This design comes from an exercise in tuning for small area on the open sky130 flow, not from production work.
RTL that was checked went through simulation tests only; none was proved equivalent to the original.
The series may have gaps, and a smaller design here may also do less where the tests do not look.
Only the layout flow was run in runs 2, 4 and 5; the RTL was not checked for function there.
No activity file was given, so power comes from the tool's default toggle rates.

--- config.mk ---
export PLATFORM = sky130hd
export DESIGN_NAME = game6
export DESIGN_NICKNAME = game6
export VERILOG_FILES = /design/flow/design.v
export SDC_FILE = /design/flow/constraint.sdc
export NUM_CORES = 4
export LEC_CHECK = 0
export CAP_MARGIN = 20
export CORE_MARGIN = 2
export CORE_UTILIZATION = 40
export SLEW_MARGIN = 20
--- constraint.sdc ---
create_clock -name core_clock -period 16.0 [get_ports {CLK}]
set_input_delay 3.2000 -clock core_clock [delete_from_list [all_inputs] [get_ports {CLK}]]
set_output_delay 3.2000 -clock core_clock [all_outputs]
set_load 0.01 [all_outputs]
--- design.v ---
`timescale 1ns / 1ps
module game6#(
    MAXSCORE = 110
)
(
    input wire mode,
    input wire CLK,  
    input wire rst,  
    input wire [1:0] BTN_LR,  
    input wire [9:0] i_x,  
    input wire [8:0] i_y,  
    input wire i_animate,  
    output reg [3:0] VGA_R,  
    output reg [3:0] VGA_G,  
    output reg [3:0] VGA_B,  
    output wire endgame,  
    output wire [8:0] score,
    output wire win
    );
    localparam PW = 60;  
    localparam PH = 5;  
    localparam PY = 480 - 2*PH;  
    localparam PX = 320;  
    localparam BX = 104;
    localparam BY = 150;
    localparam BW = 30;  
    localparam BH = 10;  
    localparam IX = 320;  
    localparam IY = 470 - PH - PH - 30;  
    localparam B_SIZE = 5;  
    localparam speed_x = 5;
    localparam speed_y = 5;
    wire pix_stb = 1'b1;  
    wire [9:0] x = i_x;   
    wire [8:0] y = i_y;   
    wire animate = i_animate;   
    wire collide;  
    wire [43:0] hit_block;
    wire [21:0] col_detected;
    reg sq_a, sq_b;  
    reg sq_b1, sq_b2, sq_b3, sq_b4, sq_b5, sq_b6, sq_b7, sq_b8, sq_b9, sq_b10, sq_b11, sq_b12, sq_b13;
    reg sq_b14, sq_b15, sq_b16, sq_b17, sq_b18, sq_b19, sq_b20, sq_b21, sq_b22;
    wire [11:0] s_x, s_y;  
    wire [11:0] sq_a_x1, sq_a_x2, sq_a_y1, sq_a_y2;  
    wire [11:0] sq_b_x1, sq_b_x2, sq_b_y1, sq_b_y2;  
    wire [11:0] sq_b1_x1, sq_b1_x2, sq_b1_y1, sq_b1_y2;
    wire [11:0] sq_b2_x1, sq_b2_x2, sq_b2_y1, sq_b2_y2;
    wire [11:0] sq_b3_x1, sq_b3_x2, sq_b3_y1, sq_b3_y2;
    wire [11:0] sq_b4_x1, sq_b4_x2, sq_b4_y1, sq_b4_y2;
    wire [11:0] sq_b5_x1, sq_b5_x2, sq_b5_y1, sq_b5_y2;
    wire [11:0] sq_b6_x1, sq_b6_x2, sq_b6_y1, sq_b6_y2;
    wire [11:0] sq_b7_x1, sq_b7_x2, sq_b7_y1, sq_b7_y2;
    wire [11:0] sq_b8_x1, sq_b8_x2, sq_b8_y1, sq_b8_y2;
    wire [11:0] sq_b9_x1, sq_b9_x2, sq_b9_y1, sq_b9_y2;
    wire [11:0] sq_b10_x1, sq_b10_x2, sq_b10_y1, sq_b10_y2;
    wire [11:0] sq_b11_x1, sq_b11_x2, sq_b11_y1, sq_b11_y2;
    wire [11:0] sq_b12_x1, sq_b12_x2, sq_b12_y1, sq_b12_y2;
    wire [11:0] sq_b13_x1, sq_b13_x2, sq_b13_y1, sq_b13_y2;
    wire [11:0] sq_b14_x1, sq_b14_x2, sq_b14_y1, sq_b14_y2;
    wire [11:0] sq_b15_x1, sq_b15_x2, sq_b15_y1, sq_b15_y2;
    wire [11:0] sq_b16_x1, sq_b16_x2, sq_b16_y1, sq_b16_y2;
    wire [11:0] sq_b17_x1, sq_b17_x2, sq_b17_y1, sq_b17_y2;
    wire [11:0] sq_b18_x1, sq_b18_x2, sq_b18_y1, sq_b18_y2;
    wire [11:0] sq_b19_x1, sq_b19_x2, sq_b19_y1, sq_b19_y2;
    wire [11:0] sq_b20_x1, sq_b20_x2, sq_b20_y1, sq_b20_y2;
    wire [11:0] sq_b21_x1, sq_b21_x2, sq_b21_y1, sq_b21_y2;
    wire [11:0] sq_b22_x1, sq_b22_x2, sq_b22_y1, sq_b22_y2;
    wire active;  
    wire [1:0] com;  
    paddle #(.P_WIDTH(PW), .P_HEIGHT(PH), .IX(PX), .IY(PY)) p(
        .endgame(endgame|!mode),
        .i_clk(CLK),
        .rst(rst), 
        .i_ani_stb(pix_stb),
        .i_animate(animate),
        .BTN_LR(BTN_LR),
        .o_x1(sq_b_x1),
        .o_x2(sq_b_x2),
        .o_y1(sq_b_y1),
        .o_y2(sq_b_y2),
        .active(active),
        .com(com)
        );  
    square #(.PY(PY), .PH(PH), .IX(IX), .IY(IY), .H_SIZE(B_SIZE), .speed_x(speed_x), .speed_y(speed_y),.MAXSCORE(MAXSCORE)) b0 (
        .toggle(1),
        .com(com),
        .mode(mode),
        .start(active),
        .i_x1(sq_b_x1),
        .i_x2(sq_b_x2),
        .i_clk(CLK),
        .rst(rst), 
        .i_ani_stb(pix_stb),
        .i_animate(animate),
        .hit_block(hit_block),
        .o_x1(sq_a_x1),
        .o_x2(sq_a_x2),
        .o_y1(sq_a_y1),
        .o_y2(sq_a_y2),
        .s_x(s_x),
        .s_y(s_y),
        .endgame(endgame),
        .score(score),
        .col_detected(col_detected),
        .win_game(win)
    );  
    block #(.B_WIDTH(BW), .B_HEIGHT(BH), .IX(BX), .IY(BY)) b1(
        .i_clk(CLK),
        .rst(rst), 
        .i_ani_stb(pix_stb),
        .i_animate(animate),
        .mode(mode),
        .s_x(s_x),
        .s_y(s_y),
        .col_detected(col_detected[21]),
        .o_x1(sq_b1_x1),
        .o_x2(sq_b1_x2),
        .o_y1(sq_b1_y1),
        .o_y2(sq_b1_y2),
        .com(com),
        .hit_block(hit_block[43:42])
    );
    block #(.B_WIDTH(BW), .B_HEIGHT(BH), .IX(BX+216), .IY(BY)) b2(
        .i_clk(CLK),
        .rst(rst), 
        .i_ani_stb(pix_stb),
        .i_animate(animate),
        .mode(mode),
        .s_x(s_x),
        .s_y(s_y),
        .col_detected(col_detected[20]),
        .o_x1(sq_b2_x1),
        .o_x2(sq_b2_x2),
        .o_y1(sq_b2_y1),
        .o_y2(sq_b2_y2),
        .com(com),
        .hit_block(hit_block[41:40])
    );
    block #(.B_WIDTH(BW), .B_HEIGHT(BH), .IX(BX + 432), .IY(BY)) b3(
        .i_clk(CLK),
        .rst(rst), 
        .i_ani_stb(pix_stb),
        .i_animate(animate),
        .mode(mode),
        .s_x(s_x),
        .s_y(s_y),
        .col_detected(col_detected[19]),
        .o_x1(sq_b3_x1),
        .o_x2(sq_b3_x2),
        .o_y1(sq_b3_y1),
        .o_y2(sq_b3_y2),
        .com(com),
        .hit_block(hit_block[39:38])
    );
    block #(.B_WIDTH(BW), .B_HEIGHT(BH), .IX(BX + 216), .IY(BY + 150)) b4(
        .i_clk(CLK),
        .rst(rst), 
        .i_ani_stb(pix_stb),
        .i_animate(animate),
        .mode(mode),
        .s_x(s_x),
        .s_y(s_y),
        .col_detected(col_detected[18]),
        .o_x1(sq_b4_x1),
        .o_x2(sq_b4_x2),
        .o_y1(sq_b4_y1),
        .o_y2(sq_b4_y2),
        .com(com),
        .hit_block(hit_block[37:36])
    );
    block #(.B_WIDTH(BW), .B_HEIGHT(BH), .IX(BX + 36), .IY(BY - 25)) b5(
        .i_clk(CLK),
        .rst(rst), 
        .i_ani_stb(pix_stb),
        .i_animate(animate),
        .mode(mode),
        .s_x(s_x),
        .s_y(s_y),
        .col_detected(col_detected[17]),
        .o_x1(sq_b5_x1),
        .o_x2(sq_b5_x2),
        .o_y1(sq_b5_y1),
        .o_y2(sq_b5_y2),
        .com(com),
        .hit_block(hit_block[35:34])
    );
    block #(.B_WIDTH(BW), .B_HEIGHT(BH), .IX(BX + 36), .IY(BY + 25)) b6(
        .i_clk(CLK),
        .rst(rst), 
        .i_ani_stb(pix_stb),
        .i_animate(animate),
        .mode(mode),
        .s_x(s_x),
        .s_y(s_y),
        .col_detected(col_detected[16]),
        .o_x1(sq_b6_x1),
        .o_x2(sq_b6_x2),
        .o_y1(sq_b6_y1),
        .o_y2(sq_b6_y2),
        .com(com),
        .hit_block(hit_block[33:32])
    );
    block #(.B_WIDTH(BW), .B_HEIGHT(BH), .IX(BX + 72), .IY(BY - 50)) b7(
        .i_clk(CLK),
        .rst(rst), 
        .i_ani_stb(pix_stb),
        .i_animate(animate),
        .mode(mode),
        .s_x(s_x),
        .s_y(s_y),
        .col_detected(col_detected[15]),
        .o_x1(sq_b7_x1),
        .o_x2(sq_b7_x2),
        .o_y1(sq_b7_y1),
        .o_y2(sq_b7_y2),
        .com(com),
        .hit_block(hit_block[31:30])
    );
    block #(.B_WIDTH(BW), .B_HEIGHT(BH), .IX(BX + 72), .IY(BY + 50)) b8(
        .i_clk(CLK),
        .rst(rst), 
        .i_ani_stb(pix_stb),
        .i_animate(animate),
        .mode(mode),
        .s_x(s_x),
        .s_y(s_y),
        .col_detected(col_detected[14]),
        .o_x1(sq_b8_x1),
        .o_x2(sq_b8_x2),
        .o_y1(sq_b8_y1),
        .o_y2(sq_b8_y2),
        .com(com),
        .hit_block(hit_block[29:28])
    );
    block #(.B_WIDTH(BW), .B_HEIGHT(BH), .IX(BX + 144), .IY(BY - 50)) b9(
        .i_clk(CLK),
        .rst(rst), 
        .i_ani_stb(pix_stb),
        .i_animate(animate),
        .mode(mode),
        .s_x(s_x),
        .s_y(s_y),
        .col_detected(col_detected[13]),
        .o_x1(sq_b9_x1),
        .o_x2(sq_b9_x2),
        .o_y1(sq_b9_y1),
        .o_y2(sq_b9_y2),
        .com(com),
        .hit_block(hit_block[27:26])
    );
    block #(.B_WIDTH(BW), .B_HEIGHT(BH), .IX(BX + 144), .IY(BY + 100)) b10(
        .i_clk(CLK),
        .rst(rst), 
        .i_ani_stb(pix_stb),
        .i_animate(animate),
         .mode(mode),
        .s_x(s_x),
        .s_y(s_y),
        .col_detected(col_detected[12]),
        .o_x1(sq_b10_x1),
        .o_x2(sq_b10_x2),
        .o_y1(sq_b10_y1),
        .o_y2(sq_b10_y2),
        .com(com),
        .hit_block(hit_block[25:24])
    );
    block #(.B_WIDTH(BW), .B_HEIGHT(BH), .IX(BX + 180), .IY(BY - 25)) b11(
        .i_clk(CLK),
        .rst(rst), 
        .i_ani_stb(pix_stb),
        .i_animate(animate),
        .mode(mode),
        .s_x(s_x),
        .s_y(s_y),
        .col_detected(col_detected[11]),
        .o_x1(sq_b11_x1),
        .o_x2(sq_b11_x2),
        .o_y1(sq_b11_y1),
        .o_y2(sq_b11_y2),
        .com(com),
        .hit_block(hit_block[23:22])
    );
     block #(.B_WIDTH(BW), .B_HEIGHT(BH), .IX(BX + 180), .IY(BY + 125)) b12(
        .i_clk(CLK),
        .rst(rst), 
        .i_ani_stb(pix_stb),
        .i_animate(animate),
        .mode(mode),
        .s_x(s_x),
        .s_y(s_y),
        .col_detected(col_detected[10]),
        .o_x1(sq_b12_x1),
        .o_x2(sq_b12_x2),
        .o_y1(sq_b12_y1),
        .o_y2(sq_b12_y2),
        .com(com),
        .hit_block(hit_block[21:20])
    );
     block #(.B_WIDTH(BW), .B_HEIGHT(BH), .IX(BX + 252), .IY(BY - 25)) b13(
        .i_clk(CLK),
        .rst(rst), 
        .i_ani_stb(pix_stb),
        .i_animate(animate),
        .mode(mode),
        .s_x(s_x),
        .s_y(s_y),
        .col_detected(col_detected[9]),
        .o_x1(sq_b13_x1),
        .o_x2(sq_b13_x2),
        .o_y1(sq_b13_y1),
        .o_y2(sq_b13_y2),
        .com(com),
        .hit_block(hit_block[19:18])
    );
    block #(.B_WIDTH(BW), .B_HEIGHT(BH), .IX(BX + 252), .IY(BY + 125)) b14(
        .i_clk(CLK),
        .rst(rst), 
        .i_ani_stb(pix_stb),
        .i_animate(animate),
        .mode(mode),
        .s_x(s_x),
        .s_y(s_y),
        .col_detected(col_detected[8]),
        .o_x1(sq_b14_x1),
        .o_x2(sq_b14_x2),
        .o_y1(sq_b14_y1),
        .o_y2(sq_b14_y2),
        .com(com),
        .hit_block(hit_block[17:16])
    );
    block #(.B_WIDTH(BW), .B_HEIGHT(BH), .IX(BX + 288), .IY(BY - 50)) b15(
        .i_clk(CLK),
        .rst(rst), 
        .i_ani_stb(pix_stb),
        .i_animate(animate),
        .mode(mode),
        .s_x(s_x),
        .s_y(s_y),
        .col_detected(col_detected[7]),
        .o_x1(sq_b15_x1),
        .o_x2(sq_b15_x2),
        .o_y1(sq_b15_y1),
        .o_y2(sq_b15_y2),
        .com(com),
        .hit_block(hit_block[15:14])
    );
    block #(.B_WIDTH(BW), .B_HEIGHT(BH), .IX(BX + 288), .IY(BY + 100)) b16(
        .i_clk(CLK),
        .rst(rst), 
        .i_ani_stb(pix_stb),
        .i_animate(animate),
        .mode(mode),
        .s_x(s_x),
        .s_y(s_y),
        .col_detected(col_detected[6]),
        .o_x1(sq_b16_x1),
        .o_x2(sq_b16_x2),
        .o_y1(sq_b16_y1),
        .o_y2(sq_b16_y2),
        .com(com),
        .hit_block(hit_block[13:12])
    );
    block #(.B_WIDTH(BW), .B_HEIGHT(BH), .IX(BX + 360), .IY(BY - 50)) b17(
        .i_clk(CLK),
        .rst(rst), 
        .i_ani_stb(pix_stb),
        .i_animate(animate),
        .mode(mode),
        .s_x(s_x),
        .s_y(s_y),
        .col_detected(col_detected[5]),
        .o_x1(sq_b17_x1),
        .o_x2(sq_b17_x2),
        .o_y1(sq_b17_y1),
        .o_y2(sq_b17_y2),
        .com(com),
        .hit_block(hit_block[11:10])
    );
    block #(.B_WIDTH(BW), .B_HEIGHT(BH), .IX(BX + 360), .IY(BY + 50)) b18(
        .i_clk(CLK),
        .rst(rst), 
        .i_ani_stb(pix_stb),
        .i_animate(animate),
        .mode(mode),
        .s_x(s_x),
        .s_y(s_y),
        .col_detected(col_detected[4]),
        .o_x1(sq_b18_x1),
        .o_x2(sq_b18_x2),
        .o_y1(sq_b18_y1),
        .o_y2(sq_b18_y2),
        .com(com),
        .hit_block(hit_block[9:8])
    );
    block #(.B_WIDTH(BW), .B_HEIGHT(BH), .IX(BX + 396), .IY(BY - 25)) b19(
        .i_clk(CLK),
        .rst(rst), 
        .i_ani_stb(pix_stb),
        .i_animate(animate),
        .mode(mode),
        .s_x(s_x),
        .s_y(s_y),
        .col_detected(col_detected[3]),
        .o_x1(sq_b19_x1),
        .o_x2(sq_b19_x2),
        .o_y1(sq_b19_y1),
        .o_y2(sq_b19_y2),
        .com(com),
        .hit_block(hit_block[7:6])
    );
    block #(.B_WIDTH(BW), .B_HEIGHT(BH), .IX(BX + 396), .IY(BY + 25)) b20(
        .i_clk(CLK),
        .rst(rst), 
        .i_ani_stb(pix_stb),
        .i_animate(animate),
        .mode(mode),
        .s_x(s_x),
        .s_y(s_y),
        .col_detected(col_detected[2]),
        .o_x1(sq_b20_x1),
        .o_x2(sq_b20_x2),
        .o_y1(sq_b20_y1),
        .o_y2(sq_b20_y2),
        .com(com),
        .hit_block(hit_block[5:4])
    );
    block #(.B_WIDTH(BW), .B_HEIGHT(BH), .IX(BX + 108), .IY(BY + 75)) b21(
        .i_clk(CLK),
        .rst(rst), 
        .i_ani_stb(pix_stb),
        .i_animate(animate),
        .mode(mode),
        .s_x(s_x),
        .s_y(s_y),
        .col_detected(col_detected[1]),
        .o_x1(sq_b21_x1),
        .o_x2(sq_b21_x2),
        .o_y1(sq_b21_y1),
        .o_y2(sq_b21_y2),
        .com(com),
        .hit_block(hit_block[3:2])
    );
    block #(.B_WIDTH(BW), .B_HEIGHT(BH), .IX(BX + 324), .IY(BY + 75)) b22(
        .i_clk(CLK),
        .rst(rst), 
        .i_ani_stb(pix_stb),
        .i_animate(animate),
        .mode(mode),
        .s_x(s_x),
        .s_y(s_y),
        .col_detected(col_detected[0]),
        .o_x1(sq_b22_x1),
        .o_x2(sq_b22_x2),
        .o_y1(sq_b22_y1),
        .o_y2(sq_b22_y2),
        .com(com),
        .hit_block(hit_block[1:0])
    );
    always @ (*)
    begin
            sq_a = ((x > sq_a_x1) & (y > sq_a_y1) & (x < sq_a_x2) & (y < sq_a_y2)) ? 1 : 0;  
            sq_b = ((x > sq_b_x1) & (y > sq_b_y1) & (x < sq_b_x2) & (y < sq_b_y2)) ? 1 : 0;  
            sq_b1 = ((x > sq_b1_x1) & (y > sq_b1_y1) & (x < sq_b1_x2) & (y < sq_b1_y2)) ? 1 : 0; 
            sq_b2 = ((x > sq_b2_x1) & (y > sq_b2_y1) & (x < sq_b2_x2) & (y < sq_b2_y2)) ? 1 : 0; 
            sq_b3 = ((x > sq_b3_x1) & (y > sq_b3_y1) & (x < sq_b3_x2) & (y < sq_b3_y2)) ? 1 : 0; 
            sq_b4 = ((x > sq_b4_x1) & (y > sq_b4_y1) & (x < sq_b4_x2) & (y < sq_b4_y2)) ? 1 : 0; 
            sq_b5 = ((x > sq_b5_x1) & (y > sq_b5_y1) & (x < sq_b5_x2) & (y < sq_b5_y2)) ? 1 : 0; 
            sq_b6 = ((x > sq_b6_x1) & (y > sq_b6_y1) & (x < sq_b6_x2) & (y < sq_b6_y2)) ? 1 : 0; 
            sq_b7 = ((x > sq_b7_x1) & (y > sq_b7_y1) & (x < sq_b7_x2) & (y < sq_b7_y2)) ? 1 : 0; 
            sq_b8 = ((x > sq_b8_x1) & (y > sq_b8_y1) & (x < sq_b8_x2) & (y < sq_b8_y2)) ? 1 : 0; 
            sq_b9 = ((x > sq_b9_x1) & (y > sq_b9_y1) & (x < sq_b9_x2) & (y < sq_b9_y2)) ? 1 : 0;
            sq_b10 = ((x > sq_b10_x1) & (y > sq_b10_y1) & (x < sq_b10_x2) & (y < sq_b10_y2)) ? 1 : 0;   
            sq_b11 = ((x > sq_b11_x1) & (y > sq_b11_y1) & (x < sq_b11_x2) & (y < sq_b11_y2)) ? 1 : 0;   
            sq_b12 = ((x > sq_b12_x1) & (y > sq_b12_y1) & (x < sq_b12_x2) & (y < sq_b12_y2)) ? 1 : 0;   
            sq_b13 = ((x > sq_b13_x1) & (y > sq_b13_y1) & (x < sq_b13_x2) & (y < sq_b13_y2)) ? 1 : 0;   
            sq_b14 = ((x > sq_b14_x1) & (y > sq_b14_y1) & (x < sq_b14_x2) & (y < sq_b14_y2)) ? 1 : 0;   
            sq_b15 = ((x > sq_b15_x1) & (y > sq_b15_y1) & (x < sq_b15_x2) & (y < sq_b15_y2)) ? 1 : 0; 
            sq_b16 = ((x > sq_b16_x1) & (y > sq_b16_y1) & (x < sq_b16_x2) & (y < sq_b16_y2)) ? 1 : 0;   
            sq_b17 = ((x > sq_b17_x1) & (y > sq_b17_y1) & (x < sq_b17_x2) & (y < sq_b17_y2)) ? 1 : 0;
            sq_b18 = ((x > sq_b18_x1) & (y > sq_b18_y1) & (x < sq_b18_x2) & (y < sq_b18_y2)) ? 1 : 0;
            sq_b19 = ((x > sq_b19_x1) & (y > sq_b19_y1) & (x < sq_b19_x2) & (y < sq_b19_y2)) ? 1 : 0;
            sq_b20 = ((x > sq_b20_x1) & (y > sq_b20_y1) & (x < sq_b20_x2) & (y < sq_b20_y2)) ? 1 : 0;
            sq_b21 = ((x > sq_b21_x1) & (y > sq_b21_y1) & (x < sq_b21_x2) & (y < sq_b21_y2)) ? 1 : 0;
            sq_b22 = ((x > sq_b22_x1) & (y > sq_b22_y1) & (x < sq_b22_x2) & (y < sq_b22_y2)) ? 1 : 0;   
    end
    always @(posedge CLK)
    if (rst) begin
        VGA_R <= 4'd0;
        VGA_G <= 4'd0;
        VGA_B <= 4'd0;
    end
    else begin
        VGA_R[3] <= (sq_a | sq_b | sq_b1 |  sq_b2 |  sq_b3 |  sq_b4 |  sq_b5 |  sq_b6 |  sq_b7 |  sq_b8 |  sq_b9  | sq_b10 |  sq_b11 |  sq_b12 |  sq_b13 |  sq_b14 |  sq_b15 |  sq_b16 |  sq_b17 |  sq_b18 |  sq_b19 |  sq_b20 |  sq_b21 |  sq_b22 ); 
        VGA_G[3] <= (sq_a | sq_b | sq_b1 |  sq_b2 |  sq_b3 |  sq_b4 |  sq_b5 |  sq_b6 |  sq_b7 |  sq_b8 |  sq_b9  | sq_b10 |  sq_b11 |  sq_b12 |  sq_b13 |  sq_b14 |  sq_b15 |  sq_b16 |  sq_b17 |  sq_b18 |  sq_b19 |  sq_b20 |  sq_b21 |  sq_b22 ); 
        VGA_B[3] <= (sq_a | sq_b | sq_b1 |  sq_b2 |  sq_b3 |  sq_b4 |  sq_b5 |  sq_b6 |  sq_b7 |  sq_b8 |  sq_b9  | sq_b10 |  sq_b11 |  sq_b12 |  sq_b13 |  sq_b14 |  sq_b15 |  sq_b16 |  sq_b17 |  sq_b18 |  sq_b19 |  sq_b20 |  sq_b21 |  sq_b22 ); 
        VGA_R[2] <= (sq_a | sq_b | sq_b1 |  sq_b2 |  sq_b3 |  sq_b4 |  sq_b5 |  sq_b6 |  sq_b7 |  sq_b8 |  sq_b9  | sq_b10 |  sq_b11 |  sq_b12 |  sq_b13 |  sq_b14 |  sq_b15 |  sq_b16 |  sq_b17 |  sq_b18 |  sq_b19 |  sq_b20 |  sq_b21 |  sq_b22 ); 
        VGA_G[2] <= (sq_a | sq_b | sq_b1 |  sq_b2 |  sq_b3 |  sq_b4 |  sq_b5 |  sq_b6 |  sq_b7 |  sq_b8 |  sq_b9  | sq_b10 |  sq_b11 |  sq_b12 |  sq_b13 |  sq_b14 |  sq_b15 |  sq_b16 |  sq_b17 |  sq_b18 |  sq_b19 |  sq_b20 |  sq_b21 |  sq_b22 ); 
        VGA_B[2] <= (sq_a | sq_b | sq_b1 |  sq_b2 |  sq_b3 |  sq_b4 |  sq_b5 |  sq_b6 |  sq_b7 |  sq_b8 |  sq_b9  | sq_b10 |  sq_b11 |  sq_b12 |  sq_b13 |  sq_b14 |  sq_b15 |  sq_b16 |  sq_b17 |  sq_b18 |  sq_b19 |  sq_b20 |  sq_b21 |  sq_b22 ); 
        VGA_R[1] <= (sq_a | sq_b | sq_b1 |  sq_b2 |  sq_b3 |  sq_b4 |  sq_b5 |  sq_b6 |  sq_b7 |  sq_b8 |  sq_b9  | sq_b10 |  sq_b11 |  sq_b12 |  sq_b13 |  sq_b14 |  sq_b15 |  sq_b16 |  sq_b17 |  sq_b18 |  sq_b19 |  sq_b20 |  sq_b21 |  sq_b22 ); 
        VGA_G[1] <= (sq_a | sq_b | sq_b1 |  sq_b2 |  sq_b3 |  sq_b4 |  sq_b5 |  sq_b6 |  sq_b7 |  sq_b8 |  sq_b9  | sq_b10 |  sq_b11 |  sq_b12 |  sq_b13 |  sq_b14 |  sq_b15 |  sq_b16 |  sq_b17 |  sq_b18 |  sq_b19 |  sq_b20 |  sq_b21 |  sq_b22 ); 
        VGA_B[1] <= (sq_a | sq_b | sq_b1 |  sq_b2 |  sq_b3 |  sq_b4 |  sq_b5 |  sq_b6 |  sq_b7 |  sq_b8 |  sq_b9  | sq_b10 |  sq_b11 |  sq_b12 |  sq_b13 |  sq_b14 |  sq_b15 |  sq_b16 |  sq_b17 |  sq_b18 |  sq_b19 |  sq_b20 |  sq_b21 |  sq_b22 ); 
        VGA_R[0] <= (sq_a | sq_b | sq_b1 |  sq_b2 |  sq_b3 |  sq_b4 |  sq_b5 |  sq_b6 |  sq_b7 |  sq_b8 |  sq_b9  | sq_b10 |  sq_b11 |  sq_b12 |  sq_b13 |  sq_b14 |  sq_b15 |  sq_b16 |  sq_b17 |  sq_b18 |  sq_b19 |  sq_b20 |  sq_b21 |  sq_b22 ); 
        VGA_G[0] <= (sq_a | sq_b | sq_b1 |  sq_b2 |  sq_b3 |  sq_b4 |  sq_b5 |  sq_b6 |  sq_b7 |  sq_b8 |  sq_b9  | sq_b10 |  sq_b11 |  sq_b12 |  sq_b13 |  sq_b14 |  sq_b15 |  sq_b16 |  sq_b17 |  sq_b18 |  sq_b19 |  sq_b20 |  sq_b21 |  sq_b22 ); 
        VGA_B[0] <= (sq_a | sq_b | sq_b1 |  sq_b2 |  sq_b3 |  sq_b4 |  sq_b5 |  sq_b6 |  sq_b7 |  sq_b8 |  sq_b9  | sq_b10 |  sq_b11 |  sq_b12 |  sq_b13 |  sq_b14 |  sq_b15 |  sq_b16 |  sq_b17 |  sq_b18 |  sq_b19 |  sq_b20 |  sq_b21 |  sq_b22 ); 
    end
endmodule
`timescale 1ns / 1ps
module square #(
    PY=10,           
    PH=10,           
    H_SIZE=80,       
    IX=320,          
    IY=240,          
    IY_DIR=0,        
    D_WIDTH=640,     
    D_HEIGHT=480,     
    MAXSCORE=20,
    speed_x = 1,
    speed_y = 1
    )
    (
    input wire toggle,
    input wire [1:0] com,
    input wire mode,         
    input wire start,        
    input wire [11:0] i_x1,  
    input wire [11:0] i_x2,  
    input wire i_clk,          
    input wire rst,            
    input wire i_ani_stb,      
    input wire i_animate,      
    input wire [43:0] hit_block,
    output wire [11:0] o_x1,   
    output wire [11:0] o_x2,   
    output wire [11:0] o_y1,   
    output wire [11:0] o_y2,    
    output wire [11:0] s_x,   
    output wire [11:0] s_y,   
    output reg [13:0] score,
    output reg endgame,
    output reg [21:0] col_detected,
    output reg win_game
    );
    reg [13:0] s;
    reg [11:0] x;         
    reg [11:0] y;         
    reg y_dir;            
    reg x_dir;            
    wire [3:0] incx = speed_x, incy = speed_y;  
    assign s_x = x;
    assign s_y = y;
    assign o_x1 = x - H_SIZE;   
    assign o_x2 = x + H_SIZE;   
    assign o_y1 = y - H_SIZE;   
    assign o_y2 = y + H_SIZE;   
    reg [28:0] ctr;  
    wire [28:0] ctr_inc = ctr + 1;
    wire [28:0] ctr_nxt = (ctr_inc == 500000000) ? 29'd0 : ctr_inc;  
    integer i;
    reg hx_dir, hy_dir;
    reg [13:0] hs;
    reg [21:0] hcol;
    always @(*)
    begin
        hx_dir = x_dir;
        hy_dir = y_dir;
        hs = s;
        hcol = col_detected;
        for (i = 44; i > 1; i = i-2) begin
            if (hit_block[(i-1) -: 2] == 2'b01) begin
                hy_dir = ~hy_dir;
                hs = hs + 5;
                hcol[((i/2) -1)] = 1'b1;  end
            else if (hit_block[(i-1) -: 2] == 2'b10) begin
                hx_dir = ~hx_dir;
                hs = hs + 5;
                hcol[((i/2) - 1)] = 1'b1; end
            else if (hit_block[(i-1) -: 2] == 2'b11) begin
                hx_dir = ~hx_dir;
                hy_dir = ~hy_dir;
                hs = hs + 5;
                hcol[((i/2) - 1)] = 1'b1; end
        end
    end
    wire bottom = (y >= D_HEIGHT - H_SIZE - 1) & toggle;  
    always @ (posedge i_clk)
    if (rst) begin
        ctr <= 0;
        x <= IX;
        y <= IY;
        x_dir <= 1'b0;
        y_dir <= IY_DIR;
        col_detected <= 0;
        endgame <= 1'b0;
        s <= 0;
    end
    else begin
        ctr <= ctr_nxt;
        if (mode & endgame) begin
            x <= IX;  
            y <= IY;  
            x_dir <= ctr_nxt[0];  
            y_dir <= IY_DIR;  
        end
        if (bottom)   
        begin
            endgame <= 1;  
            x <= IX;  
            y <= IY;  
            x_dir <= ctr_nxt[0];  
            y_dir <= IY_DIR;  
        end
        if (!mode) begin  
            x <= IX;  
            y <= IY;  
            x_dir <= ctr_nxt[0];  
            y_dir <= IY_DIR;  
            col_detected <= 0;
            endgame <= 0;
            s <= 0;
        end
        if (i_animate & i_ani_stb & !endgame & mode)
        begin
            if (!bottom) begin
                x_dir <= hx_dir;
                y_dir <= hy_dir;
            end
            s <= hs;
            col_detected <= hcol;
            x <= (x_dir) ? x + incx : x - incx;   
            y <= (y_dir) ? y + incy : y - incy;   
            if (x <= H_SIZE + 1) begin   
                x_dir <= 1;   
            end
            if (x >= (D_WIDTH - H_SIZE - 1)) begin   
                x_dir <= 0;   
            end
            if (y <= H_SIZE + 1) begin  
                y_dir <= 1;   
            end
            if (y >= (D_HEIGHT - H_SIZE - 1) | ((o_y2 >= PY - PH) & (o_y2 > 0) & (o_x1 <= i_x2) & (o_x2 >= i_x1))) begin  
                y_dir <= 0;   
                if (com[1] & !com[0])
                    x_dir <= 0;
                else if (com[0] & !com[1])
                    x_dir <= 1;
            end
       end
    end
 always @(s) begin
        if (s == MAXSCORE) 
        win_game = 1;
        else 
        win_game = 0;
 end
    always @(*)
    begin
        if(!mode)begin
        score = 0;
        end
        else
        score = s;  
    end    
endmodule
`timescale 1ns / 1ps
module block
     #(
    B_WIDTH=30,  
    B_HEIGHT=5, 
    IX=20,          
    IY=20,          
    IX_DIR=0,        
    D_WIDTH=640,     
    D_HEIGHT=480,     
    S_SIZE = 5,
    BUFF = 2
    )
    (
    input wire toggle,
    input wire [1:0] com,
    input wire mode,          
    input wire start,         
    input wire [11:0] i_x1,   
    input wire [11:0] i_x2,   
    input wire i_clk,         
    input wire rst,           
    input wire i_ani_stb,     
    input wire i_animate,     
    input wire col_detected,  
    input wire [11:0] s_x,    
    input wire [11:0] s_y,    
    output reg [11:0] o_x1,   
    output reg [11:0] o_x2,   
    output reg [11:0] o_y1,   
    output reg [11:0] o_y2,   
    output reg [8:0] score,
    output reg [1:0] hit_block
    );
    reg [11:0] x;    
    reg [11:0] y;    
    always @(*)
    begin
        o_x1 = x - B_WIDTH;   
        o_x2 = x + B_WIDTH;   
        o_y1 = y - B_HEIGHT;   
        o_y2 = y + B_HEIGHT;   
    end
    reg [11:0] nx, ny;
    reg [1:0] nh;
    always @ (posedge i_clk) begin
       nx = x;
       ny = y;
       nh = hit_block;
       if (rst) begin
            nx = IX;
            ny = IY;
            nh = 2'b00;
       end
       else begin
       if(!mode)begin
            nx = IX;    
            ny = IY;    
       end
        if( (s_x <= nx + B_WIDTH + S_SIZE) && (s_x >= nx + B_WIDTH + S_SIZE - BUFF) && 
            (s_y <= ny + B_HEIGHT + S_SIZE) && (s_y >= ny - B_HEIGHT - S_SIZE) ) begin
            nh = 2'b10;
            nx = 3000;
            ny = 3000;
            end
        else if( (s_x >= nx - B_WIDTH - S_SIZE) && (s_x <= nx - B_WIDTH - S_SIZE + BUFF) &&
            (s_y <= ny + B_HEIGHT + S_SIZE) && (s_y >= ny - B_HEIGHT - S_SIZE) ) begin
           nh = 2'b10;
           nx = 3000;
           ny = 3000;
           end
        else if( (s_y <= ny + B_HEIGHT + S_SIZE) && (s_y >=ny + B_HEIGHT + S_SIZE - BUFF) &&
            (s_x <= nx + B_WIDTH + S_SIZE) && (s_x >= nx - B_WIDTH - S_SIZE) ) begin
            nh = 2'b01;
            nx = 3000;
            ny = 3000;
            end
        else if( (s_y >= ny - B_HEIGHT - S_SIZE) && (s_y <= ny - B_HEIGHT - S_SIZE + BUFF) &&
            (s_x <= nx + B_WIDTH + S_SIZE) && (s_x >= nx - B_WIDTH - S_SIZE) ) begin
           nh = 2'b01;       
           nx = 3000;
           ny = 3000;
           end
        else if( (s_x == nx - B_WIDTH - S_SIZE && (s_y == ny - B_HEIGHT - S_SIZE)) ||
                  (s_x == nx + B_WIDTH + S_SIZE && (s_y == ny - B_HEIGHT - S_SIZE)) ||
                  (s_x == nx - B_WIDTH - S_SIZE && (s_y == ny + B_HEIGHT + S_SIZE)) ||
                  (s_x == nx + B_WIDTH + S_SIZE && (s_y == ny + B_HEIGHT + S_SIZE)) ) begin
            nh = 2'b11;
            nx = 3000;
            ny = 3000;
            end
          else if(col_detected == 1) nh = 2'b00;
       end
       x <= nx;
       y <= ny;
       hit_block <= nh;
    end
endmodule
`timescale 1ns / 1ps
module paddle
    #(
    P_WIDTH=30,  
    P_HEIGHT=5, 
    IX=320,          
    IY=480,          
    IX_DIR=0,        
    D_WIDTH=640,     
    D_HEIGHT=480     
    )
    (
    input wire endgame,        
    input wire i_clk,          
    input wire rst,            
    input wire i_ani_stb,      
    input wire i_animate,      
    input wire [1:0] BTN_LR,      
    output reg [11:0] o_x1,   
    output reg [11:0] o_x2,   
    output reg [11:0] o_y1,   
    output reg [11:0] o_y2,    
    output wire active,      
    output wire [1:0] com   
    );
    assign com = BTN_LR;  
    assign active = BTN_LR[0] | BTN_LR[1];  
    reg [11:0] x;    
    reg [11:0] y;    
    always @ (posedge i_clk)
    if (rst) begin
        x <= IX;
        y <= IY;
    end
    else begin
        if (endgame)   
        begin
            x <= IX;  
            y <= IY;  
        end
        if (i_animate & i_ani_stb & !endgame)
        begin
            if (BTN_LR[0] & ! BTN_LR[1] & o_x2<=D_WIDTH)  
                x <= x + 10;  
            if (BTN_LR[1] & ! BTN_LR[0] & o_x1>=2)  
                x <= x - 10;  
        end
    end
    always @(*)
    begin
        o_x1 = x - P_WIDTH;   
        o_x2 = x + P_WIDTH;   
        o_y1 = y - P_HEIGHT;   
        o_y2 = y + P_HEIGHT;   
    end
endmodule
--- run.sh ---
#!/bin/bash
# synth_recipe.tcl (not shown) runs the flow's synth.tcl, then flattens the netlist and writes it again
# the make line also repeats each setting of config.mk as NAME=value (left out here)
make -C /OpenROAD-flow-scripts/flow DESIGN_CONFIG=/design/flow/config.mk WORK_HOME=/design/flow/orfs CLKGATE_MAP_FILE= SYNTH_SCRIPT=/design/flow/synth_recipe.tcl finish
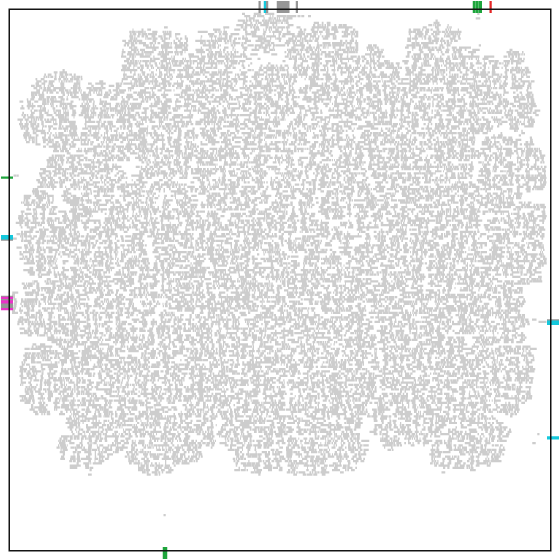
run_1/pinout.png
Pins as bars across the die edge, other pins in gray.
magenta -> VGA_B  # pins 4, direction output, edge left
cyan -> i_y  # pins 9, direction input, edge 5 right, 3 left, 1 top
red -> CLK  # pins 1, direction input, edge top
green -> i_x  # pins 10, direction input, edge 5 top, 4 bottom, 1 left

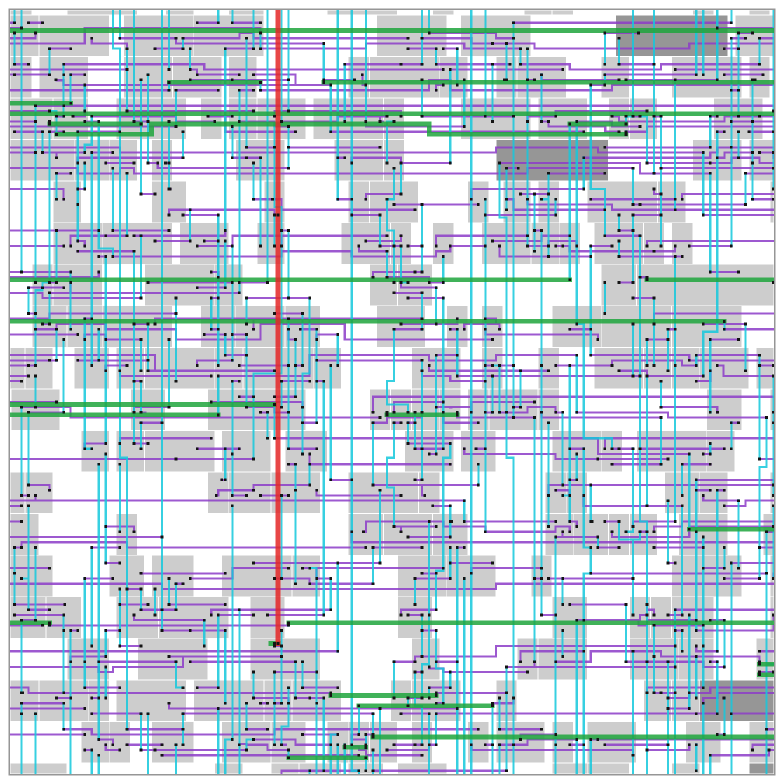
run_1/closeup.png
Region (465, 138) to (515, 188) um. Cells in gray, sequential cells in the stronger gray; small squares are vias.
cyan -> M2
red -> M4
green -> M3
purple -> M1
cells with their middle in the window = 199
sequential cells in the window = 3
netlist names of flops here include = b21.x (3)
most frequent = ha_1 (31), xor2_1 (24), nand2_1 (23)

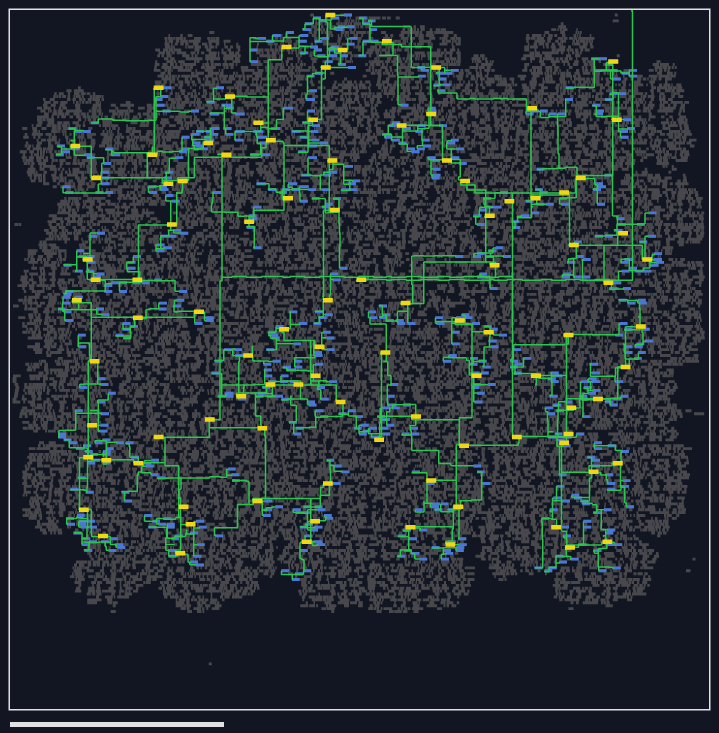
run_1/clock_wires.png
Scale bar: 200 um.
yellow -> clock-net drivers  # count 99
green -> clock wires  # length 15100 um
blue -> flip-flops  # count 677
routed clock nets = 100
flops lie = all over the die

==> impl_results.md, run 1 <==
* EDFF count, synth at 0
* Final core occ at 42.5%
* Setup crit start kind: flip-flop
* Drt first-iter violations at ~11000
* Largest net degree at the start of global routing at between 100 and 150
* Vias/cell at about 5.7
* Initial antenna violation count at 31
* Post-Syn Instances at 22900
* Slew HR at 20.0%
* Worst hold endpoint: b0.col_detected[10]
* Post-DP Area at between 150000 and 200000 sq um
* CP max stage cell: or4_1
* Clock Path Buffers at 4
* Vias in the first global route at 151000
* Post-synth top area share at 27.2%
* Status: timing/DRC/antenna clean
* Arrival time worst endpoint at 15.56 ns
* PD cells at 47.6 nW/um^2
* Area leader, netlist: ha_1
* Number of cells on the worst hold path at 2
* CTS Buf Count at 99
* WHS at 0.469 ns
* Clock root buffer: clkbuf_16
* I/O Buffers at 47
* Die width at 653 um
* Hold_buf cts at 0
* R2R Path End: b0.s[13]
* Post-Syn Area at 169000 sq um
* Core area at 420000 sq um
* Worst vdd ir at 0.0698 mV
* Detailed Routing Iterations Pass 1 at 6
* Hold Startpoint: b0.col_detected[10]
* Layout cell share with drive strength beyond 1 at 2.76%
* Kind of critical path: flip-flop to flip-flop
* Register bit total from synthesis at 677
* CP delay by family, top: adder cells
* Worst Path Required at 16.67 ns
* Vias at 161000
* Top cells by count, synth: 3668 x ha_1, 1929 x nand2_1, 1692 x nor2_1
* Clock latency on the worst-skew pair at 0.88 ns
* Cell row count at 238
* Most used cell along the critical path: ha_1
* Residual DRC at 0
* GRT Overall Usage at roughly a quarter
* RSZ-0062 raised after global routing: false
* Top reg by flops: b0.ctr
* Max Transition Viols Final at 0
* Die height at approximately 650 um
* Reg2reg start: b1.hit_block[1]
* Lkg Pwr at 75.9 nW
* DIE AREA at 427000 sq um
* Max Freq at 67.2 MHz
## run 1: layout by cell type, fill, tap and decap left out, types with 248 or more instances in the layout
cell type,synthesis,layout
nand2_1,1929,1929
or3_1,272,272
inv_1,1127,1122
and3_1,318,318
a21oi_1,1587,1587
o21ai_0,1261,1259
nor2_1,1692,1689
nand3_1,769,769
xor2_1,1351,1351
nor3_1,786,779
dfxtp_1,677,655
xnor2_1,1678,1678
ha_1,3668,3668
nand2b_1,853,852
nor2b_1,611,611
nor4_1,252,248
a21o_1,533,533
nand4_1,631,631
## run 1: worst max path at each step
stage | startpoint | to | slack, ns | cells past startpoint
floorplan | mode | b17.x[4] | 2.12 | 42
global placement | b1.hit_block[1] | b0.s[13] | 0.97 | 66
detailed placement | b1.hit_block[1] | b0.s[13] | 1.17 | 66
CTS | b1.hit_block[1] | b0.s[13] | 1.12 | 66
global route | b1.hit_block[1] | b0.s[13] | 0.01 | 66
finish | b1.hit_block[1] | b0.s[13] | 1.11 | 70
## run 1: layout make-up
| type | instances | area [sq um] |
|---|---|---|
| clock inverters | 38 | 409 |
| multi-input cells | 20400 | 148000 |
| repair buffers | 218 | 1940 |
| clock buffers | 139 | 2880 |
| well taps | 5640 | 7060 |
| fillers | 43500 | 242000 |
| flip-flops and latches | 677 | 13600 |
| inverters | 1131 | 4260 |
| diodes | 18 | 45.0 |
## run 1: layer usage
metal | global-route usage (%) | vias up | wire length (um)
met3 | 1.81 | 653 | 27900
met5 | 0 | - | 80
met1 | 33.9 | 75300 | 258000
li1 | - | 80900 | -
met2 | 41.0 | 3806 | 244000
met4 | 6.63 | 12 | 15700
## run 1: power by group
group / switching [mW] / internal, mW / total [mW]
sequential: 0.201 / 1.75 / 1.95
clock: 0.989 / 1.36 / 2.35
combinational: 2.54 / 1.66 / 4.20
## run 1: cells by family (layout without fill, tap and decap cells)
kind of cell / Yosys count / count (layout) / synth area share, %
multiplexers: 81 / 81 / 0.494
XOR/XNOR: 3067 / 3067 / 16.1
buffers and inverters: 1880 / 1526 / 4.22
AO/OA/AOI/OAI: 4487 / 4487 / 16.0
other: 1 / 61 / 0.00222
flip-flops: 677 / 677 / 8.03
adder cells (fa/ha/maj): 3672 / 3672 / 27.2
AND/OR/NAND/NOR: 9071 / 9071 / 27.9
## run 1: timing repair
action	in CTS	in global routing
setup buffers	0	1
endpoints found under the setup margin	0	2
resized for setup	0	1
--- run 2 (changed files replaced; the others as in run 1) ---
==> design.v <==
module game6 (
    input wire mode,
    input wire CLK,
    input wire rst,
    input wire [1:0] BTN_LR,
    input wire [9:0] i_x,
    input wire [8:0] i_y,
    input wire i_animate,
    output wire [3:0] VGA_R,
    output wire [3:0] VGA_G,
    output wire [3:0] VGA_B,
    output wire endgame,
    output wire [8:0] score,
    output wire win
    );
    reg [9:0] bx;
    reg [8:0] by;
    reg xd, yd;          
    reg par;             
    reg eg;              
    reg [4:0] n;         
    reg [9:0] px;        
    reg [21:0] a;        
    reg [21:0] pend;     
    reg [21:0] cnt;      
    reg hx, hy;          
    reg lit;
    wire run = i_animate & ~eg & mode;
    wire bottom = (by >= 9'd474);
    wire restart = ~mode | bottom | eg;
    wire cx104 = (bx >= 10'd69) & (bx <= 10'd139);
    wire sx104 = (bx == 10'd70);
    wire cx140 = (bx >= 10'd105) & (bx <= 10'd175);
    wire sx140 = (bx == 10'd105) | (bx == 10'd175);
    wire cx176 = (bx >= 10'd141) & (bx <= 10'd211);
    wire sx176 = (bx == 10'd210);
    wire cx212 = (bx >= 10'd177) & (bx <= 10'd247);
    wire sx212 = (bx == 10'd245);
    wire cx248 = (bx >= 10'd213) & (bx <= 10'd283);
    wire sx248 = (bx == 10'd215);
    wire cx284 = (bx >= 10'd249) & (bx <= 10'd319);
    wire sx284 = (bx == 10'd250);
    wire cx320 = (bx >= 10'd285) & (bx <= 10'd355);
    wire sx320 = (bx == 10'd285) | (bx == 10'd355);
    wire cx356 = (bx >= 10'd321) & (bx <= 10'd391);
    wire sx356 = (bx == 10'd390);
    wire cx392 = (bx >= 10'd357) & (bx <= 10'd427);
    wire sx392 = (bx == 10'd425);
    wire cx428 = (bx >= 10'd393) & (bx <= 10'd463);
    wire sx428 = (bx == 10'd395);
    wire cx464 = (bx >= 10'd429) & (bx <= 10'd499);
    wire sx464 = (bx == 10'd430);
    wire cx500 = (bx >= 10'd465) & (bx <= 10'd535);
    wire sx500 = (bx == 10'd465) | (bx == 10'd535);
    wire cx536 = (bx >= 10'd501) & (bx <= 10'd571);
    wire sx536 = (bx == 10'd570);
    wire ry100 = (by >= 9'd85) & (by <= 9'd115);
    wire ey100 = (by == 9'd85) | (by == 9'd115);
    wire ry125 = (by >= 9'd110) & (by <= 9'd140);
    wire ey125 = (by == 9'd110) | (by == 9'd140);
    wire ry150 = (by >= 9'd135) & (by <= 9'd165);
    wire ey150 = (by == 9'd135) | (by == 9'd165);
    wire ry175 = (by >= 9'd160) & (by <= 9'd190);
    wire ey175 = (by == 9'd160) | (by == 9'd190);
    wire ry200 = (by >= 9'd185) & (by <= 9'd215);
    wire ey200 = (by == 9'd185) | (by == 9'd215);
    wire ry225 = (by >= 9'd210) & (by <= 9'd240);
    wire ey225 = (by == 9'd210) | (by == 9'd240);
    wire ry250 = (by >= 9'd235) & (by <= 9'd265);
    wire ey250 = (by == 9'd235) | (by == 9'd265);
    wire ry275 = (by >= 9'd260) & (by <= 9'd290);
    wire ey275 = (by == 9'd260) | (by == 9'd290);
    wire ry300 = (by >= 9'd285) & (by <= 9'd315);
    wire ey300 = (by == 9'd285) | (by == 9'd315);
    wire [21:0] zs, ze;
    assign zs[0] = sx104 & ry150;
    assign ze[0] = cx104 & ey150;
    assign zs[1] = sx320 & ry150;
    assign ze[1] = cx320 & ey150;
    assign zs[2] = sx536 & ry150;
    assign ze[2] = cx536 & ey150;
    assign zs[3] = sx320 & ry300;
    assign ze[3] = cx320 & ey300;
    assign zs[4] = sx140 & ry125;
    assign ze[4] = cx140 & ey125;
    assign zs[5] = sx140 & ry175;
    assign ze[5] = cx140 & ey175;
    assign zs[6] = sx176 & ry100;
    assign ze[6] = cx176 & ey100;
    assign zs[7] = sx176 & ry200;
    assign ze[7] = cx176 & ey200;
    assign zs[8] = sx248 & ry100;
    assign ze[8] = cx248 & ey100;
    assign zs[9] = sx248 & ry250;
    assign ze[9] = cx248 & ey250;
    assign zs[10] = sx284 & ry125;
    assign ze[10] = cx284 & ey125;
    assign zs[11] = sx284 & ry275;
    assign ze[11] = cx284 & ey275;
    assign zs[12] = sx356 & ry125;
    assign ze[12] = cx356 & ey125;
    assign zs[13] = sx356 & ry275;
    assign ze[13] = cx356 & ey275;
    assign zs[14] = sx392 & ry100;
    assign ze[14] = cx392 & ey100;
    assign zs[15] = sx392 & ry250;
    assign ze[15] = cx392 & ey250;
    assign zs[16] = sx464 & ry100;
    assign ze[16] = cx464 & ey100;
    assign zs[17] = sx464 & ry200;
    assign ze[17] = cx464 & ey200;
    assign zs[18] = sx500 & ry125;
    assign ze[18] = cx500 & ey125;
    assign zs[19] = sx500 & ry175;
    assign ze[19] = cx500 & ey175;
    assign zs[20] = sx212 & ry225;
    assign ze[20] = cx212 & ey225;
    assign zs[21] = sx428 & ry225;
    assign ze[21] = cx428 & ey225;
    wire [21:0] z = zs | ze;
    wire [21:0] hit = (a | {22{~mode}}) & z;
    wire [21:0] t10 = zs;              
    always @(posedge CLK)
    if (rst) begin
        a <= {22{1'b1}};
        pend <= 0;
        cnt <= 0;
        hx <= 1'b0;
        hy <= 1'b0;
    end else begin
        a <= (a | {22{~mode}}) & ~z;
        if (~mode) begin
            pend <= pend | hit;
            cnt <= 0;
            hx <= hx | (|(hit & t10));
            hy <= hy | (|(hit & ~t10));
        end else if (run) begin
            pend <= hit & ~pend & ~cnt;
            cnt <= cnt | pend;
            hx <= |(hit & t10 & ~pend & ~cnt);
            hy <= |(hit & ~t10 & ~pend & ~cnt);
        end else begin
            pend <= pend | (hit & ~cnt);
            hx <= hx | (|(hit & t10 & ~cnt));
            hy <= hy | (|(hit & ~t10 & ~cnt));
        end
    end
    wire pad_x = (bx != 10'd0) & (bx != 10'd1019) & (bx <= px + 10'd65) & (bx + 10'd65 >= px);
    wire pad_hit = bottom | ((by >= 9'd460) & pad_x);
    wire lwall = (bx <= 10'd6);
    wire rwall = (bx >= 10'd634);
    wire top = (by <= 9'd6);
    wire btn_l = BTN_LR[1] & ~BTN_LR[0];
    wire btn_r = BTN_LR[0] & ~BTN_LR[1];
    always @(posedge CLK)
    if (rst) begin
        par <= 1'b0;
        bx <= 10'd320;
        by <= 9'd430;
        xd <= 1'b0;
        yd <= 1'b0;
        eg <= 1'b0;
        n <= 5'd0;
    end else begin
        par <= ~par;
        eg <= mode & (eg | bottom);
        if (~mode) n <= 5'd0;
        else if (run) n <= n + {4'd0, hx} + {4'd0, hy};
        if (run) begin
            bx <= xd ? bx + 10'd5 : bx - 10'd5;
            by <= yd ? by + 9'd5 : by - 9'd5;
            if (pad_hit & (btn_l | btn_r)) xd <= btn_r;
            else if (rwall) xd <= 1'b0;
            else if (lwall) xd <= 1'b1;
            else if (bottom) xd <= ~par;
            else xd <= xd ^ hx;
            if (pad_hit) yd <= 1'b0;
            else if (top) yd <= 1'b1;
            else if (bottom) yd <= 1'b0;
            else yd <= yd ^ hy;
        end else if (restart) begin
            bx <= 10'd320;
            by <= 9'd430;
            xd <= ~par;
            yd <= 1'b0;
        end
    end
    always @(posedge CLK)
    if (rst) px <= 10'd320;
    else if (eg | ~mode) px <= 10'd320;
    else if (run & btn_r & (px <= 10'd580)) px <= px + 10'd10;
    else if (run & btn_l & (px >= 10'd62)) px <= px - 10'd10;
    wire dx104 = (i_x >= 10'd75) & (i_x <= 10'd133);
    wire dx140 = (i_x >= 10'd111) & (i_x <= 10'd169);
    wire dx176 = (i_x >= 10'd147) & (i_x <= 10'd205);
    wire dx212 = (i_x >= 10'd183) & (i_x <= 10'd241);
    wire dx248 = (i_x >= 10'd219) & (i_x <= 10'd277);
    wire dx284 = (i_x >= 10'd255) & (i_x <= 10'd313);
    wire dx320 = (i_x >= 10'd291) & (i_x <= 10'd349);
    wire dx356 = (i_x >= 10'd327) & (i_x <= 10'd385);
    wire dx392 = (i_x >= 10'd363) & (i_x <= 10'd421);
    wire dx428 = (i_x >= 10'd399) & (i_x <= 10'd457);
    wire dx464 = (i_x >= 10'd435) & (i_x <= 10'd493);
    wire dx500 = (i_x >= 10'd471) & (i_x <= 10'd529);
    wire dx536 = (i_x >= 10'd507) & (i_x <= 10'd565);
    wire dy100 = (i_y >= 9'd91) & (i_y <= 9'd109);
    wire dy125 = (i_y >= 9'd116) & (i_y <= 9'd134);
    wire dy150 = (i_y >= 9'd141) & (i_y <= 9'd159);
    wire dy175 = (i_y >= 9'd166) & (i_y <= 9'd184);
    wire dy200 = (i_y >= 9'd191) & (i_y <= 9'd209);
    wire dy225 = (i_y >= 9'd216) & (i_y <= 9'd234);
    wire dy250 = (i_y >= 9'd241) & (i_y <= 9'd259);
    wire dy275 = (i_y >= 9'd266) & (i_y <= 9'd284);
    wire dy300 = (i_y >= 9'd291) & (i_y <= 9'd309);
    wire [21:0] blk_pix = a & {dx428 & dy225, dx212 & dy225, dx500 & dy175, dx500 & dy125, dx464 & dy200, dx464 & dy100, dx392 & dy250, dx392 & dy100, dx356 & dy275, dx356 & dy125, dx284 & dy275, dx284 & dy125, dx248 & dy250, dx248 & dy100, dx176 & dy200, dx176 & dy100, dx140 & dy175, dx140 & dy125, dx320 & dy300, dx536 & dy150, dx320 & dy150, dx104 & dy150};
    wire ball_pix = (bx != 10'd0) & (by != 9'd0) & (i_x + 10'd5 > bx) & (i_x < bx + 10'd5) & ({1'b0, i_y} + 10'd5 > {1'b0, by}) & (i_y < by + 9'd5);
    wire pad_pix = (i_x + 10'd60 > px) & (i_x < px + 10'd60) & (i_y > 9'd465) & (i_y < 9'd475);
    always @(posedge CLK)
    if (rst) lit <= 1'b0;
    else lit <= ball_pix | pad_pix | (|blk_pix);
    assign VGA_R = {4{lit}};
    assign VGA_G = {4{lit}};
    assign VGA_B = {4{lit}};
    assign endgame = eg;
    wire [6:0] s = {n, 2'b00} + {2'b00, n};
    assign score = mode ? {2'b00, s} : 9'd0;
    assign win = (n == 5'd22);
endmodule
==> run 2 against run 1 <==
- sequential power decreased by 86%
- critical path depth decreased by 65
- critical path type is now primary input to output pin
- power decreased by 92%
- die area is 92% lower
- cell area decreased by 93%
- largest power group is now registers
- sequential share of layout area is 8.6 points higher
- combinational power fell by 96%
==> impl_results.md, run 2 <==
* Worst Path Required at 12.80 ns (was 16.67 ns)
* Post-synth top area share at 17.3% (was 27.2%)
* Routed length on met3 at 4070 um (was 27900 um)
* Most used cell along the critical path: clkdlybuf4s50_1 (was ha_1)
* CP max stage cell: clkdlybuf4s50_1 (was or4_1)
* Drt first-iter violations at 1701 (was 11300)
* Core area at 30400 sq um (was 420000 sq um)
* Lkg Pwr at 4.97 nW (was 75.9 nW)
* Clock Path Buffers at 2 (was 4)
* RSZ-0062 raised after global routing: false (unchanged)
* Arrival time worst endpoint at 5.02 ns (was 15.56 ns)
* Status: timing/DRC/antenna clean (unchanged)
* Initial antenna violation count at 0 (was 31)
* Kind of critical path: primary input to output pin (was flip-flop to flip-flop)
* Slew HR at 23.4% (was 20.0%)
* Largest net degree at the start of global routing at 71 (was 130)
* Clock latency on the worst-skew pair at 0.38 ns (was 0.88 ns)
* Clock root buffer: clkbuf_16 (unchanged)
* Setup crit start kind: primary input (was flip-flop)
* Post-Syn Area at 12300 sq um (was 169000 sq um)
* Layout cell share with drive strength beyond 1 at 5.27% (was 2.76%)
* Register bit total from synthesis at 106 (was 677)
* GRT Overall Usage at 29.1% (was 24.6%)
* Area leader, netlist: dfxtp_1 (was ha_1)
* Hold_buf cts at 0 (unchanged)
* Vias/cell at 6.42 (was 5.68)
* Cell row count at 64 (was 238)
* Top Layer Used: met4 (was met5)
* Post-DP Area at 12800 sq um (was 175000 sq um)
* Post_cts resized at 0 (unchanged)
## run 2: critical path: cells and delay by family
family / cells / cell delay (ns)
buf+inv: 4 / 1.67
simple gates: 1 / 0.14
## run 2: final timing paths
path,from,endpoint,slack (ns),cells after the start
worst max-delay path,mode,score[0],7.78,5
worst min-delay path,cnt[18],cnt[18],0.47,2
worst max register to register,by[1],hx,11.26,10
worst min register to register,cnt[18],cnt[18],0.47,2
## run 2: cell type report
cell class              instances  area [sq um]
fillers                      3212         17400
multi-input cells            1398          9300
flip-flops and latches        106          2120
repair buffers                 62           573
well taps                     396           495
inverters                      70           263
clock buffers                  10           229
clock inverters                 5          41.3
diodes                          1          2.50
## run 2: kinds of logic (layout without fill, tap and decap cells)
| kind of cell | after synthesis | count (layout) | share of synthesized area (%) |
|---|---|---|---|
| flops | 106 | 106 | 17.3 |
| compound gates | 467 | 467 | 26.6 |
| buf+inv | 192 | 147 | 6.99 |
| xor+xnor | 71 | 71 | 5.07 |
| other cells | 1 | 3 | 0.0305 |
| fa+ha+maj | 116 | 116 | 12.1 |
| mux | 11 | 11 | 0.927 |
| simple gates | 731 | 731 | 31.0 |
## run 2: report_power, final
group / switching (mW) / total, mW / leakage, nW / internal (mW)
logic: 0.105 / 0.169 / 3.99 / 0.0643
registers: 0.0124 / 0.279 / 0.858 / 0.267
clock network: 0.118 / 0.224 / 0.119 / 0.106
## run 2: stage by stage
| stage | setup slack (ns) | hold WS, ns | utilization, % |
|---|---|---|---|
| 6_report | 7.78 | 0.473 | 42.8 |
| 5_1_grt | 7.70 | 0.486 | 42.8 |
| 4_1_cts | 7.72 | 0.477 | 42.8 |
| 3_5_place_dp | 7.72 | 0.461 | 41.9 |
| 3_3_place_gp | 7.76 | 0.457 | 41.9 |
| 2_1_floorplan | 8.47 | 0.411 | - |
## run 2: per-layer routing
metal | GRT usage (%) | vias up
li1 | - | 6133
met1 | 39.2 | 6273
met2 | 44.5 | 637
met3 | 5.58 | 103
met4 | 14.1 | 0
met5 | 0 | -
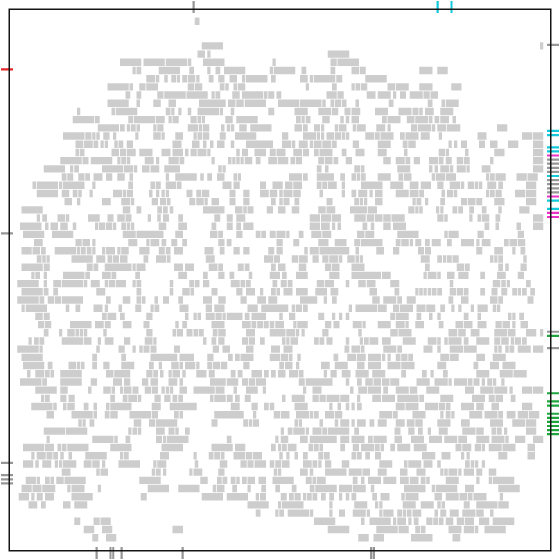
run_2/pinout.png
Pins as bars across the die edge, other pins in gray.
I/O Buffers: 45
die width: 179 um

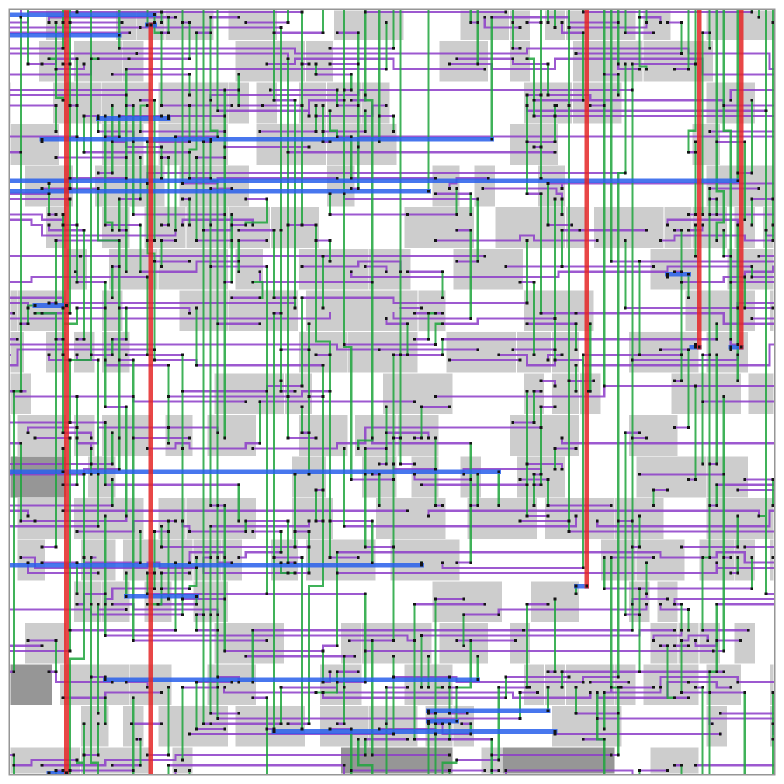
run_2/closeup.png
Region (109, 20) to (159, 70) um. Cells in gray, sequential cells in the stronger gray; small squares are vias.

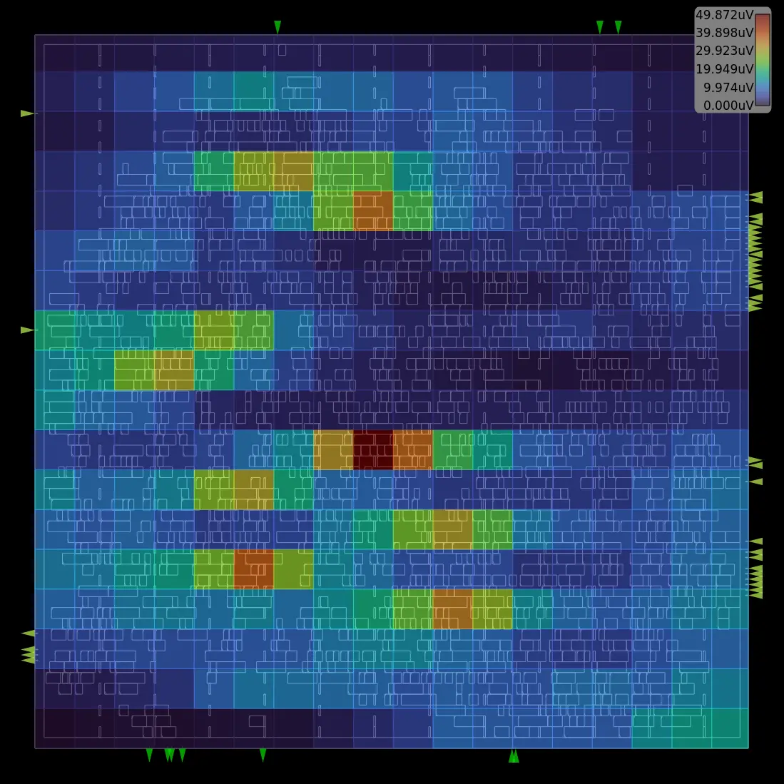
run_2/ir_map.png
Psw: 235 uW
Int Pwr: 437 uW
Final Power: 672 uW
PD cells: 51.6 nW/um^2

run_2/port_trees.png
Scale bar: 50 um.
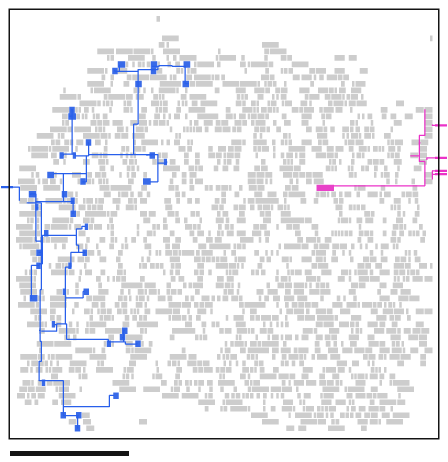

--- run 3 (changed files replaced; the others as in run 2) ---
==> design.v <==
module game6 (
    input wire mode,
    input wire CLK,
    input wire rst,
    input wire [1:0] BTN_LR,
    input wire [9:0] i_x,
    input wire [8:0] i_y,
    input wire i_animate,
    output wire [3:0] VGA_R,
    output wire [3:0] VGA_G,
    output wire [3:0] VGA_B,
    output wire endgame,
    output wire [8:0] score,
    output wire win
    );
    reg [9:0] bx;        
    reg [8:0] by;        
    reg xd, yd;          
    reg par;             
    reg eg;              
    reg [8:0] ph;        
    reg [21:0] a;        
    reg [21:0] pend;     
    reg [21:0] cnt;      
    reg hx, hy;          
    reg lit;             
    reg [4:0] n;         
    wire run = i_animate & ~eg & mode;
    wire bottom = ((by[7] & by[6] & ~by[5] & by[3] & by[1]));
    wire restart = ~mode | bottom | eg;
    wire cx104 = ((~bx[9] & ~bx[8] & ~bx[7] & bx[6] & bx[3]) | (~bx[9] & ~bx[8] & ~bx[7] & bx[6] & bx[4]) | (~bx[8] & bx[7] & ~bx[6] & ~bx[4] & ~bx[3] & bx[1]) | (~bx[9] & ~bx[8] & ~bx[7] & bx[6] & bx[5]));
    wire sx104 = ((~bx[7] & ~bx[5] & ~bx[3] & bx[2] & bx[1] & ~bx[0]));
    wire cx140 = ((~bx[9] & ~bx[8] & bx[7] & ~bx[6] & ~bx[5]) | (~bx[9] & ~bx[8] & ~bx[7] & bx[6] & bx[5] & bx[4]) | (~bx[9] & ~bx[8] & bx[7] & ~bx[6] & ~bx[4] & ~bx[0]) | (~bx[9] & ~bx[8] & bx[7] & ~bx[6] & ~bx[4] & ~bx[3]) | (~bx[8] & bx[5] & ~bx[4] & bx[3] & bx[1] & ~bx[0]));
    wire sx140 = ((~bx[7] & bx[5] & bx[3] & ~bx[2] & ~bx[1] & bx[0]) | (bx[7] & ~bx[6] & bx[5] & bx[2] & bx[1] & bx[0]));
    wire cx176 = ((~bx[8] & bx[7] & ~bx[6] & bx[5]) | (~bx[9] & ~bx[8] & bx[7] & ~bx[6] & bx[4]) | (~bx[8] & bx[7] & bx[6] & ~bx[5] & ~bx[4]));
    wire sx176 = ((bx[7] & bx[4] & ~bx[3] & ~bx[2] & bx[1] & ~bx[0]));
    wire cx212 = ((~bx[8] & bx[7] & bx[6] & ~bx[4]) | (~bx[8] & bx[7] & bx[6] & ~bx[5]) | (~bx[8] & bx[7] & ~bx[6] & bx[5] & bx[4]) | (~bx[8] & bx[7] & bx[6] & ~bx[3] & ~bx[2]));
    wire sx212 = ((bx[7] & bx[5] & bx[4] & ~bx[3] & ~bx[1] & bx[0]));
    wire cx248 = ((~bx[8] & bx[7] & bx[6] & bx[5]) | (bx[8] & ~bx[7] & ~bx[6] & ~bx[5] & ~bx[0]) | (bx[8] & ~bx[7] & ~bx[6] & ~bx[5] & ~bx[2]) | (~bx[8] & bx[7] & bx[6] & bx[4] & ~bx[1]));
    wire sx248 = ((bx[7] & bx[4] & ~bx[3] & bx[2] & bx[1] & bx[0]));
    wire cx284 = ((bx[8] & ~bx[7] & ~bx[6]) | (~bx[9] & bx[5] & bx[4] & bx[3] & bx[1] & bx[0]));
    wire sx284 = ((bx[7] & bx[5] & bx[4] & ~bx[2] & bx[1] & ~bx[0]));
    wire cx320 = ((bx[8] & ~bx[7] & bx[6] & ~bx[5]) | (bx[8] & ~bx[7] & ~bx[6] & bx[5]));
    wire sx320 = ((bx[8] & bx[6] & ~bx[4] & ~bx[2] & bx[0]) | (bx[8] & ~bx[5] & bx[3] & bx[2] & ~bx[1] & bx[0]));
    wire cx356 = ((bx[8] & ~bx[7] & bx[6] & bx[2]) | (bx[8] & ~bx[7] & bx[6] & bx[3]) | (bx[8] & ~bx[7] & bx[6] & bx[1]) | (bx[8] & ~bx[4] & ~bx[3] & ~bx[2] & bx[0]));
    wire sx356 = ((bx[7] & ~bx[5] & ~bx[4] & bx[2] & bx[1] & ~bx[0]));
    wire cx392 = ((bx[8] & bx[7] & ~bx[6] & ~bx[5]) | (bx[8] & ~bx[7] & bx[6] & bx[5] & ~bx[0]) | (bx[8] & ~bx[7] & bx[6] & bx[5] & bx[2]) | (bx[8] & bx[7] & ~bx[6] & ~bx[3] & ~bx[1]));
    wire sx392 = ((bx[7] & bx[5] & ~bx[4] & bx[3] & ~bx[1]));
    wire cx428 = ((bx[8] & bx[7] & ~bx[6] & bx[4]) | (bx[8] & bx[7] & ~bx[6] & bx[5]) | (bx[8] & bx[7] & bx[6] & ~bx[5] & ~bx[4]));
    wire sx428 = ((bx[7] & ~bx[5] & ~bx[4] & bx[3] & ~bx[2] & bx[0]));
    wire cx464 = ((bx[8] & bx[7] & bx[6] & ~bx[4]) | (bx[8] & bx[7] & bx[6] & ~bx[5]) | (bx[8] & bx[7] & ~bx[6] & bx[5] & bx[4]));
    wire sx464 = ((bx[7] & ~bx[4] & bx[3] & bx[2] & bx[1] & ~bx[0]));
    wire cx500 = ((~bx[9] & bx[8] & bx[7] & bx[6] & bx[5]) | (bx[9] & ~bx[7] & ~bx[6] & ~bx[5] & ~bx[2]) | (~bx[9] & bx[8] & bx[7] & bx[6] & bx[4] & bx[1]) | (bx[9] & ~bx[7] & ~bx[6] & ~bx[5] & ~bx[4]));
    wire sx500 = ((bx[7] & bx[6] & ~bx[5] & ~bx[3] & ~bx[1]) | (bx[9] & ~bx[5] & ~bx[3] & bx[2] & bx[1]));
    wire cx536 = ((bx[9] & ~bx[7] & ~bx[6] & ~bx[3]) | (bx[9] & ~bx[7] & ~bx[6] & ~bx[1]) | (~bx[9] & bx[8] & bx[7] & bx[6] & bx[5] & bx[4] & bx[3]) | (bx[9] & ~bx[7] & ~bx[6] & ~bx[4]));
    wire sx536 = ((bx[9] & bx[4] & bx[3] & bx[1] & ~bx[0]));
    wire ry100 = ((~by[8] & ~by[7] & by[6] & by[4] & by[1]) | (~by[8] & ~by[7] & by[6] & by[5] & ~by[4]) | (~by[7] & by[6] & ~by[5] & by[4] & by[2] & by[0]));
    wire ey100 = ((~by[8] & ~by[7] & by[6] & by[4] & ~by[3] & by[0]));
    wire ry125 = ((~by[8] & by[7] & ~by[6] & ~by[5] & ~by[4]) | (~by[8] & ~by[7] & by[6] & by[5] & by[4]) | (~by[8] & ~by[4] & by[3] & by[2] & ~by[0]));
    wire ey125 = ((~by[8] & ~by[4] & by[3] & by[2] & ~by[0]));
    wire ry150 = ((~by[8] & by[7] & ~by[6] & ~by[3] & by[0]) | (~by[8] & by[7] & ~by[6] & ~by[4] & ~by[1]) | (~by[8] & by[7] & ~by[6] & ~by[5] & by[4]));
    wire ey150 = ((by[7] & ~by[6] & ~by[4] & ~by[3] & by[2] & by[0]));
    wire ry175 = ((~by[8] & by[7] & ~by[6] & by[5]));
    wire ey175 = ((by[5] & by[4] & by[3] & by[2] & by[1] & ~by[0]) | (by[5] & ~by[4] & ~by[3] & ~by[2] & ~by[1] & ~by[0]));
    wire ry200 = ((~by[8] & by[7] & by[6] & ~by[5] & by[0]) | (~by[8] & by[7] & by[6] & ~by[5] & ~by[2]) | (~by[8] & by[7] & ~by[6] & by[5] & by[4] & by[3]));
    wire ey200 = ((~by[8] & by[7] & by[5] & by[3] & ~by[1]) | (~by[5] & by[4] & ~by[3] & by[2] & by[1] & by[0]));
    wire ry225 = ((by[7] & by[6] & by[5] & ~by[4]) | (~by[8] & by[7] & by[6] & ~by[5] & by[4]) | (~by[8] & by[7] & by[6] & ~by[3] & ~by[0]));
    wire ey225 = ((by[7] & by[6] & by[4] & ~by[3] & ~by[2] & ~by[0]));
    wire ry250 = ((by[7] & by[6] & by[5] & by[4]) | (by[8] & ~by[7] & ~by[6] & ~by[5] & ~by[4] & ~by[1]) | (by[7] & by[6] & by[5] & by[3]));
    wire ey250 = ((~by[7] & ~by[5] & ~by[4] & by[3] & ~by[1]) | (by[7] & by[6] & ~by[4] & by[3] & by[1]));
    wire ry275 = ((by[8] & ~by[7] & ~by[6] & ~by[5]) | (by[8] & ~by[7] & ~by[6] & ~by[2] & ~by[0]));
    wire ey275 = ((by[8] & ~by[7] & ~by[6] & ~by[4] & ~by[3] & ~by[0]));
    wire ry300 = ((by[8] & ~by[7] & ~by[6] & by[5]) | (by[8] & ~by[7] & ~by[6] & by[2] & by[0]));
    wire ey300 = ((by[8] & ~by[7] & ~by[6] & by[4] & by[3] & by[0]));
    wire [21:0] zs, ze;
    assign zs[0] = sx104 & ry150;
    assign ze[0] = cx104 & ey150;
    assign zs[1] = sx320 & ry150;
    assign ze[1] = cx320 & ey150;
    assign zs[2] = sx536 & ry150;
    assign ze[2] = cx536 & ey150;
    assign zs[3] = sx320 & ry300;
    assign ze[3] = cx320 & ey300;
    assign zs[4] = sx140 & ry125;
    assign ze[4] = cx140 & ey125;
    assign zs[5] = sx140 & ry175;
    assign ze[5] = cx140 & ey175;
    assign zs[6] = sx176 & ry100;
    assign ze[6] = cx176 & ey100;
    assign zs[7] = sx176 & ry200;
    assign ze[7] = cx176 & ey200;
    assign zs[8] = sx248 & ry100;
    assign ze[8] = cx248 & ey100;
    assign zs[9] = sx248 & ry250;
    assign ze[9] = cx248 & ey250;
    assign zs[10] = sx284 & ry125;
    assign ze[10] = cx284 & ey125;
    assign zs[11] = sx284 & ry275;
    assign ze[11] = cx284 & ey275;
    assign zs[12] = sx356 & ry125;
    assign ze[12] = cx356 & ey125;
    assign zs[13] = sx356 & ry275;
    assign ze[13] = cx356 & ey275;
    assign zs[14] = sx392 & ry100;
    assign ze[14] = cx392 & ey100;
    assign zs[15] = sx392 & ry250;
    assign ze[15] = cx392 & ey250;
    assign zs[16] = sx464 & ry100;
    assign ze[16] = cx464 & ey100;
    assign zs[17] = sx464 & ry200;
    assign ze[17] = cx464 & ey200;
    assign zs[18] = sx500 & ry125;
    assign ze[18] = cx500 & ey125;
    assign zs[19] = sx500 & ry175;
    assign ze[19] = cx500 & ey175;
    assign zs[20] = sx212 & ry225;
    assign ze[20] = cx212 & ey225;
    assign zs[21] = sx428 & ry225;
    assign ze[21] = cx428 & ey225;
    wire [21:0] z = zs | ze;           
    wire [21:0] hm = z & ({22{~mode}} | (a & ~cnt));
    always @(posedge CLK)
    if (rst) begin
        a <= {22{1'b1}};
        pend <= 0;
        cnt <= 0;
        hx <= 1'b0;
        hy <= 1'b0;
    end else begin
        a <= (a | {22{~mode}}) & ~z;
        pend <= run ? {22{1'b0}} : pend | hm;
        cnt <= ~mode ? {22{1'b0}} : run ? cnt | pend : cnt;
        hx <= ~run & (hx | (|(hm & zs)));
        hy <= ~run & (hy | (|(hm & ze)));
    end
    wire btn_l = BTN_LR[1] & ~BTN_LR[0];
    wire btn_r = BTN_LR[0] & ~BTN_LR[1];
    wire [8:0] dbp_s;
    wire [9:0] dbp_c;
    assign dbp_c[0] = 1'b1;
    assign dbp_s[0] = bx[1] ^ ~ph[0] ^ dbp_c[0];
    assign dbp_c[1] = (bx[1] & ~ph[0]) | (dbp_c[0] & (bx[1] ^ ~ph[0]));
    assign dbp_s[1] = bx[2] ^ ~ph[1] ^ dbp_c[1];
    assign dbp_c[2] = (bx[2] & ~ph[1]) | (dbp_c[1] & (bx[2] ^ ~ph[1]));
    assign dbp_s[2] = bx[3] ^ ~ph[2] ^ dbp_c[2];
    assign dbp_c[3] = (bx[3] & ~ph[2]) | (dbp_c[2] & (bx[3] ^ ~ph[2]));
    assign dbp_s[3] = bx[4] ^ ~ph[3] ^ dbp_c[3];
    assign dbp_c[4] = (bx[4] & ~ph[3]) | (dbp_c[3] & (bx[4] ^ ~ph[3]));
    assign dbp_s[4] = bx[5] ^ ~ph[4] ^ dbp_c[4];
    assign dbp_c[5] = (bx[5] & ~ph[4]) | (dbp_c[4] & (bx[5] ^ ~ph[4]));
    assign dbp_s[5] = bx[6] ^ ~ph[5] ^ dbp_c[5];
    assign dbp_c[6] = (bx[6] & ~ph[5]) | (dbp_c[5] & (bx[6] ^ ~ph[5]));
    assign dbp_s[6] = bx[7] ^ ~ph[6] ^ dbp_c[6];
    assign dbp_c[7] = (bx[7] & ~ph[6]) | (dbp_c[6] & (bx[7] ^ ~ph[6]));
    assign dbp_s[7] = bx[8] ^ ~ph[7] ^ dbp_c[7];
    assign dbp_c[8] = (bx[8] & ~ph[7]) | (dbp_c[7] & (bx[8] ^ ~ph[7]));
    assign dbp_s[8] = bx[9] ^ ~ph[8] ^ dbp_c[8];
    assign dbp_c[9] = (bx[9] & ~ph[8]) | (dbp_c[8] & (bx[9] ^ ~ph[8]));
    wire [9:0] dbp = {dbp_s, bx[0]};
    wire pad_x = ((bx[0]) | (bx[3]) | (bx[2]) | (bx[1]) | (bx[7]) | (bx[4]) | (bx[6])) & ((~bx[9]) | (~bx[8])) & ((dbp_c[9] & ~(dbp[9] | (dbp[8] | (dbp[7] | (dbp[6] & (dbp[5] | (dbp[4] | (dbp[3] | (dbp[2] | dbp[1]))))))))) | (~dbp_c[9] & (dbp[9] & (dbp[8] & (dbp[7] & (dbp[6] | (dbp[5] & (dbp[4] & (dbp[3] & (dbp[2] & (dbp[1] & dbp[0])))))))))));
    wire pad_hit = bottom | (((by[8] & by[7] & by[6] & by[4]) | (by[8] & by[7] & by[6] & ~by[1])) & pad_x);
    wire lwall = ((~bx[8] & ~bx[7] & ~bx[6] & ~bx[5] & ~bx[4] & ~bx[3] & ~bx[1]));
    wire rwall = ((bx[9] & bx[7]) | (bx[9] & bx[4] & bx[3] & ~bx[2] & bx[0]));
    wire top = ((~by[8] & ~by[6] & ~by[5] & ~by[4] & ~by[3] & ~by[1]));
    wire [9:0] mx_s;
    wire [10:0] mx_c;
    assign mx_c[0] = 1'b0;
    assign mx_s[0] = bx[0] ^ 1'b1 ^ mx_c[0];
    assign mx_c[1] = (bx[0] & 1'b1) | (mx_c[0] & (bx[0] ^ 1'b1));
    assign mx_s[1] = bx[1] ^ ~xd ^ mx_c[1];
    assign mx_c[2] = (bx[1] & ~xd) | (mx_c[1] & (bx[1] ^ ~xd));
    assign mx_s[2] = bx[2] ^ xd ^ mx_c[2];
    assign mx_c[3] = (bx[2] & xd) | (mx_c[2] & (bx[2] ^ xd));
    assign mx_s[3] = bx[3] ^ ~xd ^ mx_c[3];
    assign mx_c[4] = (bx[3] & ~xd) | (mx_c[3] & (bx[3] ^ ~xd));
    assign mx_s[4] = bx[4] ^ ~xd ^ mx_c[4];
    assign mx_c[5] = (bx[4] & ~xd) | (mx_c[4] & (bx[4] ^ ~xd));
    assign mx_s[5] = bx[5] ^ ~xd ^ mx_c[5];
    assign mx_c[6] = (bx[5] & ~xd) | (mx_c[5] & (bx[5] ^ ~xd));
    assign mx_s[6] = bx[6] ^ ~xd ^ mx_c[6];
    assign mx_c[7] = (bx[6] & ~xd) | (mx_c[6] & (bx[6] ^ ~xd));
    assign mx_s[7] = bx[7] ^ ~xd ^ mx_c[7];
    assign mx_c[8] = (bx[7] & ~xd) | (mx_c[7] & (bx[7] ^ ~xd));
    assign mx_s[8] = bx[8] ^ ~xd ^ mx_c[8];
    assign mx_c[9] = (bx[8] & ~xd) | (mx_c[8] & (bx[8] ^ ~xd));
    assign mx_s[9] = bx[9] ^ ~xd ^ mx_c[9];
    assign mx_c[10] = (bx[9] & ~xd) | (mx_c[9] & (bx[9] ^ ~xd));
    wire [8:0] my_s;
    wire [9:0] my_c;
    assign my_c[0] = 1'b0;
    assign my_s[0] = by[0] ^ 1'b1 ^ my_c[0];
    assign my_c[1] = (by[0] & 1'b1) | (my_c[0] & (by[0] ^ 1'b1));
    assign my_s[1] = by[1] ^ ~yd ^ my_c[1];
    assign my_c[2] = (by[1] & ~yd) | (my_c[1] & (by[1] ^ ~yd));
    assign my_s[2] = by[2] ^ yd ^ my_c[2];
    assign my_c[3] = (by[2] & yd) | (my_c[2] & (by[2] ^ yd));
    assign my_s[3] = by[3] ^ ~yd ^ my_c[3];
    assign my_c[4] = (by[3] & ~yd) | (my_c[3] & (by[3] ^ ~yd));
    assign my_s[4] = by[4] ^ ~yd ^ my_c[4];
    assign my_c[5] = (by[4] & ~yd) | (my_c[4] & (by[4] ^ ~yd));
    assign my_s[5] = by[5] ^ ~yd ^ my_c[5];
    assign my_c[6] = (by[5] & ~yd) | (my_c[5] & (by[5] ^ ~yd));
    assign my_s[6] = by[6] ^ ~yd ^ my_c[6];
    assign my_c[7] = (by[6] & ~yd) | (my_c[6] & (by[6] ^ ~yd));
    assign my_s[7] = by[7] ^ ~yd ^ my_c[7];
    assign my_c[8] = (by[7] & ~yd) | (my_c[7] & (by[7] ^ ~yd));
    assign my_s[8] = by[8] ^ ~yd ^ my_c[8];
    assign my_c[9] = (by[8] & ~yd) | (my_c[8] & (by[8] ^ ~yd));
    wire inc1 = hx ^ hy, inc2 = hx & hy;
    wire [4:0] na_s;
    wire [5:0] na_c;
    assign na_c[0] = 1'b0;
    assign na_s[0] = n[0] ^ inc1 ^ na_c[0];
    assign na_c[1] = (n[0] & inc1) | (na_c[0] & (n[0] ^ inc1));
    assign na_s[1] = n[1] ^ inc2 ^ na_c[1];
    assign na_c[2] = (n[1] & inc2) | (na_c[1] & (n[1] ^ inc2));
    assign na_s[2] = n[2] ^ 1'b0 ^ na_c[2];
    assign na_c[3] = (n[2] & 1'b0) | (na_c[2] & (n[2] ^ 1'b0));
    assign na_s[3] = n[3] ^ 1'b0 ^ na_c[3];
    assign na_c[4] = (n[3] & 1'b0) | (na_c[3] & (n[3] ^ 1'b0));
    assign na_s[4] = n[4] ^ 1'b0 ^ na_c[4];
    assign na_c[5] = (n[4] & 1'b0) | (na_c[4] & (n[4] ^ 1'b0));
    always @(posedge CLK)
    if (rst | ~mode) n <= 5'd0;
    else if (run) n <= na_s;
    always @(posedge CLK)
    if (rst) begin
        par <= 1'b0;
        bx <= 10'd320;
        by <= 9'd430;
        xd <= 1'b0;
        yd <= 1'b0;
        eg <= 1'b0;
    end else begin
        par <= ~par;
        eg <= mode & (eg | bottom);
        if (run) begin
            bx <= mx_s;
            by <= my_s;
            if (pad_hit & (btn_l | btn_r)) xd <= btn_r;
            else if (rwall) xd <= 1'b0;
            else if (lwall) xd <= 1'b1;
            else if (bottom) xd <= ~par;
            else xd <= xd ^ hx;
            if (pad_hit) yd <= 1'b0;
            else if (top) yd <= 1'b1;
            else if (bottom) yd <= 1'b0;
            else yd <= yd ^ hy;
        end else if (restart) begin
            bx <= 10'd320;
            by <= 9'd430;
            xd <= ~par;
            yd <= 1'b0;
        end
    end
    wire pm_l = run & btn_l & ((ph[5]) | (ph[0]) | (~ph[2]) | (~ph[4]) | (ph[7]));
    wire pm_r = run & btn_r & ((~ph[8]) | (~ph[5]) | (~ph[0]));
    wire pm = pm_l | pm_r;
    wire [8:0] pa_s;
    wire [9:0] pa_c;
    assign pa_c[0] = 1'b0;
    assign pa_s[0] = ph[0] ^ pm ^ pa_c[0];
    assign pa_c[1] = (ph[0] & pm) | (pa_c[0] & (ph[0] ^ pm));
    assign pa_s[1] = ph[1] ^ pm_l ^ pa_c[1];
    assign pa_c[2] = (ph[1] & pm_l) | (pa_c[1] & (ph[1] ^ pm_l));
    assign pa_s[2] = ph[2] ^ pm_r ^ pa_c[2];
    assign pa_c[3] = (ph[2] & pm_r) | (pa_c[2] & (ph[2] ^ pm_r));
    assign pa_s[3] = ph[3] ^ pm_l ^ pa_c[3];
    assign pa_c[4] = (ph[3] & pm_l) | (pa_c[3] & (ph[3] ^ pm_l));
    assign pa_s[4] = ph[4] ^ pm_l ^ pa_c[4];
    assign pa_c[5] = (ph[4] & pm_l) | (pa_c[4] & (ph[4] ^ pm_l));
    assign pa_s[5] = ph[5] ^ pm_l ^ pa_c[5];
    assign pa_c[6] = (ph[5] & pm_l) | (pa_c[5] & (ph[5] ^ pm_l));
    assign pa_s[6] = ph[6] ^ pm_l ^ pa_c[6];
    assign pa_c[7] = (ph[6] & pm_l) | (pa_c[6] & (ph[6] ^ pm_l));
    assign pa_s[7] = ph[7] ^ pm_l ^ pa_c[7];
    assign pa_c[8] = (ph[7] & pm_l) | (pa_c[7] & (ph[7] ^ pm_l));
    assign pa_s[8] = ph[8] ^ pm_l ^ pa_c[8];
    assign pa_c[9] = (ph[8] & pm_l) | (pa_c[8] & (ph[8] ^ pm_l));
    always @(posedge CLK)
    if (rst | eg | ~mode) ph <= 9'd160;
    else ph <= pa_s;
    wire dx104 = ((i_x[9] | (i_x[8] | (i_x[7] | (i_x[6] & (i_x[5] | (i_x[4] | (i_x[3] & (i_x[2] | (i_x[1] & i_x[0]))))))))) & ~(i_x[9] | (i_x[8] | (i_x[7] & (i_x[6] | (i_x[5] | (i_x[4] | (i_x[3] | (i_x[2] & i_x[1])))))))));
    wire dx140 = ((i_x[9] | (i_x[8] | (i_x[7] | (i_x[6] & (i_x[5] & (i_x[4] | (i_x[3] & (i_x[2] & (i_x[1] & i_x[0]))))))))) & ~(i_x[9] | (i_x[8] | (i_x[7] & (i_x[6] | (i_x[5] & (i_x[4] | (i_x[3] & (i_x[2] | i_x[1])))))))));
    wire dx176 = ((i_x[9] | (i_x[8] | (i_x[7] & (i_x[6] | (i_x[5] | (i_x[4] & (i_x[3] | (i_x[2] | (i_x[1] & i_x[0]))))))))) & ~(i_x[9] | (i_x[8] | (i_x[7] & (i_x[6] & (i_x[5] | (i_x[4] | (i_x[3] & (i_x[2] & i_x[1])))))))));
    wire dx212 = ((i_x[9] | (i_x[8] | (i_x[7] & (i_x[6] | (i_x[5] & (i_x[4] & (i_x[3] | (i_x[2] & (i_x[1] & i_x[0]))))))))) & ~(i_x[9] | (i_x[8] | (i_x[7] & (i_x[6] & (i_x[5] & (i_x[4] & (i_x[3] | (i_x[2] | i_x[1])))))))));
    wire dx248 = ((i_x[9] | (i_x[8] | (i_x[7] & (i_x[6] & (i_x[5] | (i_x[4] & (i_x[3] & (i_x[2] | (i_x[1] & i_x[0]))))))))) & ~(i_x[9] | (i_x[8] & (i_x[7] | (i_x[6] | (i_x[5] | (i_x[4] & (i_x[3] | (i_x[2] & i_x[1])))))))));
    wire dx284 = ((i_x[9] | (i_x[8] | (i_x[7] & (i_x[6] & (i_x[5] & (i_x[4] & (i_x[3] & (i_x[2] & (i_x[1] & i_x[0]))))))))) & ~(i_x[9] | (i_x[8] & (i_x[7] | (i_x[6] | (i_x[5] & (i_x[4] & (i_x[3] & (i_x[2] | i_x[1])))))))));
    wire dx320 = ((i_x[9] | (i_x[8] & (i_x[7] | (i_x[6] | (i_x[5] & (i_x[4] | (i_x[3] | (i_x[2] | (i_x[1] & i_x[0]))))))))) & ~(i_x[9] | (i_x[8] & (i_x[7] | (i_x[6] & (i_x[5] | (i_x[4] & (i_x[3] & (i_x[2] & i_x[1])))))))));
    wire dx356 = ((i_x[9] | (i_x[8] & (i_x[7] | (i_x[6] & (i_x[5] | (i_x[4] | (i_x[3] | (i_x[2] & (i_x[1] & i_x[0]))))))))) & ~(i_x[9] | (i_x[8] & (i_x[7] & (i_x[6] | (i_x[5] | (i_x[4] | (i_x[3] | (i_x[2] | i_x[1])))))))));
    wire dx392 = ((i_x[9] | (i_x[8] & (i_x[7] | (i_x[6] & (i_x[5] & (i_x[4] | (i_x[3] & (i_x[2] | (i_x[1] & i_x[0]))))))))) & ~(i_x[9] | (i_x[8] & (i_x[7] & (i_x[6] | (i_x[5] & (i_x[4] | (i_x[3] | (i_x[2] & i_x[1])))))))));
    wire dx428 = ((i_x[9] | (i_x[8] & (i_x[7] & (i_x[6] | (i_x[5] | (i_x[4] | (i_x[3] & (i_x[2] & (i_x[1] & i_x[0]))))))))) & ~(i_x[9] | (i_x[8] & (i_x[7] & (i_x[6] & (i_x[5] | (i_x[4] | (i_x[3] & (i_x[2] | i_x[1])))))))));
    wire dx464 = ((i_x[9] | (i_x[8] & (i_x[7] & (i_x[6] | (i_x[5] & (i_x[4] & (i_x[3] | (i_x[2] | (i_x[1] & i_x[0]))))))))) & ~(i_x[9] | (i_x[8] & (i_x[7] & (i_x[6] & (i_x[5] & (i_x[4] | (i_x[3] & (i_x[2] & i_x[1])))))))));
    wire dx500 = ((i_x[9] | (i_x[8] & (i_x[7] & (i_x[6] & (i_x[5] | (i_x[4] & (i_x[3] | (i_x[2] & (i_x[1] & i_x[0]))))))))) & ~(i_x[9] & (i_x[8] | (i_x[7] | (i_x[6] | (i_x[5] | (i_x[4] & (i_x[3] | (i_x[2] | i_x[1])))))))));
    wire dx536 = ((i_x[9] | (i_x[8] & (i_x[7] & (i_x[6] & (i_x[5] & (i_x[4] & (i_x[3] & (i_x[2] | (i_x[1] & i_x[0]))))))))) & ~(i_x[9] & (i_x[8] | (i_x[7] | (i_x[6] | (i_x[5] & (i_x[4] & (i_x[3] | (i_x[2] & i_x[1])))))))));
    wire dy100 = ((i_y[8] | (i_y[7] | (i_y[6] & (i_y[5] | (i_y[4] & (i_y[3] & (i_y[2] | (i_y[1] & i_y[0])))))))) & ~(i_y[8] | (i_y[7] | (i_y[6] & (i_y[5] & (i_y[4] | (i_y[3] & (i_y[2] & i_y[1]))))))));
    wire dy125 = ((i_y[8] | (i_y[7] | (i_y[6] & (i_y[5] & (i_y[4] & (i_y[3] | i_y[2])))))) & ~(i_y[8] | (i_y[7] & (i_y[6] | (i_y[5] | (i_y[4] | (i_y[3] | (i_y[2] & (i_y[1] & i_y[0])))))))));
    wire dy150 = ((i_y[8] | (i_y[7] & (i_y[6] | (i_y[5] | (i_y[4] | (i_y[3] & (i_y[2] & (i_y[1] | i_y[0])))))))) & ~(i_y[8] | (i_y[7] & (i_y[6] | i_y[5]))));
    wire dy175 = ((i_y[8] | (i_y[7] & (i_y[6] | (i_y[5] & (i_y[4] | (i_y[3] | (i_y[2] & i_y[1]))))))) & ~(i_y[8] | (i_y[7] & (i_y[6] | (i_y[5] & (i_y[4] & (i_y[3] & (i_y[2] | (i_y[1] | i_y[0])))))))));
    wire dy200 = ((i_y[8] | (i_y[7] & (i_y[6] | (i_y[5] & (i_y[4] & (i_y[3] & (i_y[2] & (i_y[1] & i_y[0])))))))) & ~(i_y[8] | (i_y[7] & (i_y[6] & (i_y[5] | (i_y[4] & (i_y[3] | (i_y[2] | i_y[1]))))))));
    wire dy225 = ((i_y[8] | (i_y[7] & (i_y[6] & (i_y[5] | (i_y[4] & i_y[3]))))) & ~(i_y[8] | (i_y[7] & (i_y[6] & (i_y[5] & (i_y[4] | (i_y[3] & (i_y[2] | (i_y[1] & i_y[0])))))))));
    wire dy250 = ((i_y[8] | (i_y[7] & (i_y[6] & (i_y[5] & (i_y[4] & (i_y[3] | (i_y[2] | (i_y[1] | i_y[0])))))))) & ~(i_y[8] & (i_y[7] | (i_y[6] | (i_y[5] | (i_y[4] | (i_y[3] | i_y[2])))))));
    wire dy275 = ((i_y[8] & (i_y[7] | (i_y[6] | (i_y[5] | (i_y[4] | (i_y[3] & (i_y[2] | i_y[1]))))))) & ~(i_y[8] & (i_y[7] | (i_y[6] | (i_y[5] | (i_y[4] & (i_y[3] & (i_y[2] & (i_y[1] | i_y[0])))))))));
    wire dy300 = ((i_y[8] & (i_y[7] | (i_y[6] | (i_y[5] & (i_y[4] | (i_y[3] | (i_y[2] | (i_y[1] & i_y[0])))))))) & ~(i_y[8] & (i_y[7] | (i_y[6] | (i_y[5] & (i_y[4] & (i_y[3] | (i_y[2] & i_y[1]))))))));
    wire [21:0] blk_pix = a & {dx428 & dy225, dx212 & dy225, dx500 & dy175, dx500 & dy125, dx464 & dy200, dx464 & dy100, dx392 & dy250, dx392 & dy100, dx356 & dy275, dx356 & dy125, dx284 & dy275, dx284 & dy125, dx248 & dy250, dx248 & dy100, dx176 & dy200, dx176 & dy100, dx140 & dy175, dx140 & dy125, dx320 & dy300, dx536 & dy150, dx320 & dy150, dx104 & dy150};
    wire [9:0] bpx_s;
    wire [10:0] bpx_c;
    assign bpx_c[0] = 1'b1;
    assign bpx_s[0] = i_x[0] ^ ~bx[0] ^ bpx_c[0];
    assign bpx_c[1] = (i_x[0] & ~bx[0]) | (bpx_c[0] & (i_x[0] ^ ~bx[0]));
    assign bpx_s[1] = i_x[1] ^ ~bx[1] ^ bpx_c[1];
    assign bpx_c[2] = (i_x[1] & ~bx[1]) | (bpx_c[1] & (i_x[1] ^ ~bx[1]));
    assign bpx_s[2] = i_x[2] ^ ~bx[2] ^ bpx_c[2];
    assign bpx_c[3] = (i_x[2] & ~bx[2]) | (bpx_c[2] & (i_x[2] ^ ~bx[2]));
    assign bpx_s[3] = i_x[3] ^ ~bx[3] ^ bpx_c[3];
    assign bpx_c[4] = (i_x[3] & ~bx[3]) | (bpx_c[3] & (i_x[3] ^ ~bx[3]));
    assign bpx_s[4] = i_x[4] ^ ~bx[4] ^ bpx_c[4];
    assign bpx_c[5] = (i_x[4] & ~bx[4]) | (bpx_c[4] & (i_x[4] ^ ~bx[4]));
    assign bpx_s[5] = i_x[5] ^ ~bx[5] ^ bpx_c[5];
    assign bpx_c[6] = (i_x[5] & ~bx[5]) | (bpx_c[5] & (i_x[5] ^ ~bx[5]));
    assign bpx_s[6] = i_x[6] ^ ~bx[6] ^ bpx_c[6];
    assign bpx_c[7] = (i_x[6] & ~bx[6]) | (bpx_c[6] & (i_x[6] ^ ~bx[6]));
    assign bpx_s[7] = i_x[7] ^ ~bx[7] ^ bpx_c[7];
    assign bpx_c[8] = (i_x[7] & ~bx[7]) | (bpx_c[7] & (i_x[7] ^ ~bx[7]));
    assign bpx_s[8] = i_x[8] ^ ~bx[8] ^ bpx_c[8];
    assign bpx_c[9] = (i_x[8] & ~bx[8]) | (bpx_c[8] & (i_x[8] ^ ~bx[8]));
    assign bpx_s[9] = i_x[9] ^ ~bx[9] ^ bpx_c[9];
    assign bpx_c[10] = (i_x[9] & ~bx[9]) | (bpx_c[9] & (i_x[9] ^ ~bx[9]));
    wire [8:0] bpy_s;
    wire [9:0] bpy_c;
    assign bpy_c[0] = 1'b1;
    assign bpy_s[0] = i_y[0] ^ ~by[0] ^ bpy_c[0];
    assign bpy_c[1] = (i_y[0] & ~by[0]) | (bpy_c[0] & (i_y[0] ^ ~by[0]));
    assign bpy_s[1] = i_y[1] ^ ~by[1] ^ bpy_c[1];
    assign bpy_c[2] = (i_y[1] & ~by[1]) | (bpy_c[1] & (i_y[1] ^ ~by[1]));
    assign bpy_s[2] = i_y[2] ^ ~by[2] ^ bpy_c[2];
    assign bpy_c[3] = (i_y[2] & ~by[2]) | (bpy_c[2] & (i_y[2] ^ ~by[2]));
    assign bpy_s[3] = i_y[3] ^ ~by[3] ^ bpy_c[3];
    assign bpy_c[4] = (i_y[3] & ~by[3]) | (bpy_c[3] & (i_y[3] ^ ~by[3]));
    assign bpy_s[4] = i_y[4] ^ ~by[4] ^ bpy_c[4];
    assign bpy_c[5] = (i_y[4] & ~by[4]) | (bpy_c[4] & (i_y[4] ^ ~by[4]));
    assign bpy_s[5] = i_y[5] ^ ~by[5] ^ bpy_c[5];
    assign bpy_c[6] = (i_y[5] & ~by[5]) | (bpy_c[5] & (i_y[5] ^ ~by[5]));
    assign bpy_s[6] = i_y[6] ^ ~by[6] ^ bpy_c[6];
    assign bpy_c[7] = (i_y[6] & ~by[6]) | (bpy_c[6] & (i_y[6] ^ ~by[6]));
    assign bpy_s[7] = i_y[7] ^ ~by[7] ^ bpy_c[7];
    assign bpy_c[8] = (i_y[7] & ~by[7]) | (bpy_c[7] & (i_y[7] ^ ~by[7]));
    assign bpy_s[8] = i_y[8] ^ ~by[8] ^ bpy_c[8];
    assign bpy_c[9] = (i_y[8] & ~by[8]) | (bpy_c[8] & (i_y[8] ^ ~by[8]));
    wire [8:0] ppx_s;
    wire [9:0] ppx_c;
    assign ppx_c[0] = 1'b1;
    assign ppx_s[0] = i_x[1] ^ ~ph[0] ^ ppx_c[0];
    assign ppx_c[1] = (i_x[1] & ~ph[0]) | (ppx_c[0] & (i_x[1] ^ ~ph[0]));
    assign ppx_s[1] = i_x[2] ^ ~ph[1] ^ ppx_c[1];
    assign ppx_c[2] = (i_x[2] & ~ph[1]) | (ppx_c[1] & (i_x[2] ^ ~ph[1]));
    assign ppx_s[2] = i_x[3] ^ ~ph[2] ^ ppx_c[2];
    assign ppx_c[3] = (i_x[3] & ~ph[2]) | (ppx_c[2] & (i_x[3] ^ ~ph[2]));
    assign ppx_s[3] = i_x[4] ^ ~ph[3] ^ ppx_c[3];
    assign ppx_c[4] = (i_x[4] & ~ph[3]) | (ppx_c[3] & (i_x[4] ^ ~ph[3]));
    assign ppx_s[4] = i_x[5] ^ ~ph[4] ^ ppx_c[4];
    assign ppx_c[5] = (i_x[5] & ~ph[4]) | (ppx_c[4] & (i_x[5] ^ ~ph[4]));
    assign ppx_s[5] = i_x[6] ^ ~ph[5] ^ ppx_c[5];
    assign ppx_c[6] = (i_x[6] & ~ph[5]) | (ppx_c[5] & (i_x[6] ^ ~ph[5]));
    assign ppx_s[6] = i_x[7] ^ ~ph[6] ^ ppx_c[6];
    assign ppx_c[7] = (i_x[7] & ~ph[6]) | (ppx_c[6] & (i_x[7] ^ ~ph[6]));
    assign ppx_s[7] = i_x[8] ^ ~ph[7] ^ ppx_c[7];
    assign ppx_c[8] = (i_x[8] & ~ph[7]) | (ppx_c[7] & (i_x[8] ^ ~ph[7]));
    assign ppx_s[8] = i_x[9] ^ ~ph[8] ^ ppx_c[8];
    assign ppx_c[9] = (i_x[9] & ~ph[8]) | (ppx_c[8] & (i_x[9] ^ ~ph[8]));
    wire [9:0] dpx = {ppx_s, i_x[0]};
    wire ball_x = (bpx_c[10] & ~(bpx_s[9] | (bpx_s[8] | (bpx_s[7] | (bpx_s[6] | (bpx_s[5] | (bpx_s[4] | (bpx_s[3] | (bpx_s[2] & (bpx_s[1] | bpx_s[0])))))))))) | (~bpx_c[10] & (bpx_s[9] & (bpx_s[8] & (bpx_s[7] & (bpx_s[6] & (bpx_s[5] & (bpx_s[4] & (bpx_s[3] & bpx_s[2]))))))));
    wire ball_y = (bpy_c[9] & ~(bpy_s[8] | (bpy_s[7] | (bpy_s[6] | (bpy_s[5] | (bpy_s[4] | (bpy_s[3] | (bpy_s[2] & (bpy_s[1] | bpy_s[0]))))))))) | (~bpy_c[9] & (bpy_s[8] & (bpy_s[7] & (bpy_s[6] & (bpy_s[5] & (bpy_s[4] & (bpy_s[3] & bpy_s[2])))))));
    wire ball_pix = ((bx[0]) | (bx[3]) | (bx[2]) | (bx[1]) | (bx[7]) | (bx[4]) | (bx[6])) & ((by[0]) | (by[1]) | (by[2]) | (by[3]) | (by[4]) | (by[6]) | (by[7])) & ball_x & ball_y;
    wire pad_pix = ((ppx_c[9] & ~(dpx[9] | (dpx[8] | (dpx[7] | (dpx[6] | (dpx[5] & (dpx[4] & (dpx[3] & dpx[2])))))))) | (~ppx_c[9] & (dpx[9] & (dpx[8] & (dpx[7] & (dpx[6] & (dpx[5] | (dpx[4] | (dpx[3] | (dpx[2] & (dpx[1] | dpx[0]))))))))))) & ((i_y[8] & (i_y[7] & (i_y[6] & (i_y[5] | (i_y[4] & (i_y[3] | (i_y[2] | i_y[1]))))))) & ~(i_y[8] & (i_y[7] & (i_y[6] & (i_y[5] | (i_y[4] & (i_y[3] & (i_y[2] | (i_y[1] & i_y[0])))))))));
    always @(posedge CLK)
    if (rst) lit <= 1'b0;
    else lit <= ball_pix | pad_pix | (|blk_pix);
    assign VGA_R = {4{lit}};
    assign VGA_G = {4{lit}};
    assign VGA_B = {4{lit}};
    assign endgame = eg;
    wire [4:0] s5_s;
    wire [5:0] s5_c;
    assign s5_c[0] = 1'b0;
    assign s5_s[0] = n[2] ^ n[0] ^ s5_c[0];
    assign s5_c[1] = (n[2] & n[0]) | (s5_c[0] & (n[2] ^ n[0]));
    assign s5_s[1] = n[3] ^ n[1] ^ s5_c[1];
    assign s5_c[2] = (n[3] & n[1]) | (s5_c[1] & (n[3] ^ n[1]));
    assign s5_s[2] = n[4] ^ n[2] ^ s5_c[2];
    assign s5_c[3] = (n[4] & n[2]) | (s5_c[2] & (n[4] ^ n[2]));
    assign s5_s[3] = 1'b0 ^ n[3] ^ s5_c[3];
    assign s5_c[4] = (1'b0 & n[3]) | (s5_c[3] & (1'b0 ^ n[3]));
    assign s5_s[4] = 1'b0 ^ n[4] ^ s5_c[4];
    assign s5_c[5] = (1'b0 & n[4]) | (s5_c[4] & (1'b0 ^ n[4]));
    wire [6:0] s = {s5_s, n[1:0]};
    assign score = {2'b00, s & {7{mode}}};
    assign win = ((n[4] & n[2] & n[1]));
endmodule
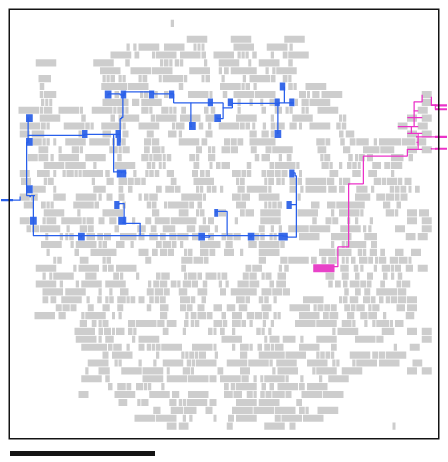
run_3/port_trees.png
Scale bar: 50 um.
blue -> mode  # direction input, edge left, end cells 31, wire 374 um
magenta -> VGA_B  # direction output, edge right, end cells 1, wire 127 um

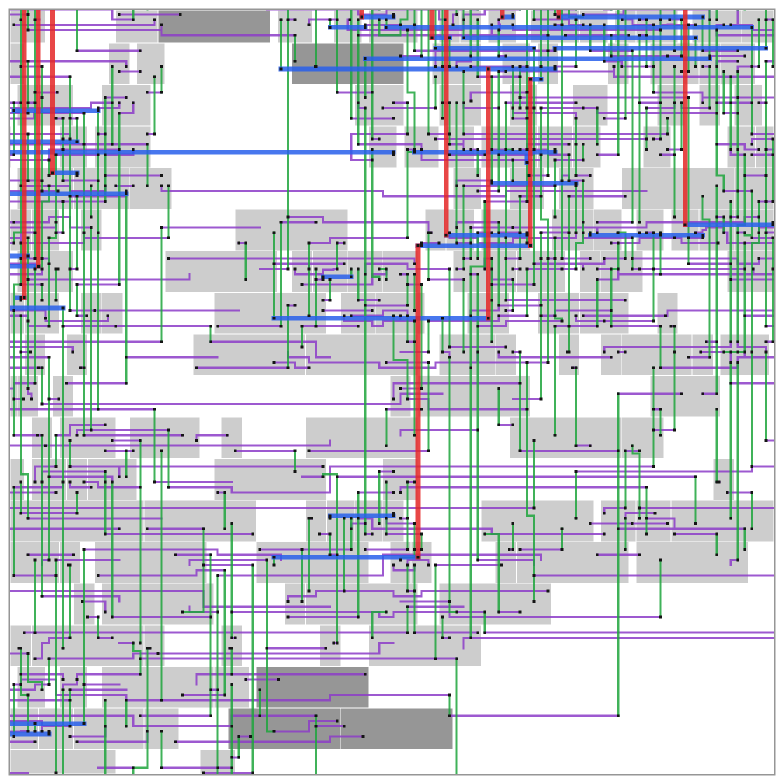
run_3/closeup.png
Region (86, 12) to (136, 62) um. Cells in gray, sequential cells in the stronger gray; small squares are vias.
green -> M2
purple -> M1
red -> M4
blue -> M3
cells with their middle in the window = 160
sequential cells in the window = 5
netlist names of flops here include = ph (3)
most frequent = inv_1 (24), fa_1 (24), nand2_1 (12)

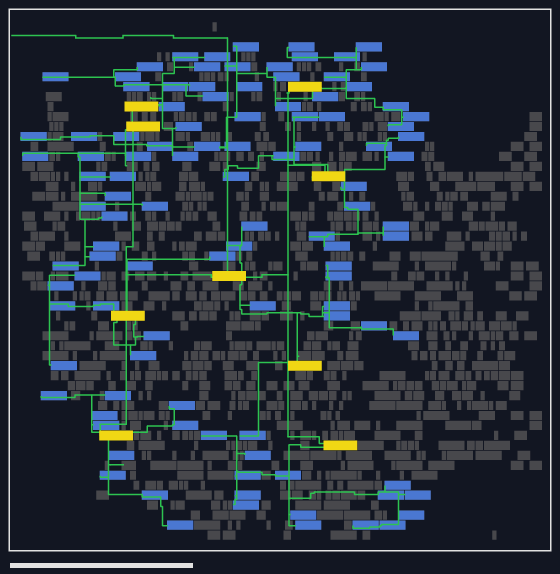
run_3/clock_wires.png
Scale bar: 50 um.
yellow -> clock-net drivers  # count 9
blue -> flip-flops  # count 106
green -> clock wires  # length 1550 um
routed clock nets = 10

==> run 3 against run 2 <==
- register-to-register slack got worse by 0.77 ns
- power is 7.6% lower
- sequential cell count is the same
- maximum frequency increased by 0.29%
- clock-buffer cell count did not move
- critical path depth rose by 1
- cell area is 31% lower
- die area is 32% lower
- critical path type unchanged
- critical endpoint is now score[1]
==> impl_results.md, run 3 <==
* Register bit total from synthesis at 106 (unchanged)
* Slew HR at 25.0% (was 23.4%)
* R2R Path End: lit (was hx)
* Largest net degree at the start of global routing at 52 (was 71)
* Detailed Routing Iterations Pass 1 at 5 (was 6)
* Post-synth top area share at 25.8% (was 17.3%)
* Drt first-iter violations at 812 (was 1701)
* Post_cts resized at 0 (unchanged)
* Clock root buffer: clkbuf_16 (unchanged)
* Layout cell share with drive strength beyond 1 at 5.59% (was 5.27%)
* DIE AREA at 21700 sq um (was 32100 sq um)
* Hold_buf cts at 0 (unchanged)
* N_diodes at 0 (was 1)
* Multiplexer share of the synthesized area at 0.259% (was 0.927%)
* CTS Buf Count at 9 (unchanged)
* Setup WS pre-CTS at 7.65 ns (was 7.72 ns)
* Vias at 7634 (was 13100)
* Commonest non-fill, non-tap cells in the layout: 110 x nor2_1, 106 x dfxtp_1, 93 x inv_1, 77 x a21oi_1, 70 x nand2_1 (was 212 x nor2_1, 138 x nand2_1, 118 x a21oi_1, 112 x ha_1, 106 x dfxtp_1)
* Arrival time worst endpoint at 5.00 ns (was 5.02 ns)
* Post-Syn Area at 8230 sq um (was 12300 sq um)
* EDFF count, synth at 0 (unchanged)
* Core area at 20200 sq um (was 30400 sq um)
* Area leader, netlist: dfxtp_1 (unchanged)
* Worst hold endpoint: par (was cnt[18])
* Setup crit start kind: primary input (unchanged)
* PD cells at 68.7 nW/um^2 (was 51.6 nW/um^2)
* Post-Syn Instances at 1021 (was 1695)
* Vias/cell at 5.92 (was 6.42)
* Cell row count at 52 (was 64)
* Lkg Pwr at 3.35 nW (was 4.97 nW)
* Max Transition Viols Final at 0 (unchanged)
* Hold Startpoint: par (was cnt[18])
* Status: timing/DRC/antenna clean (unchanged)
* Post-DP Area at 8760 sq um (was 12800 sq um)
* Setup Fix Bufs, Post-CTS at 0 (unchanged)
* First-pass GRT wire length at 41400 um (was 72200 um)
* Adder-cell area share of the yosys netlist at 16.2% (was 12.1%)
* Compound-gate portion of the synthesized area at 22.5% (was 26.6%)
* Most frequent standard cell in the layout excluding fill and tap cells: nor2_1 (unchanged)
* Fin worst setup slack at 7.80 ns (was 7.78 ns)
* R2R setup slack at 10.49 ns (was 11.26 ns)
* Initial antenna violation count at 0 (unchanged)
* GRT Overall Usage at 24.6% (was 29.1%)
* Number of cells on the worst hold path at 1 (was 2)
* Max Freq at 122 MHz (about the same)
* Die height at 147 um (was 179 um)
* Reg2Reg Depth at 16 (was 10)
* Kind of critical path: primary input to output pin (unchanged)
* Worst Path Required at 12.80 ns (about the same)
* I/O Buffers at 45 (unchanged)
* Residual DRC at 0 (unchanged)
* RSZ-0062 raised after global routing: false (unchanged)
* Worst vdd ir at 0.0411 mV (was 0.0427 mV)
* Top cells by count, synth: 110 x nor2_1, 106 x dfxtp_1, 93 x inv_1 (was 212 x nor2_1, 138 x nand2_1, 118 x a21oi_1)
[run 3: logic make-up after synthesis]
kind of cell | after synthesis
flops | 106
xor+xnor | 9
simple gates | 390
fa+ha+maj | 72
mux | 2
compound gates | 269
other cells | 1
buf+inv | 172
[run 3: layout make-up]
type	instances	area [sq um]	area share (%)
clock buffer	10	229	2.53
clock inverter	6	57.6	0.636
inverter	93	349	3.86
multi-input combinational	744	5380	59.5
sequential	106	2120	23.5
tap	270	338	3.73
timing repair buffer	61	566	6.25
[run 3: worst max-delay path, cell delays in order]
cell             delay [ns]
clkdlybuf4s50_1        0.45
buf_4                  0.32
inv_1                  0.10
buf_4                  0.24
nor2_1                 0.13
clkdlybuf4s50_1        0.55
[run 3: metrics by stage]
stage | hold slack, ns | power, mW | util, %
after floorplan | 0.399 | 0.360 | -
after global placement | 0.415 | 0.397 | 43.3
after detailed placement | 0.425 | 0.398 | 43.3
after CTS | 0.442 | 0.621 | 44.7
after global routing | 0.482 | 0.648 | 44.7
final | 0.436 | 0.621 | 44.7
[run 3: power breakdown]
part           switching [mW]  leakage [nW]  internal, mW
clock                   0.118         0.135         0.110
sequential            0.00863         0.857         0.267
combinational          0.0731          2.36        0.0451
[run 3: how the worst max path moves through the flow]
stage	start	end	slack, ns	cells past startpoint
floorplan	i_x[1]	lit	8.40	17
global placement	i_x[1]	lit	7.82	17
detailed placement	i_x[1]	lit	7.65	17
CTS	mode	score[3]	7.82	6
global route	mode	score[3]	7.67	6
finish	mode	score[1]	7.80	6
[run 3: routing by layer]
layer	wire, um	GRT usage, %	part of all wire (%)
met4	911	10.7	3.5
met3	2170	4.51	8.4
met2	11100	36.6	43
met1	11700	35.2	45
met5	0	0	0
==> run 3 -> run 4 <==
--- a/design.v
+++ b/design.v
@@ -15,4 +15,6 @@
     );
-    reg [9:0] bx;        
-    reg [8:0] by;        
+    reg [9:0] bxn;       
+    reg [8:0] byn;       
+    wire [9:0] bx = ~bxn;
+    wire [8:0] by = ~byn;
     reg xd, yd;          
@@ -21,5 +23,4 @@
     reg [8:0] ph;        
-    reg [21:0] a;        
-    reg [21:0] pend;     
-    reg [21:0] cnt;      
+    reg [21:0] a, h;     
+    reg cs;              
     reg hx, hy;          
@@ -120,3 +121,4 @@
     wire [21:0] z = zs | ze;           
-    wire [21:0] hm = z & ({22{~mode}} | (a & ~cnt));
+    wire [21:0] hc = h & {22{cs}};
+    wire [21:0] hm = z & ({22{~mode}} | (a & ~hc));
     always @(posedge CLK)
@@ -124,4 +126,4 @@
         a <= {22{1'b1}};
-        pend <= 0;
-        cnt <= 0;
+        h <= 0;
+        cs <= 1'b0;
         hx <= 1'b0;
@@ -130,4 +132,6 @@
         a <= (a | {22{~mode}}) & ~z;
-        pend <= run ? {22{1'b0}} : pend | hm;
-        cnt <= ~mode ? {22{1'b0}} : run ? cnt | pend : cnt;
+        if (~mode) h <= z | (h & ~(a & {22{cs}}));
+        else if (run) h <= h & a;
+        else h <= (a & z & ~hc) | (~(a & z) & h);
+        cs <= mode & (cs | run);
         hx <= ~run & (hx | (|(hm & zs)));
@@ -137,25 +141,27 @@
     wire btn_r = BTN_LR[0] & ~BTN_LR[1];
-    wire [8:0] dbp_s;
-    wire [9:0] dbp_c;
+    wire [9:0] dbp_s;
+    wire [10:0] dbp_c;
     assign dbp_c[0] = 1'b1;
-    assign dbp_s[0] = bx[1] ^ ~ph[0] ^ dbp_c[0];
-    assign dbp_c[1] = (bx[1] & ~ph[0]) | (dbp_c[0] & (bx[1] ^ ~ph[0]));
-    assign dbp_s[1] = bx[2] ^ ~ph[1] ^ dbp_c[1];
-    assign dbp_c[2] = (bx[2] & ~ph[1]) | (dbp_c[1] & (bx[2] ^ ~ph[1]));
-    assign dbp_s[2] = bx[3] ^ ~ph[2] ^ dbp_c[2];
-    assign dbp_c[3] = (bx[3] & ~ph[2]) | (dbp_c[2] & (bx[3] ^ ~ph[2]));
-    assign dbp_s[3] = bx[4] ^ ~ph[3] ^ dbp_c[3];
-    assign dbp_c[4] = (bx[4] & ~ph[3]) | (dbp_c[3] & (bx[4] ^ ~ph[3]));
-    assign dbp_s[4] = bx[5] ^ ~ph[4] ^ dbp_c[4];
-    assign dbp_c[5] = (bx[5] & ~ph[4]) | (dbp_c[4] & (bx[5] ^ ~ph[4]));
-    assign dbp_s[5] = bx[6] ^ ~ph[5] ^ dbp_c[5];
-    assign dbp_c[6] = (bx[6] & ~ph[5]) | (dbp_c[5] & (bx[6] ^ ~ph[5]));
-    assign dbp_s[6] = bx[7] ^ ~ph[6] ^ dbp_c[6];
-    assign dbp_c[7] = (bx[7] & ~ph[6]) | (dbp_c[6] & (bx[7] ^ ~ph[6]));
-    assign dbp_s[7] = bx[8] ^ ~ph[7] ^ dbp_c[7];
-    assign dbp_c[8] = (bx[8] & ~ph[7]) | (dbp_c[7] & (bx[8] ^ ~ph[7]));
-    assign dbp_s[8] = bx[9] ^ ~ph[8] ^ dbp_c[8];
-    assign dbp_c[9] = (bx[9] & ~ph[8]) | (dbp_c[8] & (bx[9] ^ ~ph[8]));
-    wire [9:0] dbp = {dbp_s, bx[0]};
-    wire pad_x = ((bx[0]) | (bx[3]) | (bx[2]) | (bx[1]) | (bx[7]) | (bx[4]) | (bx[6])) & ((~bx[9]) | (~bx[8])) & ((dbp_c[9] & ~(dbp[9] | (dbp[8] | (dbp[7] | (dbp[6] & (dbp[5] | (dbp[4] | (dbp[3] | (dbp[2] | dbp[1]))))))))) | (~dbp_c[9] & (dbp[9] & (dbp[8] & (dbp[7] & (dbp[6] | (dbp[5] & (dbp[4] & (dbp[3] & (dbp[2] & (dbp[1] & dbp[0])))))))))));
+    assign dbp_s[0] = 1'b0 ^ bxn[0] ^ dbp_c[0];
+    assign dbp_c[1] = (1'b0 & bxn[0]) | (dbp_c[0] & (1'b0 ^ bxn[0]));
+    assign dbp_s[1] = ph[0] ^ bxn[1] ^ dbp_c[1];
+    assign dbp_c[2] = (ph[0] & bxn[1]) | (dbp_c[1] & (ph[0] ^ bxn[1]));
+    assign dbp_s[2] = ph[1] ^ bxn[2] ^ dbp_c[2];
+    assign dbp_c[3] = (ph[1] & bxn[2]) | (dbp_c[2] & (ph[1] ^ bxn[2]));
+    assign dbp_s[3] = ph[2] ^ bxn[3] ^ dbp_c[3];
+    assign dbp_c[4] = (ph[2] & bxn[3]) | (dbp_c[3] & (ph[2] ^ bxn[3]));
+    assign dbp_s[4] = ph[3] ^ bxn[4] ^ dbp_c[4];
+    assign dbp_c[5] = (ph[3] & bxn[4]) | (dbp_c[4] & (ph[3] ^ bxn[4]));
+    assign dbp_s[5] = ph[4] ^ bxn[5] ^ dbp_c[5];
+    assign dbp_c[6] = (ph[4] & bxn[5]) | (dbp_c[5] & (ph[4] ^ bxn[5]));
+    assign dbp_s[6] = ph[5] ^ bxn[6] ^ dbp_c[6];
+    assign dbp_c[7] = (ph[5] & bxn[6]) | (dbp_c[6] & (ph[5] ^ bxn[6]));
+    assign dbp_s[7] = ph[6] ^ bxn[7] ^ dbp_c[7];
+    assign dbp_c[8] = (ph[6] & bxn[7]) | (dbp_c[7] & (ph[6] ^ bxn[7]));
+    assign dbp_s[8] = ph[7] ^ bxn[8] ^ dbp_c[8];
+    assign dbp_c[9] = (ph[7] & bxn[8]) | (dbp_c[8] & (ph[7] ^ bxn[8]));
+    assign dbp_s[9] = ph[8] ^ bxn[9] ^ dbp_c[9];
+    assign dbp_c[10] = (ph[8] & bxn[9]) | (dbp_c[9] & (ph[8] ^ bxn[9]));
+    wire [9:0] dbp = dbp_s;
+    wire pad_x = ((bx[0]) | (bx[3]) | (bx[2]) | (bx[1]) | (bx[7]) | (bx[4]) | (bx[6])) & ((~bx[9]) | (~bx[8])) & ((dbp_c[10] & ~(dbp[9] | (dbp[8] | (dbp[7] | (dbp[6] & (dbp[5] | (dbp[4] | (dbp[3] | (dbp[2] | dbp[1]))))))))) | (~dbp_c[10] & (dbp[9] & (dbp[8] & (dbp[7] & (dbp[6] | (dbp[5] & (dbp[4] & (dbp[3] & (dbp[2] & (dbp[1] & dbp[0])))))))))));
     wire pad_hit = bottom | (((by[8] & by[7] & by[6] & by[4]) | (by[8] & by[7] & by[6] & ~by[1])) & pad_x);
@@ -167,22 +173,22 @@
     assign mx_c[0] = 1'b0;
-    assign mx_s[0] = bx[0] ^ 1'b1 ^ mx_c[0];
-    assign mx_c[1] = (bx[0] & 1'b1) | (mx_c[0] & (bx[0] ^ 1'b1));
-    assign mx_s[1] = bx[1] ^ ~xd ^ mx_c[1];
-    assign mx_c[2] = (bx[1] & ~xd) | (mx_c[1] & (bx[1] ^ ~xd));
-    assign mx_s[2] = bx[2] ^ xd ^ mx_c[2];
-    assign mx_c[3] = (bx[2] & xd) | (mx_c[2] & (bx[2] ^ xd));
-    assign mx_s[3] = bx[3] ^ ~xd ^ mx_c[3];
-    assign mx_c[4] = (bx[3] & ~xd) | (mx_c[3] & (bx[3] ^ ~xd));
-    assign mx_s[4] = bx[4] ^ ~xd ^ mx_c[4];
-    assign mx_c[5] = (bx[4] & ~xd) | (mx_c[4] & (bx[4] ^ ~xd));
-    assign mx_s[5] = bx[5] ^ ~xd ^ mx_c[5];
-    assign mx_c[6] = (bx[5] & ~xd) | (mx_c[5] & (bx[5] ^ ~xd));
-    assign mx_s[6] = bx[6] ^ ~xd ^ mx_c[6];
-    assign mx_c[7] = (bx[6] & ~xd) | (mx_c[6] & (bx[6] ^ ~xd));
-    assign mx_s[7] = bx[7] ^ ~xd ^ mx_c[7];
-    assign mx_c[8] = (bx[7] & ~xd) | (mx_c[7] & (bx[7] ^ ~xd));
-    assign mx_s[8] = bx[8] ^ ~xd ^ mx_c[8];
-    assign mx_c[9] = (bx[8] & ~xd) | (mx_c[8] & (bx[8] ^ ~xd));
-    assign mx_s[9] = bx[9] ^ ~xd ^ mx_c[9];
-    assign mx_c[10] = (bx[9] & ~xd) | (mx_c[9] & (bx[9] ^ ~xd));
+    assign mx_s[0] = bxn[0] ^ 1'b1 ^ mx_c[0];
+    assign mx_c[1] = (bxn[0] & 1'b1) | (mx_c[0] & (bxn[0] ^ 1'b1));
+    assign mx_s[1] = bxn[1] ^ xd ^ mx_c[1];
+    assign mx_c[2] = (bxn[1] & xd) | (mx_c[1] & (bxn[1] ^ xd));
+    assign mx_s[2] = bxn[2] ^ ~xd ^ mx_c[2];
+    assign mx_c[3] = (bxn[2] & ~xd) | (mx_c[2] & (bxn[2] ^ ~xd));
+    assign mx_s[3] = bxn[3] ^ xd ^ mx_c[3];
+    assign mx_c[4] = (bxn[3] & xd) | (mx_c[3] & (bxn[3] ^ xd));
+    assign mx_s[4] = bxn[4] ^ xd ^ mx_c[4];
+    assign mx_c[5] = (bxn[4] & xd) | (mx_c[4] & (bxn[4] ^ xd));
+    assign mx_s[5] = bxn[5] ^ xd ^ mx_c[5];
+    assign mx_c[6] = (bxn[5] & xd) | (mx_c[5] & (bxn[5] ^ xd));
+    assign mx_s[6] = bxn[6] ^ xd ^ mx_c[6];
+    assign mx_c[7] = (bxn[6] & xd) | (mx_c[6] & (bxn[6] ^ xd));
+    assign mx_s[7] = bxn[7] ^ xd ^ mx_c[7];
+    assign mx_c[8] = (bxn[7] & xd) | (mx_c[7] & (bxn[7] ^ xd));
+    assign mx_s[8] = bxn[8] ^ xd ^ mx_c[8];
+    assign mx_c[9] = (bxn[8] & xd) | (mx_c[8] & (bxn[8] ^ xd));
+    assign mx_s[9] = bxn[9] ^ xd ^ mx_c[9];
+    assign mx_c[10] = (bxn[9] & xd) | (mx_c[9] & (bxn[9] ^ xd));
     wire [8:0] my_s;
@@ -190,20 +196,20 @@
     assign my_c[0] = 1'b0;
-    assign my_s[0] = by[0] ^ 1'b1 ^ my_c[0];
-    assign my_c[1] = (by[0] & 1'b1) | (my_c[0] & (by[0] ^ 1'b1));
-    assign my_s[1] = by[1] ^ ~yd ^ my_c[1];
-    assign my_c[2] = (by[1] & ~yd) | (my_c[1] & (by[1] ^ ~yd));
-    assign my_s[2] = by[2] ^ yd ^ my_c[2];
-    assign my_c[3] = (by[2] & yd) | (my_c[2] & (by[2] ^ yd));
-    assign my_s[3] = by[3] ^ ~yd ^ my_c[3];
-    assign my_c[4] = (by[3] & ~yd) | (my_c[3] & (by[3] ^ ~yd));
-    assign my_s[4] = by[4] ^ ~yd ^ my_c[4];
-    assign my_c[5] = (by[4] & ~yd) | (my_c[4] & (by[4] ^ ~yd));
-    assign my_s[5] = by[5] ^ ~yd ^ my_c[5];
-    assign my_c[6] = (by[5] & ~yd) | (my_c[5] & (by[5] ^ ~yd));
-    assign my_s[6] = by[6] ^ ~yd ^ my_c[6];
-    assign my_c[7] = (by[6] & ~yd) | (my_c[6] & (by[6] ^ ~yd));
-    assign my_s[7] = by[7] ^ ~yd ^ my_c[7];
-    assign my_c[8] = (by[7] & ~yd) | (my_c[7] & (by[7] ^ ~yd));
-    assign my_s[8] = by[8] ^ ~yd ^ my_c[8];
-    assign my_c[9] = (by[8] & ~yd) | (my_c[8] & (by[8] ^ ~yd));
+    assign my_s[0] = byn[0] ^ 1'b1 ^ my_c[0];
+    assign my_c[1] = (byn[0] & 1'b1) | (my_c[0] & (byn[0] ^ 1'b1));
+    assign my_s[1] = byn[1] ^ yd ^ my_c[1];
+    assign my_c[2] = (byn[1] & yd) | (my_c[1] & (byn[1] ^ yd));
+    assign my_s[2] = byn[2] ^ ~yd ^ my_c[2];
+    assign my_c[3] = (byn[2] & ~yd) | (my_c[2] & (byn[2] ^ ~yd));
+    assign my_s[3] = byn[3] ^ yd ^ my_c[3];
+    assign my_c[4] = (byn[3] & yd) | (my_c[3] & (byn[3] ^ yd));
+    assign my_s[4] = byn[4] ^ yd ^ my_c[4];
+    assign my_c[5] = (byn[4] & yd) | (my_c[4] & (byn[4] ^ yd));
+    assign my_s[5] = byn[5] ^ yd ^ my_c[5];
+    assign my_c[6] = (byn[5] & yd) | (my_c[5] & (byn[5] ^ yd));
+    assign my_s[6] = byn[6] ^ yd ^ my_c[6];
+    assign my_c[7] = (byn[6] & yd) | (my_c[6] & (byn[6] ^ yd));
+    assign my_s[7] = byn[7] ^ yd ^ my_c[7];
+    assign my_c[8] = (byn[7] & yd) | (my_c[7] & (byn[7] ^ yd));
+    assign my_s[8] = byn[8] ^ yd ^ my_c[8];
+    assign my_c[9] = (byn[8] & yd) | (my_c[8] & (byn[8] ^ yd));
     wire inc1 = hx ^ hy, inc2 = hx & hy;
@@ -228,4 +234,4 @@
         par <= 1'b0;
-        bx <= 10'd320;
-        by <= 9'd430;
+        bxn <= ~10'd320;
+        byn <= ~9'd430;
         xd <= 1'b0;
@@ -237,4 +243,4 @@
         if (run) begin
-            bx <= mx_s;
-            by <= my_s;
+            bxn <= mx_s;
+            byn <= my_s;
             if (pad_hit & (btn_l | btn_r)) xd <= btn_r;
@@ -249,4 +255,4 @@
         end else if (restart) begin
-            bx <= 10'd320;
-            by <= 9'd430;
+            bxn <= ~10'd320;
+            byn <= ~9'd430;
             xd <= ~par;
@@ -308,22 +314,22 @@
     assign bpx_c[0] = 1'b1;
-    assign bpx_s[0] = i_x[0] ^ ~bx[0] ^ bpx_c[0];
-    assign bpx_c[1] = (i_x[0] & ~bx[0]) | (bpx_c[0] & (i_x[0] ^ ~bx[0]));
-    assign bpx_s[1] = i_x[1] ^ ~bx[1] ^ bpx_c[1];
-    assign bpx_c[2] = (i_x[1] & ~bx[1]) | (bpx_c[1] & (i_x[1] ^ ~bx[1]));
-    assign bpx_s[2] = i_x[2] ^ ~bx[2] ^ bpx_c[2];
-    assign bpx_c[3] = (i_x[2] & ~bx[2]) | (bpx_c[2] & (i_x[2] ^ ~bx[2]));
-    assign bpx_s[3] = i_x[3] ^ ~bx[3] ^ bpx_c[3];
-    assign bpx_c[4] = (i_x[3] & ~bx[3]) | (bpx_c[3] & (i_x[3] ^ ~bx[3]));
-    assign bpx_s[4] = i_x[4] ^ ~bx[4] ^ bpx_c[4];
-    assign bpx_c[5] = (i_x[4] & ~bx[4]) | (bpx_c[4] & (i_x[4] ^ ~bx[4]));
-    assign bpx_s[5] = i_x[5] ^ ~bx[5] ^ bpx_c[5];
-    assign bpx_c[6] = (i_x[5] & ~bx[5]) | (bpx_c[5] & (i_x[5] ^ ~bx[5]));
-    assign bpx_s[6] = i_x[6] ^ ~bx[6] ^ bpx_c[6];
-    assign bpx_c[7] = (i_x[6] & ~bx[6]) | (bpx_c[6] & (i_x[6] ^ ~bx[6]));
-    assign bpx_s[7] = i_x[7] ^ ~bx[7] ^ bpx_c[7];
-    assign bpx_c[8] = (i_x[7] & ~bx[7]) | (bpx_c[7] & (i_x[7] ^ ~bx[7]));
-    assign bpx_s[8] = i_x[8] ^ ~bx[8] ^ bpx_c[8];
-    assign bpx_c[9] = (i_x[8] & ~bx[8]) | (bpx_c[8] & (i_x[8] ^ ~bx[8]));
-    assign bpx_s[9] = i_x[9] ^ ~bx[9] ^ bpx_c[9];
-    assign bpx_c[10] = (i_x[9] & ~bx[9]) | (bpx_c[9] & (i_x[9] ^ ~bx[9]));
+    assign bpx_s[0] = i_x[0] ^ bxn[0] ^ bpx_c[0];
+    assign bpx_c[1] = (i_x[0] & bxn[0]) | (bpx_c[0] & (i_x[0] ^ bxn[0]));
+    assign bpx_s[1] = i_x[1] ^ bxn[1] ^ bpx_c[1];
+    assign bpx_c[2] = (i_x[1] & bxn[1]) | (bpx_c[1] & (i_x[1] ^ bxn[1]));
+    assign bpx_s[2] = i_x[2] ^ bxn[2] ^ bpx_c[2];
+    assign bpx_c[3] = (i_x[2] & bxn[2]) | (bpx_c[2] & (i_x[2] ^ bxn[2]));
+    assign bpx_s[3] = i_x[3] ^ bxn[3] ^ bpx_c[3];
+    assign bpx_c[4] = (i_x[3] & bxn[3]) | (bpx_c[3] & (i_x[3] ^ bxn[3]));
+    assign bpx_s[4] = i_x[4] ^ bxn[4] ^ bpx_c[4];
+    assign bpx_c[5] = (i_x[4] & bxn[4]) | (bpx_c[4] & (i_x[4] ^ bxn[4]));
+    assign bpx_s[5] = i_x[5] ^ bxn[5] ^ bpx_c[5];
+    assign bpx_c[6] = (i_x[5] & bxn[5]) | (bpx_c[5] & (i_x[5] ^ bxn[5]));
+    assign bpx_s[6] = i_x[6] ^ bxn[6] ^ bpx_c[6];
+    assign bpx_c[7] = (i_x[6] & bxn[6]) | (bpx_c[6] & (i_x[6] ^ bxn[6]));
+    assign bpx_s[7] = i_x[7] ^ bxn[7] ^ bpx_c[7];
+    assign bpx_c[8] = (i_x[7] & bxn[7]) | (bpx_c[7] & (i_x[7] ^ bxn[7]));
+    assign bpx_s[8] = i_x[8] ^ bxn[8] ^ bpx_c[8];
+    assign bpx_c[9] = (i_x[8] & bxn[8]) | (bpx_c[8] & (i_x[8] ^ bxn[8]));
+    assign bpx_s[9] = i_x[9] ^ bxn[9] ^ bpx_c[9];
+    assign bpx_c[10] = (i_x[9] & bxn[9]) | (bpx_c[9] & (i_x[9] ^ bxn[9]));
     wire [8:0] bpy_s;
@@ -331,20 +337,20 @@
     assign bpy_c[0] = 1'b1;
-    assign bpy_s[0] = i_y[0] ^ ~by[0] ^ bpy_c[0];
-    assign bpy_c[1] = (i_y[0] & ~by[0]) | (bpy_c[0] & (i_y[0] ^ ~by[0]));
-    assign bpy_s[1] = i_y[1] ^ ~by[1] ^ bpy_c[1];
-    assign bpy_c[2] = (i_y[1] & ~by[1]) | (bpy_c[1] & (i_y[1] ^ ~by[1]));
-    assign bpy_s[2] = i_y[2] ^ ~by[2] ^ bpy_c[2];
-    assign bpy_c[3] = (i_y[2] & ~by[2]) | (bpy_c[2] & (i_y[2] ^ ~by[2]));
-    assign bpy_s[3] = i_y[3] ^ ~by[3] ^ bpy_c[3];
-    assign bpy_c[4] = (i_y[3] & ~by[3]) | (bpy_c[3] & (i_y[3] ^ ~by[3]));
-    assign bpy_s[4] = i_y[4] ^ ~by[4] ^ bpy_c[4];
-    assign bpy_c[5] = (i_y[4] & ~by[4]) | (bpy_c[4] & (i_y[4] ^ ~by[4]));
-    assign bpy_s[5] = i_y[5] ^ ~by[5] ^ bpy_c[5];
-    assign bpy_c[6] = (i_y[5] & ~by[5]) | (bpy_c[5] & (i_y[5] ^ ~by[5]));
-    assign bpy_s[6] = i_y[6] ^ ~by[6] ^ bpy_c[6];
-    assign bpy_c[7] = (i_y[6] & ~by[6]) | (bpy_c[6] & (i_y[6] ^ ~by[6]));
-    assign bpy_s[7] = i_y[7] ^ ~by[7] ^ bpy_c[7];
-    assign bpy_c[8] = (i_y[7] & ~by[7]) | (bpy_c[7] & (i_y[7] ^ ~by[7]));
-    assign bpy_s[8] = i_y[8] ^ ~by[8] ^ bpy_c[8];
-    assign bpy_c[9] = (i_y[8] & ~by[8]) | (bpy_c[8] & (i_y[8] ^ ~by[8]));
+    assign bpy_s[0] = i_y[0] ^ byn[0] ^ bpy_c[0];
+    assign bpy_c[1] = (i_y[0] & byn[0]) | (bpy_c[0] & (i_y[0] ^ byn[0]));
+    assign bpy_s[1] = i_y[1] ^ byn[1] ^ bpy_c[1];
+    assign bpy_c[2] = (i_y[1] & byn[1]) | (bpy_c[1] & (i_y[1] ^ byn[1]));
+    assign bpy_s[2] = i_y[2] ^ byn[2] ^ bpy_c[2];
+    assign bpy_c[3] = (i_y[2] & byn[2]) | (bpy_c[2] & (i_y[2] ^ byn[2]));
+    assign bpy_s[3] = i_y[3] ^ byn[3] ^ bpy_c[3];
+    assign bpy_c[4] = (i_y[3] & byn[3]) | (bpy_c[3] & (i_y[3] ^ byn[3]));
+    assign bpy_s[4] = i_y[4] ^ byn[4] ^ bpy_c[4];
+    assign bpy_c[5] = (i_y[4] & byn[4]) | (bpy_c[4] & (i_y[4] ^ byn[4]));
+    assign bpy_s[5] = i_y[5] ^ byn[5] ^ bpy_c[5];
+    assign bpy_c[6] = (i_y[5] & byn[5]) | (bpy_c[5] & (i_y[5] ^ byn[5]));
+    assign bpy_s[6] = i_y[6] ^ byn[6] ^ bpy_c[6];
+    assign bpy_c[7] = (i_y[6] & byn[6]) | (bpy_c[6] & (i_y[6] ^ byn[6]));
+    assign bpy_s[7] = i_y[7] ^ byn[7] ^ bpy_c[7];
+    assign bpy_c[8] = (i_y[7] & byn[7]) | (bpy_c[7] & (i_y[7] ^ byn[7]));
+    assign bpy_s[8] = i_y[8] ^ byn[8] ^ bpy_c[8];
+    assign bpy_c[9] = (i_y[8] & byn[8]) | (bpy_c[8] & (i_y[8] ^ byn[8]));
     wire [8:0] ppx_s;
==> run 4 against run 3 <==
- highest routed layer is now met5
- largest power group unchanged
- wire length rose by 5.7%
- sequential power down 17%
- cell area rose by 1.8%
- utilization shrank 0.49 points
- critical endpoint is now score[3]
- largest cell class unchanged
- die area rose by 2.3%
==> impl_results.md, run 4 <==
* Status: timing/DRC/antenna clean (unchanged)
* Post-synth top area share at 20.2% (was 25.8%)
* Vias/cell at 6.10 (was 5.92)
* CP Cell Sequence: clkdlybuf4s50_1 > buf_4 > clkinv_1 > buf_4 > nor2_1 > clkdlybuf4s50_1 (was clkdlybuf4s50_1 > buf_4 > inv_1 > buf_4 > nor2_1 > clkdlybuf4s50_1)
* PD cells at 63.2 nW/um^2 (was 68.7 nW/um^2)
* Post-Syn Area at 8420 sq um (was 8230 sq um)
* Clock root buffer: clkbuf_16 (unchanged)
* Buf/Inv on CP at 5 (unchanged)
* Hold Startpoint: par (unchanged)
* Clock Path Buffers at 2 (unchanged)
* Die height at 149 um (was 147 um)
* Vias in the first global route at 7705 (was 7271)
* Crit path largest cell delay at 0.55 ns (about the same)
* Cell row count at 53 (was 52)
* CP max stage cell: clkdlybuf4s50_1 (unchanged)
* Most frequent standard cell in the layout excluding fill and tap cells: nand2_1 (was nor2_1)
* I/O Buffers at 45 (unchanged)
* DIE AREA at 22200 sq um (was 21700 sq um)
* Residual DRC at 0 (unchanged)
* Slew HR at 38.8% (was 25.0%)
* Area leader, netlist: dfxtp_1 (unchanged)
* Lkg Pwr at 3.45 nW (was 3.35 nW)
* Number of cells on the worst hold path at 1 (unchanged)
* Setup Fix Bufs, Post-CTS at 0 (unchanged)
* Final core occ at 44.2% (was 44.7%)
* Initial antenna violation count at 1 (was 0)
* R2R setup slack at 10.40 ns (was 10.49 ns)
* Worst hold endpoint: par (unchanged)
* Reg2reg start: bxn[0] (was bx[0])
* Worst vdd ir at 0.0584 mV (was 0.0411 mV)
* R2R Path End: yd (was lit)
* Top cells by count, synth: 99 x nand2_1, 94 x inv_1, 92 x nor2_1 (was 110 x nor2_1, 106 x dfxtp_1, 93 x inv_1)
* Core area at 20800 sq um (was 20200 sq um)
* Setup WS pre-CTS at 7.41 ns (was 7.65 ns)
* RSZ-0062 raised after global routing: false (unchanged)
* Post_cts resized at 0 (unchanged)
* Reg2Reg Depth at 17 (was 16)
* Drt first-iter violations at 863 (was 812)
* Clock latency on the worst-skew pair at 0.36 ns (was 0.37 ns)
* Die width at 149 um (was 147 um)
* Register bit total from synthesis at 85 (was 106)
* Largest net degree at the start of global routing at 60 (was 52)
* GRT Overall Usage at 25.3% (was 24.6%)
* Hold_buf cts at 0 (unchanged)
* Arrival time worst endpoint at 5.20 ns (was 5.00 ns)
run 4: cell count changes after synthesis, moves of 12 or more:
cell	delta
o22ai_1	+13
nand2_1	+29
nand3_1	-12
nor2_1	-18
mux2i_1	+12
dfxtp_1	-21
o21ai_0	+12
run 4: area by class of cell:
class	instances	area, sq um
clock inverters	5	42.5
inverters	95	357
fillers	2125	11600
repair buffers	58	548
well taps	275	344
flip-flops and latches	85	1700
multi-input cells	817	5960
diodes	1	2.50
clock buffers	11	253
run 4: per-layer routing:
layer | part of all wire, % | GRT usage [%] | routed length [um]
met5 | 0.048 | 0 | 13
met4 | 3.0 | 8.86 | 832
met3 | 8.1 | 6.30 | 2210
met2 | 45 | 38.6 | 12300
met1 | 44 | 34.8 | 12000
run 4: report_power, final:
part / total (mW) / switching (mW) / internal, mW
clock: 0.213 / 0.0972 / 0.116
combinational: 0.141 / 0.0857 / 0.0553
sequential: 0.227 / 0.0105 / 0.217
total: 0.582 / 0.193 / 0.388
run 4: worst max-delay path by stage:
stage / start / slack (ns) / end / cells past startpoint
after CTS: mode / 7.60 / score[1] / 6
after global placement: i_animate / 7.58 / ph[8] / 19
after global routing: mode / 7.43 / score[6] / 6
after floorplan: mode / 8.04 / ph[7] / 16
after detailed placement: i_animate / 7.41 / ph[8] / 19
final: mode / 7.60 / score[3] / 6
run 4: through the flow:
stage / hold slack (ns) / power, mW
detailed placement: 0.422 / 0.371
CTS: 0.432 / 0.583
finish: 0.439 / 0.582
global placement: 0.421 / 0.369
global route: 0.473 / 0.612
floorplan: 0.399 / 0.331
run 4: kinds of logic (layout without fill, tap and decap cells):
family | Yosys count | after routing | synth area share [%]
buffers and inverters | 186 | 169 | 9.34
and+or+nand+nor | 384 | 384 | 23.7
adders and majority gates | 84 | 84 | 17.4
other | 1 | 3 | 0.0445
DFF | 85 | 85 | 20.2
xor gates and xnor gates | 10 | 10 | 1.04
muxes | 14 | 14 | 1.68
AOI/OAI and AO/OA | 323 | 323 | 26.5
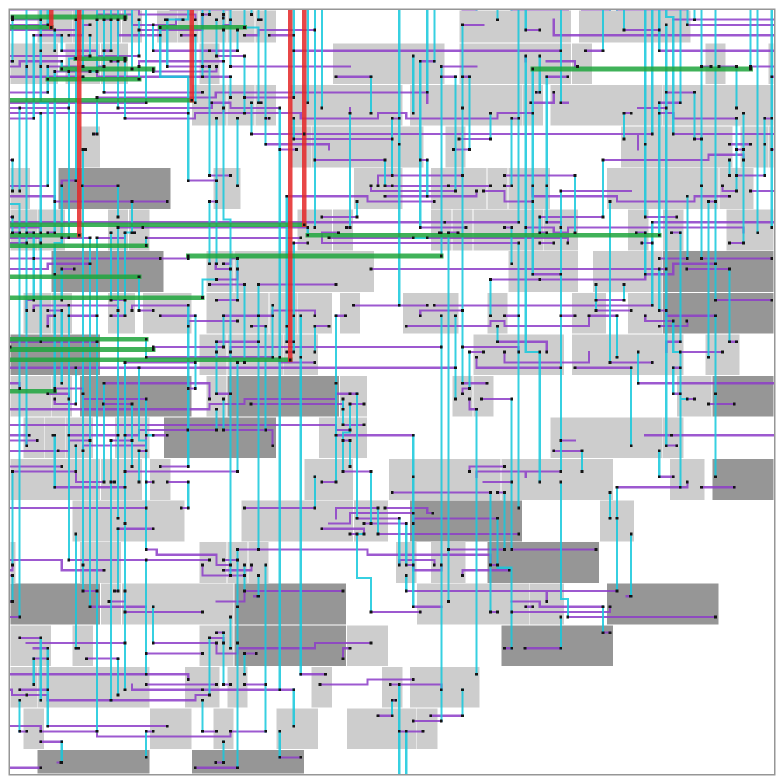
run_4/closeup.png
Region (87, 12) to (137, 62) um. Cells in gray, sequential cells in the stronger gray; small squares are vias.
cyan -> M2
green -> M3
red -> M4
purple -> M1
cells with their middle in the window = 142
most frequent = inv_1 (25), fa_1 (20), dfxtp_1 (19)
netlist names of flops here include = ph (9), bxn (8)
sequential cells in the window = 19

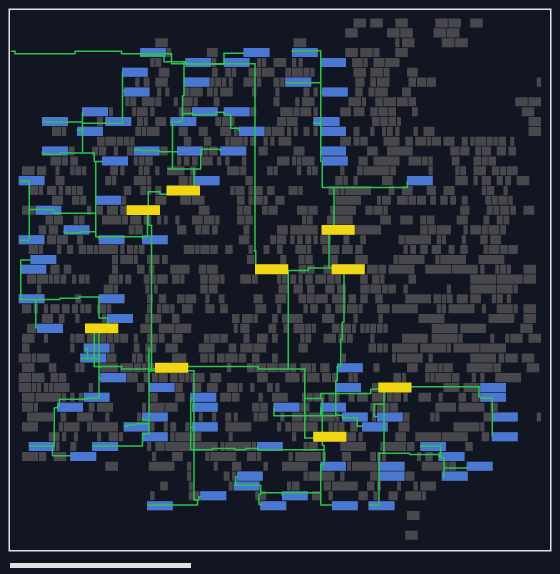
run_4/clock_wires.png
Scale bar: 50 um.
green -> clock wires  # length 1340 um
yellow -> clock-net drivers  # count 9
blue -> flip-flops  # count 85
flops lie = all over the die
routed clock nets = 10

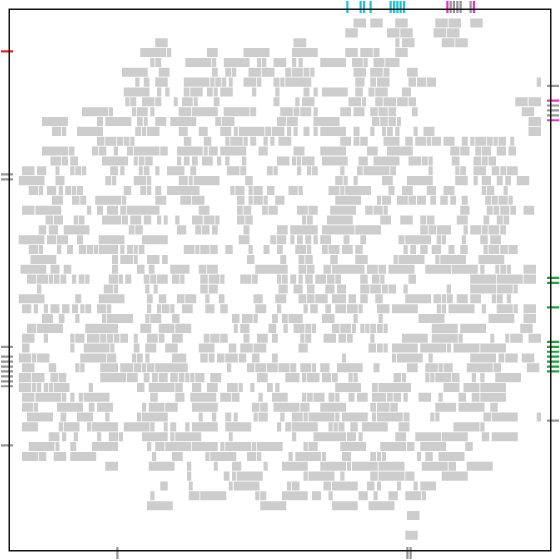
run_4/pinout.png
Pins as bars across the die edge, other pins in gray.
green -> i_x  # pins 10, direction input, edge right
red -> CLK  # pins 1, direction input, edge left
cyan -> i_y  # pins 9, direction input, edge top
magenta -> VGA_B  # pins 4, direction output, edge 2 right, 2 top

==> run 4 -> run 5 <==
--- a/design.v
+++ b/design.v
@@ -23,4 +23,5 @@
     reg [8:0] ph;        
-    reg [21:0] a, h;     
-    reg cs;              
+    reg [21:0] a;        
+    reg [21:0] pend;     
+    reg [21:0] cnt;      
     reg hx, hy;          
@@ -121,4 +122,3 @@
     wire [21:0] z = zs | ze;           
-    wire [21:0] hc = h & {22{cs}};
-    wire [21:0] hm = z & ({22{~mode}} | (a & ~hc));
+    wire [21:0] hm = z & ({22{~mode}} | (a & ~cnt));
     always @(posedge CLK)
@@ -126,4 +126,4 @@
         a <= {22{1'b1}};
-        h <= 0;
-        cs <= 1'b0;
+        pend <= 0;
+        cnt <= 0;
         hx <= 1'b0;
@@ -132,6 +132,4 @@
         a <= (a | {22{~mode}}) & ~z;
-        if (~mode) h <= z | (h & ~(a & {22{cs}}));
-        else if (run) h <= h & a;
-        else h <= (a & z & ~hc) | (~(a & z) & h);
-        cs <= mode & (cs | run);
+        pend <= run ? {22{1'b0}} : pend | hm;
+        cnt <= ~mode ? {22{1'b0}} : run ? cnt | pend : cnt;
         hx <= ~run & (hx | (|(hm & zs)));
==> run 5 against run 4 <==
- sequential power increased by 22%
- critical path depth increased by 13
- wire length down 7.5%
- clock skew down 0.0033 ns
- maximum frequency decreased by 0.57%
- sequential cell count up 21
- hold slack got worse by 0.0052 ns
- non-clock buffer count is 2 lower
- die area down 3.2%
- global-route usage shrank 1.2 points
- sequential share of layout area is 5.3 points higher
- combinational power is 11% lower
- critical path type is now primary input to flip-flop
==> impl_results.md, run 5 <==
* Clock Path Buffers at 2 (unchanged)
* # fillers at 2045 (was 2125)
* Hold_buf cts at 0 (unchanged)
* Post-Syn Area at 8140 sq um (was 8420 sq um)
* I/O Buffers at 45 (unchanged)
* Post-Syn Instances at 1021 (was 1087)
* EDFF count, synth at 0 (unchanged)
* Post-DP Area at 8650 sq um (was 8890 sq um)
* Int Pwr at 425 uW (was 388 uW)
* Max Transition Viols Final at 0 (unchanged)
* RSZ-0062 raised after global routing: false (unchanged)
* Setup crit start kind: primary input (unchanged)
* Worst Path Required at 16.28 ns (was 12.80 ns)
* Final core occ at 44.5% (was 44.2%)
* Post-synth top area share at 26.1% (was 20.2%)
* Slew HR at 38.7% (was 38.8%)
* DIE AREA at 21500 sq um (was 22200 sq um)
* Clock network power share at 35.5% (was 36.6%)
* Kind of critical path: primary input to flip-flop (was primary input to output pin)
* Layout cell share with drive strength beyond 1 at 4.71% (was 4.76%)
* Largest net degree at the start of global routing at 41 (was 60)
* Die height at 147 um (was 149 um)
* Most frequent standard cell in the layout excluding fill and tap cells: dfxtp_1 (was nand2_1)
* Post_cts resized at 0 (unchanged)
* Core area at 20100 sq um (was 20800 sq um)
* CP max stage cell: clkdlybuf4s50_1 (unchanged)
* Setup WS pre-CTS at 7.18 ns (was 7.41 ns)
* Lkg Pwr at 3.38 nW (was 3.45 nW)
* Area leader, netlist: dfxtp_1 (unchanged)
* Register bit total from synthesis at 106 (was 85)
* Status: timing/DRC/antenna clean (unchanged)
* Gate power share at 20.0% (was 24.3%)
* Psw at 200 uW (was 193 uW)
* Switching Fraction at 32.0% (was 33.3%)
* Setup Fix Bufs, Post-CTS at 0 (unchanged)
* Vias at 7616 (was 8212)
* Die width at 147 um (was 149 um)
* Fin worst setup slack at 7.55 ns (was 7.60 ns)
* Worst vdd ir at 0.0642 mV (was 0.0584 mV)
* Clock latency on the worst-skew pair at 0.36 ns (about the same)
* Final Power at 624 uW (was 582 uW)
* First-pass GRT wire length at 40700 um (was 43800 um)
* Cell row count at 52 (was 53)
* Crit path largest cell delay at 0.54 ns (was 0.55 ns)
==> run 5: changes by cell type after synthesis, moves of 12 or more <==
cell	previous run	this run
dfxtp_1	85	106
and2_1	19	7
o21ai_1	3	31
and3_1	5	18
o21ai_0	55	31
nand3_1	23	41
nand4_1	27	13
nand2_1	99	70
clkbuf_1	49	33
==> run 5: worst register-to-register path: cells and delay by family, from the launching register on <==
| family | cells | cell delay (ns) |
|---|---|---|
| DFF | 1 | 0.66 |
| and+or+nand+nor | 3 | 0.55 |
| buffers and inverters | 3 | 0.38 |
| adders and majority gates | 10 | 3.62 |
| AOI/OAI and AO/OA | 2 | 0.70 |
==> run 5: final timing paths <==
kind          start  endpoint  slack, ns  depth (start not counted)
max          i_x[0]       lit       7.55                         19
min             par       par       0.43                          1
max reg2reg  bxn[0]       lit      10.02                         18
min reg2reg     par       par       0.43                          1
==> run 5: cell families after synthesis <==
kind of cell / count (synthesis) / share of synthesized area (%)
AND/OR/NAND/NOR: 384 / 25.1
flip-flops: 106 / 26.1
other: 1 / 0.0460
adder cells (fa/ha/maj): 74 / 16.8
buffers and inverters: 178 / 9.33
XOR/XNOR: 9 / 0.968
multiplexers: 3 / 0.384
AO/OA/AOI/OAI: 266 / 21.3
==> run 5: power by group through the flow <==
stage	Combinational, mW	Clock [mW]	Sequential (mW)
3_5_place_dp	0.124	0	0.284
3_3_place_gp	0.122	0	0.284
4_1_cts	0.124	0.224	0.278
5_1_grt	0.142	0.234	0.279
6_report	0.125	0.221	0.278
2_1_floorplan	0.0914	0	0.277
==> run 5: cell type report <==
type / count / area (sq um) / area share (%)
clock inverters: 6 / 56.3 / 0.630
repair buffers: 56 / 533 / 5.96
flip-flops and latches: 106 / 2120 / 23.7
multi-input cells: 738 / 5270 / 59.0
inverters: 103 / 387 / 4.33
well taps: 270 / 338 / 3.78
clock buffers: 10 / 229 / 2.56
==> run 5: metal layers <==
layer | wire length, um | vias up | GRT usage (%)
li1 | - | 3599 | -
met1 | 11600 | 3650 | 34.4
met2 | 11200 | 313 | 37.5
met3 | 1740 | 54 | 3.39
met4 | 727 | 0 | 8.06
met5 | 0 | - | 0
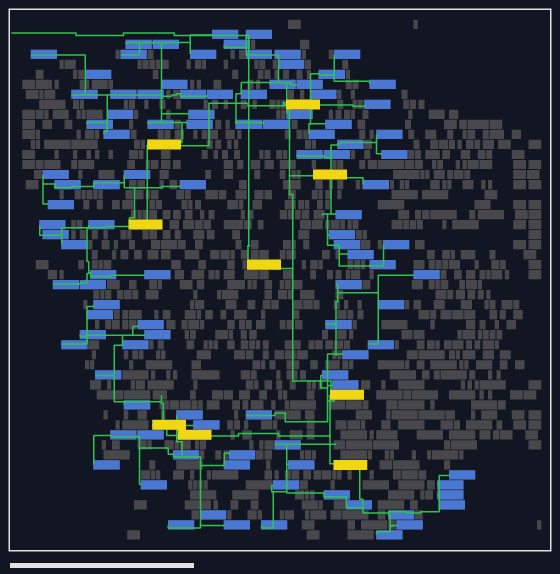
run_5/clock_wires.png
Scale bar: 50 um.
green -> clock wires  # length 1420 um
blue -> flip-flops  # count 106
yellow -> clock-net drivers  # count 9
routed clock nets = 10

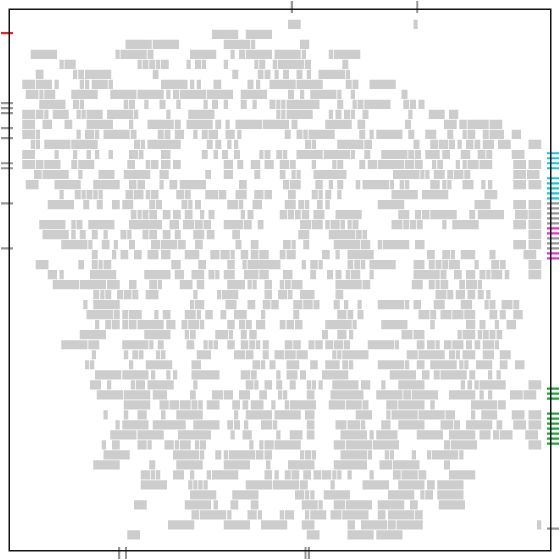
run_5/pinout.png
Pins as bars across the die edge, other pins in gray.
cyan -> i_y  # pins 9, direction input, edge right
red -> CLK  # pins 1, direction input, edge left
green -> i_x  # pins 10, direction input, edge right
magenta -> VGA_B  # pins 4, direction output, edge right

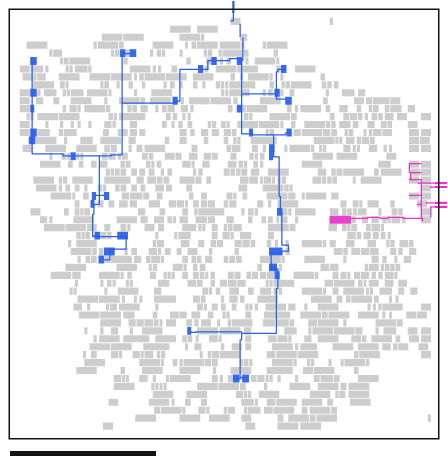
run_5/port_trees.png
Scale bar: 50 um.
blue -> mode  # direction input, edge top, end cells 35, wire 448 um
magenta -> VGA_B  # direction output, edge right, end cells 1, wire 81.8 um

==> run 5 -> run 6 <==
--- a/design.v
+++ b/design.v
@@ -23,8 +23,6 @@
     reg [8:0] ph;        
-    reg [21:0] a;        
-    reg [21:0] pend;     
-    reg [21:0] cnt;      
+    reg cs;              
     reg hx, hy;          
-    reg lit;             
     reg [4:0] n;         
+    reg lit;             
     wire run = i_animate & ~eg & mode;
@@ -76,2 +74,26 @@
     wire ey300 = ((by[8] & ~by[7] & ~by[6] & by[4] & by[3] & by[0]));
+    wire dx104 = ((i_x[9] | (i_x[8] | (i_x[7] | (i_x[6] & (i_x[5] | (i_x[4] | (i_x[3] & (i_x[2] | (i_x[1] & i_x[0]))))))))) & ~(i_x[9] | (i_x[8] | (i_x[7] & (i_x[6] | (i_x[5] | (i_x[4] | (i_x[3] | (i_x[2] & i_x[1])))))))));
+    wire dx140 = ((i_x[9] | (i_x[8] | (i_x[7] | (i_x[6] & (i_x[5] & (i_x[4] | (i_x[3] & (i_x[2] & (i_x[1] & i_x[0]))))))))) & ~(i_x[9] | (i_x[8] | (i_x[7] & (i_x[6] | (i_x[5] & (i_x[4] | (i_x[3] & (i_x[2] | i_x[1])))))))));
+    wire dx176 = ((i_x[9] | (i_x[8] | (i_x[7] & (i_x[6] | (i_x[5] | (i_x[4] & (i_x[3] | (i_x[2] | (i_x[1] & i_x[0]))))))))) & ~(i_x[9] | (i_x[8] | (i_x[7] & (i_x[6] & (i_x[5] | (i_x[4] | (i_x[3] & (i_x[2] & i_x[1])))))))));
+    wire dx212 = ((i_x[9] | (i_x[8] | (i_x[7] & (i_x[6] | (i_x[5] & (i_x[4] & (i_x[3] | (i_x[2] & (i_x[1] & i_x[0]))))))))) & ~(i_x[9] | (i_x[8] | (i_x[7] & (i_x[6] & (i_x[5] & (i_x[4] & (i_x[3] | (i_x[2] | i_x[1])))))))));
+    wire dx248 = ((i_x[9] | (i_x[8] | (i_x[7] & (i_x[6] & (i_x[5] | (i_x[4] & (i_x[3] & (i_x[2] | (i_x[1] & i_x[0]))))))))) & ~(i_x[9] | (i_x[8] & (i_x[7] | (i_x[6] | (i_x[5] | (i_x[4] & (i_x[3] | (i_x[2] & i_x[1])))))))));
+    wire dx284 = ((i_x[9] | (i_x[8] | (i_x[7] & (i_x[6] & (i_x[5] & (i_x[4] & (i_x[3] & (i_x[2] & (i_x[1] & i_x[0]))))))))) & ~(i_x[9] | (i_x[8] & (i_x[7] | (i_x[6] | (i_x[5] & (i_x[4] & (i_x[3] & (i_x[2] | i_x[1])))))))));
+    wire dx320 = ((i_x[9] | (i_x[8] & (i_x[7] | (i_x[6] | (i_x[5] & (i_x[4] | (i_x[3] | (i_x[2] | (i_x[1] & i_x[0]))))))))) & ~(i_x[9] | (i_x[8] & (i_x[7] | (i_x[6] & (i_x[5] | (i_x[4] & (i_x[3] & (i_x[2] & i_x[1])))))))));
+    wire dx356 = ((i_x[9] | (i_x[8] & (i_x[7] | (i_x[6] & (i_x[5] | (i_x[4] | (i_x[3] | (i_x[2] & (i_x[1] & i_x[0]))))))))) & ~(i_x[9] | (i_x[8] & (i_x[7] & (i_x[6] | (i_x[5] | (i_x[4] | (i_x[3] | (i_x[2] | i_x[1])))))))));
+    wire dx392 = ((i_x[9] | (i_x[8] & (i_x[7] | (i_x[6] & (i_x[5] & (i_x[4] | (i_x[3] & (i_x[2] | (i_x[1] & i_x[0]))))))))) & ~(i_x[9] | (i_x[8] & (i_x[7] & (i_x[6] | (i_x[5] & (i_x[4] | (i_x[3] | (i_x[2] & i_x[1])))))))));
+    wire dx428 = ((i_x[9] | (i_x[8] & (i_x[7] & (i_x[6] | (i_x[5] | (i_x[4] | (i_x[3] & (i_x[2] & (i_x[1] & i_x[0]))))))))) & ~(i_x[9] | (i_x[8] & (i_x[7] & (i_x[6] & (i_x[5] | (i_x[4] | (i_x[3] & (i_x[2] | i_x[1])))))))));
+    wire dx464 = ((i_x[9] | (i_x[8] & (i_x[7] & (i_x[6] | (i_x[5] & (i_x[4] & (i_x[3] | (i_x[2] | (i_x[1] & i_x[0]))))))))) & ~(i_x[9] | (i_x[8] & (i_x[7] & (i_x[6] & (i_x[5] & (i_x[4] | (i_x[3] & (i_x[2] & i_x[1])))))))));
+    wire dx500 = ((i_x[9] | (i_x[8] & (i_x[7] & (i_x[6] & (i_x[5] | (i_x[4] & (i_x[3] | (i_x[2] & (i_x[1] & i_x[0]))))))))) & ~(i_x[9] & (i_x[8] | (i_x[7] | (i_x[6] | (i_x[5] | (i_x[4] & (i_x[3] | (i_x[2] | i_x[1])))))))));
+    wire dx536 = ((i_x[9] | (i_x[8] & (i_x[7] & (i_x[6] & (i_x[5] & (i_x[4] & (i_x[3] & (i_x[2] | (i_x[1] & i_x[0]))))))))) & ~(i_x[9] & (i_x[8] | (i_x[7] | (i_x[6] | (i_x[5] & (i_x[4] & (i_x[3] | (i_x[2] & i_x[1])))))))));
+    wire dy100 = ((i_y[8] | (i_y[7] | (i_y[6] & (i_y[5] | (i_y[4] & (i_y[3] & (i_y[2] | (i_y[1] & i_y[0])))))))) & ~(i_y[8] | (i_y[7] | (i_y[6] & (i_y[5] & (i_y[4] | (i_y[3] & (i_y[2] & i_y[1]))))))));
+    wire dy125 = ((i_y[8] | (i_y[7] | (i_y[6] & (i_y[5] & (i_y[4] & (i_y[3] | i_y[2])))))) & ~(i_y[8] | (i_y[7] & (i_y[6] | (i_y[5] | (i_y[4] | (i_y[3] | (i_y[2] & (i_y[1] & i_y[0])))))))));
+    wire dy150 = ((i_y[8] | (i_y[7] & (i_y[6] | (i_y[5] | (i_y[4] | (i_y[3] & (i_y[2] & (i_y[1] | i_y[0])))))))) & ~(i_y[8] | (i_y[7] & (i_y[6] | i_y[5]))));
+    wire dy175 = ((i_y[8] | (i_y[7] & (i_y[6] | (i_y[5] & (i_y[4] | (i_y[3] | (i_y[2] & i_y[1]))))))) & ~(i_y[8] | (i_y[7] & (i_y[6] | (i_y[5] & (i_y[4] & (i_y[3] & (i_y[2] | (i_y[1] | i_y[0])))))))));
+    wire dy200 = ((i_y[8] | (i_y[7] & (i_y[6] | (i_y[5] & (i_y[4] & (i_y[3] & (i_y[2] & (i_y[1] & i_y[0])))))))) & ~(i_y[8] | (i_y[7] & (i_y[6] & (i_y[5] | (i_y[4] & (i_y[3] | (i_y[2] | i_y[1]))))))));
+    wire dy225 = ((i_y[8] | (i_y[7] & (i_y[6] & (i_y[5] | (i_y[4] & i_y[3]))))) & ~(i_y[8] | (i_y[7] & (i_y[6] & (i_y[5] & (i_y[4] | (i_y[3] & (i_y[2] | (i_y[1] & i_y[0])))))))));
+    wire dy250 = ((i_y[8] | (i_y[7] & (i_y[6] & (i_y[5] & (i_y[4] & (i_y[3] | (i_y[2] | (i_y[1] | i_y[0])))))))) & ~(i_y[8] & (i_y[7] | (i_y[6] | (i_y[5] | (i_y[4] | (i_y[3] | i_y[2])))))));
+    wire dy275 = ((i_y[8] & (i_y[7] | (i_y[6] | (i_y[5] | (i_y[4] | (i_y[3] & (i_y[2] | i_y[1]))))))) & ~(i_y[8] & (i_y[7] | (i_y[6] | (i_y[5] | (i_y[4] & (i_y[3] & (i_y[2] & (i_y[1] | i_y[0])))))))));
+    wire dy300 = ((i_y[8] & (i_y[7] | (i_y[6] | (i_y[5] & (i_y[4] | (i_y[3] | (i_y[2] | (i_y[1] & i_y[0])))))))) & ~(i_y[8] & (i_y[7] | (i_y[6] | (i_y[5] & (i_y[4] & (i_y[3] | (i_y[2] & i_y[1]))))))));
+    wire [21:0] hxs, hys, bpix;
+    reg [21:0] a, h;
     wire [21:0] zs, ze;
@@ -79,46 +101,70 @@
     assign ze[0] = cx104 & ey150;
+    assign bpix[0] = a[0] & dx104 & dy150;
     assign zs[1] = sx320 & ry150;
     assign ze[1] = cx320 & ey150;
+    assign bpix[1] = a[1] & dx320 & dy150;
     assign zs[2] = sx536 & ry150;
     assign ze[2] = cx536 & ey150;
+    assign bpix[2] = a[2] & dx536 & dy150;
     assign zs[3] = sx320 & ry300;
     assign ze[3] = cx320 & ey300;
+    assign bpix[3] = a[3] & dx320 & dy300;
     assign zs[4] = sx140 & ry125;
     assign ze[4] = cx140 & ey125;
+    assign bpix[4] = a[4] & dx140 & dy125;
     assign zs[5] = sx140 & ry175;
     assign ze[5] = cx140 & ey175;
+    assign bpix[5] = a[5] & dx140 & dy175;
     assign zs[6] = sx176 & ry100;
     assign ze[6] = cx176 & ey100;
+    assign bpix[6] = a[6] & dx176 & dy100;
     assign zs[7] = sx176 & ry200;
     assign ze[7] = cx176 & ey200;
+    assign bpix[7] = a[7] & dx176 & dy200;
     assign zs[8] = sx248 & ry100;
     assign ze[8] = cx248 & ey100;
+    assign bpix[8] = a[8] & dx248 & dy100;
     assign zs[9] = sx248 & ry250;
     assign ze[9] = cx248 & ey250;
+    assign bpix[9] = a[9] & dx248 & dy250;
     assign zs[10] = sx284 & ry125;
     assign ze[10] = cx284 & ey125;
+    assign bpix[10] = a[10] & dx284 & dy125;
     assign zs[11] = sx284 & ry275;
     assign ze[11] = cx284 & ey275;
+    assign bpix[11] = a[11] & dx284 & dy275;
     assign zs[12] = sx356 & ry125;
     assign ze[12] = cx356 & ey125;
+    assign bpix[12] = a[12] & dx356 & dy125;
     assign zs[13] = sx356 & ry275;
     assign ze[13] = cx356 & ey275;
+    assign bpix[13] = a[13] & dx356 & dy275;
     assign zs[14] = sx392 & ry100;
     assign ze[14] = cx392 & ey100;
+    assign bpix[14] = a[14] & dx392 & dy100;
     assign zs[15] = sx392 & ry250;
     assign ze[15] = cx392 & ey250;
+    assign bpix[15] = a[15] & dx392 & dy250;
     assign zs[16] = sx464 & ry100;
     assign ze[16] = cx464 & ey100;
+    assign bpix[16] = a[16] & dx464 & dy100;
     assign zs[17] = sx464 & ry200;
     assign ze[17] = cx464 & ey200;
+    assign bpix[17] = a[17] & dx464 & dy200;
     assign zs[18] = sx500 & ry125;
     assign ze[18] = cx500 & ey125;
+    assign bpix[18] = a[18] & dx500 & dy125;
     assign zs[19] = sx500 & ry175;
     assign ze[19] = cx500 & ey175;
+    assign bpix[19] = a[19] & dx500 & dy175;
     assign zs[20] = sx212 & ry225;
     assign ze[20] = cx212 & ey225;
+    assign bpix[20] = a[20] & dx212 & dy225;
     assign zs[21] = sx428 & ry225;
     assign ze[21] = cx428 & ey225;
-    wire [21:0] z = zs | ze;           
-    wire [21:0] hm = z & ({22{~mode}} | (a & ~cnt));
+    assign bpix[21] = a[21] & dx428 & dy225;
+    wire [21:0] z = zs | ze;
+    wire [21:0] g = {22{~mode}} | (a & ~h);
+    assign hxs = zs & g;
+    assign hys = ze & g;
     always @(posedge CLK)
@@ -126,4 +172,11 @@
         a <= {22{1'b1}};
-        pend <= 0;
-        cnt <= 0;
+        h <= 0;
+    end else begin
+        a <= (a | {22{~mode}}) & ~z;
+        if (~mode) h <= ~z & ((a & h & {22{~cs}}) | (~a & ~h));
+        else h <= h | ({22{run}} & ~a);
+    end
+    always @(posedge CLK)
+    if (rst) begin
+        cs <= 1'b0;
         hx <= 1'b0;
@@ -131,7 +184,5 @@
     end else begin
-        a <= (a | {22{~mode}}) & ~z;
-        pend <= run ? {22{1'b0}} : pend | hm;
-        cnt <= ~mode ? {22{1'b0}} : run ? cnt | pend : cnt;
-        hx <= ~run & (hx | (|(hm & zs)));
-        hy <= ~run & (hy | (|(hm & ze)));
+        cs <= mode & (cs | run);
+        hx <= ~run & (hx | (|hxs));
+        hy <= ~run & (hy | (|hys));
     end
@@ -163,3 +214,3 @@
     wire [9:0] dbp = dbp_s;
-    wire pad_x = ((bx[0]) | (bx[3]) | (bx[2]) | (bx[1]) | (bx[7]) | (bx[4]) | (bx[6])) & ((~bx[9]) | (~bx[8])) & ((dbp_c[10] & ~(dbp[9] | (dbp[8] | (dbp[7] | (dbp[6] & (dbp[5] | (dbp[4] | (dbp[3] | (dbp[2] | dbp[1]))))))))) | (~dbp_c[10] & (dbp[9] & (dbp[8] & (dbp[7] & (dbp[6] | (dbp[5] & (dbp[4] & (dbp[3] & (dbp[2] & (dbp[1] & dbp[0])))))))))));
+    wire pad_x = ((bx[2]) | (~bx[9] & bx[3]) | (~bx[3] & bx[0]) | (bx[9] & ~bx[8]) | (~bx[9] & bx[6]) | (~bx[9] & bx[7]) | (~bx[9] & bx[1])) & ((dbp_c[10] & ~(dbp[9] | (dbp[8] | (dbp[7] | (dbp[6] & (dbp[5] | (dbp[4] | (dbp[3] | (dbp[2] | dbp[1]))))))))) | (~dbp_c[10] & (dbp[9] & (dbp[8] & (dbp[7] & (dbp[6] | (dbp[5] & (dbp[4] & (dbp[3] & (dbp[2] & (dbp[1] & dbp[0])))))))))));
     wire pad_hit = bottom | (((by[8] & by[7] & by[6] & by[4]) | (by[8] & by[7] & by[6] & ~by[1])) & pad_x);
@@ -286,25 +337,2 @@
     else ph <= pa_s;
-    wire dx104 = ((i_x[9] | (i_x[8] | (i_x[7] | (i_x[6] & (i_x[5] | (i_x[4] | (i_x[3] & (i_x[2] | (i_x[1] & i_x[0]))))))))) & ~(i_x[9] | (i_x[8] | (i_x[7] & (i_x[6] | (i_x[5] | (i_x[4] | (i_x[3] | (i_x[2] & i_x[1])))))))));
-    wire dx140 = ((i_x[9] | (i_x[8] | (i_x[7] | (i_x[6] & (i_x[5] & (i_x[4] | (i_x[3] & (i_x[2] & (i_x[1] & i_x[0]))))))))) & ~(i_x[9] | (i_x[8] | (i_x[7] & (i_x[6] | (i_x[5] & (i_x[4] | (i_x[3] & (i_x[2] | i_x[1])))))))));
-    wire dx176 = ((i_x[9] | (i_x[8] | (i_x[7] & (i_x[6] | (i_x[5] | (i_x[4] & (i_x[3] | (i_x[2] | (i_x[1] & i_x[0]))))))))) & ~(i_x[9] | (i_x[8] | (i_x[7] & (i_x[6] & (i_x[5] | (i_x[4] | (i_x[3] & (i_x[2] & i_x[1])))))))));
-    wire dx212 = ((i_x[9] | (i_x[8] | (i_x[7] & (i_x[6] | (i_x[5] & (i_x[4] & (i_x[3] | (i_x[2] & (i_x[1] & i_x[0]))))))))) & ~(i_x[9] | (i_x[8] | (i_x[7] & (i_x[6] & (i_x[5] & (i_x[4] & (i_x[3] | (i_x[2] | i_x[1])))))))));
-    wire dx248 = ((i_x[9] | (i_x[8] | (i_x[7] & (i_x[6] & (i_x[5] | (i_x[4] & (i_x[3] & (i_x[2] | (i_x[1] & i_x[0]))))))))) & ~(i_x[9] | (i_x[8] & (i_x[7] | (i_x[6] | (i_x[5] | (i_x[4] & (i_x[3] | (i_x[2] & i_x[1])))))))));
-    wire dx284 = ((i_x[9] | (i_x[8] | (i_x[7] & (i_x[6] & (i_x[5] & (i_x[4] & (i_x[3] & (i_x[2] & (i_x[1] & i_x[0]))))))))) & ~(i_x[9] | (i_x[8] & (i_x[7] | (i_x[6] | (i_x[5] & (i_x[4] & (i_x[3] & (i_x[2] | i_x[1])))))))));
-    wire dx320 = ((i_x[9] | (i_x[8] & (i_x[7] | (i_x[6] | (i_x[5] & (i_x[4] | (i_x[3] | (i_x[2] | (i_x[1] & i_x[0]))))))))) & ~(i_x[9] | (i_x[8] & (i_x[7] | (i_x[6] & (i_x[5] | (i_x[4] & (i_x[3] & (i_x[2] & i_x[1])))))))));
-    wire dx356 = ((i_x[9] | (i_x[8] & (i_x[7] | (i_x[6] & (i_x[5] | (i_x[4] | (i_x[3] | (i_x[2] & (i_x[1] & i_x[0]))))))))) & ~(i_x[9] | (i_x[8] & (i_x[7] & (i_x[6] | (i_x[5] | (i_x[4] | (i_x[3] | (i_x[2] | i_x[1])))))))));
-    wire dx392 = ((i_x[9] | (i_x[8] & (i_x[7] | (i_x[6] & (i_x[5] & (i_x[4] | (i_x[3] & (i_x[2] | (i_x[1] & i_x[0]))))))))) & ~(i_x[9] | (i_x[8] & (i_x[7] & (i_x[6] | (i_x[5] & (i_x[4] | (i_x[3] | (i_x[2] & i_x[1])))))))));
-    wire dx428 = ((i_x[9] | (i_x[8] & (i_x[7] & (i_x[6] | (i_x[5] | (i_x[4] | (i_x[3] & (i_x[2] & (i_x[1] & i_x[0]))))))))) & ~(i_x[9] | (i_x[8] & (i_x[7] & (i_x[6] & (i_x[5] | (i_x[4] | (i_x[3] & (i_x[2] | i_x[1])))))))));
-    wire dx464 = ((i_x[9] | (i_x[8] & (i_x[7] & (i_x[6] | (i_x[5] & (i_x[4] & (i_x[3] | (i_x[2] | (i_x[1] & i_x[0]))))))))) & ~(i_x[9] | (i_x[8] & (i_x[7] & (i_x[6] & (i_x[5] & (i_x[4] | (i_x[3] & (i_x[2] & i_x[1])))))))));
-    wire dx500 = ((i_x[9] | (i_x[8] & (i_x[7] & (i_x[6] & (i_x[5] | (i_x[4] & (i_x[3] | (i_x[2] & (i_x[1] & i_x[0]))))))))) & ~(i_x[9] & (i_x[8] | (i_x[7] | (i_x[6] | (i_x[5] | (i_x[4] & (i_x[3] | (i_x[2] | i_x[1])))))))));
-    wire dx536 = ((i_x[9] | (i_x[8] & (i_x[7] & (i_x[6] & (i_x[5] & (i_x[4] & (i_x[3] & (i_x[2] | (i_x[1] & i_x[0]))))))))) & ~(i_x[9] & (i_x[8] | (i_x[7] | (i_x[6] | (i_x[5] & (i_x[4] & (i_x[3] | (i_x[2] & i_x[1])))))))));
-    wire dy100 = ((i_y[8] | (i_y[7] | (i_y[6] & (i_y[5] | (i_y[4] & (i_y[3] & (i_y[2] | (i_y[1] & i_y[0])))))))) & ~(i_y[8] | (i_y[7] | (i_y[6] & (i_y[5] & (i_y[4] | (i_y[3] & (i_y[2] & i_y[1]))))))));
-    wire dy125 = ((i_y[8] | (i_y[7] | (i_y[6] & (i_y[5] & (i_y[4] & (i_y[3] | i_y[2])))))) & ~(i_y[8] | (i_y[7] & (i_y[6] | (i_y[5] | (i_y[4] | (i_y[3] | (i_y[2] & (i_y[1] & i_y[0])))))))));
-    wire dy150 = ((i_y[8] | (i_y[7] & (i_y[6] | (i_y[5] | (i_y[4] | (i_y[3] & (i_y[2] & (i_y[1] | i_y[0])))))))) & ~(i_y[8] | (i_y[7] & (i_y[6] | i_y[5]))));
-    wire dy175 = ((i_y[8] | (i_y[7] & (i_y[6] | (i_y[5] & (i_y[4] | (i_y[3] | (i_y[2] & i_y[1]))))))) & ~(i_y[8] | (i_y[7] & (i_y[6] | (i_y[5] & (i_y[4] & (i_y[3] & (i_y[2] | (i_y[1] | i_y[0])))))))));
-    wire dy200 = ((i_y[8] | (i_y[7] & (i_y[6] | (i_y[5] & (i_y[4] & (i_y[3] & (i_y[2] & (i_y[1] & i_y[0])))))))) & ~(i_y[8] | (i_y[7] & (i_y[6] & (i_y[5] | (i_y[4] & (i_y[3] | (i_y[2] | i_y[1]))))))));
-    wire dy225 = ((i_y[8] | (i_y[7] & (i_y[6] & (i_y[5] | (i_y[4] & i_y[3]))))) & ~(i_y[8] | (i_y[7] & (i_y[6] & (i_y[5] & (i_y[4] | (i_y[3] & (i_y[2] | (i_y[1] & i_y[0])))))))));
-    wire dy250 = ((i_y[8] | (i_y[7] & (i_y[6] & (i_y[5] & (i_y[4] & (i_y[3] | (i_y[2] | (i_y[1] | i_y[0])))))))) & ~(i_y[8] & (i_y[7] | (i_y[6] | (i_y[5] | (i_y[4] | (i_y[3] | i_y[2])))))));
-    wire dy275 = ((i_y[8] & (i_y[7] | (i_y[6] | (i_y[5] | (i_y[4] | (i_y[3] & (i_y[2] | i_y[1]))))))) & ~(i_y[8] & (i_y[7] | (i_y[6] | (i_y[5] | (i_y[4] & (i_y[3] & (i_y[2] & (i_y[1] | i_y[0])))))))));
-    wire dy300 = ((i_y[8] & (i_y[7] | (i_y[6] | (i_y[5] & (i_y[4] | (i_y[3] | (i_y[2] | (i_y[1] & i_y[0])))))))) & ~(i_y[8] & (i_y[7] | (i_y[6] | (i_y[5] & (i_y[4] & (i_y[3] | (i_y[2] & i_y[1]))))))));
-    wire [21:0] blk_pix = a & {dx428 & dy225, dx212 & dy225, dx500 & dy175, dx500 & dy125, dx464 & dy200, dx464 & dy100, dx392 & dy250, dx392 & dy100, dx356 & dy275, dx356 & dy125, dx284 & dy275, dx284 & dy125, dx248 & dy250, dx248 & dy100, dx176 & dy200, dx176 & dy100, dx140 & dy175, dx140 & dy125, dx320 & dy300, dx536 & dy150, dx320 & dy150, dx104 & dy150};
     wire [9:0] bpx_s;
@@ -381,3 +409,3 @@
     if (rst) lit <= 1'b0;
-    else lit <= ball_pix | pad_pix | (|blk_pix);
+    else lit <= ball_pix | pad_pix | (|bpix);
     assign VGA_R = {4{lit}};
--- a/config.mk
+++ b/config.mk
@@ -9,3 +9,6 @@
 export CORE_MARGIN = 2
-export CORE_UTILIZATION = 40
+export CORE_UTILIZATION = 60
+export CTS_BUF_LIST = sky130_fd_sc_hd__clkbuf_8
+export CTS_CLUSTER_DIAMETER = 150
+export CTS_CLUSTER_SIZE = 40
 export SLEW_MARGIN = 20
==> run 6 against run 5 <==
- non-clock buffer count fell by 2
- maximum frequency rose by 2.8%
- sequential cell count fell by 21
- utilization rose by 21 points
- sequential power fell by 19%
- hold slack improved by 0.028 ns
- clock power fell by 21%
- register-to-register slack got worse by 0.33 ns
- synthesized cell count rose by 2.5%
- via count rose by 2.9%
- cell area fell by 4.5%
- critical path type unchanged
- largest cell class unchanged
- highest routed layer unchanged
==> impl_results.md, run 6 <==
* Status: timing/DRC/antenna clean (unchanged)
* Initial antenna violation count at 0 (unchanged)
* Largest net degree at the start of global routing at 67 (was 41)
* Max Freq at 122 MHz (was 118 MHz)
* Core area at 13100 sq um (was 20100 sq um)
* Die height at 119 um (was 147 um)
* Clock latency on the worst-skew pair at 0.39 ns (was 0.36 ns)
* Sequential group share of total power at 43.1% (was 44.5%)
* EDFF count, synth at 0 (unchanged)
* Register area at 1700 sq um (was 2120 sq um)
* Clock Path Buffers at 2 (unchanged)
* Crit path largest cell delay at 0.55 ns (was 0.54 ns)
* Post-DP Area at 8310 sq um (was 8650 sq um)
* CP max stage cell: clkdlybuf4s50_1 (unchanged)
* Most frequent standard cell in the layout excluding fill and tap cells: o21ai_0 (was dfxtp_1)
* Slew HR at 33.7% (was 38.7%)
* Post-Syn Area at 7960 sq um (was 8140 sq um)
* DIE AREA at 14200 sq um (was 21500 sq um)
* Setup WS pre-CTS at 7.42 ns (was 7.18 ns)
* CP delay by family, top: adder cells (unchanged)
* Fin worst setup slack at 7.79 ns (was 7.55 ns)
* Commonest non-fill, non-tap cells in the layout: 97 x o21ai_0, 92 x inv_1, 88 x nor2_1, 87 x nand2_1, 85 x dfxtp_1 (was 106 x dfxtp_1, 98 x nor2_1, 92 x inv_1, 70 x nand2_1, 69 x a21oi_1)
* Hold_buf cts at 0 (unchanged)
* Setup Fix Bufs, Post-CTS at 0 (unchanged)
* Residual DRC at 0 (unchanged)
* Worst Path Required at 16.31 ns (was 16.28 ns)
* Post-Syn Instances at 1047 (was 1021)
* Clock root buffer: clkbuf_8 (was clkbuf_16)
* # fillers at 1178 (was 2045)
* Register bit total from synthesis at 85 (was 106)
* Clock network power share at 33.4% (was 35.5%)
* Multi-input gate area at 5530 sq um (was 5270 sq um)
* CP Cell Sequence: clkdlybuf4s50_1 > inv_1 > ha_1 > inv_1 > fa_1 > inv_1 > fa_1 > fa_1 > fa_1 > fa_1 > fa_1 > fa_1 > fa_1 > fa_1 > nand4b_1 > o31ai_1 > o2111ai_1 > o221ai_1 > a21oi_1 > a41oi_1 (was clkdlybuf4s50_1 > inv_1 > ha_1 > inv_1 > fa_1 > inv_1 > fa_1 > fa_1 > fa_1 > fa_1 > fa_1 > fa_1 > fa_1 > fa_1 > nand4b_1 > or3_1 > a2111oi_0 > nor4_1 > a41oi_1)
* Vias/cell at 6.45 (was 5.91)
* Worst Setup SP: i_x[0] (unchanged)
* Reg2reg start: bxn[0] (unchanged)
* Die width at 119 um (was 147 um)
* First-pass GRT wire length at 39100 um (was 40700 um)
* CTS Buf Count at 9 (unchanged)
* Kind of critical path: primary input to flip-flop (unchanged)
* N_diodes at 0 (unchanged)
* Cell row count at 42 (was 52)
* Most used cell along the critical path: fa_1 (unchanged)
run 6: final cells by class:
type	count	area share (%)
Clock buffer	11	1.77
Timing Repair Buffer	54	6.01
Tap cell	176	2.58
Multi-Input combinational cell	790	64.7
Sequential cell	85	19.9
Inverter	94	4.13
Clock inverter	5	0.865
run 6: path summary, 6_finish.rpt:
| kind | to | slack, ns | cells past startpoint |
|---|---|---|---|
| setup / recovery | lit | 7.79 | 20 |
| hold / removal | par | 0.46 | 1 |
| setup reg to reg | xd | 9.69 | 19 |
| hold reg to reg | par | 0.46 | 1 |
run 6: cells by family after synthesis:
logic type      Yosys count  synth area share [%]
compound gates          303                  24.2
xor+xnor                 10                  1.10
fa+ha+maj                74                  17.2
buf+inv                 173                  9.38
flops                    85                  21.4
mux                       4                 0.519
other cells               1                0.0471
simple gates            397                  26.1
run 6: power by group through the flow:
stage | sequential, mW | clock (mW) | combinational (mW)
2_1_floorplan | 0.224 | 0 | 0.0888
3_3_place_gp | 0.229 | 0 | 0.117
3_5_place_dp | 0.230 | 0 | 0.119
4_1_cts | 0.224 | 0.177 | 0.120
5_1_grt | 0.226 | 0.186 | 0.136
6_report | 0.225 | 0.175 | 0.123
run 6: worst register-to-register path, delay by kind of cell, from the launching register on:
| kind | cells | cell delay (ns) |
|---|---|---|
| DFF | 1 | 0.58 |
| buffers and inverters | 3 | 0.44 |
| adders and majority gates | 9 | 3.49 |
| muxes | 1 | 0.29 |
| AOI/OAI and AO/OA | 5 | 1.19 |
| and+or+nand+nor | 1 | 0.18 |
run 6: metrics by stage:
stage	total power [mW]	hold WS, ns	utilization (%)
after floorplan	0.312	0.400	-
after global placement	0.346	0.416	63.5
after detailed placement	0.348	0.449	63.5
after CTS	0.522	0.461	65.2
after global routing	0.548	0.489	65.3
final	0.522	0.461	65.3
run 6: per-layer routing:
layer | track usage [%] | up-vias | routed length, um
met2 | 52.0 | 413 | 10400
met1 | 50.4 | 3672 | 10700
met3 | 6.18 | 67 | 2160
met5 | 0 | - | 0
li1 | - | 3683 | -
met4 | 16.1 | 0 | 988
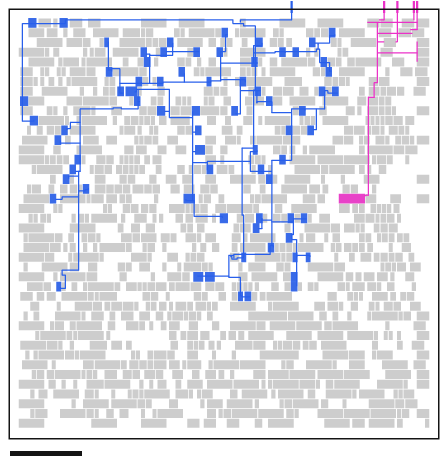
run_6/port_trees.png
Scale bar: 20 um.
blue -> mode  # direction input, edge top, end cells 71, wire 743 um
magenta -> VGA_B  # direction output, edge top, end cells 1, wire 116 um

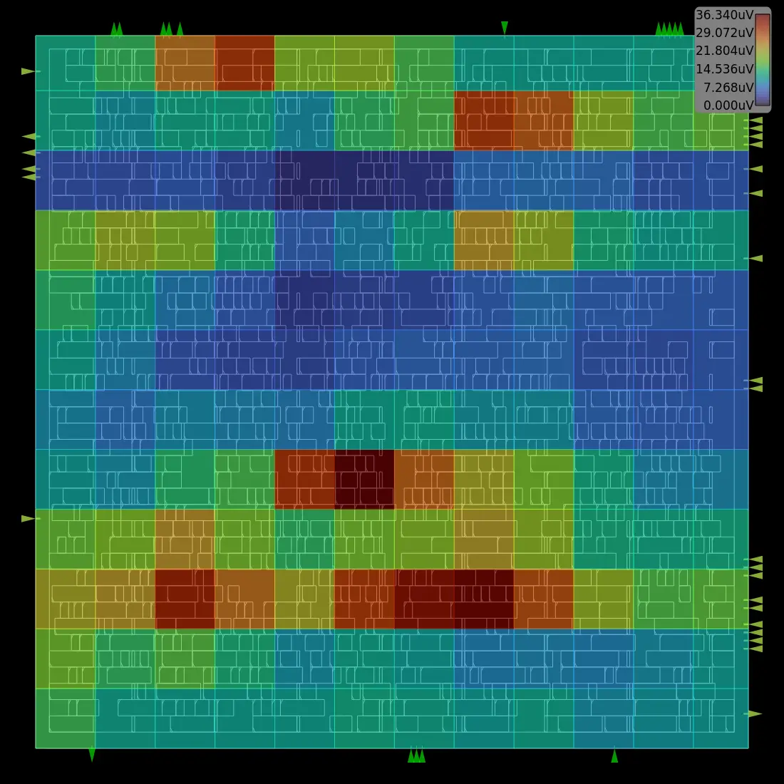
run_6/ir_map.png
Psw: 165 uW
PD cells: 61.1 nW/um^2
Int Pwr: 357 uW
Final Power: 522 uW

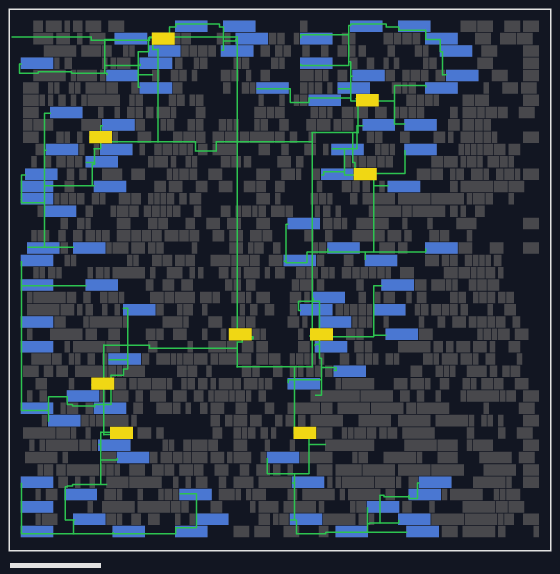
run_6/clock_wires.png
Scale bar: 20 um.
yellow -> clock-net drivers  # count 9
green -> clock wires  # length 1170 um
blue -> flip-flops  # count 85
routed clock nets = 10
flops lie = all over the die

run_6/closeup.png
Region (64, 5) to (114, 55) um. Cells in gray, sequential cells in the stronger gray; small squares are vias.
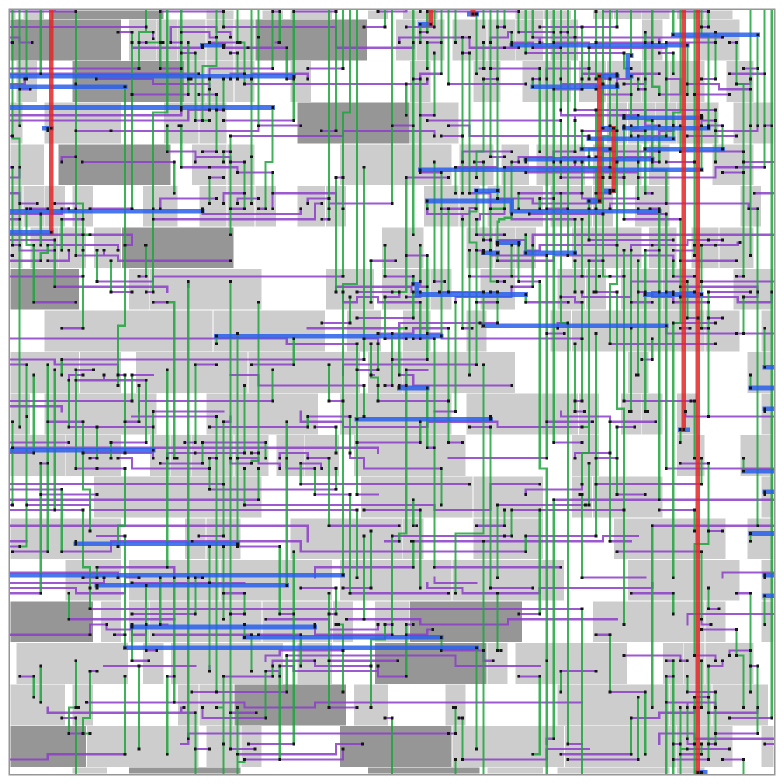

==> run 6 -> run 7 <==
==> config.mk (replaced) <==
export PLATFORM = sky130hd
export DESIGN_NAME = game6
export DESIGN_NICKNAME = game6
export VERILOG_FILES = /design/flow/design.v
export SDC_FILE = /design/flow/constraint.sdc
export NUM_CORES = 4
export LEC_CHECK = 0
export CAP_MARGIN = 0
export CORE_MARGIN = 2
export CORE_UTILIZATION = 70
export CTS_BUF_LIST = sky130_fd_sc_hd__clkbuf_8
export CTS_CLUSTER_DIAMETER = 200
export CTS_CLUSTER_SIZE = 60
export SLEW_MARGIN = 0
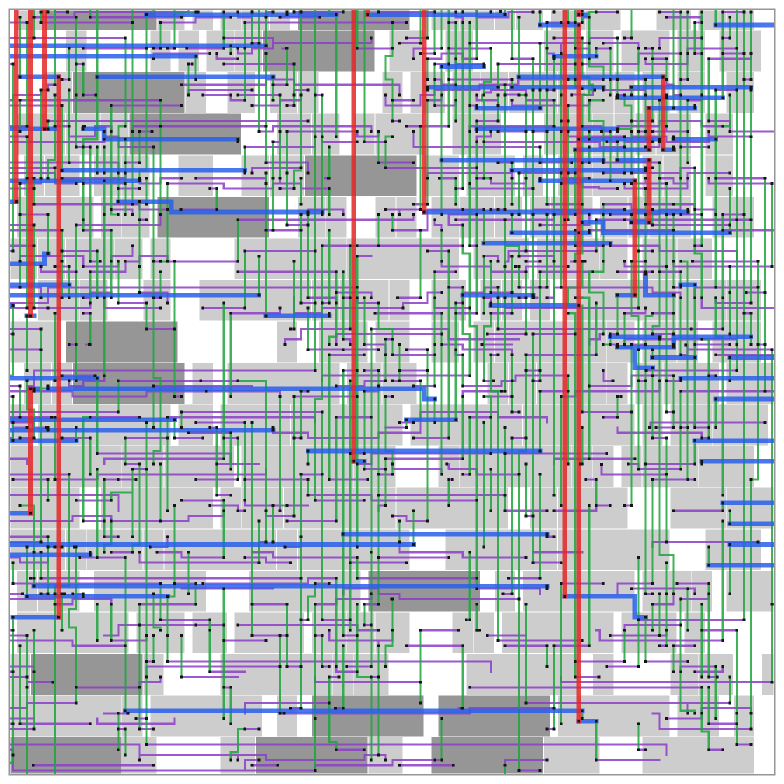
run_7/closeup.png
Region (58, 3) to (108, 53) um. Cells in gray, sequential cells in the stronger gray; small squares are vias.

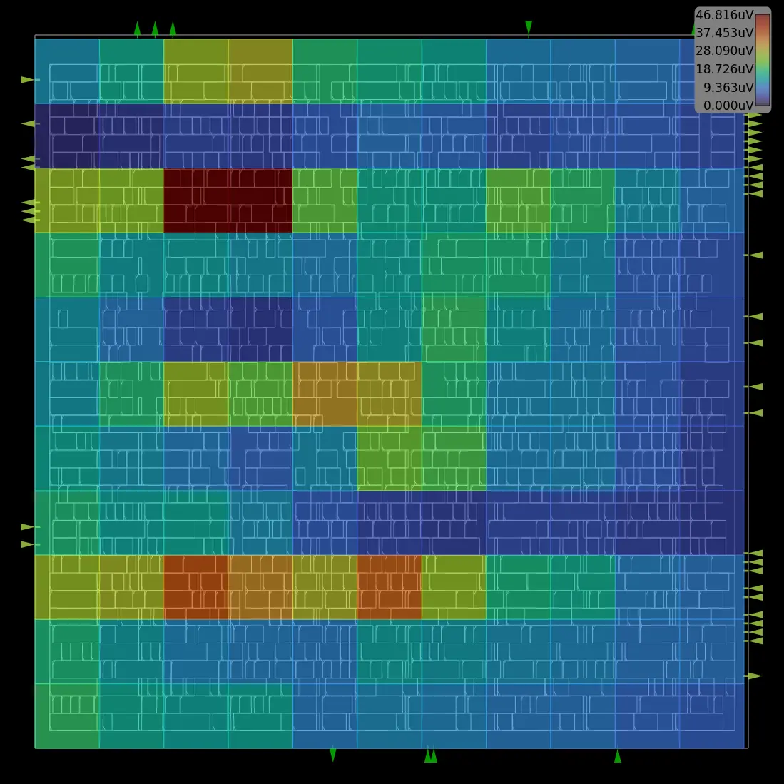
run_7/ir_map.png
Int Pwr: 350 uW
Psw: 173 uW
PD cells: 61.8 nW/um^2
Final Power: 523 uW

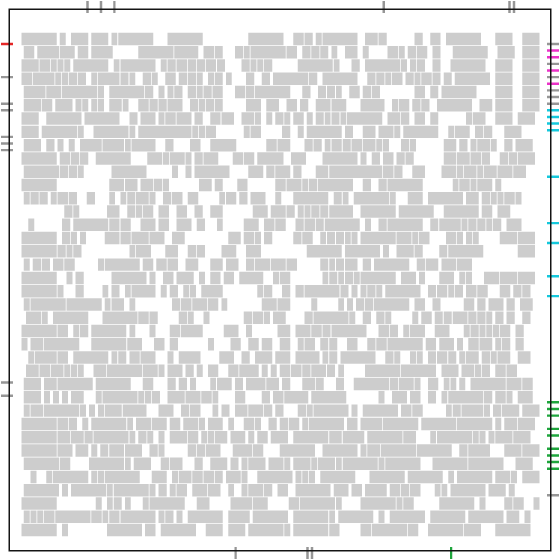
run_7/pinout.png
Pins as bars across the die edge, other pins in gray.
cyan -> i_y  # pins 9, direction input, edge right
magenta -> VGA_B  # pins 4, direction output, edge right
green -> i_x  # pins 10, direction input, edge 9 right, 1 bottom
red -> CLK  # pins 1, direction input, edge left

==> run 7 against run 6 <==
- final cell count shrank 3.2%
- power grew 0.22%
- critical path depth shrank 2
- first-iteration DRC count grew 35%
- synthesized cell count is the same
- global-route usage grew 4.0 points
- setup slack lost 0.097 ns
- largest cell class unchanged
- largest power group unchanged
==> impl_results.md, run 7 <==
* Die width at 111 um (was 119 um)
* Cell row count at 38 (was 42)
* Die height at 111 um (was 119 um)
* Status: timing/DRC/antenna clean (unchanged)
* Initial antenna violation count at 0 (unchanged)
* Clock latency on the worst-skew pair at 0.39 ns (about the same)
* Adder-cell area share of the yosys netlist at 17.2% (unchanged)
* R2R setup slack at 9.86 ns (was 9.69 ns)
* Slew HR at 22.5% (was 33.7%)
* Vias in the first global route at 7370 (was 7171)
* Post-synth top area share at 21.4% (unchanged)
* Arrival time worst endpoint at 8.62 ns (was 8.52 ns)
* Vias at 8102 (was 7835)
* Largest net degree at the start of global routing at 67 (unchanged)
* # fillers at 849 (was 1178)
* DIE AREA at 12200 sq um (was 14200 sq um)
* Hold_buf cts at 0 (unchanged)
* EDFF count, synth at 0 (unchanged)
* Post-Syn Instances at 1047 (unchanged)
* WHS at 0.493 ns (was 0.461 ns)
* Setup total negative slack at 0 ns (unchanged)
* Area leader, netlist: dfxtp_1 (unchanged)
* Detailed Routing Iterations Pass 1 at 6 (unchanged)
* Compound-gate portion of the synthesized area at 24.2% (unchanged)
* Worst vdd ir at 0.0661 mV (was 0.0492 mV)
* Tcrit/Tclk final at 51.9% (was 51.3%)
* Simple-Gate Fraction of Synth Area at 26.1% (unchanged)
* Final core occ at 77.0% (was 65.3%)
* Post_cts resized at 0 (unchanged)
* Max Freq at 120 MHz (was 122 MHz)
* Setup Fix Bufs, Post-CTS at 0 (unchanged)
* Commonest non-fill, non-tap cells in the layout: 97 x o21ai_0, 92 x inv_1, 88 x nor2_1, 87 x nand2_1, 85 x dfxtp_1 (unchanged)
* Register bit total from synthesis at 85 (unchanged)
* Residual DRC at 0 (unchanged)
* GRT Overall Usage at 39.3% (was 35.3%)
* Most frequent standard cell in the layout excluding fill and tap cells: o21ai_0 (unchanged)
* First-pass GRT wire length at 39000 um (was 39100 um)
* Drt first-iter violations at 1349 (was 997)
* Worst Path Required at 16.30 ns (was 16.31 ns)
* Kind of critical path: primary input to flip-flop (unchanged)
* CTS Buf Count at 9 (unchanged)
* Max Transition Viols Final at 0 (unchanged)
* Post-Syn Area at 7960 sq um (unchanged)
* Synth Area in XOR/XNOR at 1.10% (unchanged)
* Main combinational cell family by area after synthesis: simple AND/OR/NAND/NOR gates (unchanged)
* Core area at 11000 sq um (was 13100 sq um)
## run 7: cell types whose count changed in the layout (fill, tap and decap cells not counted), sizes merged
| cell | before | now |
|---|---|---|
| buf | 10 | 7 |
| clkinv | 3 | 4 |
| inv | 94 | 95 |
| clkbuf | 11 | 9 |
## run 7: cells by family (layout without fill, tap and decap cells)
logic type               count (synthesis)  after routing
AND/OR/NAND/NOR                        397            397
AO/OA/AOI/OAI                          303            303
buffers and inverters                  173            161
flip-flops                              85             85
adder cells (fa/ha/maj)                 74             74
XOR/XNOR                                10             10
multiplexers                             4              4
other                                    1              2
## run 7: worst paths after layout
check	to	depth (start not counted)	from
setup / recovery	ph[8]	18	i_animate
setup reg to reg	xd	19	bxn[0]
hold / removal	par	1	par
hold reg to reg	par	1	par
## run 7: cell type report
type | instances | area (sq um) | share of cell area, %
clock buffers | 9 | 124 | 1.46
multi-input cells | 790 | 5520 | 65.2
inverters | 94 | 353 | 4.17
repair buffers | 51 | 490 | 5.80
flip-flops and latches | 85 | 1700 | 20.1
clock inverters | 7 | 98.8 | 1.17
well taps | 140 | 175 | 2.07
## run 7: per-stage QoR
stage	instance area (sq um)	worst slack (ns)
2_1_floorplan	7970	8.35
3_3_place_gp	8240	7.44
3_5_place_dp	8240	7.30
4_1_cts	8460	7.71
5_1_grt	8460	7.33
6_report	8460	7.69
## run 7: report_power, final
group	leakage, nW	switching, mW	internal (mW)	total, mW
combinational	2.41	0.0743	0.0464	0.121
sequential	0.689	0.0122	0.215	0.227
clock	0.115	0.0868	0.0887	0.176
## run 7: worst max-delay path, cell delays in order
cell and delay (ns):
clkdlybuf4s50_1 0.46, nand2b_1 0.09, buf_4 0.30, nor2_1 0.34
nand2_1 0.17, a41oi_1 0.20, or2_2 0.49, ha_1 0.19
fa_1 0.38, fa_1 0.38, fa_1 0.40, fa_1 0.39
fa_1 0.39, fa_1 0.39, fa_1 0.38, xor2_1 0.16
xnor2_1 0.12, nor3_1 0.14
## run 7: metal layers
metal  up-vias  share of wire, %  global-route usage [%]  wire [um]
met3        93                13                    7.05       3010
met2       632                43                    58.7      10400
met4         0               4.7                    18.5       1120
met5         -                 0                       0          0
met1      3681                39                    55.5       9470
li1       3696                 -                       -          -
==> run 7 -> run 8 <==
==> flow/run.sh (new file) <==
#!/bin/bash
# Layout flow: the standard layout (standard.sh), except that the
# synthesis maps the logic with an area-oriented ABC script (abc_area.script
# here) in place of ORFS's delay-oriented abc_speed.script.  The synthesis is
# otherwise ORFS's and the standard flow's own (synth_recipe.tcl), so the registers, their
# names and cells are those of the standard synthesis.
set -euo pipefail
W=$(pwd)
rm -rf "$W/scripts_area"
cp -r "$FLOW_HOME/scripts" "$W/scripts_area"
cp "$W/flow/abc_area.script" "$W/scripts_area/abc_speed.script"
bash "$W/standard.sh" SCRIPTS_DIR="$W/scripts_area" synth > "$W/synth.log" 2>&1
bash "$W/standard.sh" > "$W/layout.log" 2>&1
==> flow/abc_area.script (new file) <==
&get -n
&st
&syn2
&dc2
&syn2
&dch -f
&nf -R 1000 -p
&put
topo
==> standard.sh (new file) <==
#!/bin/bash
# synth_recipe.tcl (not shown) runs the flow's synth.tcl, then flattens the netlist and writes it again
# the make line also repeats each setting of config.mk as NAME=value (left out here)
make -C /OpenROAD-flow-scripts/flow DESIGN_CONFIG=/design/flow/config.mk WORK_HOME=/design/flow/orfs CLKGATE_MAP_FILE= SYNTH_SCRIPT=/design/flow/synth_recipe.tcl "${@:-finish}"
==> config.mk (replaced) <==
export PLATFORM = sky130hd
export DESIGN_NAME = game6
export DESIGN_NICKNAME = game6
export VERILOG_FILES = /design/flow/design.v
export SDC_FILE = /design/flow/constraint.sdc
export NUM_CORES = 4
export LEC_CHECK = 0
export CAP_MARGIN = 20
export CORE_MARGIN = 2
export CORE_UTILIZATION = 40
export SLEW_MARGIN = 20
removed: run.sh
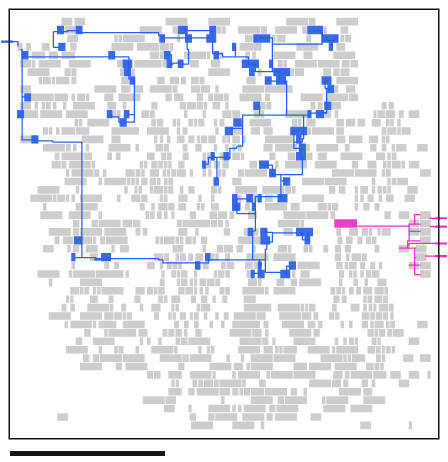
run_8/port_trees.png
Scale bar: 50 um.
io pins: 48

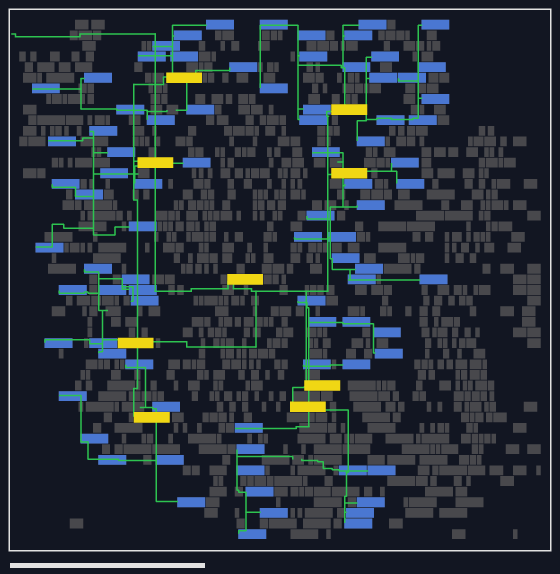
run_8/clock_wires.png
Scale bar: 50 um.
blue -> flip-flops  # count 85
yellow -> clock-net drivers  # count 9
green -> clock wires  # length 1270 um
routed clock nets = 10

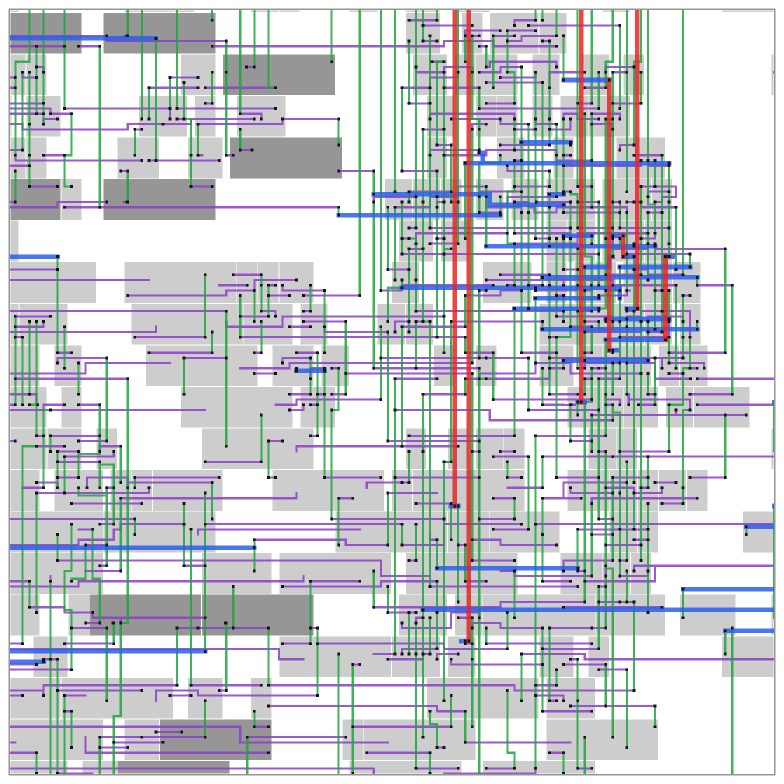
run_8/closeup.png
Region (79, 10) to (129, 60) um. Cells in gray, sequential cells in the stronger gray; small squares are vias.
green -> M2
blue -> M3
red -> M4
purple -> M1
cells with their middle in the window = 157
netlist names of flops here include = a (3), ph (3), h (2)
most frequent = fa_1 (20), clkinv_1 (19), nand2_1 (15)
sequential cells in the window = 8

==> run 8 against run 7 <==
- maximum frequency increased by 2.4%
- sequential power barely moved
- clock power is 21% higher
- setup slack improved by 0.19 ns
- cell area is 3.3% lower
- synthesized cell count decreased by 13%
- first-iteration DRC count down 34%
- combinational power decreased by 4%
- critical path depth increased by 2
- critical path type unchanged
- critical endpoint is now lit
- largest power group unchanged
==> impl_results.md, run 8 <==
* Clock root buffer: clkbuf_16 (was clkbuf_8)
* Main combinational cell family by area after synthesis: compound AO/OA/AOI/OAI gates (was simple AND/OR/NAND/NOR gates)
* Worst Path Required at 16.21 ns (was 16.30 ns)
* Switching Fraction at 33.5% (was 33.1%)
* GRT Overall Usage at 24.6% (was 39.3%)
* I/O Buffers at 45 (unchanged)
* Post-synth top area share at 23.5% (was 21.4%)
* Gate power share at 20.8% (was 23.1%)
* Core area at 17800 sq um (was 11000 sq um)
* Cell row count at 49 (was 38)
* Post_cts resized at 0 (unchanged)
* Clock latency on the worst-skew pair at 0.36 ns (was 0.39 ns)
* Setup crit start kind: primary input (unchanged)
* Most frequent standard cell in the layout excluding fill and tap cells: nor2_1 (was o21ai_0)
* Status: timing/DRC/antenna clean (unchanged)
* Setup total negative slack at 0 ns (unchanged)
* Setup Fix Bufs, Post-CTS at 0 (unchanged)
* Max Freq at 123 MHz (was 120 MHz)
* Hold_buf cts at 0 (unchanged)
* Tcrit/Tclk final at 50.7% (was 51.9%)
* Simple-Gate Fraction of Synth Area at 24.4% (was 26.1%)
* Commonest non-fill, non-tap cells in the layout: 104 x nor2_1, 99 x clkinv_1, 85 x dfxtp_1, 83 x nand2_1, 59 x fa_1 (was 97 x o21ai_0, 92 x inv_1, 88 x nor2_1, 87 x nand2_1, 85 x dfxtp_1)
* Detailed Routing Iterations Pass 1 at 6 (unchanged)
* Slew HR at 32.2% (was 22.5%)
* CP Cell Sequence: clkdlybuf4s50_1 > clkinv_1 > ha_1 > clkinv_1 > fa_1 > clkinv_1 > fa_1 > fa_1 > fa_1 > fa_1 > fa_1 > fa_1 > fa_1 > fa_1 > nand4b_1 > nor3_1 > a31oi_1 > nor3_1 > nor4_1 > a21oi_1 (was clkdlybuf4s50_1 > nand2b_1 > buf_4 > nor2_1 > nand2_1 > a41oi_1 > or2_2 > ha_1 > fa_1 > fa_1 > fa_1 > fa_1 > fa_1 > fa_1 > fa_1 > xor2_1 > xnor2_1 > nor3_1)
* Post-Syn Area at 7230 sq um (was 7960 sq um)
* First-pass GRT wire length at 37800 um (was 39000 um)
* Clock Path Buffers at 2 (unchanged)
* Register bit total from synthesis at 85 (unchanged)
* Sequential group share of total power at 40.8% (was 43.4%)
* Die height at 138 um (was 111 um)
* Vias in the first global route at 6893 (was 7370)
* Largest net degree at the start of global routing at 69 (was 67)
* Final Power at 556 uW (was 523 uW)
* Psw at 186 uW (was 173 uW)
* Max Transition Viols Final at 0 (unchanged)
## run 8: cell count changes after synthesis, sizes merged, moves of 15 or more
| cell | before | now |
|---|---|---|
| and3 | 19 | 3 |
| o21ai | 98 | 50 |
| o22a | 3 | 21 |
| clkinv | 1 | 99 |
| inv | 93 | 0 |
| buf | 38 | 14 |
| nor2b | 18 | 3 |
| nor2 | 88 | 104 |
| clkbuf | 41 | 0 |
| a221oi | 3 | 18 |
## run 8: power by group through the flow
stage | Combinational, mW | Clock, mW | Sequential (mW)
after floorplan | 0.0738 | 0 | 0.228
after global placement | 0.114 | 0 | 0.232
after detailed placement | 0.114 | 0 | 0.231
after CTS | 0.115 | 0.217 | 0.226
after global routing | 0.131 | 0.227 | 0.228
final | 0.116 | 0.213 | 0.227
## run 8: final cells by class
cell class	count	share of cell area (%)
inverters	99	4.54
multi-input cells	716	61.7
clock inverters	7	0.902
flip-flops and latches	85	20.8
repair buffers	49	5.75
well taps	229	3.50
clock buffers	9	2.75
## run 8: metal layers
metal / vias to the layer above / GRT usage, % / wire (um)
li1: 3461 / - / -
met1: 3455 / 35.0 / 10400
met2: 392 / 36.6 / 10000
met3: 69 / 2.91 / 1820
met4: 0 / 13.0 / 1110
met5: - / 0 / 0
## run 8: worst max-delay path, delay by kind of cell
family                   cells  cell delay, ns
AO/OA/AOI/OAI                2            0.26
adder cells (fa/ha/maj)     10            3.54
buffers and inverters        4            0.83
AND/OR/NAND/NOR              4            0.48
## run 8: cell families after synthesis
family,Yosys count
fa+ha+maj,74
buf+inv,113
mux,1
flops,85
xor+xnor,7
simple gates,358
compound gates,274
other cells,1
## run 8: path summary, 6_finish.rpt
kind / startpoint / endpoint / slack, ns / cells after the start
min: par / par / 0.46 / 1
max reg2reg: bxn[0] / xd / 9.70 / 20
min reg2reg: par / par / 0.46 / 1
max: i_x[0] / lit / 7.88 / 20
## run 8: stage by stage
stage	setup slack [ns]	cell area, sq um	instances	util [%]	hold WS, ns
detailed placement	7.52	7880	1178	44.2	0.446
finish	7.88	8180	1194	45.9	0.455
global placement	7.56	7880	1178	44.2	0.430
global route	7.60	8180	1194	45.9	0.473
CTS	7.89	8180	1194	45.9	0.461
floorplan	8.41	7230	914	-	0.409
## Run 9: large edit since run 8, in outline
design.v: 431 -> 372 lines; modules unchanged: 0
  game6: edited, 431 -> 362 lines
  fa: new, 10 lines
==> module fa as of run 9 <==
module fa (
    input wire a,
    input wire b,
    input wire ci,
    output wire s,
    output wire co
    );
    assign s = a ^ b ^ ci;
    assign co = (a & b) | (ci & (a ^ b));
endmodule
--- a/config.mk
+++ b/config.mk
@@ -6,6 +6,8 @@
 export NUM_CORES = 4
 export LEC_CHECK = 0
-export CAP_MARGIN = 20
+export CAP_MARGIN = 0
 export CORE_MARGIN = 2
 export CORE_UTILIZATION = 40
-export SLEW_MARGIN = 20
+export CTS_BUF_LIST = sky130_fd_sc_hd__clkbuf_8
+export SLEW_MARGIN = 0
+export SYNTH_HIERARCHICAL = 1
==> run 9 against run 8 <==
- still clean on timing, DRC and antenna
- final cell count shrank 3.0%
- combinational power barely moved
- global-route usage up 0.72 points
- power fell by 7.7%
- maximum frequency fell by 3.5%
- hold slack better by 0.0083 ns
- clock skew grew 0.0064 ns
- clock-buffer cell count unchanged
- sequential cell count did not move
- critical path type unchanged
- largest power group unchanged
==> impl_results.md, run 9 <==
* Layout cell share with drive strength beyond 1 at 2.79% (was 2.28%)
* Clock network power share at 33.7% (was 38.4%)
* Switching Fraction at 32.2% (was 33.5%)
* GRT Overall Usage at 25.3% (was 24.6%)
* CTS Buf Count at 9 (unchanged)
* Max Freq at 119 MHz (was 123 MHz)
* Tcrit/Tclk final at 52.6% (was 50.7%)
* First-pass GRT wire length at 36300 um (was 37800 um)
* Cell row count at 48 (was 49)
* Reg2reg start: bxn[0] (unchanged)
* Detailed Routing Iterations Pass 1 at 6 (unchanged)
* Post-synth top area share at 24.2% (was 23.5%)
* PD cells at 64.7 nW/um^2 (was 68.0 nW/um^2)
* Top cells by count, synth: 121 x nor2_1, 86 x nand2_1, 85 x dfxtp_1 (was 104 x nor2_1, 99 x clkinv_1, 85 x dfxtp_1)
* CP Cell Sequence: clkdlybuf4s50_1 > ha_1 > fa_1 > fa_1 > fa_1 > fa_1 > fa_1 > fa_1 > fa_1 > fa_1 > fa_1 > nor4b_1 > a21oi_1 > nor3_1 > a31oi_1 > o311ai_0 > a2111oi_0 > a41oi_1 (was clkdlybuf4s50_1 > clkinv_1 > ha_1 > clkinv_1 > fa_1 > clkinv_1 > fa_1 > fa_1 > fa_1 > fa_1 > fa_1 > fa_1 > fa_1 > fa_1 > nand4b_1 > nor3_1 > a31oi_1 > nor3_1 > nor4_1 > a21oi_1)
* DIE AREA at 18600 sq um (was 19200 sq um)
* EDFF count, synth at 0 (unchanged)
* Register area at 1700 sq um (unchanged)
* Post-Syn Instances at 876 (was 913)
* Gate power share at 22.3% (was 20.8%)
* Max Transition Viols Final at 0 (unchanged)
* Clock skew at 0.0145 ns (was 0.00808 ns)
* Clock Path Buffers at 2 (unchanged)
* Setup crit start kind: primary input (unchanged)
* Residual DRC at 0 (unchanged)
* Clock latency on the worst-skew pair at 0.40 ns (was 0.36 ns)
* Initial antenna violation count at 1 (was 0)
* Most used cell along the critical path: fa_1 (unchanged)
* Arrival time worst endpoint at 8.65 ns (was 8.33 ns)
* Vias at 7185 (was 7377)
* Worst vdd ir at 0.0350 mV (was 0.0374 mV)
* I/O Buffers at 45 (unchanged)
* Slew HR at 35.9% (was 32.2%)
* Core area at 17200 sq um (was 17800 sq um)
* Worst Setup SP: i_x[0] (unchanged)
* N_diodes at 0 (unchanged)
* Area leader, netlist: dfxtp_1 (unchanged)
* Setup total negative slack at 0 ns (unchanged)
* Post-Syn Area at 7030 sq um (was 7230 sq um)
* Die height at 137 um (was 138 um)
* Crit path largest cell delay at 0.51 ns (was 0.55 ns)
* Worst Path Required at 16.24 ns (was 16.21 ns)
* Vias in the first global route at 6587 (was 6893)
* Finished Cell Area at 7930 sq um (was 8180 sq um)
* Register bit total from synthesis at 85 (unchanged)
* Drt first-iter violations at 727 (was 891)
* Most frequent standard cell in the layout excluding fill and tap cells: nor2_1 (unchanged)
* Clock root buffer: clkbuf_8 (was clkbuf_16)
* Sequential group share of total power at 44.0% (was 40.8%)
* Hold_buf cts at 0 (unchanged)
* CP max stage cell: fa_1 (was clkdlybuf4s50_1)
* Setup Fix Bufs, Post-CTS at 0 (unchanged)
* Status: timing/DRC/antenna clean (unchanged)
* Post_cts resized at 0 (unchanged)
* Lkg Pwr at 2.62 nW (was 2.72 nW)
## run 9: metrics by stage
stage / cells / hold slack [ns] / setup slack, ns / utilization (%) / power [mW]
6_report: 1158 / 0.464 / 7.59 / 46.0 / 0.513
5_1_grt: 1158 / 0.476 / 7.20 / 46.0 / 0.541
4_1_cts: 1158 / 0.457 / 7.59 / 46.0 / 0.515
3_5_place_dp: 1142 / 0.434 / 7.18 / 44.8 / 0.343
3_3_place_gp: 1142 / 0.426 / 7.28 / 44.8 / 0.342
2_1_floorplan: 877 / 0.410 / 8.02 / - / 0.296
## run 9: per-layer routing
metal | track usage, % | wire [um]
met2 | 38.0 | 10000
met1 | 36.5 | 10500
met5 | 0 | 16
met3 | 3.63 | 1560
met4 | 10.2 | 771
## run 9: worst max-delay path, delay by kind of cell
family / cells / cell delay, ns
compound gates: 5 / 1.03
simple gates: 2 / 0.13
fa+ha+maj: 10 / 3.83
buf+inv: 1 / 0.45
## run 9: area by class of cell
cell class	count	area share, %
clock inverter	7	1.15
inverter	23	1.09
sequential	85	21.5
clock buffer	9	1.56
timing repair buffer	54	6.41
tap	225	3.55
multi-input combinational	755	64.8
## run 9: path summary, 6_finish.rpt
kind | to | depth (start not counted)
max | lit | 18
min | par | 1
max reg2reg | lit | 17
min reg2reg | par | 1
## run 9: per-module statistics from Yosys, one instance, submodules excluded
module	flip-flops and latches	cells
fa	0	1
game6	85	814
## run 9: power groups by stage
stage,sequential (mW),clock (mW),combinational [mW]
2_1_floorplan,0.230,0,0.0667
3_3_place_gp,0.231,0,0.111
3_5_place_dp,0.231,0,0.113
4_1_cts,0.226,0.176,0.113
5_1_grt,0.227,0.186,0.128
6_report,0.226,0.173,0.115
## run 9: cell families after synthesis
family,count (synthesis),share of synthesized area (%)
buf+inv,37,2.72
other cells,1,0.0534
compound gates,286,25.7
flops,85,24.2
xor+xnor,4,0.499
fa+ha+maj,74,19.8
simple gates,389,27.0
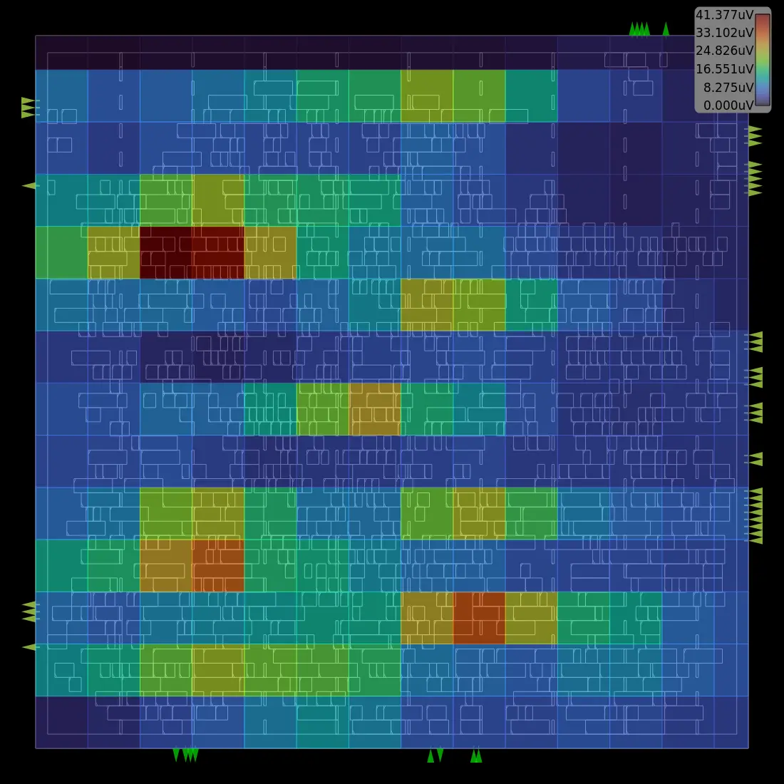
run_9/ir_map.png
Int Pwr: 348 uW
Final Power: 513 uW
Psw: 165 uW

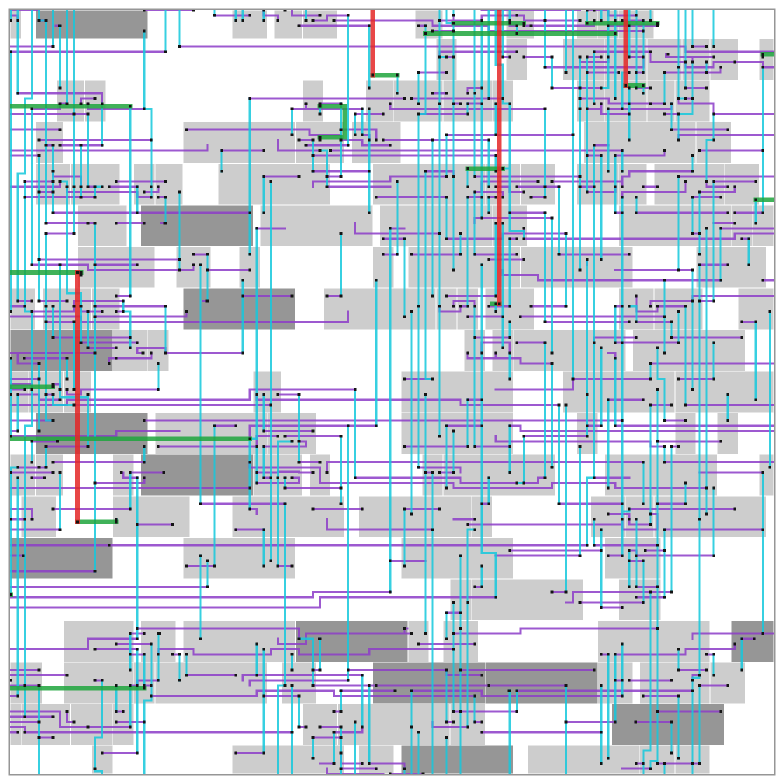
run_9/closeup.png
Region (77, 9) to (127, 59) um. Cells in gray, sequential cells in the stronger gray; small squares are vias.

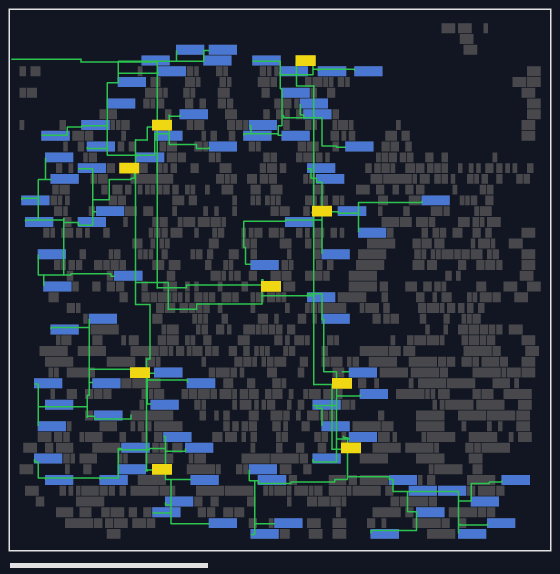
run_9/clock_wires.png
Scale bar: 50 um.
green -> clock wires  # length 1290 um
yellow -> clock-net drivers  # count 9
blue -> flip-flops  # count 85
routed clock nets = 10

==> run 9 -> run 10 <==
--- a/flow/run.sh
+++ b/flow/run.sh
@@ -12,2 +12,2 @@
 bash "$W/standard.sh" SCRIPTS_DIR="$W/scripts_area" synth > "$W/synth.log" 2>&1
-bash "$W/standard.sh" > "$W/layout.log" 2>&1
+bash "$W/standard.sh" "BUFFER_PORTS_ARGS=-buffer_cell sky130_fd_sc_hd__buf_1" > "$W/layout.log" 2>&1
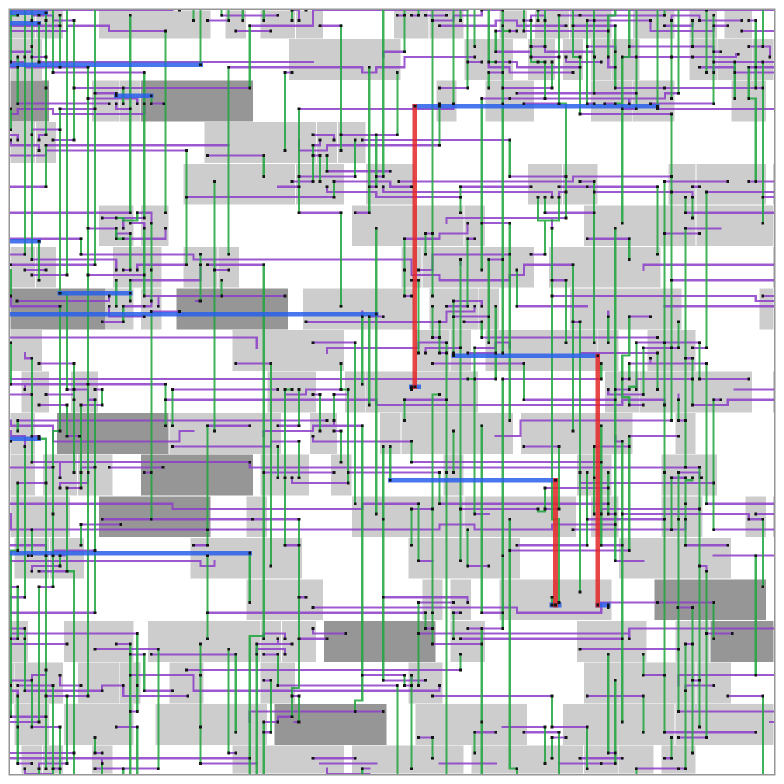
run_10/closeup.png
Region (77, 9) to (127, 59) um. Cells in gray, sequential cells in the stronger gray; small squares are vias.

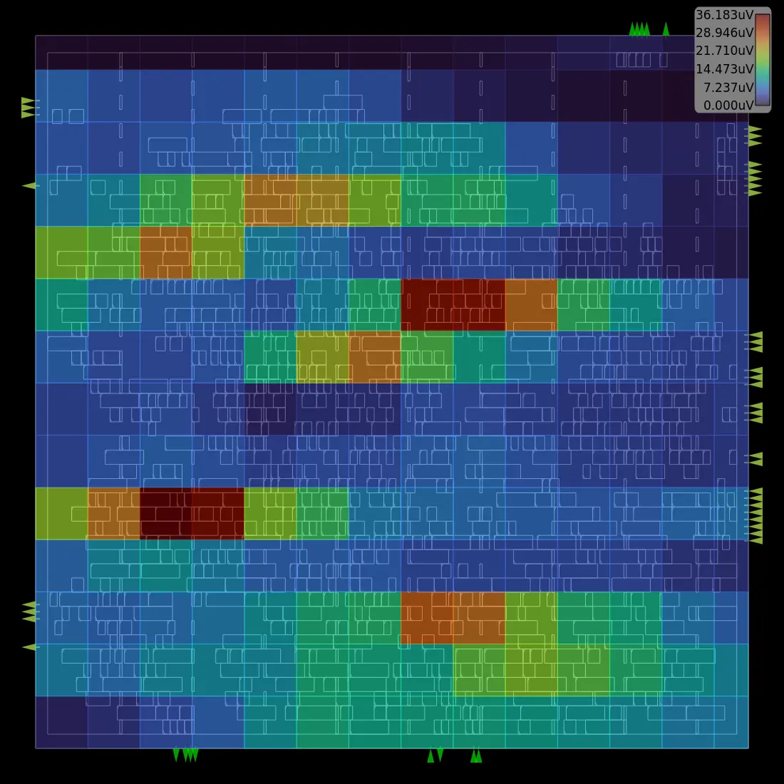
run_10/ir_map.png
Int Pwr: 315 uW
PD cells: 62.6 nW/um^2
Final Power: 478 uW
Psw: 163 uW

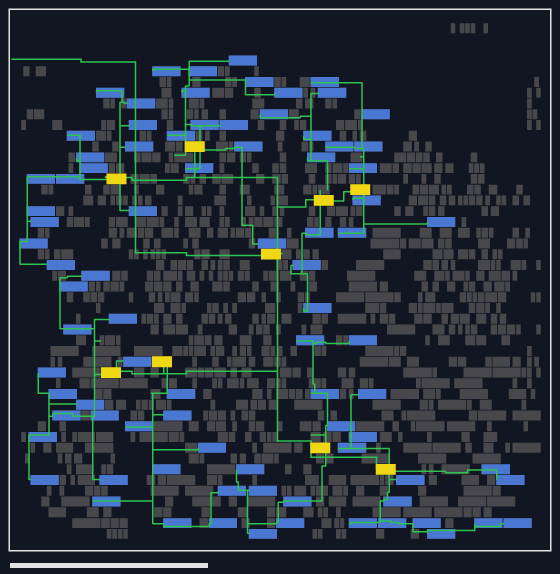
run_10/clock_wires.png
Scale bar: 50 um.
yellow -> clock-net drivers  # count 9
green -> clock wires  # length 1280 um
blue -> flip-flops  # count 85
flops lie = all over the die

==> run 10 against run 9 <==
- first-iteration DRC count grew 1.5%
- sequential share of layout area grew 0.82 points
- synthesized area is the same
- register-to-register slack gained 0.03 ns
- synthesized cell count is the same
- global-route usage grew 0.11 points
- hold slack lost 0.010 ns
- combinational power shrank 6%
- critical path depth is the same
- die area is the same
- clock-buffer cell count grew 1
- critical endpoint unchanged
- highest routed layer is now met4
==> impl_results.md, run 10 <==
* CP delay by family, top: adder cells (unchanged)
* Top cells by count, synth: 121 x nor2_1, 86 x nand2_1, 85 x dfxtp_1 (unchanged)
* Clock root buffer: clkbuf_8 (unchanged)
* Reg2reg start: bxn[0] (unchanged)
* Detailed Routing Iterations Pass 1 at 7 (was 6)
* Post-Syn Area at 7030 sq um (unchanged)
* Post-synth top area share at 24.2% (unchanged)
* Setup crit start kind: primary input (unchanged)
* Register bit total from synthesis at 85 (unchanged)
* Vias in the first global route at 6565 (was 6587)
* Drt first-iter violations at 738 (was 727)
* R2R setup slack at 10.31 ns (was 10.28 ns)
* Fin worst setup slack at 7.99 ns (was 7.59 ns)
* DIE AREA at 18600 sq um (unchanged)
* Io pins at 48 (unchanged)
* Clock skew at 0.0126 ns (was 0.0145 ns)
* Reg2Reg Depth at 17 (unchanged)
* Core area at 17200 sq um (unchanged)
* I/O Buffers at 45 (unchanged)
* Status: timing/DRC/antenna clean (unchanged)
* CTS Buf Count at 9 (unchanged)
* Hold Startpoint: par (unchanged)
* Worst vdd ir at 0.0386 mV (was 0.0350 mV)
* RSZ-0062 raised after global routing: false (unchanged)
* Buf/Inv on CP at 1 (unchanged)
* Layout cell share with drive strength beyond 1 at 2.89% (was 2.79%)
* Post-Syn Instances at 876 (unchanged)
* Residual DRC at 0 (unchanged)
[run 10: cell counts after synthesis]
Identical to the previous run, type by type.
[run 10: stage by stage]
step	hold WS, ns	area [sq um]	instances
final	0.454	7640	1160
after global routing	0.488	7640	1160
after CTS	0.457	7640	1160
after detailed placement	0.436	7460	1144
after global placement	0.426	7460	1144
after floorplan	0.410	7030	877
[run 10: cell type report]
| cell class | instances | area [sq um] |
|---|---|---|
| clock inverter | 6 | 40.0 |
| tap | 225 | 282 |
| inverter | 23 | 86.3 |
| timing repair buffer | 56 | 254 |
| multi-input combinational | 755 | 5140 |
| fill | 1771 | 9600 |
| clock buffer | 10 | 138 |
| sequential | 85 | 1700 |
[run 10: per-module statistics from Yosys, one instance, submodules excluded]
module / area, sq um / cells inside / copies in the design
game6: 5790 / 814 / 1
fa: 20.0 / 1 / 62
[run 10: metal layers]
| metal | vias to the layer above | global-route usage, % | routed length [um] |
|---|---|---|---|
| li1 | 3395 | - | - |
| met1 | 3428 | 37.0 | 10200 |
| met2 | 356 | 38.0 | 9970 |
| met3 | 43 | 4.85 | 1980 |
| met4 | 0 | 7.75 | 563 |
| met5 | - | 0 | 0 |
[run 10: power groups by stage]
stage               Combinational, mW  Clock [mW]  Sequential [mW]
floorplan                      0.0667           0            0.230
global placement                0.105           0            0.230
detailed placement              0.106           0            0.230
CTS                             0.107       0.150            0.225
global route                    0.122       0.158            0.227
finish                          0.108       0.144            0.225
[run 10: kinds of logic after synthesis]
| family | count (synthesis) | synth area share (%) |
|---|---|---|
| AO/OA/AOI/OAI | 286 | 25.7 |
| XOR/XNOR | 4 | 0.499 |
| adder cells (fa/ha/maj) | 74 | 19.8 |
| buffers and inverters | 37 | 2.72 |
| flip-flops | 85 | 24.2 |
| other | 1 | 0.0534 |
| AND/OR/NAND/NOR | 389 | 27.0 |
[run 10: worst max path at each step]
stage	startpoint	end	slack, ns
4_1_cts	i_x[0]	lit	7.96
3_3_place_gp	i_x[0]	lit	7.65
6_report	i_x[0]	lit	7.99
2_1_floorplan	i_x[0]	lit	8.02
3_5_place_dp	i_x[0]	lit	7.55
5_1_grt	i_x[0]	lit	7.73
==> run 10 -> run 11 <==
==> flow/run.sh (replaced) <==
#!/bin/bash
# Layout flow: the standard layout (standard.sh) with three changes:
#  - the synthesis maps the logic with an area-oriented ABC script
#    (abc_area.script here) in place of ORFS's delay-oriented abc_speed.script;
#  - the synthesis buffers pass-through outputs with buf_1 instead of buf_4;
#  - placement gives every input and output port a buf_1 buffer.
# The synthesis is otherwise ORFS's with the standard flow's own script (synth_recipe.tcl),
# so the registers, their names and cells are those of the standard synthesis.
set -euo pipefail
W=$(pwd)
rm -rf "$W/scripts_area"
cp -r "$FLOW_HOME/scripts" "$W/scripts_area"
cp "$W/flow/abc_area.script" "$W/scripts_area/abc_speed.script"
bash "$W/standard.sh" SCRIPTS_DIR="$W/scripts_area" "MIN_BUF_CELL_AND_PORTS=sky130_fd_sc_hd__buf_1 A X" synth > "$W/synth.log" 2>&1
bash "$W/standard.sh" "BUFFER_PORTS_ARGS=-buffer_cell sky130_fd_sc_hd__buf_1" > "$W/layout.log" 2>&1
==> flow/abc_area.script (replaced) <==
&get -n
&st
&syn2
&dc2
&syn2
&dch -f
&nf -R 1000 -p
&st
&syn2
&dc2
&syn2
&dch -f
&nf -R 1000 -p
&put
topo
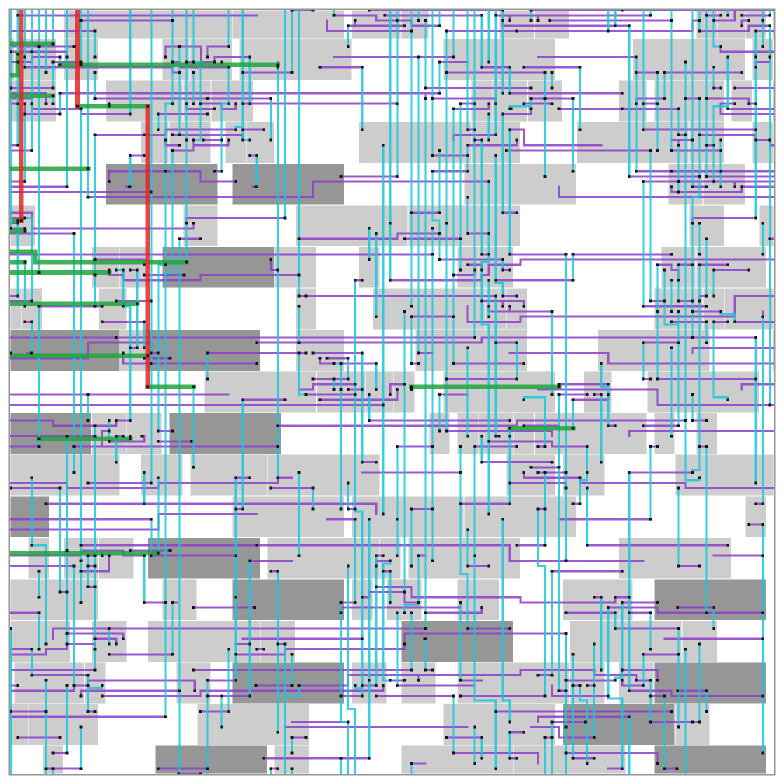
run_11/closeup.png
Region (77, 9) to (127, 59) um. Cells in gray, sequential cells in the stronger gray; small squares are vias.

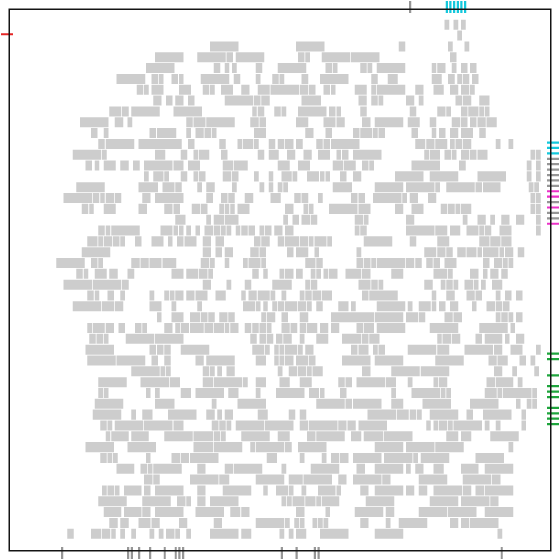
run_11/pinout.png
Pins as bars across the die edge, other pins in gray.
green -> i_x  # pins 10, direction input, edge right
magenta -> VGA_B  # pins 4, direction output, edge right
red -> CLK  # pins 1, direction input, edge left
cyan -> i_y  # pins 9, direction input, edge 6 top, 3 right

==> run 11 against run 10 <==
- still clean on timing, DRC and antenna
- clock-buffer cell count is the same
- final cell count decreased by 1.2%
- clock skew fell by 0.0059 ns
- clock power increased by 18%
- critical path depth unchanged
- critical path type unchanged
- largest cell class unchanged
==> impl_results.md, run 11 <==
* Slew HR at 31.7% (was 26.2%)
* Clock Path Buffers at 2 (unchanged)
* Final core occ at 44.8% (was 44.3%)
* Worst setup endpoint: lit (unchanged)
* Vias/cell at 6.24 (was 6.23)
* R2R setup slack at 10.24 ns (was 10.31 ns)
* CTS Buf Count at 9 (unchanged)
* Tcrit/Tclk final at 50.0% (was 50.1%)
* Post-Syn Area at 6930 sq um (was 7030 sq um)
* Register bit total from synthesis at 85 (unchanged)
* GRT Overall Usage at 25.2% (was 25.4%)
* Io pins at 48 (unchanged)
* Buf/Inv on CP at 1 (unchanged)
* Most frequent standard cell in the layout excluding fill and tap cells: nor2_1 (unchanged)
* Crit path depth at 18 (unchanged)
* EDFF count, synth at 0 (unchanged)
* DIE AREA at 18400 sq um (was 18600 sq um)
* Max Transition Viols Final at 0 (unchanged)
* Post_cts resized at 0 (unchanged)
* Number of cells on the worst hold path at 1 (unchanged)
* Top cells by count, synth: 103 x nor2_1, 90 x nand2_1, 85 x dfxtp_1 (was 121 x nor2_1, 86 x nand2_1, 85 x dfxtp_1)
* Drt first-iter violations at 763 (was 738)
* Lkg Pwr at 2.48 nW (was 2.50 nW)
* Worst hold endpoint: par (unchanged)
* CP Cell Sequence: buf_1 > ha_1 > fa_1 > fa_1 > fa_1 > fa_1 > fa_1 > fa_1 > fa_1 > fa_1 > fa_1 > nor4b_1 > a21oi_1 > a2111oi_0 > a31oi_1 > o21ai_0 > a2111oi_0 > a21oi_1 (was buf_1 > ha_1 > fa_1 > fa_1 > fa_1 > fa_1 > fa_1 > fa_1 > fa_1 > fa_1 > fa_1 > nor4b_1 > a21oi_1 > nor3_1 > a31oi_1 > o311ai_0 > a2111oi_0 > a41oi_1)
* CP max stage cell: fa_1 (unchanged)
* RSZ-0062 raised after global routing: false (unchanged)
* Area leader, netlist: dfxtp_1 (unchanged)
* R2R Path End: xd (was lit)
* Post-synth top area share at 24.6% (was 24.2%)
* Clock latency on the worst-skew pair at 0.38 ns (about the same)
* Commonest non-fill, non-tap cells in the layout: 103 x nor2_1, 90 x nand2_1, 85 x dfxtp_1, 71 x a21oi_1, 62 x fa_1 (was 121 x nor2_1, 86 x nand2_1, 85 x dfxtp_1, 75 x a21oi_1, 62 x fa_1)
* CP delay by family, top: adder cells (unchanged)
* Initial antenna violation count at 1 (unchanged)
* Reg2reg start: bxn[1] (was bxn[0])
* Reg2Reg Depth at 18 (was 17)
* Hold Startpoint: par (unchanged)
* PD cells at 65.9 nW/um^2 (was 62.6 nW/um^2)
* Status: timing/DRC/antenna clean (unchanged)
* Max Freq at 125 MHz (about the same)
* Hold_buf cts at 0 (unchanged)
* Vias in the first global route at 6507 (was 6565)
* Clock skew at 0.00662 ns (was 0.0126 ns)
* N_diodes at 0 (unchanged)
* Setup crit start kind: primary input (unchanged)
* Worst Path Required at 16.31 ns (was 16.21 ns)
* Setup Fix Bufs, Post-CTS at 0 (unchanged)
* Layout cell share with drive strength beyond 1 at 3.37% (was 2.89%)
* Setup total negative slack at 0 ns (unchanged)
* I/O Buffers at 45 (unchanged)
* Final Power at 505 uW (was 478 uW)
* Core area at 17100 sq um (was 17200 sq um)
* Worst vdd ir at 0.0450 mV (was 0.0386 mV)
* Die height at 136 um (was 137 um)
* Largest net degree at the start of global routing at 70 (was 71)
* Arrival time worst endpoint at 8.30 ns (was 8.23 ns)
* Cell row count at 48 (unchanged)
* Detailed Routing Iterations Pass 1 at 5 (was 7)
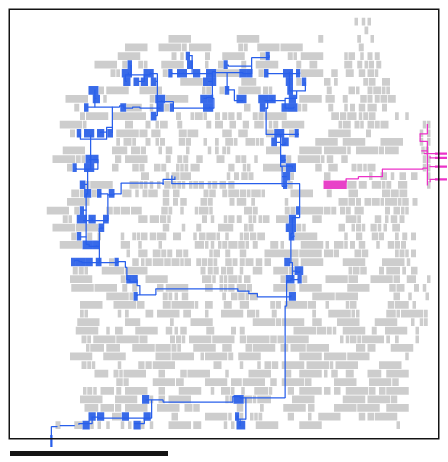
run_11/port_trees.png
Scale bar: 50 um.
magenta -> VGA_B  # direction output, edge right, end cells 1, wire 67.8 um
blue -> mode  # direction input, edge bottom, end cells 99, wire 726 um

-- run 11: changes by cell type after synthesis, moves of 5 or more --
cell / before / now
o21ai_0: 61 / 54
buf_4: 14 / 0
nor3_1: 43 / 53
buf_1: 0 / 14
nand2b_1: 26 / 21
nand3_1: 16 / 9
a221oi_1: 15 / 22
nor2_1: 121 / 103
a31oi_1: 14 / 19
-- run 11: logic make-up (layout without fill, tap and decap cells) --
kind of cell	count (synthesis)	after routing	synth area share, %
compound gates	274	274	25.2
xor+xnor	4	4	0.506
fa+ha+maj	74	74	20.1
buf+inv	36	97	1.95
flops	85	85	24.6
mux	1	1	0.144
other cells	1	2	0.0541
simple gates	384	384	27.5
-- run 11: cell type report --
cell class	instances	area (sq um)
Tap cell	225	282
Multi-Input combinational cell	739	5100
Sequential cell	85	1700
Inverter	22	82.6
Timing Repair Buffer	60	284
Fill cell	1721	9460
Clock inverter	5	76.3
Clock buffer	10	138
-- run 11: per-stage QoR --
step / hold WS, ns / setup WS [ns] / cell area (sq um) / instances
after detailed placement: 0.445 / 7.61 / 7450 / 1131
after floorplan: 0.410 / 8.08 / 6930 / 860
after global routing: 0.522 / 7.56 / 7660 / 1146
after CTS: 0.458 / 8.00 / 7660 / 1146
after global placement: 0.436 / 7.74 / 7450 / 1131
final: 0.464 / 8.00 / 7660 / 1146
-- run 11: worst reg2reg max path: cells and delay by family, from the launching register on --
kind | cells | cell delay [ns]
adder cells (fa/ha/maj) | 9 | 3.74
AND/OR/NAND/NOR | 5 | 0.61
flip-flops | 1 | 0.57
AO/OA/AOI/OAI | 3 | 0.52
multiplexers | 1 | 0.19
-- run 11: power by group --
| part | internal [mW] | switching (mW) |
|---|---|---|
| clock network | 0.0905 | 0.0793 |
| registers | 0.215 | 0.00859 |
| logic | 0.0407 | 0.0709 |
| total | 0.346 | 0.159 |
-- run 11: per-layer routing --
layer / up-vias / GRT usage [%] / part of all wire, %
met5: - / 0 / 0.058
met4: 2 / 8.97 / 2.4
met3: 54 / 5.61 / 8.4
met2: 328 / 38.2 / 45
met1: 3414 / 35.3 / 44
li1: 3351 / - / -
-- run 11: Yosys stat by module, one instance, submodules excluded --
module,area [sq um],copies in the design
game6,5690,1
fa,20.0,62
==> run 11 -> run 12 <==
--- a/config.mk
+++ b/config.mk
@@ -11,2 +11,3 @@
 export CTS_BUF_LIST = sky130_fd_sc_hd__clkbuf_8
+export GPL_TIMING_DRIVEN = 0
 export SLEW_MARGIN = 0
==> run 12 against run 11 <==
- sequential power rose by 4%
- clock-buffer cell count grew 1
- synthesized area is the same
- still clean
- first-iteration DRC count is 13% lower
- clock skew rose by 0.0033 ns
- critical endpoint is now ph[8]
- via count decreased by 1.2%
- sequential share of layout area increased by 0.14 points
- utilization is 0.27 points lower
==> impl_results.md, run 12 <==
* Kind of critical path: primary input to flip-flop (unchanged)
* DIE AREA at 18400 sq um (unchanged)
* I/O Buffers at 45 (unchanged)
* Max Transition Viols Final at 0 (unchanged)
* Post-synth top area share at 24.6% (unchanged)
* Final Power at 482 uW (was 505 uW)
* WHS at 0.455 ns (was 0.464 ns)
* Status: timing/DRC/antenna clean (unchanged)
* N_diodes at 0 (unchanged)
* Top cells by count, synth: 103 x nor2_1, 90 x nand2_1, 85 x dfxtp_1 (unchanged)
* RSZ-0062 raised after global routing: false (unchanged)
* # fillers at 1748 (was 1721)
* Vias at 7066 (was 7149)
* Tcrit/Tclk final at 50.8% (was 50.0%)
* Largest net degree at the start of global routing at 66 (was 70)
* Initial antenna violation count at 0 (was 1)
* Register bit total from synthesis at 85 (unchanged)
* GRT Overall Usage at 24.8% (was 25.2%)
* Commonest non-fill, non-tap cells in the layout: 103 x nor2_1, 90 x nand2_1, 85 x dfxtp_1, 71 x a21oi_1, 62 x fa_1 (unchanged)
* Worst vdd ir at 0.0345 mV (was 0.0450 mV)
* Slew HR at 35.2% (was 31.7%)
* Clock root buffer: clkbuf_8 (unchanged)
* Setup Fix Bufs, Post-CTS at 0 (unchanged)
* Setup WS pre-CTS at 7.43 ns (was 7.61 ns)
* Worst Path Required at 16.29 ns (was 16.31 ns)
* Cell row count at 48 (unchanged)
* PD cells at 63.3 nW/um^2 (was 65.9 nW/um^2)
* Drt first-iter violations at 665 (was 763)
* Arrival time worst endpoint at 8.42 ns (was 8.30 ns)
* Setup crit start kind: primary input (unchanged)
* Max Freq at 123 MHz (was 125 MHz)
* Placed Cells at 1132 (was 1131)
* Detailed Routing Iterations Pass 1 at 5 (unchanged)
* EDFF count, synth at 0 (unchanged)
* Most frequent standard cell in the layout excluding fill and tap cells: nor2_1 (unchanged)
* Vias in the first global route at 6619 (was 6507)
* Lkg Pwr at 2.43 nW (was 2.48 nW)
* Clock skew at 0.00991 ns (was 0.00662 ns)
* Core area at 17100 sq um (unchanged)
* Hold_buf cts at 0 (unchanged)
* Area leader, netlist: dfxtp_1 (unchanged)
* Post_cts resized at 0 (unchanged)
* Vias/cell at 6.16 (was 6.24)
* Layout cell share with drive strength beyond 1 at 2.28% (was 3.37%)
* Layout Cells excl Fill at 1148 (was 1146)
* Clock Path Buffers at 2 (unchanged)
* First-pass GRT wire length at 35300 um (was 36100 um)
* Setup total negative slack at 0 ns (unchanged)
* Post-Syn Instances at 859 (unchanged)
## run 12: cell families (layout without fill, tap and decap cells)
group / after synthesis / count (layout) / share of synthesized area [%]
AO/OA/AOI/OAI: 274 / 274 / 25.2
flip-flops: 85 / 85 / 24.6
other: 1 / 2 / 0.0541
AND/OR/NAND/NOR: 384 / 384 / 27.5
multiplexers: 1 / 1 / 0.144
XOR/XNOR: 4 / 4 / 0.506
buffers and inverters: 36 / 99 / 1.95
adder cells (fa/ha/maj): 74 / 74 / 20.1
## run 12: worst max-delay path, stage by stage
cell and delay, ns:
buf_2 0.30, and3b_2 0.64, and3_1 0.51, or2_0 0.29, ha_1 0.19, fa_1 0.39, fa_1 0.39, fa_1 0.39
fa_1 0.39, fa_1 0.39, fa_1 0.39, fa_1 0.39, fa_1 0.42, and2_0 0.14
## run 12: metal layers
metal | vias up | track usage, % | share of wire, %
met5 | - | 0 | 0
li1 | 3353 | - | -
met1 | 3330 | 34.4 | 44
met4 | 0 | 11.2 | 3.5
met3 | 51 | 4.26 | 8.3
met2 | 332 | 37.6 | 44
## run 12: final timing paths
kind                              end  startpoint  slack (ns)
worst max-delay path            ph[8]        mode        7.87
worst min-delay path              par         par        0.45
worst max register to register     xd      bxn[1]       10.28
worst min register to register    par         par        0.45
## run 12: report_power, final
group / total [mW] / switching [mW] / internal (mW) / leakage, nW
clock: 0.149 / 0.0844 / 0.0649 / 0.0953
sequential: 0.231 / 0.0160 / 0.215 / 0.687
combinational: 0.102 / 0.0619 / 0.0401 / 1.65
## run 12: final cells by class
cell class	instances	area, sq um	share of cell area (%)
Buffer	14	52.6	0.690
Clock buffer	11	151	1.99
Clock inverter	5	35.0	0.460
Inverter	22	82.6	1.08
Multi-Input combinational cell	739	5100	67.0
Sequential cell	85	1700	22.3
Tap cell	225	282	3.70
Timing Repair Buffer	47	211	2.78
## run 12: modules after synthesis (local to each module, per instance)
module | cell area, sq um | times used | cells | flip-flops and latches
fa | 20.0 | 62 | 1 | 0
game6 | 5690 | 1 | 797 | 85
## run 12: per-stage QoR
stage                     utilization, %  cell area, sq um
after global routing                44.5              7610
after floorplan                        -              6930
after CTS                           44.5              7610
after global placement              43.1              7380
after detailed placement            43.4              7430
final                               44.5              7610
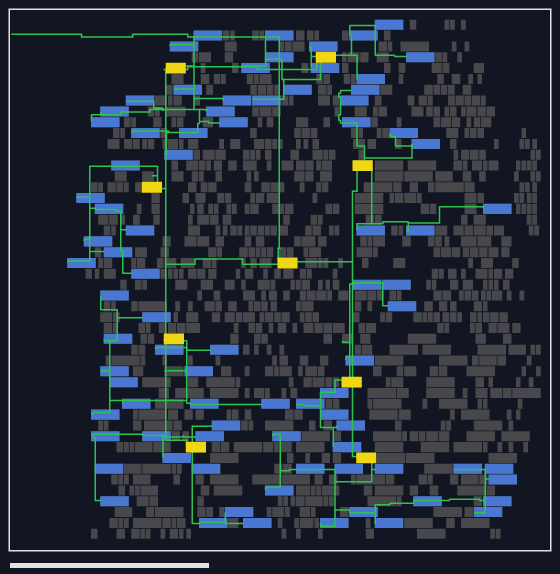
run_12/clock_wires.png
Scale bar: 50 um.
Clock group: 149 uW
clock network power share: 31.0%
clock latency on the worst-skew pair: 0.39 ns

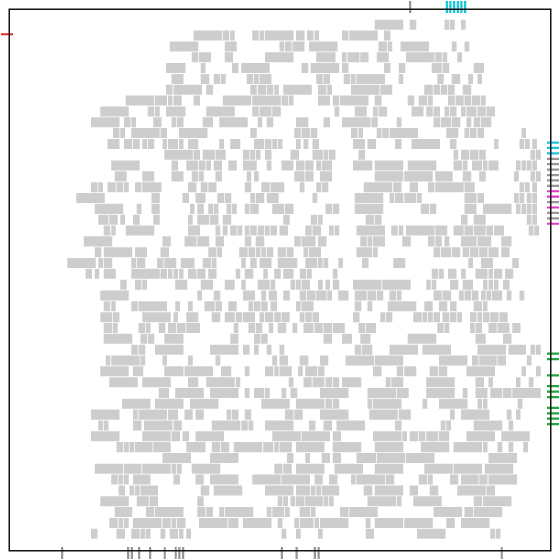
run_12/pinout.png
Pins as bars across the die edge, other pins in gray.
die height: 136 um
die width: 136 um

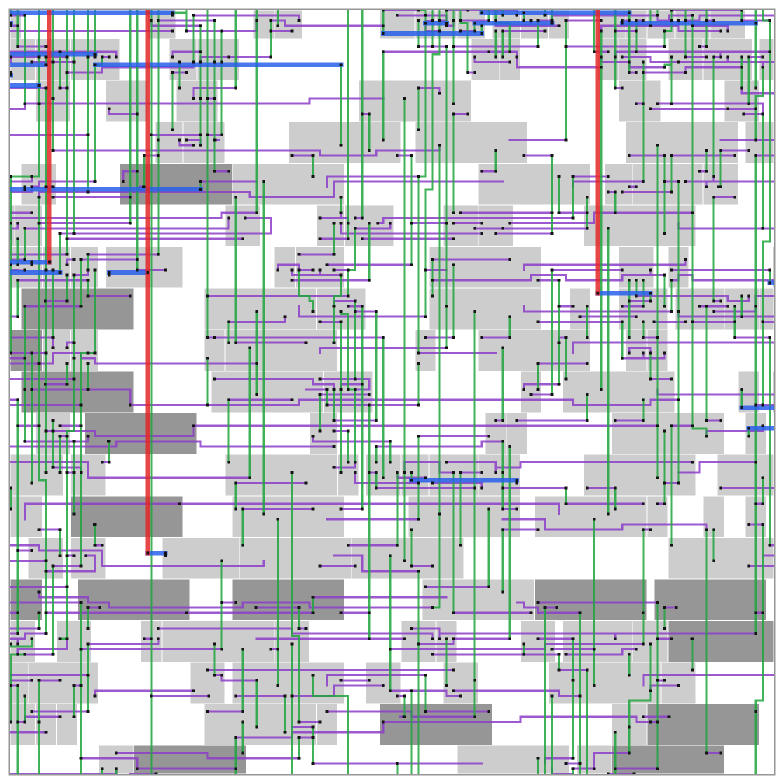
run_12/closeup.png
Region (77, 9) to (127, 59) um. Cells in gray, sequential cells in the stronger gray; small squares are vias.

==> run 12 -> run 13 <==
--- a/flow/run.sh
+++ b/flow/run.sh
@@ -5,3 +5,4 @@
 #  - the synthesis buffers pass-through outputs with buf_1 instead of buf_4;
-#  - placement gives every input and output port a buf_1 buffer.
+#  - placement gives every input and output port a buf_1 buffer;
+#  - clock tree synthesis adds no dummy loads to balance the tree's leaves.
 # The synthesis is otherwise ORFS's with the standard flow's own script (synth_recipe.tcl),
@@ -14,2 +15,4 @@
 bash "$W/standard.sh" SCRIPTS_DIR="$W/scripts_area" "MIN_BUF_CELL_AND_PORTS=sky130_fd_sc_hd__buf_1 A X" synth > "$W/synth.log" 2>&1
-bash "$W/standard.sh" "BUFFER_PORTS_ARGS=-buffer_cell sky130_fd_sc_hd__buf_1" > "$W/layout.log" 2>&1
+bash "$W/standard.sh" "BUFFER_PORTS_ARGS=-buffer_cell sky130_fd_sc_hd__buf_1" \
+    "CTS_ARGS=-sink_clustering_enable -repair_clock_nets -buf_list sky130_fd_sc_hd__clkbuf_8 -dont_use_dummy_load" \
+    > "$W/layout.log" 2>&1
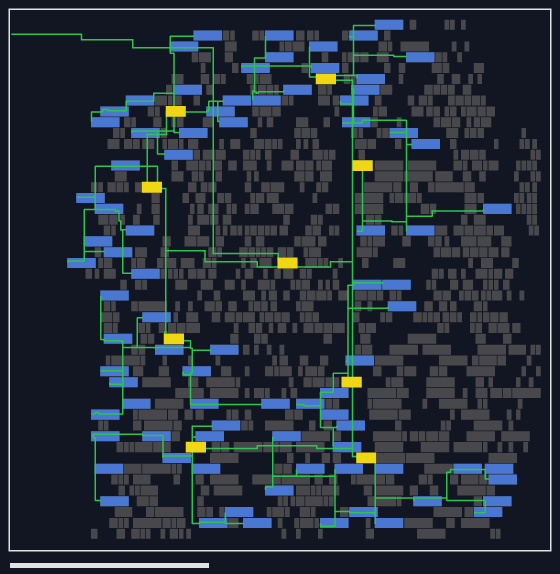
run_13/clock_wires.png
Scale bar: 50 um.
blue -> flip-flops  # count 85
green -> clock wires  # length 1240 um
yellow -> clock-net drivers  # count 9
routed clock nets = 10

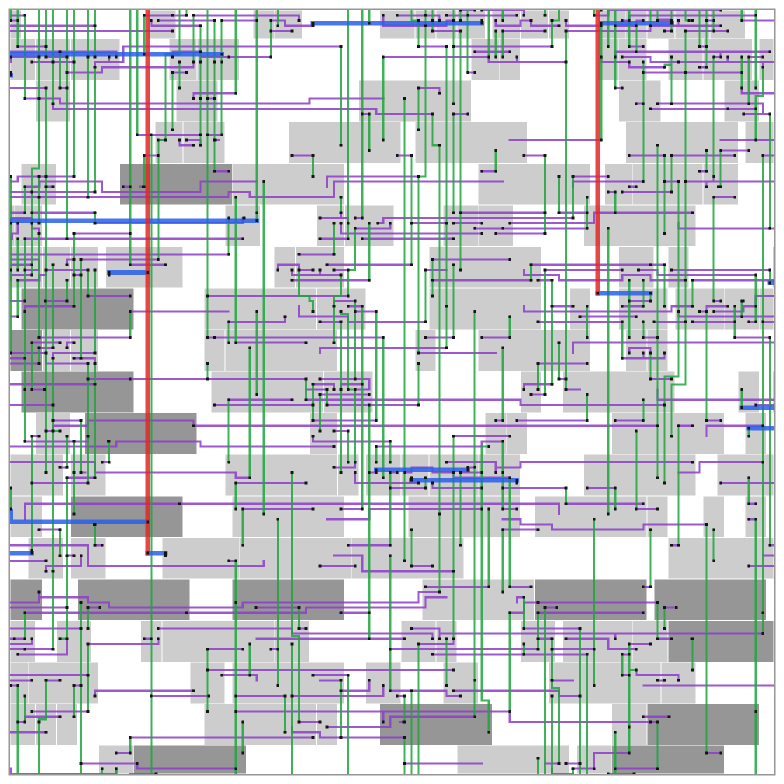
run_13/closeup.png
Region (77, 9) to (127, 59) um. Cells in gray, sequential cells in the stronger gray; small squares are vias.
blue -> M3
red -> M4
green -> M2
purple -> M1
cells with their middle in the window = 146
most frequent = fa_1 (30), dfxtp_1 (14)
netlist names of flops here include = ph (8), bxn (4)
sequential cells in the window = 14

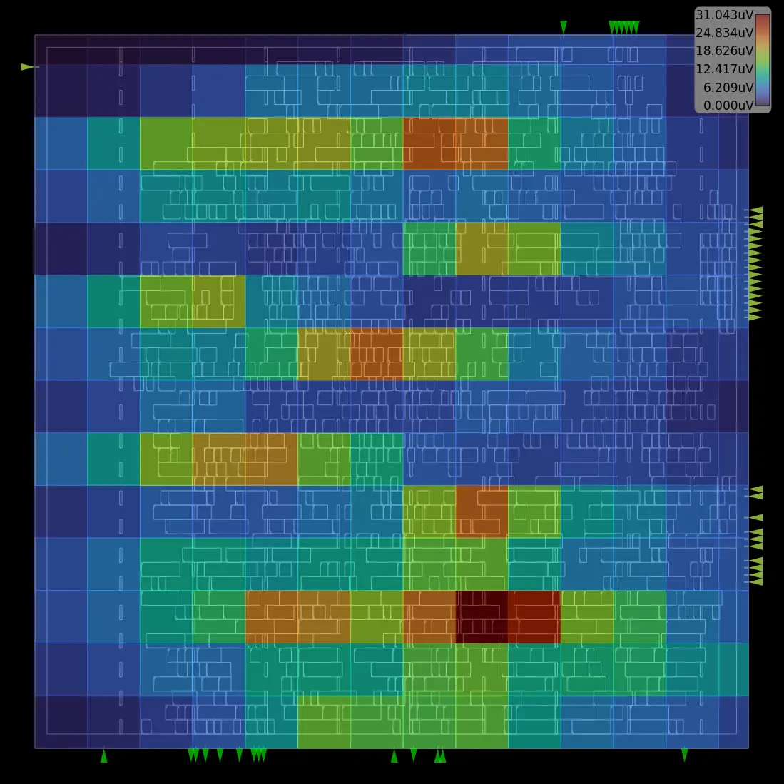
run_13/ir_map.png
Final Power: 457 uW
Psw: 151 uW
Int Pwr: 305 uW

==> run 13 against run 12 <==
- wire length shrank 0.24%
- first-iteration DRC count shrank 3.8%
- sequential share of layout area grew 0.19 points
==> impl_results.md, run 13 <==
* Clock skew at 0.0247 ns (was 0.00991 ns)
* R2R setup slack at 10.31 ns (was 10.28 ns)
* Commonest non-fill, non-tap cells in the layout: 103 x nor2_1, 90 x nand2_1, 85 x dfxtp_1, 71 x a21oi_1, 62 x fa_1 (unchanged)
* Drt first-iter violations at 640 (was 665)
* Detailed Routing Iterations Pass 1 at 5 (unchanged)
* Post_cts resized at 0 (unchanged)
* Post-Syn Area at 6930 sq um (unchanged)
* Arrival time worst endpoint at 8.42 ns (about the same)
* Max Freq at 123 MHz (about the same)
* Tcrit/Tclk final at 50.8% (about the same)
* Register bit total from synthesis at 85 (unchanged)
* Core area at 17100 sq um (unchanged)
* Slew HR at 34.1% (was 35.2%)
* Worst vdd ir at 0.0346 mV (was 0.0345 mV)
* Die width at 136 um (unchanged)
* PD cells at 60.5 nW/um^2 (was 63.3 nW/um^2)
* Residual DRC at 0 (unchanged)
* Top cells by count, synth: 103 x nor2_1, 90 x nand2_1, 85 x dfxtp_1 (unchanged)
* Cell row count at 48 (unchanged)
* I/O Buffers at 45 (unchanged)
* Io pins at 48 (unchanged)
* Vias/cell at 6.20 (was 6.16)
* DIE AREA at 18400 sq um (unchanged)
* Setup total negative slack at 0 ns (unchanged)
* Clock latency on the worst-skew pair at 0.39 ns (about the same)
* Area leader, netlist: dfxtp_1 (unchanged)
* Die height at 136 um (unchanged)
* GRT Overall Usage at 24.7% (was 24.8%)
* Gate power share at 22.4% (was 21.2%)
* Largest net degree at the start of global routing at 66 (unchanged)
* Post-synth top area share at 24.6% (unchanged)
* Setup crit start kind: primary input (unchanged)
* Post-Syn Instances at 859 (unchanged)
* RSZ-0062 raised after global routing: false (unchanged)
* Final core occ at 44.1% (was 44.5%)
* Status: timing/DRC/antenna clean (unchanged)
* Worst Path Required at 16.29 ns (about the same)
* First-pass GRT wire length at 35200 um (was 35300 um)
* Switching Fraction at 33.2% (was 33.7%)
==> run 13: stage by stage <==
step	std cells	setup slack, ns	power (mW)
3_3_place_gp	1130	5.60	0.334
5_1_grt	1141	7.64	0.483
6_report	1141	7.87	0.457
4_1_cts	1141	7.86	0.458
3_5_place_dp	1132	7.43	0.335
2_1_floorplan	860	8.08	0.294
==> run 13: area by class of cell <==
type / count / area [sq um] / area share (%)
inverter: 22 / 82.6 / 1.09
multi-input combinational: 739 / 5100 / 67.5
clock buffer: 9 / 124 / 1.64
buffer: 14 / 52.6 / 0.696
timing repair buffer: 47 / 211 / 2.80
sequential: 85 / 1700 / 22.5
tap: 225 / 282 / 3.73
==> run 13: worst max-delay path, stage by stage <==
cell     delay [ns]
buf_2          0.30
and3b_2        0.64
and3_1         0.52
or2_0          0.29
ha_1           0.19
fa_1           0.39
fa_1           0.39
fa_1           0.39
fa_1           0.38
fa_1           0.39
fa_1           0.39
fa_1           0.39
fa_1           0.42
and2_0         0.14
==> run 13: worst paths after layout <==
kind | depth (start not counted) | endpoint | from
setup reg to reg | 18 | xd | bxn[1]
hold / removal | 1 | par | par
setup / recovery | 14 | ph[8] | mode
hold reg to reg | 1 | par | par
==> run 13: power groups by stage <==
stage | Combinational (mW) | Clock (mW) | Sequential, mW
2_1_floorplan | 0.0647 | 0 | 0.229
3_3_place_gp | 0.0983 | 0 | 0.235
3_5_place_dp | 0.100 | 0 | 0.235
4_1_cts | 0.101 | 0.127 | 0.230
5_1_grt | 0.116 | 0.135 | 0.232
6_report | 0.102 | 0.124 | 0.231
==> run 13: routing by layer <==
layer	up-vias	part of all wire [%]	global-route usage [%]
li1	3338	-	-
met1	3401	44	34.3
met2	292	44	37.4
met3	46	7.8	4.30
met4	0	3.2	11.1
met5	-	0	0
==> run 13: kinds of logic (layout without fill, tap and decap cells) <==
| logic type | after synthesis | in the layout | synth area share, % |
|---|---|---|---|
| other cells | 1 | 2 | 0.0541 |
| simple gates | 384 | 384 | 27.5 |
| buf+inv | 36 | 92 | 1.95 |
| xor+xnor | 4 | 4 | 0.506 |
| compound gates | 274 | 274 | 25.2 |
| flops | 85 | 85 | 24.6 |
| fa+ha+maj | 74 | 74 | 20.1 |
| mux | 1 | 1 | 0.144 |
==> run 13: per-module statistics from Yosys (local to each module, per instance) <==
| module | cells inside | times used |
|---|---|---|
| fa | 1 | 62 |
| game6 | 797 | 1 |
==> run 13 -> run 14 <==
--- a/flow/run.sh
+++ b/flow/run.sh
@@ -1,3 +1,3 @@
 #!/bin/bash
-# Layout flow: the standard layout (standard.sh) with three changes:
+# Layout flow: the standard layout (standard.sh) with these changes:
 #  - the synthesis maps the logic with an area-oriented ABC script
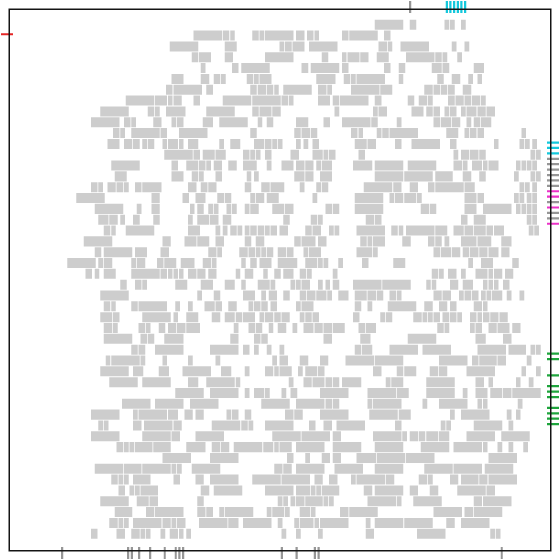
run_14/pinout.png
Pins as bars across the die edge, other pins in gray.
red -> CLK  # pins 1, direction input, edge left
magenta -> VGA_B  # pins 4, direction output, edge right
cyan -> i_y  # pins 9, direction input, edge 6 top, 3 right
green -> i_x  # pins 10, direction input, edge right
all pins by edge = 26 right, 14 bottom, 7 top, 1 left

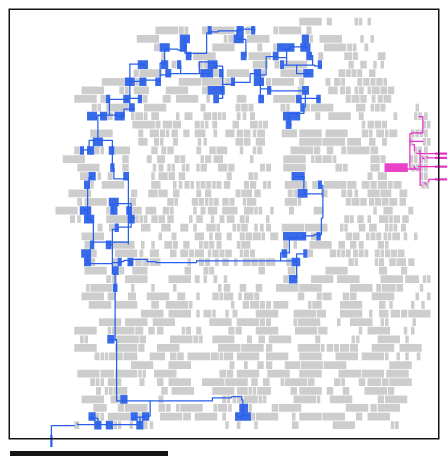
run_14/port_trees.png
Scale bar: 50 um.
blue -> mode  # direction input, edge bottom, end cells 99, wire 717 um
magenta -> VGA_B  # direction output, edge right, end cells 1, wire 68.3 um

==> run 14 against run 13 <==
- non-clock buffer count is the same
- critical endpoint unchanged
- sequential power is essentially flat
- sequential cell count stayed put
- cell area unchanged
- critical path type unchanged
- wire length did not move
- still clean on timing, DRC and antenna
- utilization unchanged
- final cell count unchanged
==> impl_results.md, run 14 <==
* Status: timing/DRC/antenna clean (unchanged)
* Clock skew at 0.0247 ns (unchanged)
* R2R Path End: xd (unchanged)
* N_diodes at 0 (unchanged)
* Vias in the first global route at 6601 (unchanged)
* Worst Setup SP: mode (unchanged)
* Commonest non-fill, non-tap cells in the layout: 103 x nor2_1, 90 x nand2_1, 85 x dfxtp_1, 71 x a21oi_1, 62 x fa_1 (unchanged)
* Post-Syn Instances at 859 (unchanged)
* Worst vdd ir at 0.0346 mV (unchanged)
* Worst setup endpoint: ph[8] (unchanged)
* RSZ-0062 raised after global routing: false (unchanged)
* CP max stage cell: and3b_2 (unchanged)
* Setup crit start kind: primary input (unchanged)
* Multiplexer share of the synthesized area at 0.144% (unchanged)
* GRT Overall Usage at 24.7% (unchanged)
* Lkg Pwr at 2.40 nW (unchanged)
* Kind of critical path: primary input to flip-flop (unchanged)
* Finished Cell Area at 7550 sq um (unchanged)
* Multi-input gate area at 5100 sq um (unchanged)
* Top cells by count, synth: 103 x nor2_1, 90 x nand2_1, 85 x dfxtp_1 (unchanged)
* I/O Buffers at 45 (unchanged)
* Largest net degree at the start of global routing at 66 (unchanged)
* Vias/cell at 6.20 (unchanged)
* Final core occ at 44.1% (unchanged)
* Post_cts resized at 0 (unchanged)
* CP Cell Sequence: buf_2 > and3b_2 > and3_1 > or2_0 > ha_1 > fa_1 > fa_1 > fa_1 > fa_1 > fa_1 > fa_1 > fa_1 > fa_1 > and2_0 (unchanged)
* CTS Buf Count at 9 (unchanged)
* Max Freq at 123 MHz (unchanged)
* Clock root buffer: clkbuf_8 (unchanged)
* Register bit total from synthesis at 85 (unchanged)
* Setup total negative slack at 0 ns (unchanged)
* Tcrit/Tclk final at 50.8% (unchanged)
* Synth Area in XOR/XNOR at 0.506% (unchanged)
* Post-Syn Area at 6930 sq um (unchanged)
* Io pins at 48 (unchanged)
* Detailed Routing Iterations Pass 1 at 5 (unchanged)
* Clock network power share at 27.1% (about the same)
* Hold_buf cts at 0 (unchanged)
* Fin worst setup slack at 7.87 ns (unchanged)
* Area leader, netlist: dfxtp_1 (unchanged)
* Clock Path Buffers at 2 (unchanged)
* Final Power at 457 uW (unchanged)
* Cell row count at 48 (unchanged)
* DIE AREA at 18400 sq um (unchanged)
* Psw at 151 uW (unchanged)
* Crit path largest cell delay at 0.64 ns (about the same)
* Worst Path Required at 16.29 ns (about the same)
* Switching Fraction at 33.2% (unchanged)
* PD cells at 60.5 nW/um^2 (unchanged)
* Post-DP Area at 7430 sq um (unchanged)
==> run 14: cell counts in the layout (fill, tap and decap cells not counted) <==
No cell type changed its count.
==> run 14: how the worst min path moves through the flow <==
stage | to | depth (start not counted)
6_report | par | 1
3_3_place_gp | par | 1
3_5_place_dp | par | 1
2_1_floorplan | par | 1
4_1_cts | par | 1
5_1_grt | par | 1
==> run 14: power by group through the flow <==
stage | registers [mW] | clock network, mW | logic, mW
finish | 0.231 | 0.124 | 0.102
global route | 0.232 | 0.135 | 0.116
CTS | 0.230 | 0.127 | 0.101
detailed placement | 0.235 | 0 | 0.100
global placement | 0.235 | 0 | 0.0983
floorplan | 0.229 | 0 | 0.0647
==> run 14: per-layer routing <==
metal / vias up / wire [um] / GRT usage, %
li1: 3338 / - / -
met1: 3401 / 9680 / 34.3
met2: 292 / 9670 / 37.4
met3: 46 / 1690 / 4.30
met4: 0 / 706 / 11.1
met5: - / 0 / 0
==> run 14: cell type report <==
| cell class | instances | share of cell area [%] |
|---|---|---|
| Multi-Input combinational cell | 739 | 67.5 |
| Sequential cell | 85 | 22.5 |
| Tap cell | 225 | 3.73 |
| Timing Repair Buffer | 47 | 2.80 |
| Clock buffer | 9 | 1.64 |
| Inverter | 22 | 1.09 |
| Buffer | 14 | 0.696 |
==> run 14: kinds of logic (layout without fill, tap and decap cells) <==
kind of cell,after synthesis,count (layout)
AOI/OAI and AO/OA,274,274
xor gates and xnor gates,4,4
adders and majority gates,74,74
buffers and inverters,36,92
DFF,85,85
muxes,1,1
other,1,2
and+or+nand+nor,384,384
==> run 14: Yosys stat by module, one instance, submodules excluded <==
module | cells inside | times used
game6 | 797 | 1
fa | 1 | 62
==> run 14: critical path, delay by kind of cell <==
kind,cells,cell delay [ns]
adder cells (fa/ha/maj),9,3.33
buffers and inverters,1,0.30
AND/OR/NAND/NOR,4,1.59
==> run 14: per-stage QoR <==
stage               cells  hold slack, ns
floorplan             860           0.410
global placement     1130           0.426
detailed placement   1132           0.437
CTS                  1141           0.449
global route         1141           0.487
finish               1141           0.449
==> run 14 -> run 15 <==
--- a/config.mk
+++ b/config.mk
@@ -9,3 +9,3 @@
 export CORE_MARGIN = 2
-export CORE_UTILIZATION = 40
+export CORE_UTILIZATION = 55
 export CTS_BUF_LIST = sky130_fd_sc_hd__clkbuf_8
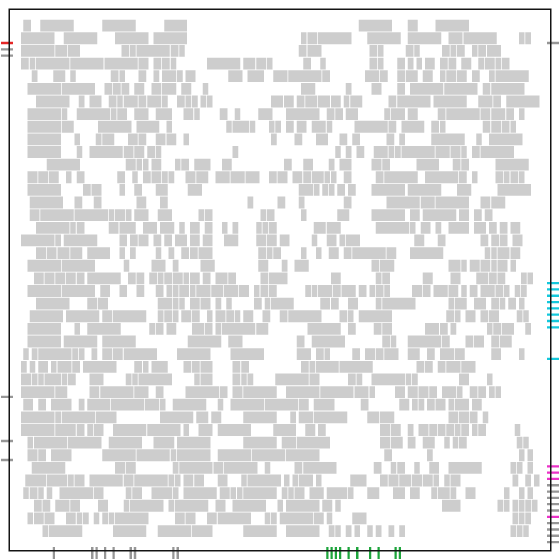
run_15/pinout.png
Pins as bars across the die edge, other pins in gray.
magenta -> VGA_B  # pins 4, direction output, edge right
green -> i_x  # pins 10, direction input, edge bottom
red -> CLK  # pins 1, direction input, edge left
cyan -> i_y  # pins 9, direction input, edge right
all pins by edge = 23 right, 19 bottom, 6 left

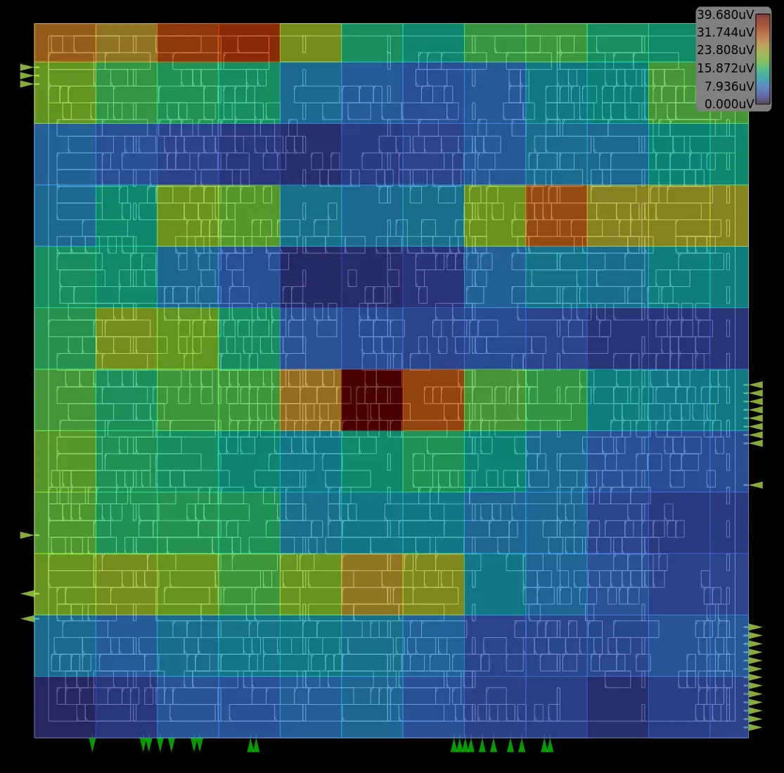
run_15/ir_map.png
Psw: 155 uW
PD cells: 61.5 nW/um^2
Final Power: 461 uW
Int Pwr: 306 uW

==> run 15 against run 14 <==
- critical path depth is 4 higher
- still clean
- synthesized cell count stayed put
- maximum frequency is 3.7% lower
- synthesized area stayed put
- largest cell class unchanged
- non-clock buffer count stayed put
- wire length is 5.0% higher
- critical path type unchanged
==> impl_results.md, run 15 <==
* Status: timing/DRC/antenna clean (unchanged)
* Vias at 7300 (was 7077)
* Clock root buffer: clkbuf_8 (unchanged)
* CP max stage cell: a2111oi_0 (was and3b_2)
* GRT Overall Usage at 35.1% (was 24.7%)
* Reg2Reg Depth at 17 (was 18)
* Clock Path Buffers at 2 (unchanged)
* Reg2reg start: bxn[0] (was bxn[1])
* Lkg Pwr at 2.40 nW (unchanged)
* Die width at 116 um (was 136 um)
* Multi-input gate area at 5100 sq um (unchanged)
* Core area at 12500 sq um (was 17100 sq um)
* Residual DRC at 0 (unchanged)
* Clock skew at 0.0277 ns (was 0.0247 ns)
* Hold_buf cts at 0 (unchanged)
* Setup crit start kind: primary input (unchanged)
* Switching Fraction at 33.6% (was 33.2%)
* Register bit total from synthesis at 85 (unchanged)
* Drt first-iter violations at 995 (was 640)
* Worst hold endpoint: par (unchanged)
* Post-Syn Instances at 859 (unchanged)
* Cell row count at 41 (was 48)
* Post-DP Area at 7360 sq um (was 7430 sq um)
* Most used cell along the critical path: fa_1 (unchanged)
* Tcrit/Tclk final at 52.8% (was 50.8%)
* Hold Startpoint: par (unchanged)
* CP Cell Sequence: buf_1 > ha_1 > fa_1 > fa_1 > fa_1 > fa_1 > fa_1 > fa_1 > fa_1 > fa_1 > fa_1 > nor4b_1 > a21oi_1 > a2111oi_0 > a31oi_1 > o21ai_0 > a2111oi_0 > a21oi_1 (was buf_2 > and3b_2 > and3_1 > or2_0 > ha_1 > fa_1 > fa_1 > fa_1 > fa_1 > fa_1 > fa_1 > fa_1 > fa_1 > and2_0)
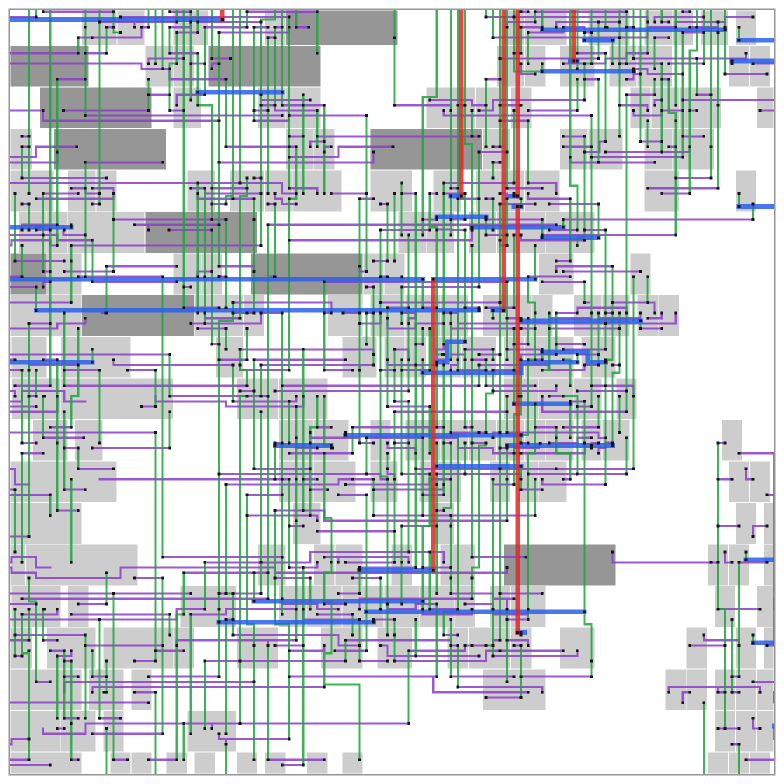
run_15/closeup.png
Region (62, 4) to (112, 54) um. Cells in gray, sequential cells in the stronger gray; small squares are vias.

run 15: cell counts after synthesis:
No cell type changed its count.
run 15: Yosys stat by module, one instance, submodules excluded:
module,cells,flip-flops and latches
game6,797,85
fa,1,0
run 15: worst max path at each step:
stage / from / end / slack, ns / cells past startpoint
final: i_x[0] / lit / 7.56 / 18
after global routing: i_x[0] / lit / 7.19 / 18
after CTS: i_x[0] / lit / 7.54 / 18
after detailed placement: i_x[0] / lit / 7.17 / 18
after global placement: mode / ph[8] / 5.78 / 14
after floorplan: mode / ph[8] / 8.08 / 13
run 15: routing by layer:
metal / up-vias / GRT usage [%] / share of wire [%]
met4: 0 / 13.4 / 3.4
met1: 3486 / 46.3 / 41
met2: 399 / 56.7 / 47
met5: - / 0 / 0
li1: 3355 / - / -
met3: 60 / 7.73 / 9.0
run 15: power by group through the flow:
| stage | Sequential (mW) | Clock, mW | Combinational (mW) |
|---|---|---|---|
| after detailed placement | 0.235 | 0 | 0.103 |
| after global placement | 0.234 | 0 | 0.0952 |
| after floorplan | 0.229 | 0 | 0.0647 |
| after CTS | 0.230 | 0.125 | 0.103 |
| after global routing | 0.232 | 0.133 | 0.118 |
| final | 0.230 | 0.124 | 0.106 |
run 15: cell families (layout without fill, tap and decap cells):
group,Yosys count,in the layout,share of synthesized area [%]
muxes,1,1,0.144
other,1,2,0.0541
DFF,85,85,24.6
buffers and inverters,36,92,1.95
and+or+nand+nor,384,384,27.5
adders and majority gates,74,74,20.1
xor gates and xnor gates,4,4,0.506
AOI/OAI and AO/OA,274,274,25.2
run 15: cell type report:
type | count | area share (%)
Multi-Input combinational cell | 739 | 68.1
Timing Repair Buffer | 47 | 2.82
Buffer | 14 | 0.702
Clock buffer | 9 | 1.65
Sequential cell | 85 | 22.7
Inverter | 22 | 1.10
Tap cell | 172 | 2.87
run 15: through the flow:
stage | worst slack, ns | cells | utilization (%)
after floorplan | 8.08 | 860 | -
after global routing | 7.19 | 1088 | 60.1
after detailed placement | 7.17 | 1079 | 59.1
final | 7.56 | 1088 | 60.1
after CTS | 7.54 | 1088 | 60.1
after global placement | 5.78 | 1077 | 58.7

Setup slack of run 15, layout unchanged: 7.557 ns with ideal ports, 7.578 ns with driving cells assumed (clock clkbuf_16, inputs buf_2), 7.161 ns with port delays also shifted by the 0.416 ns mid clock arrival.
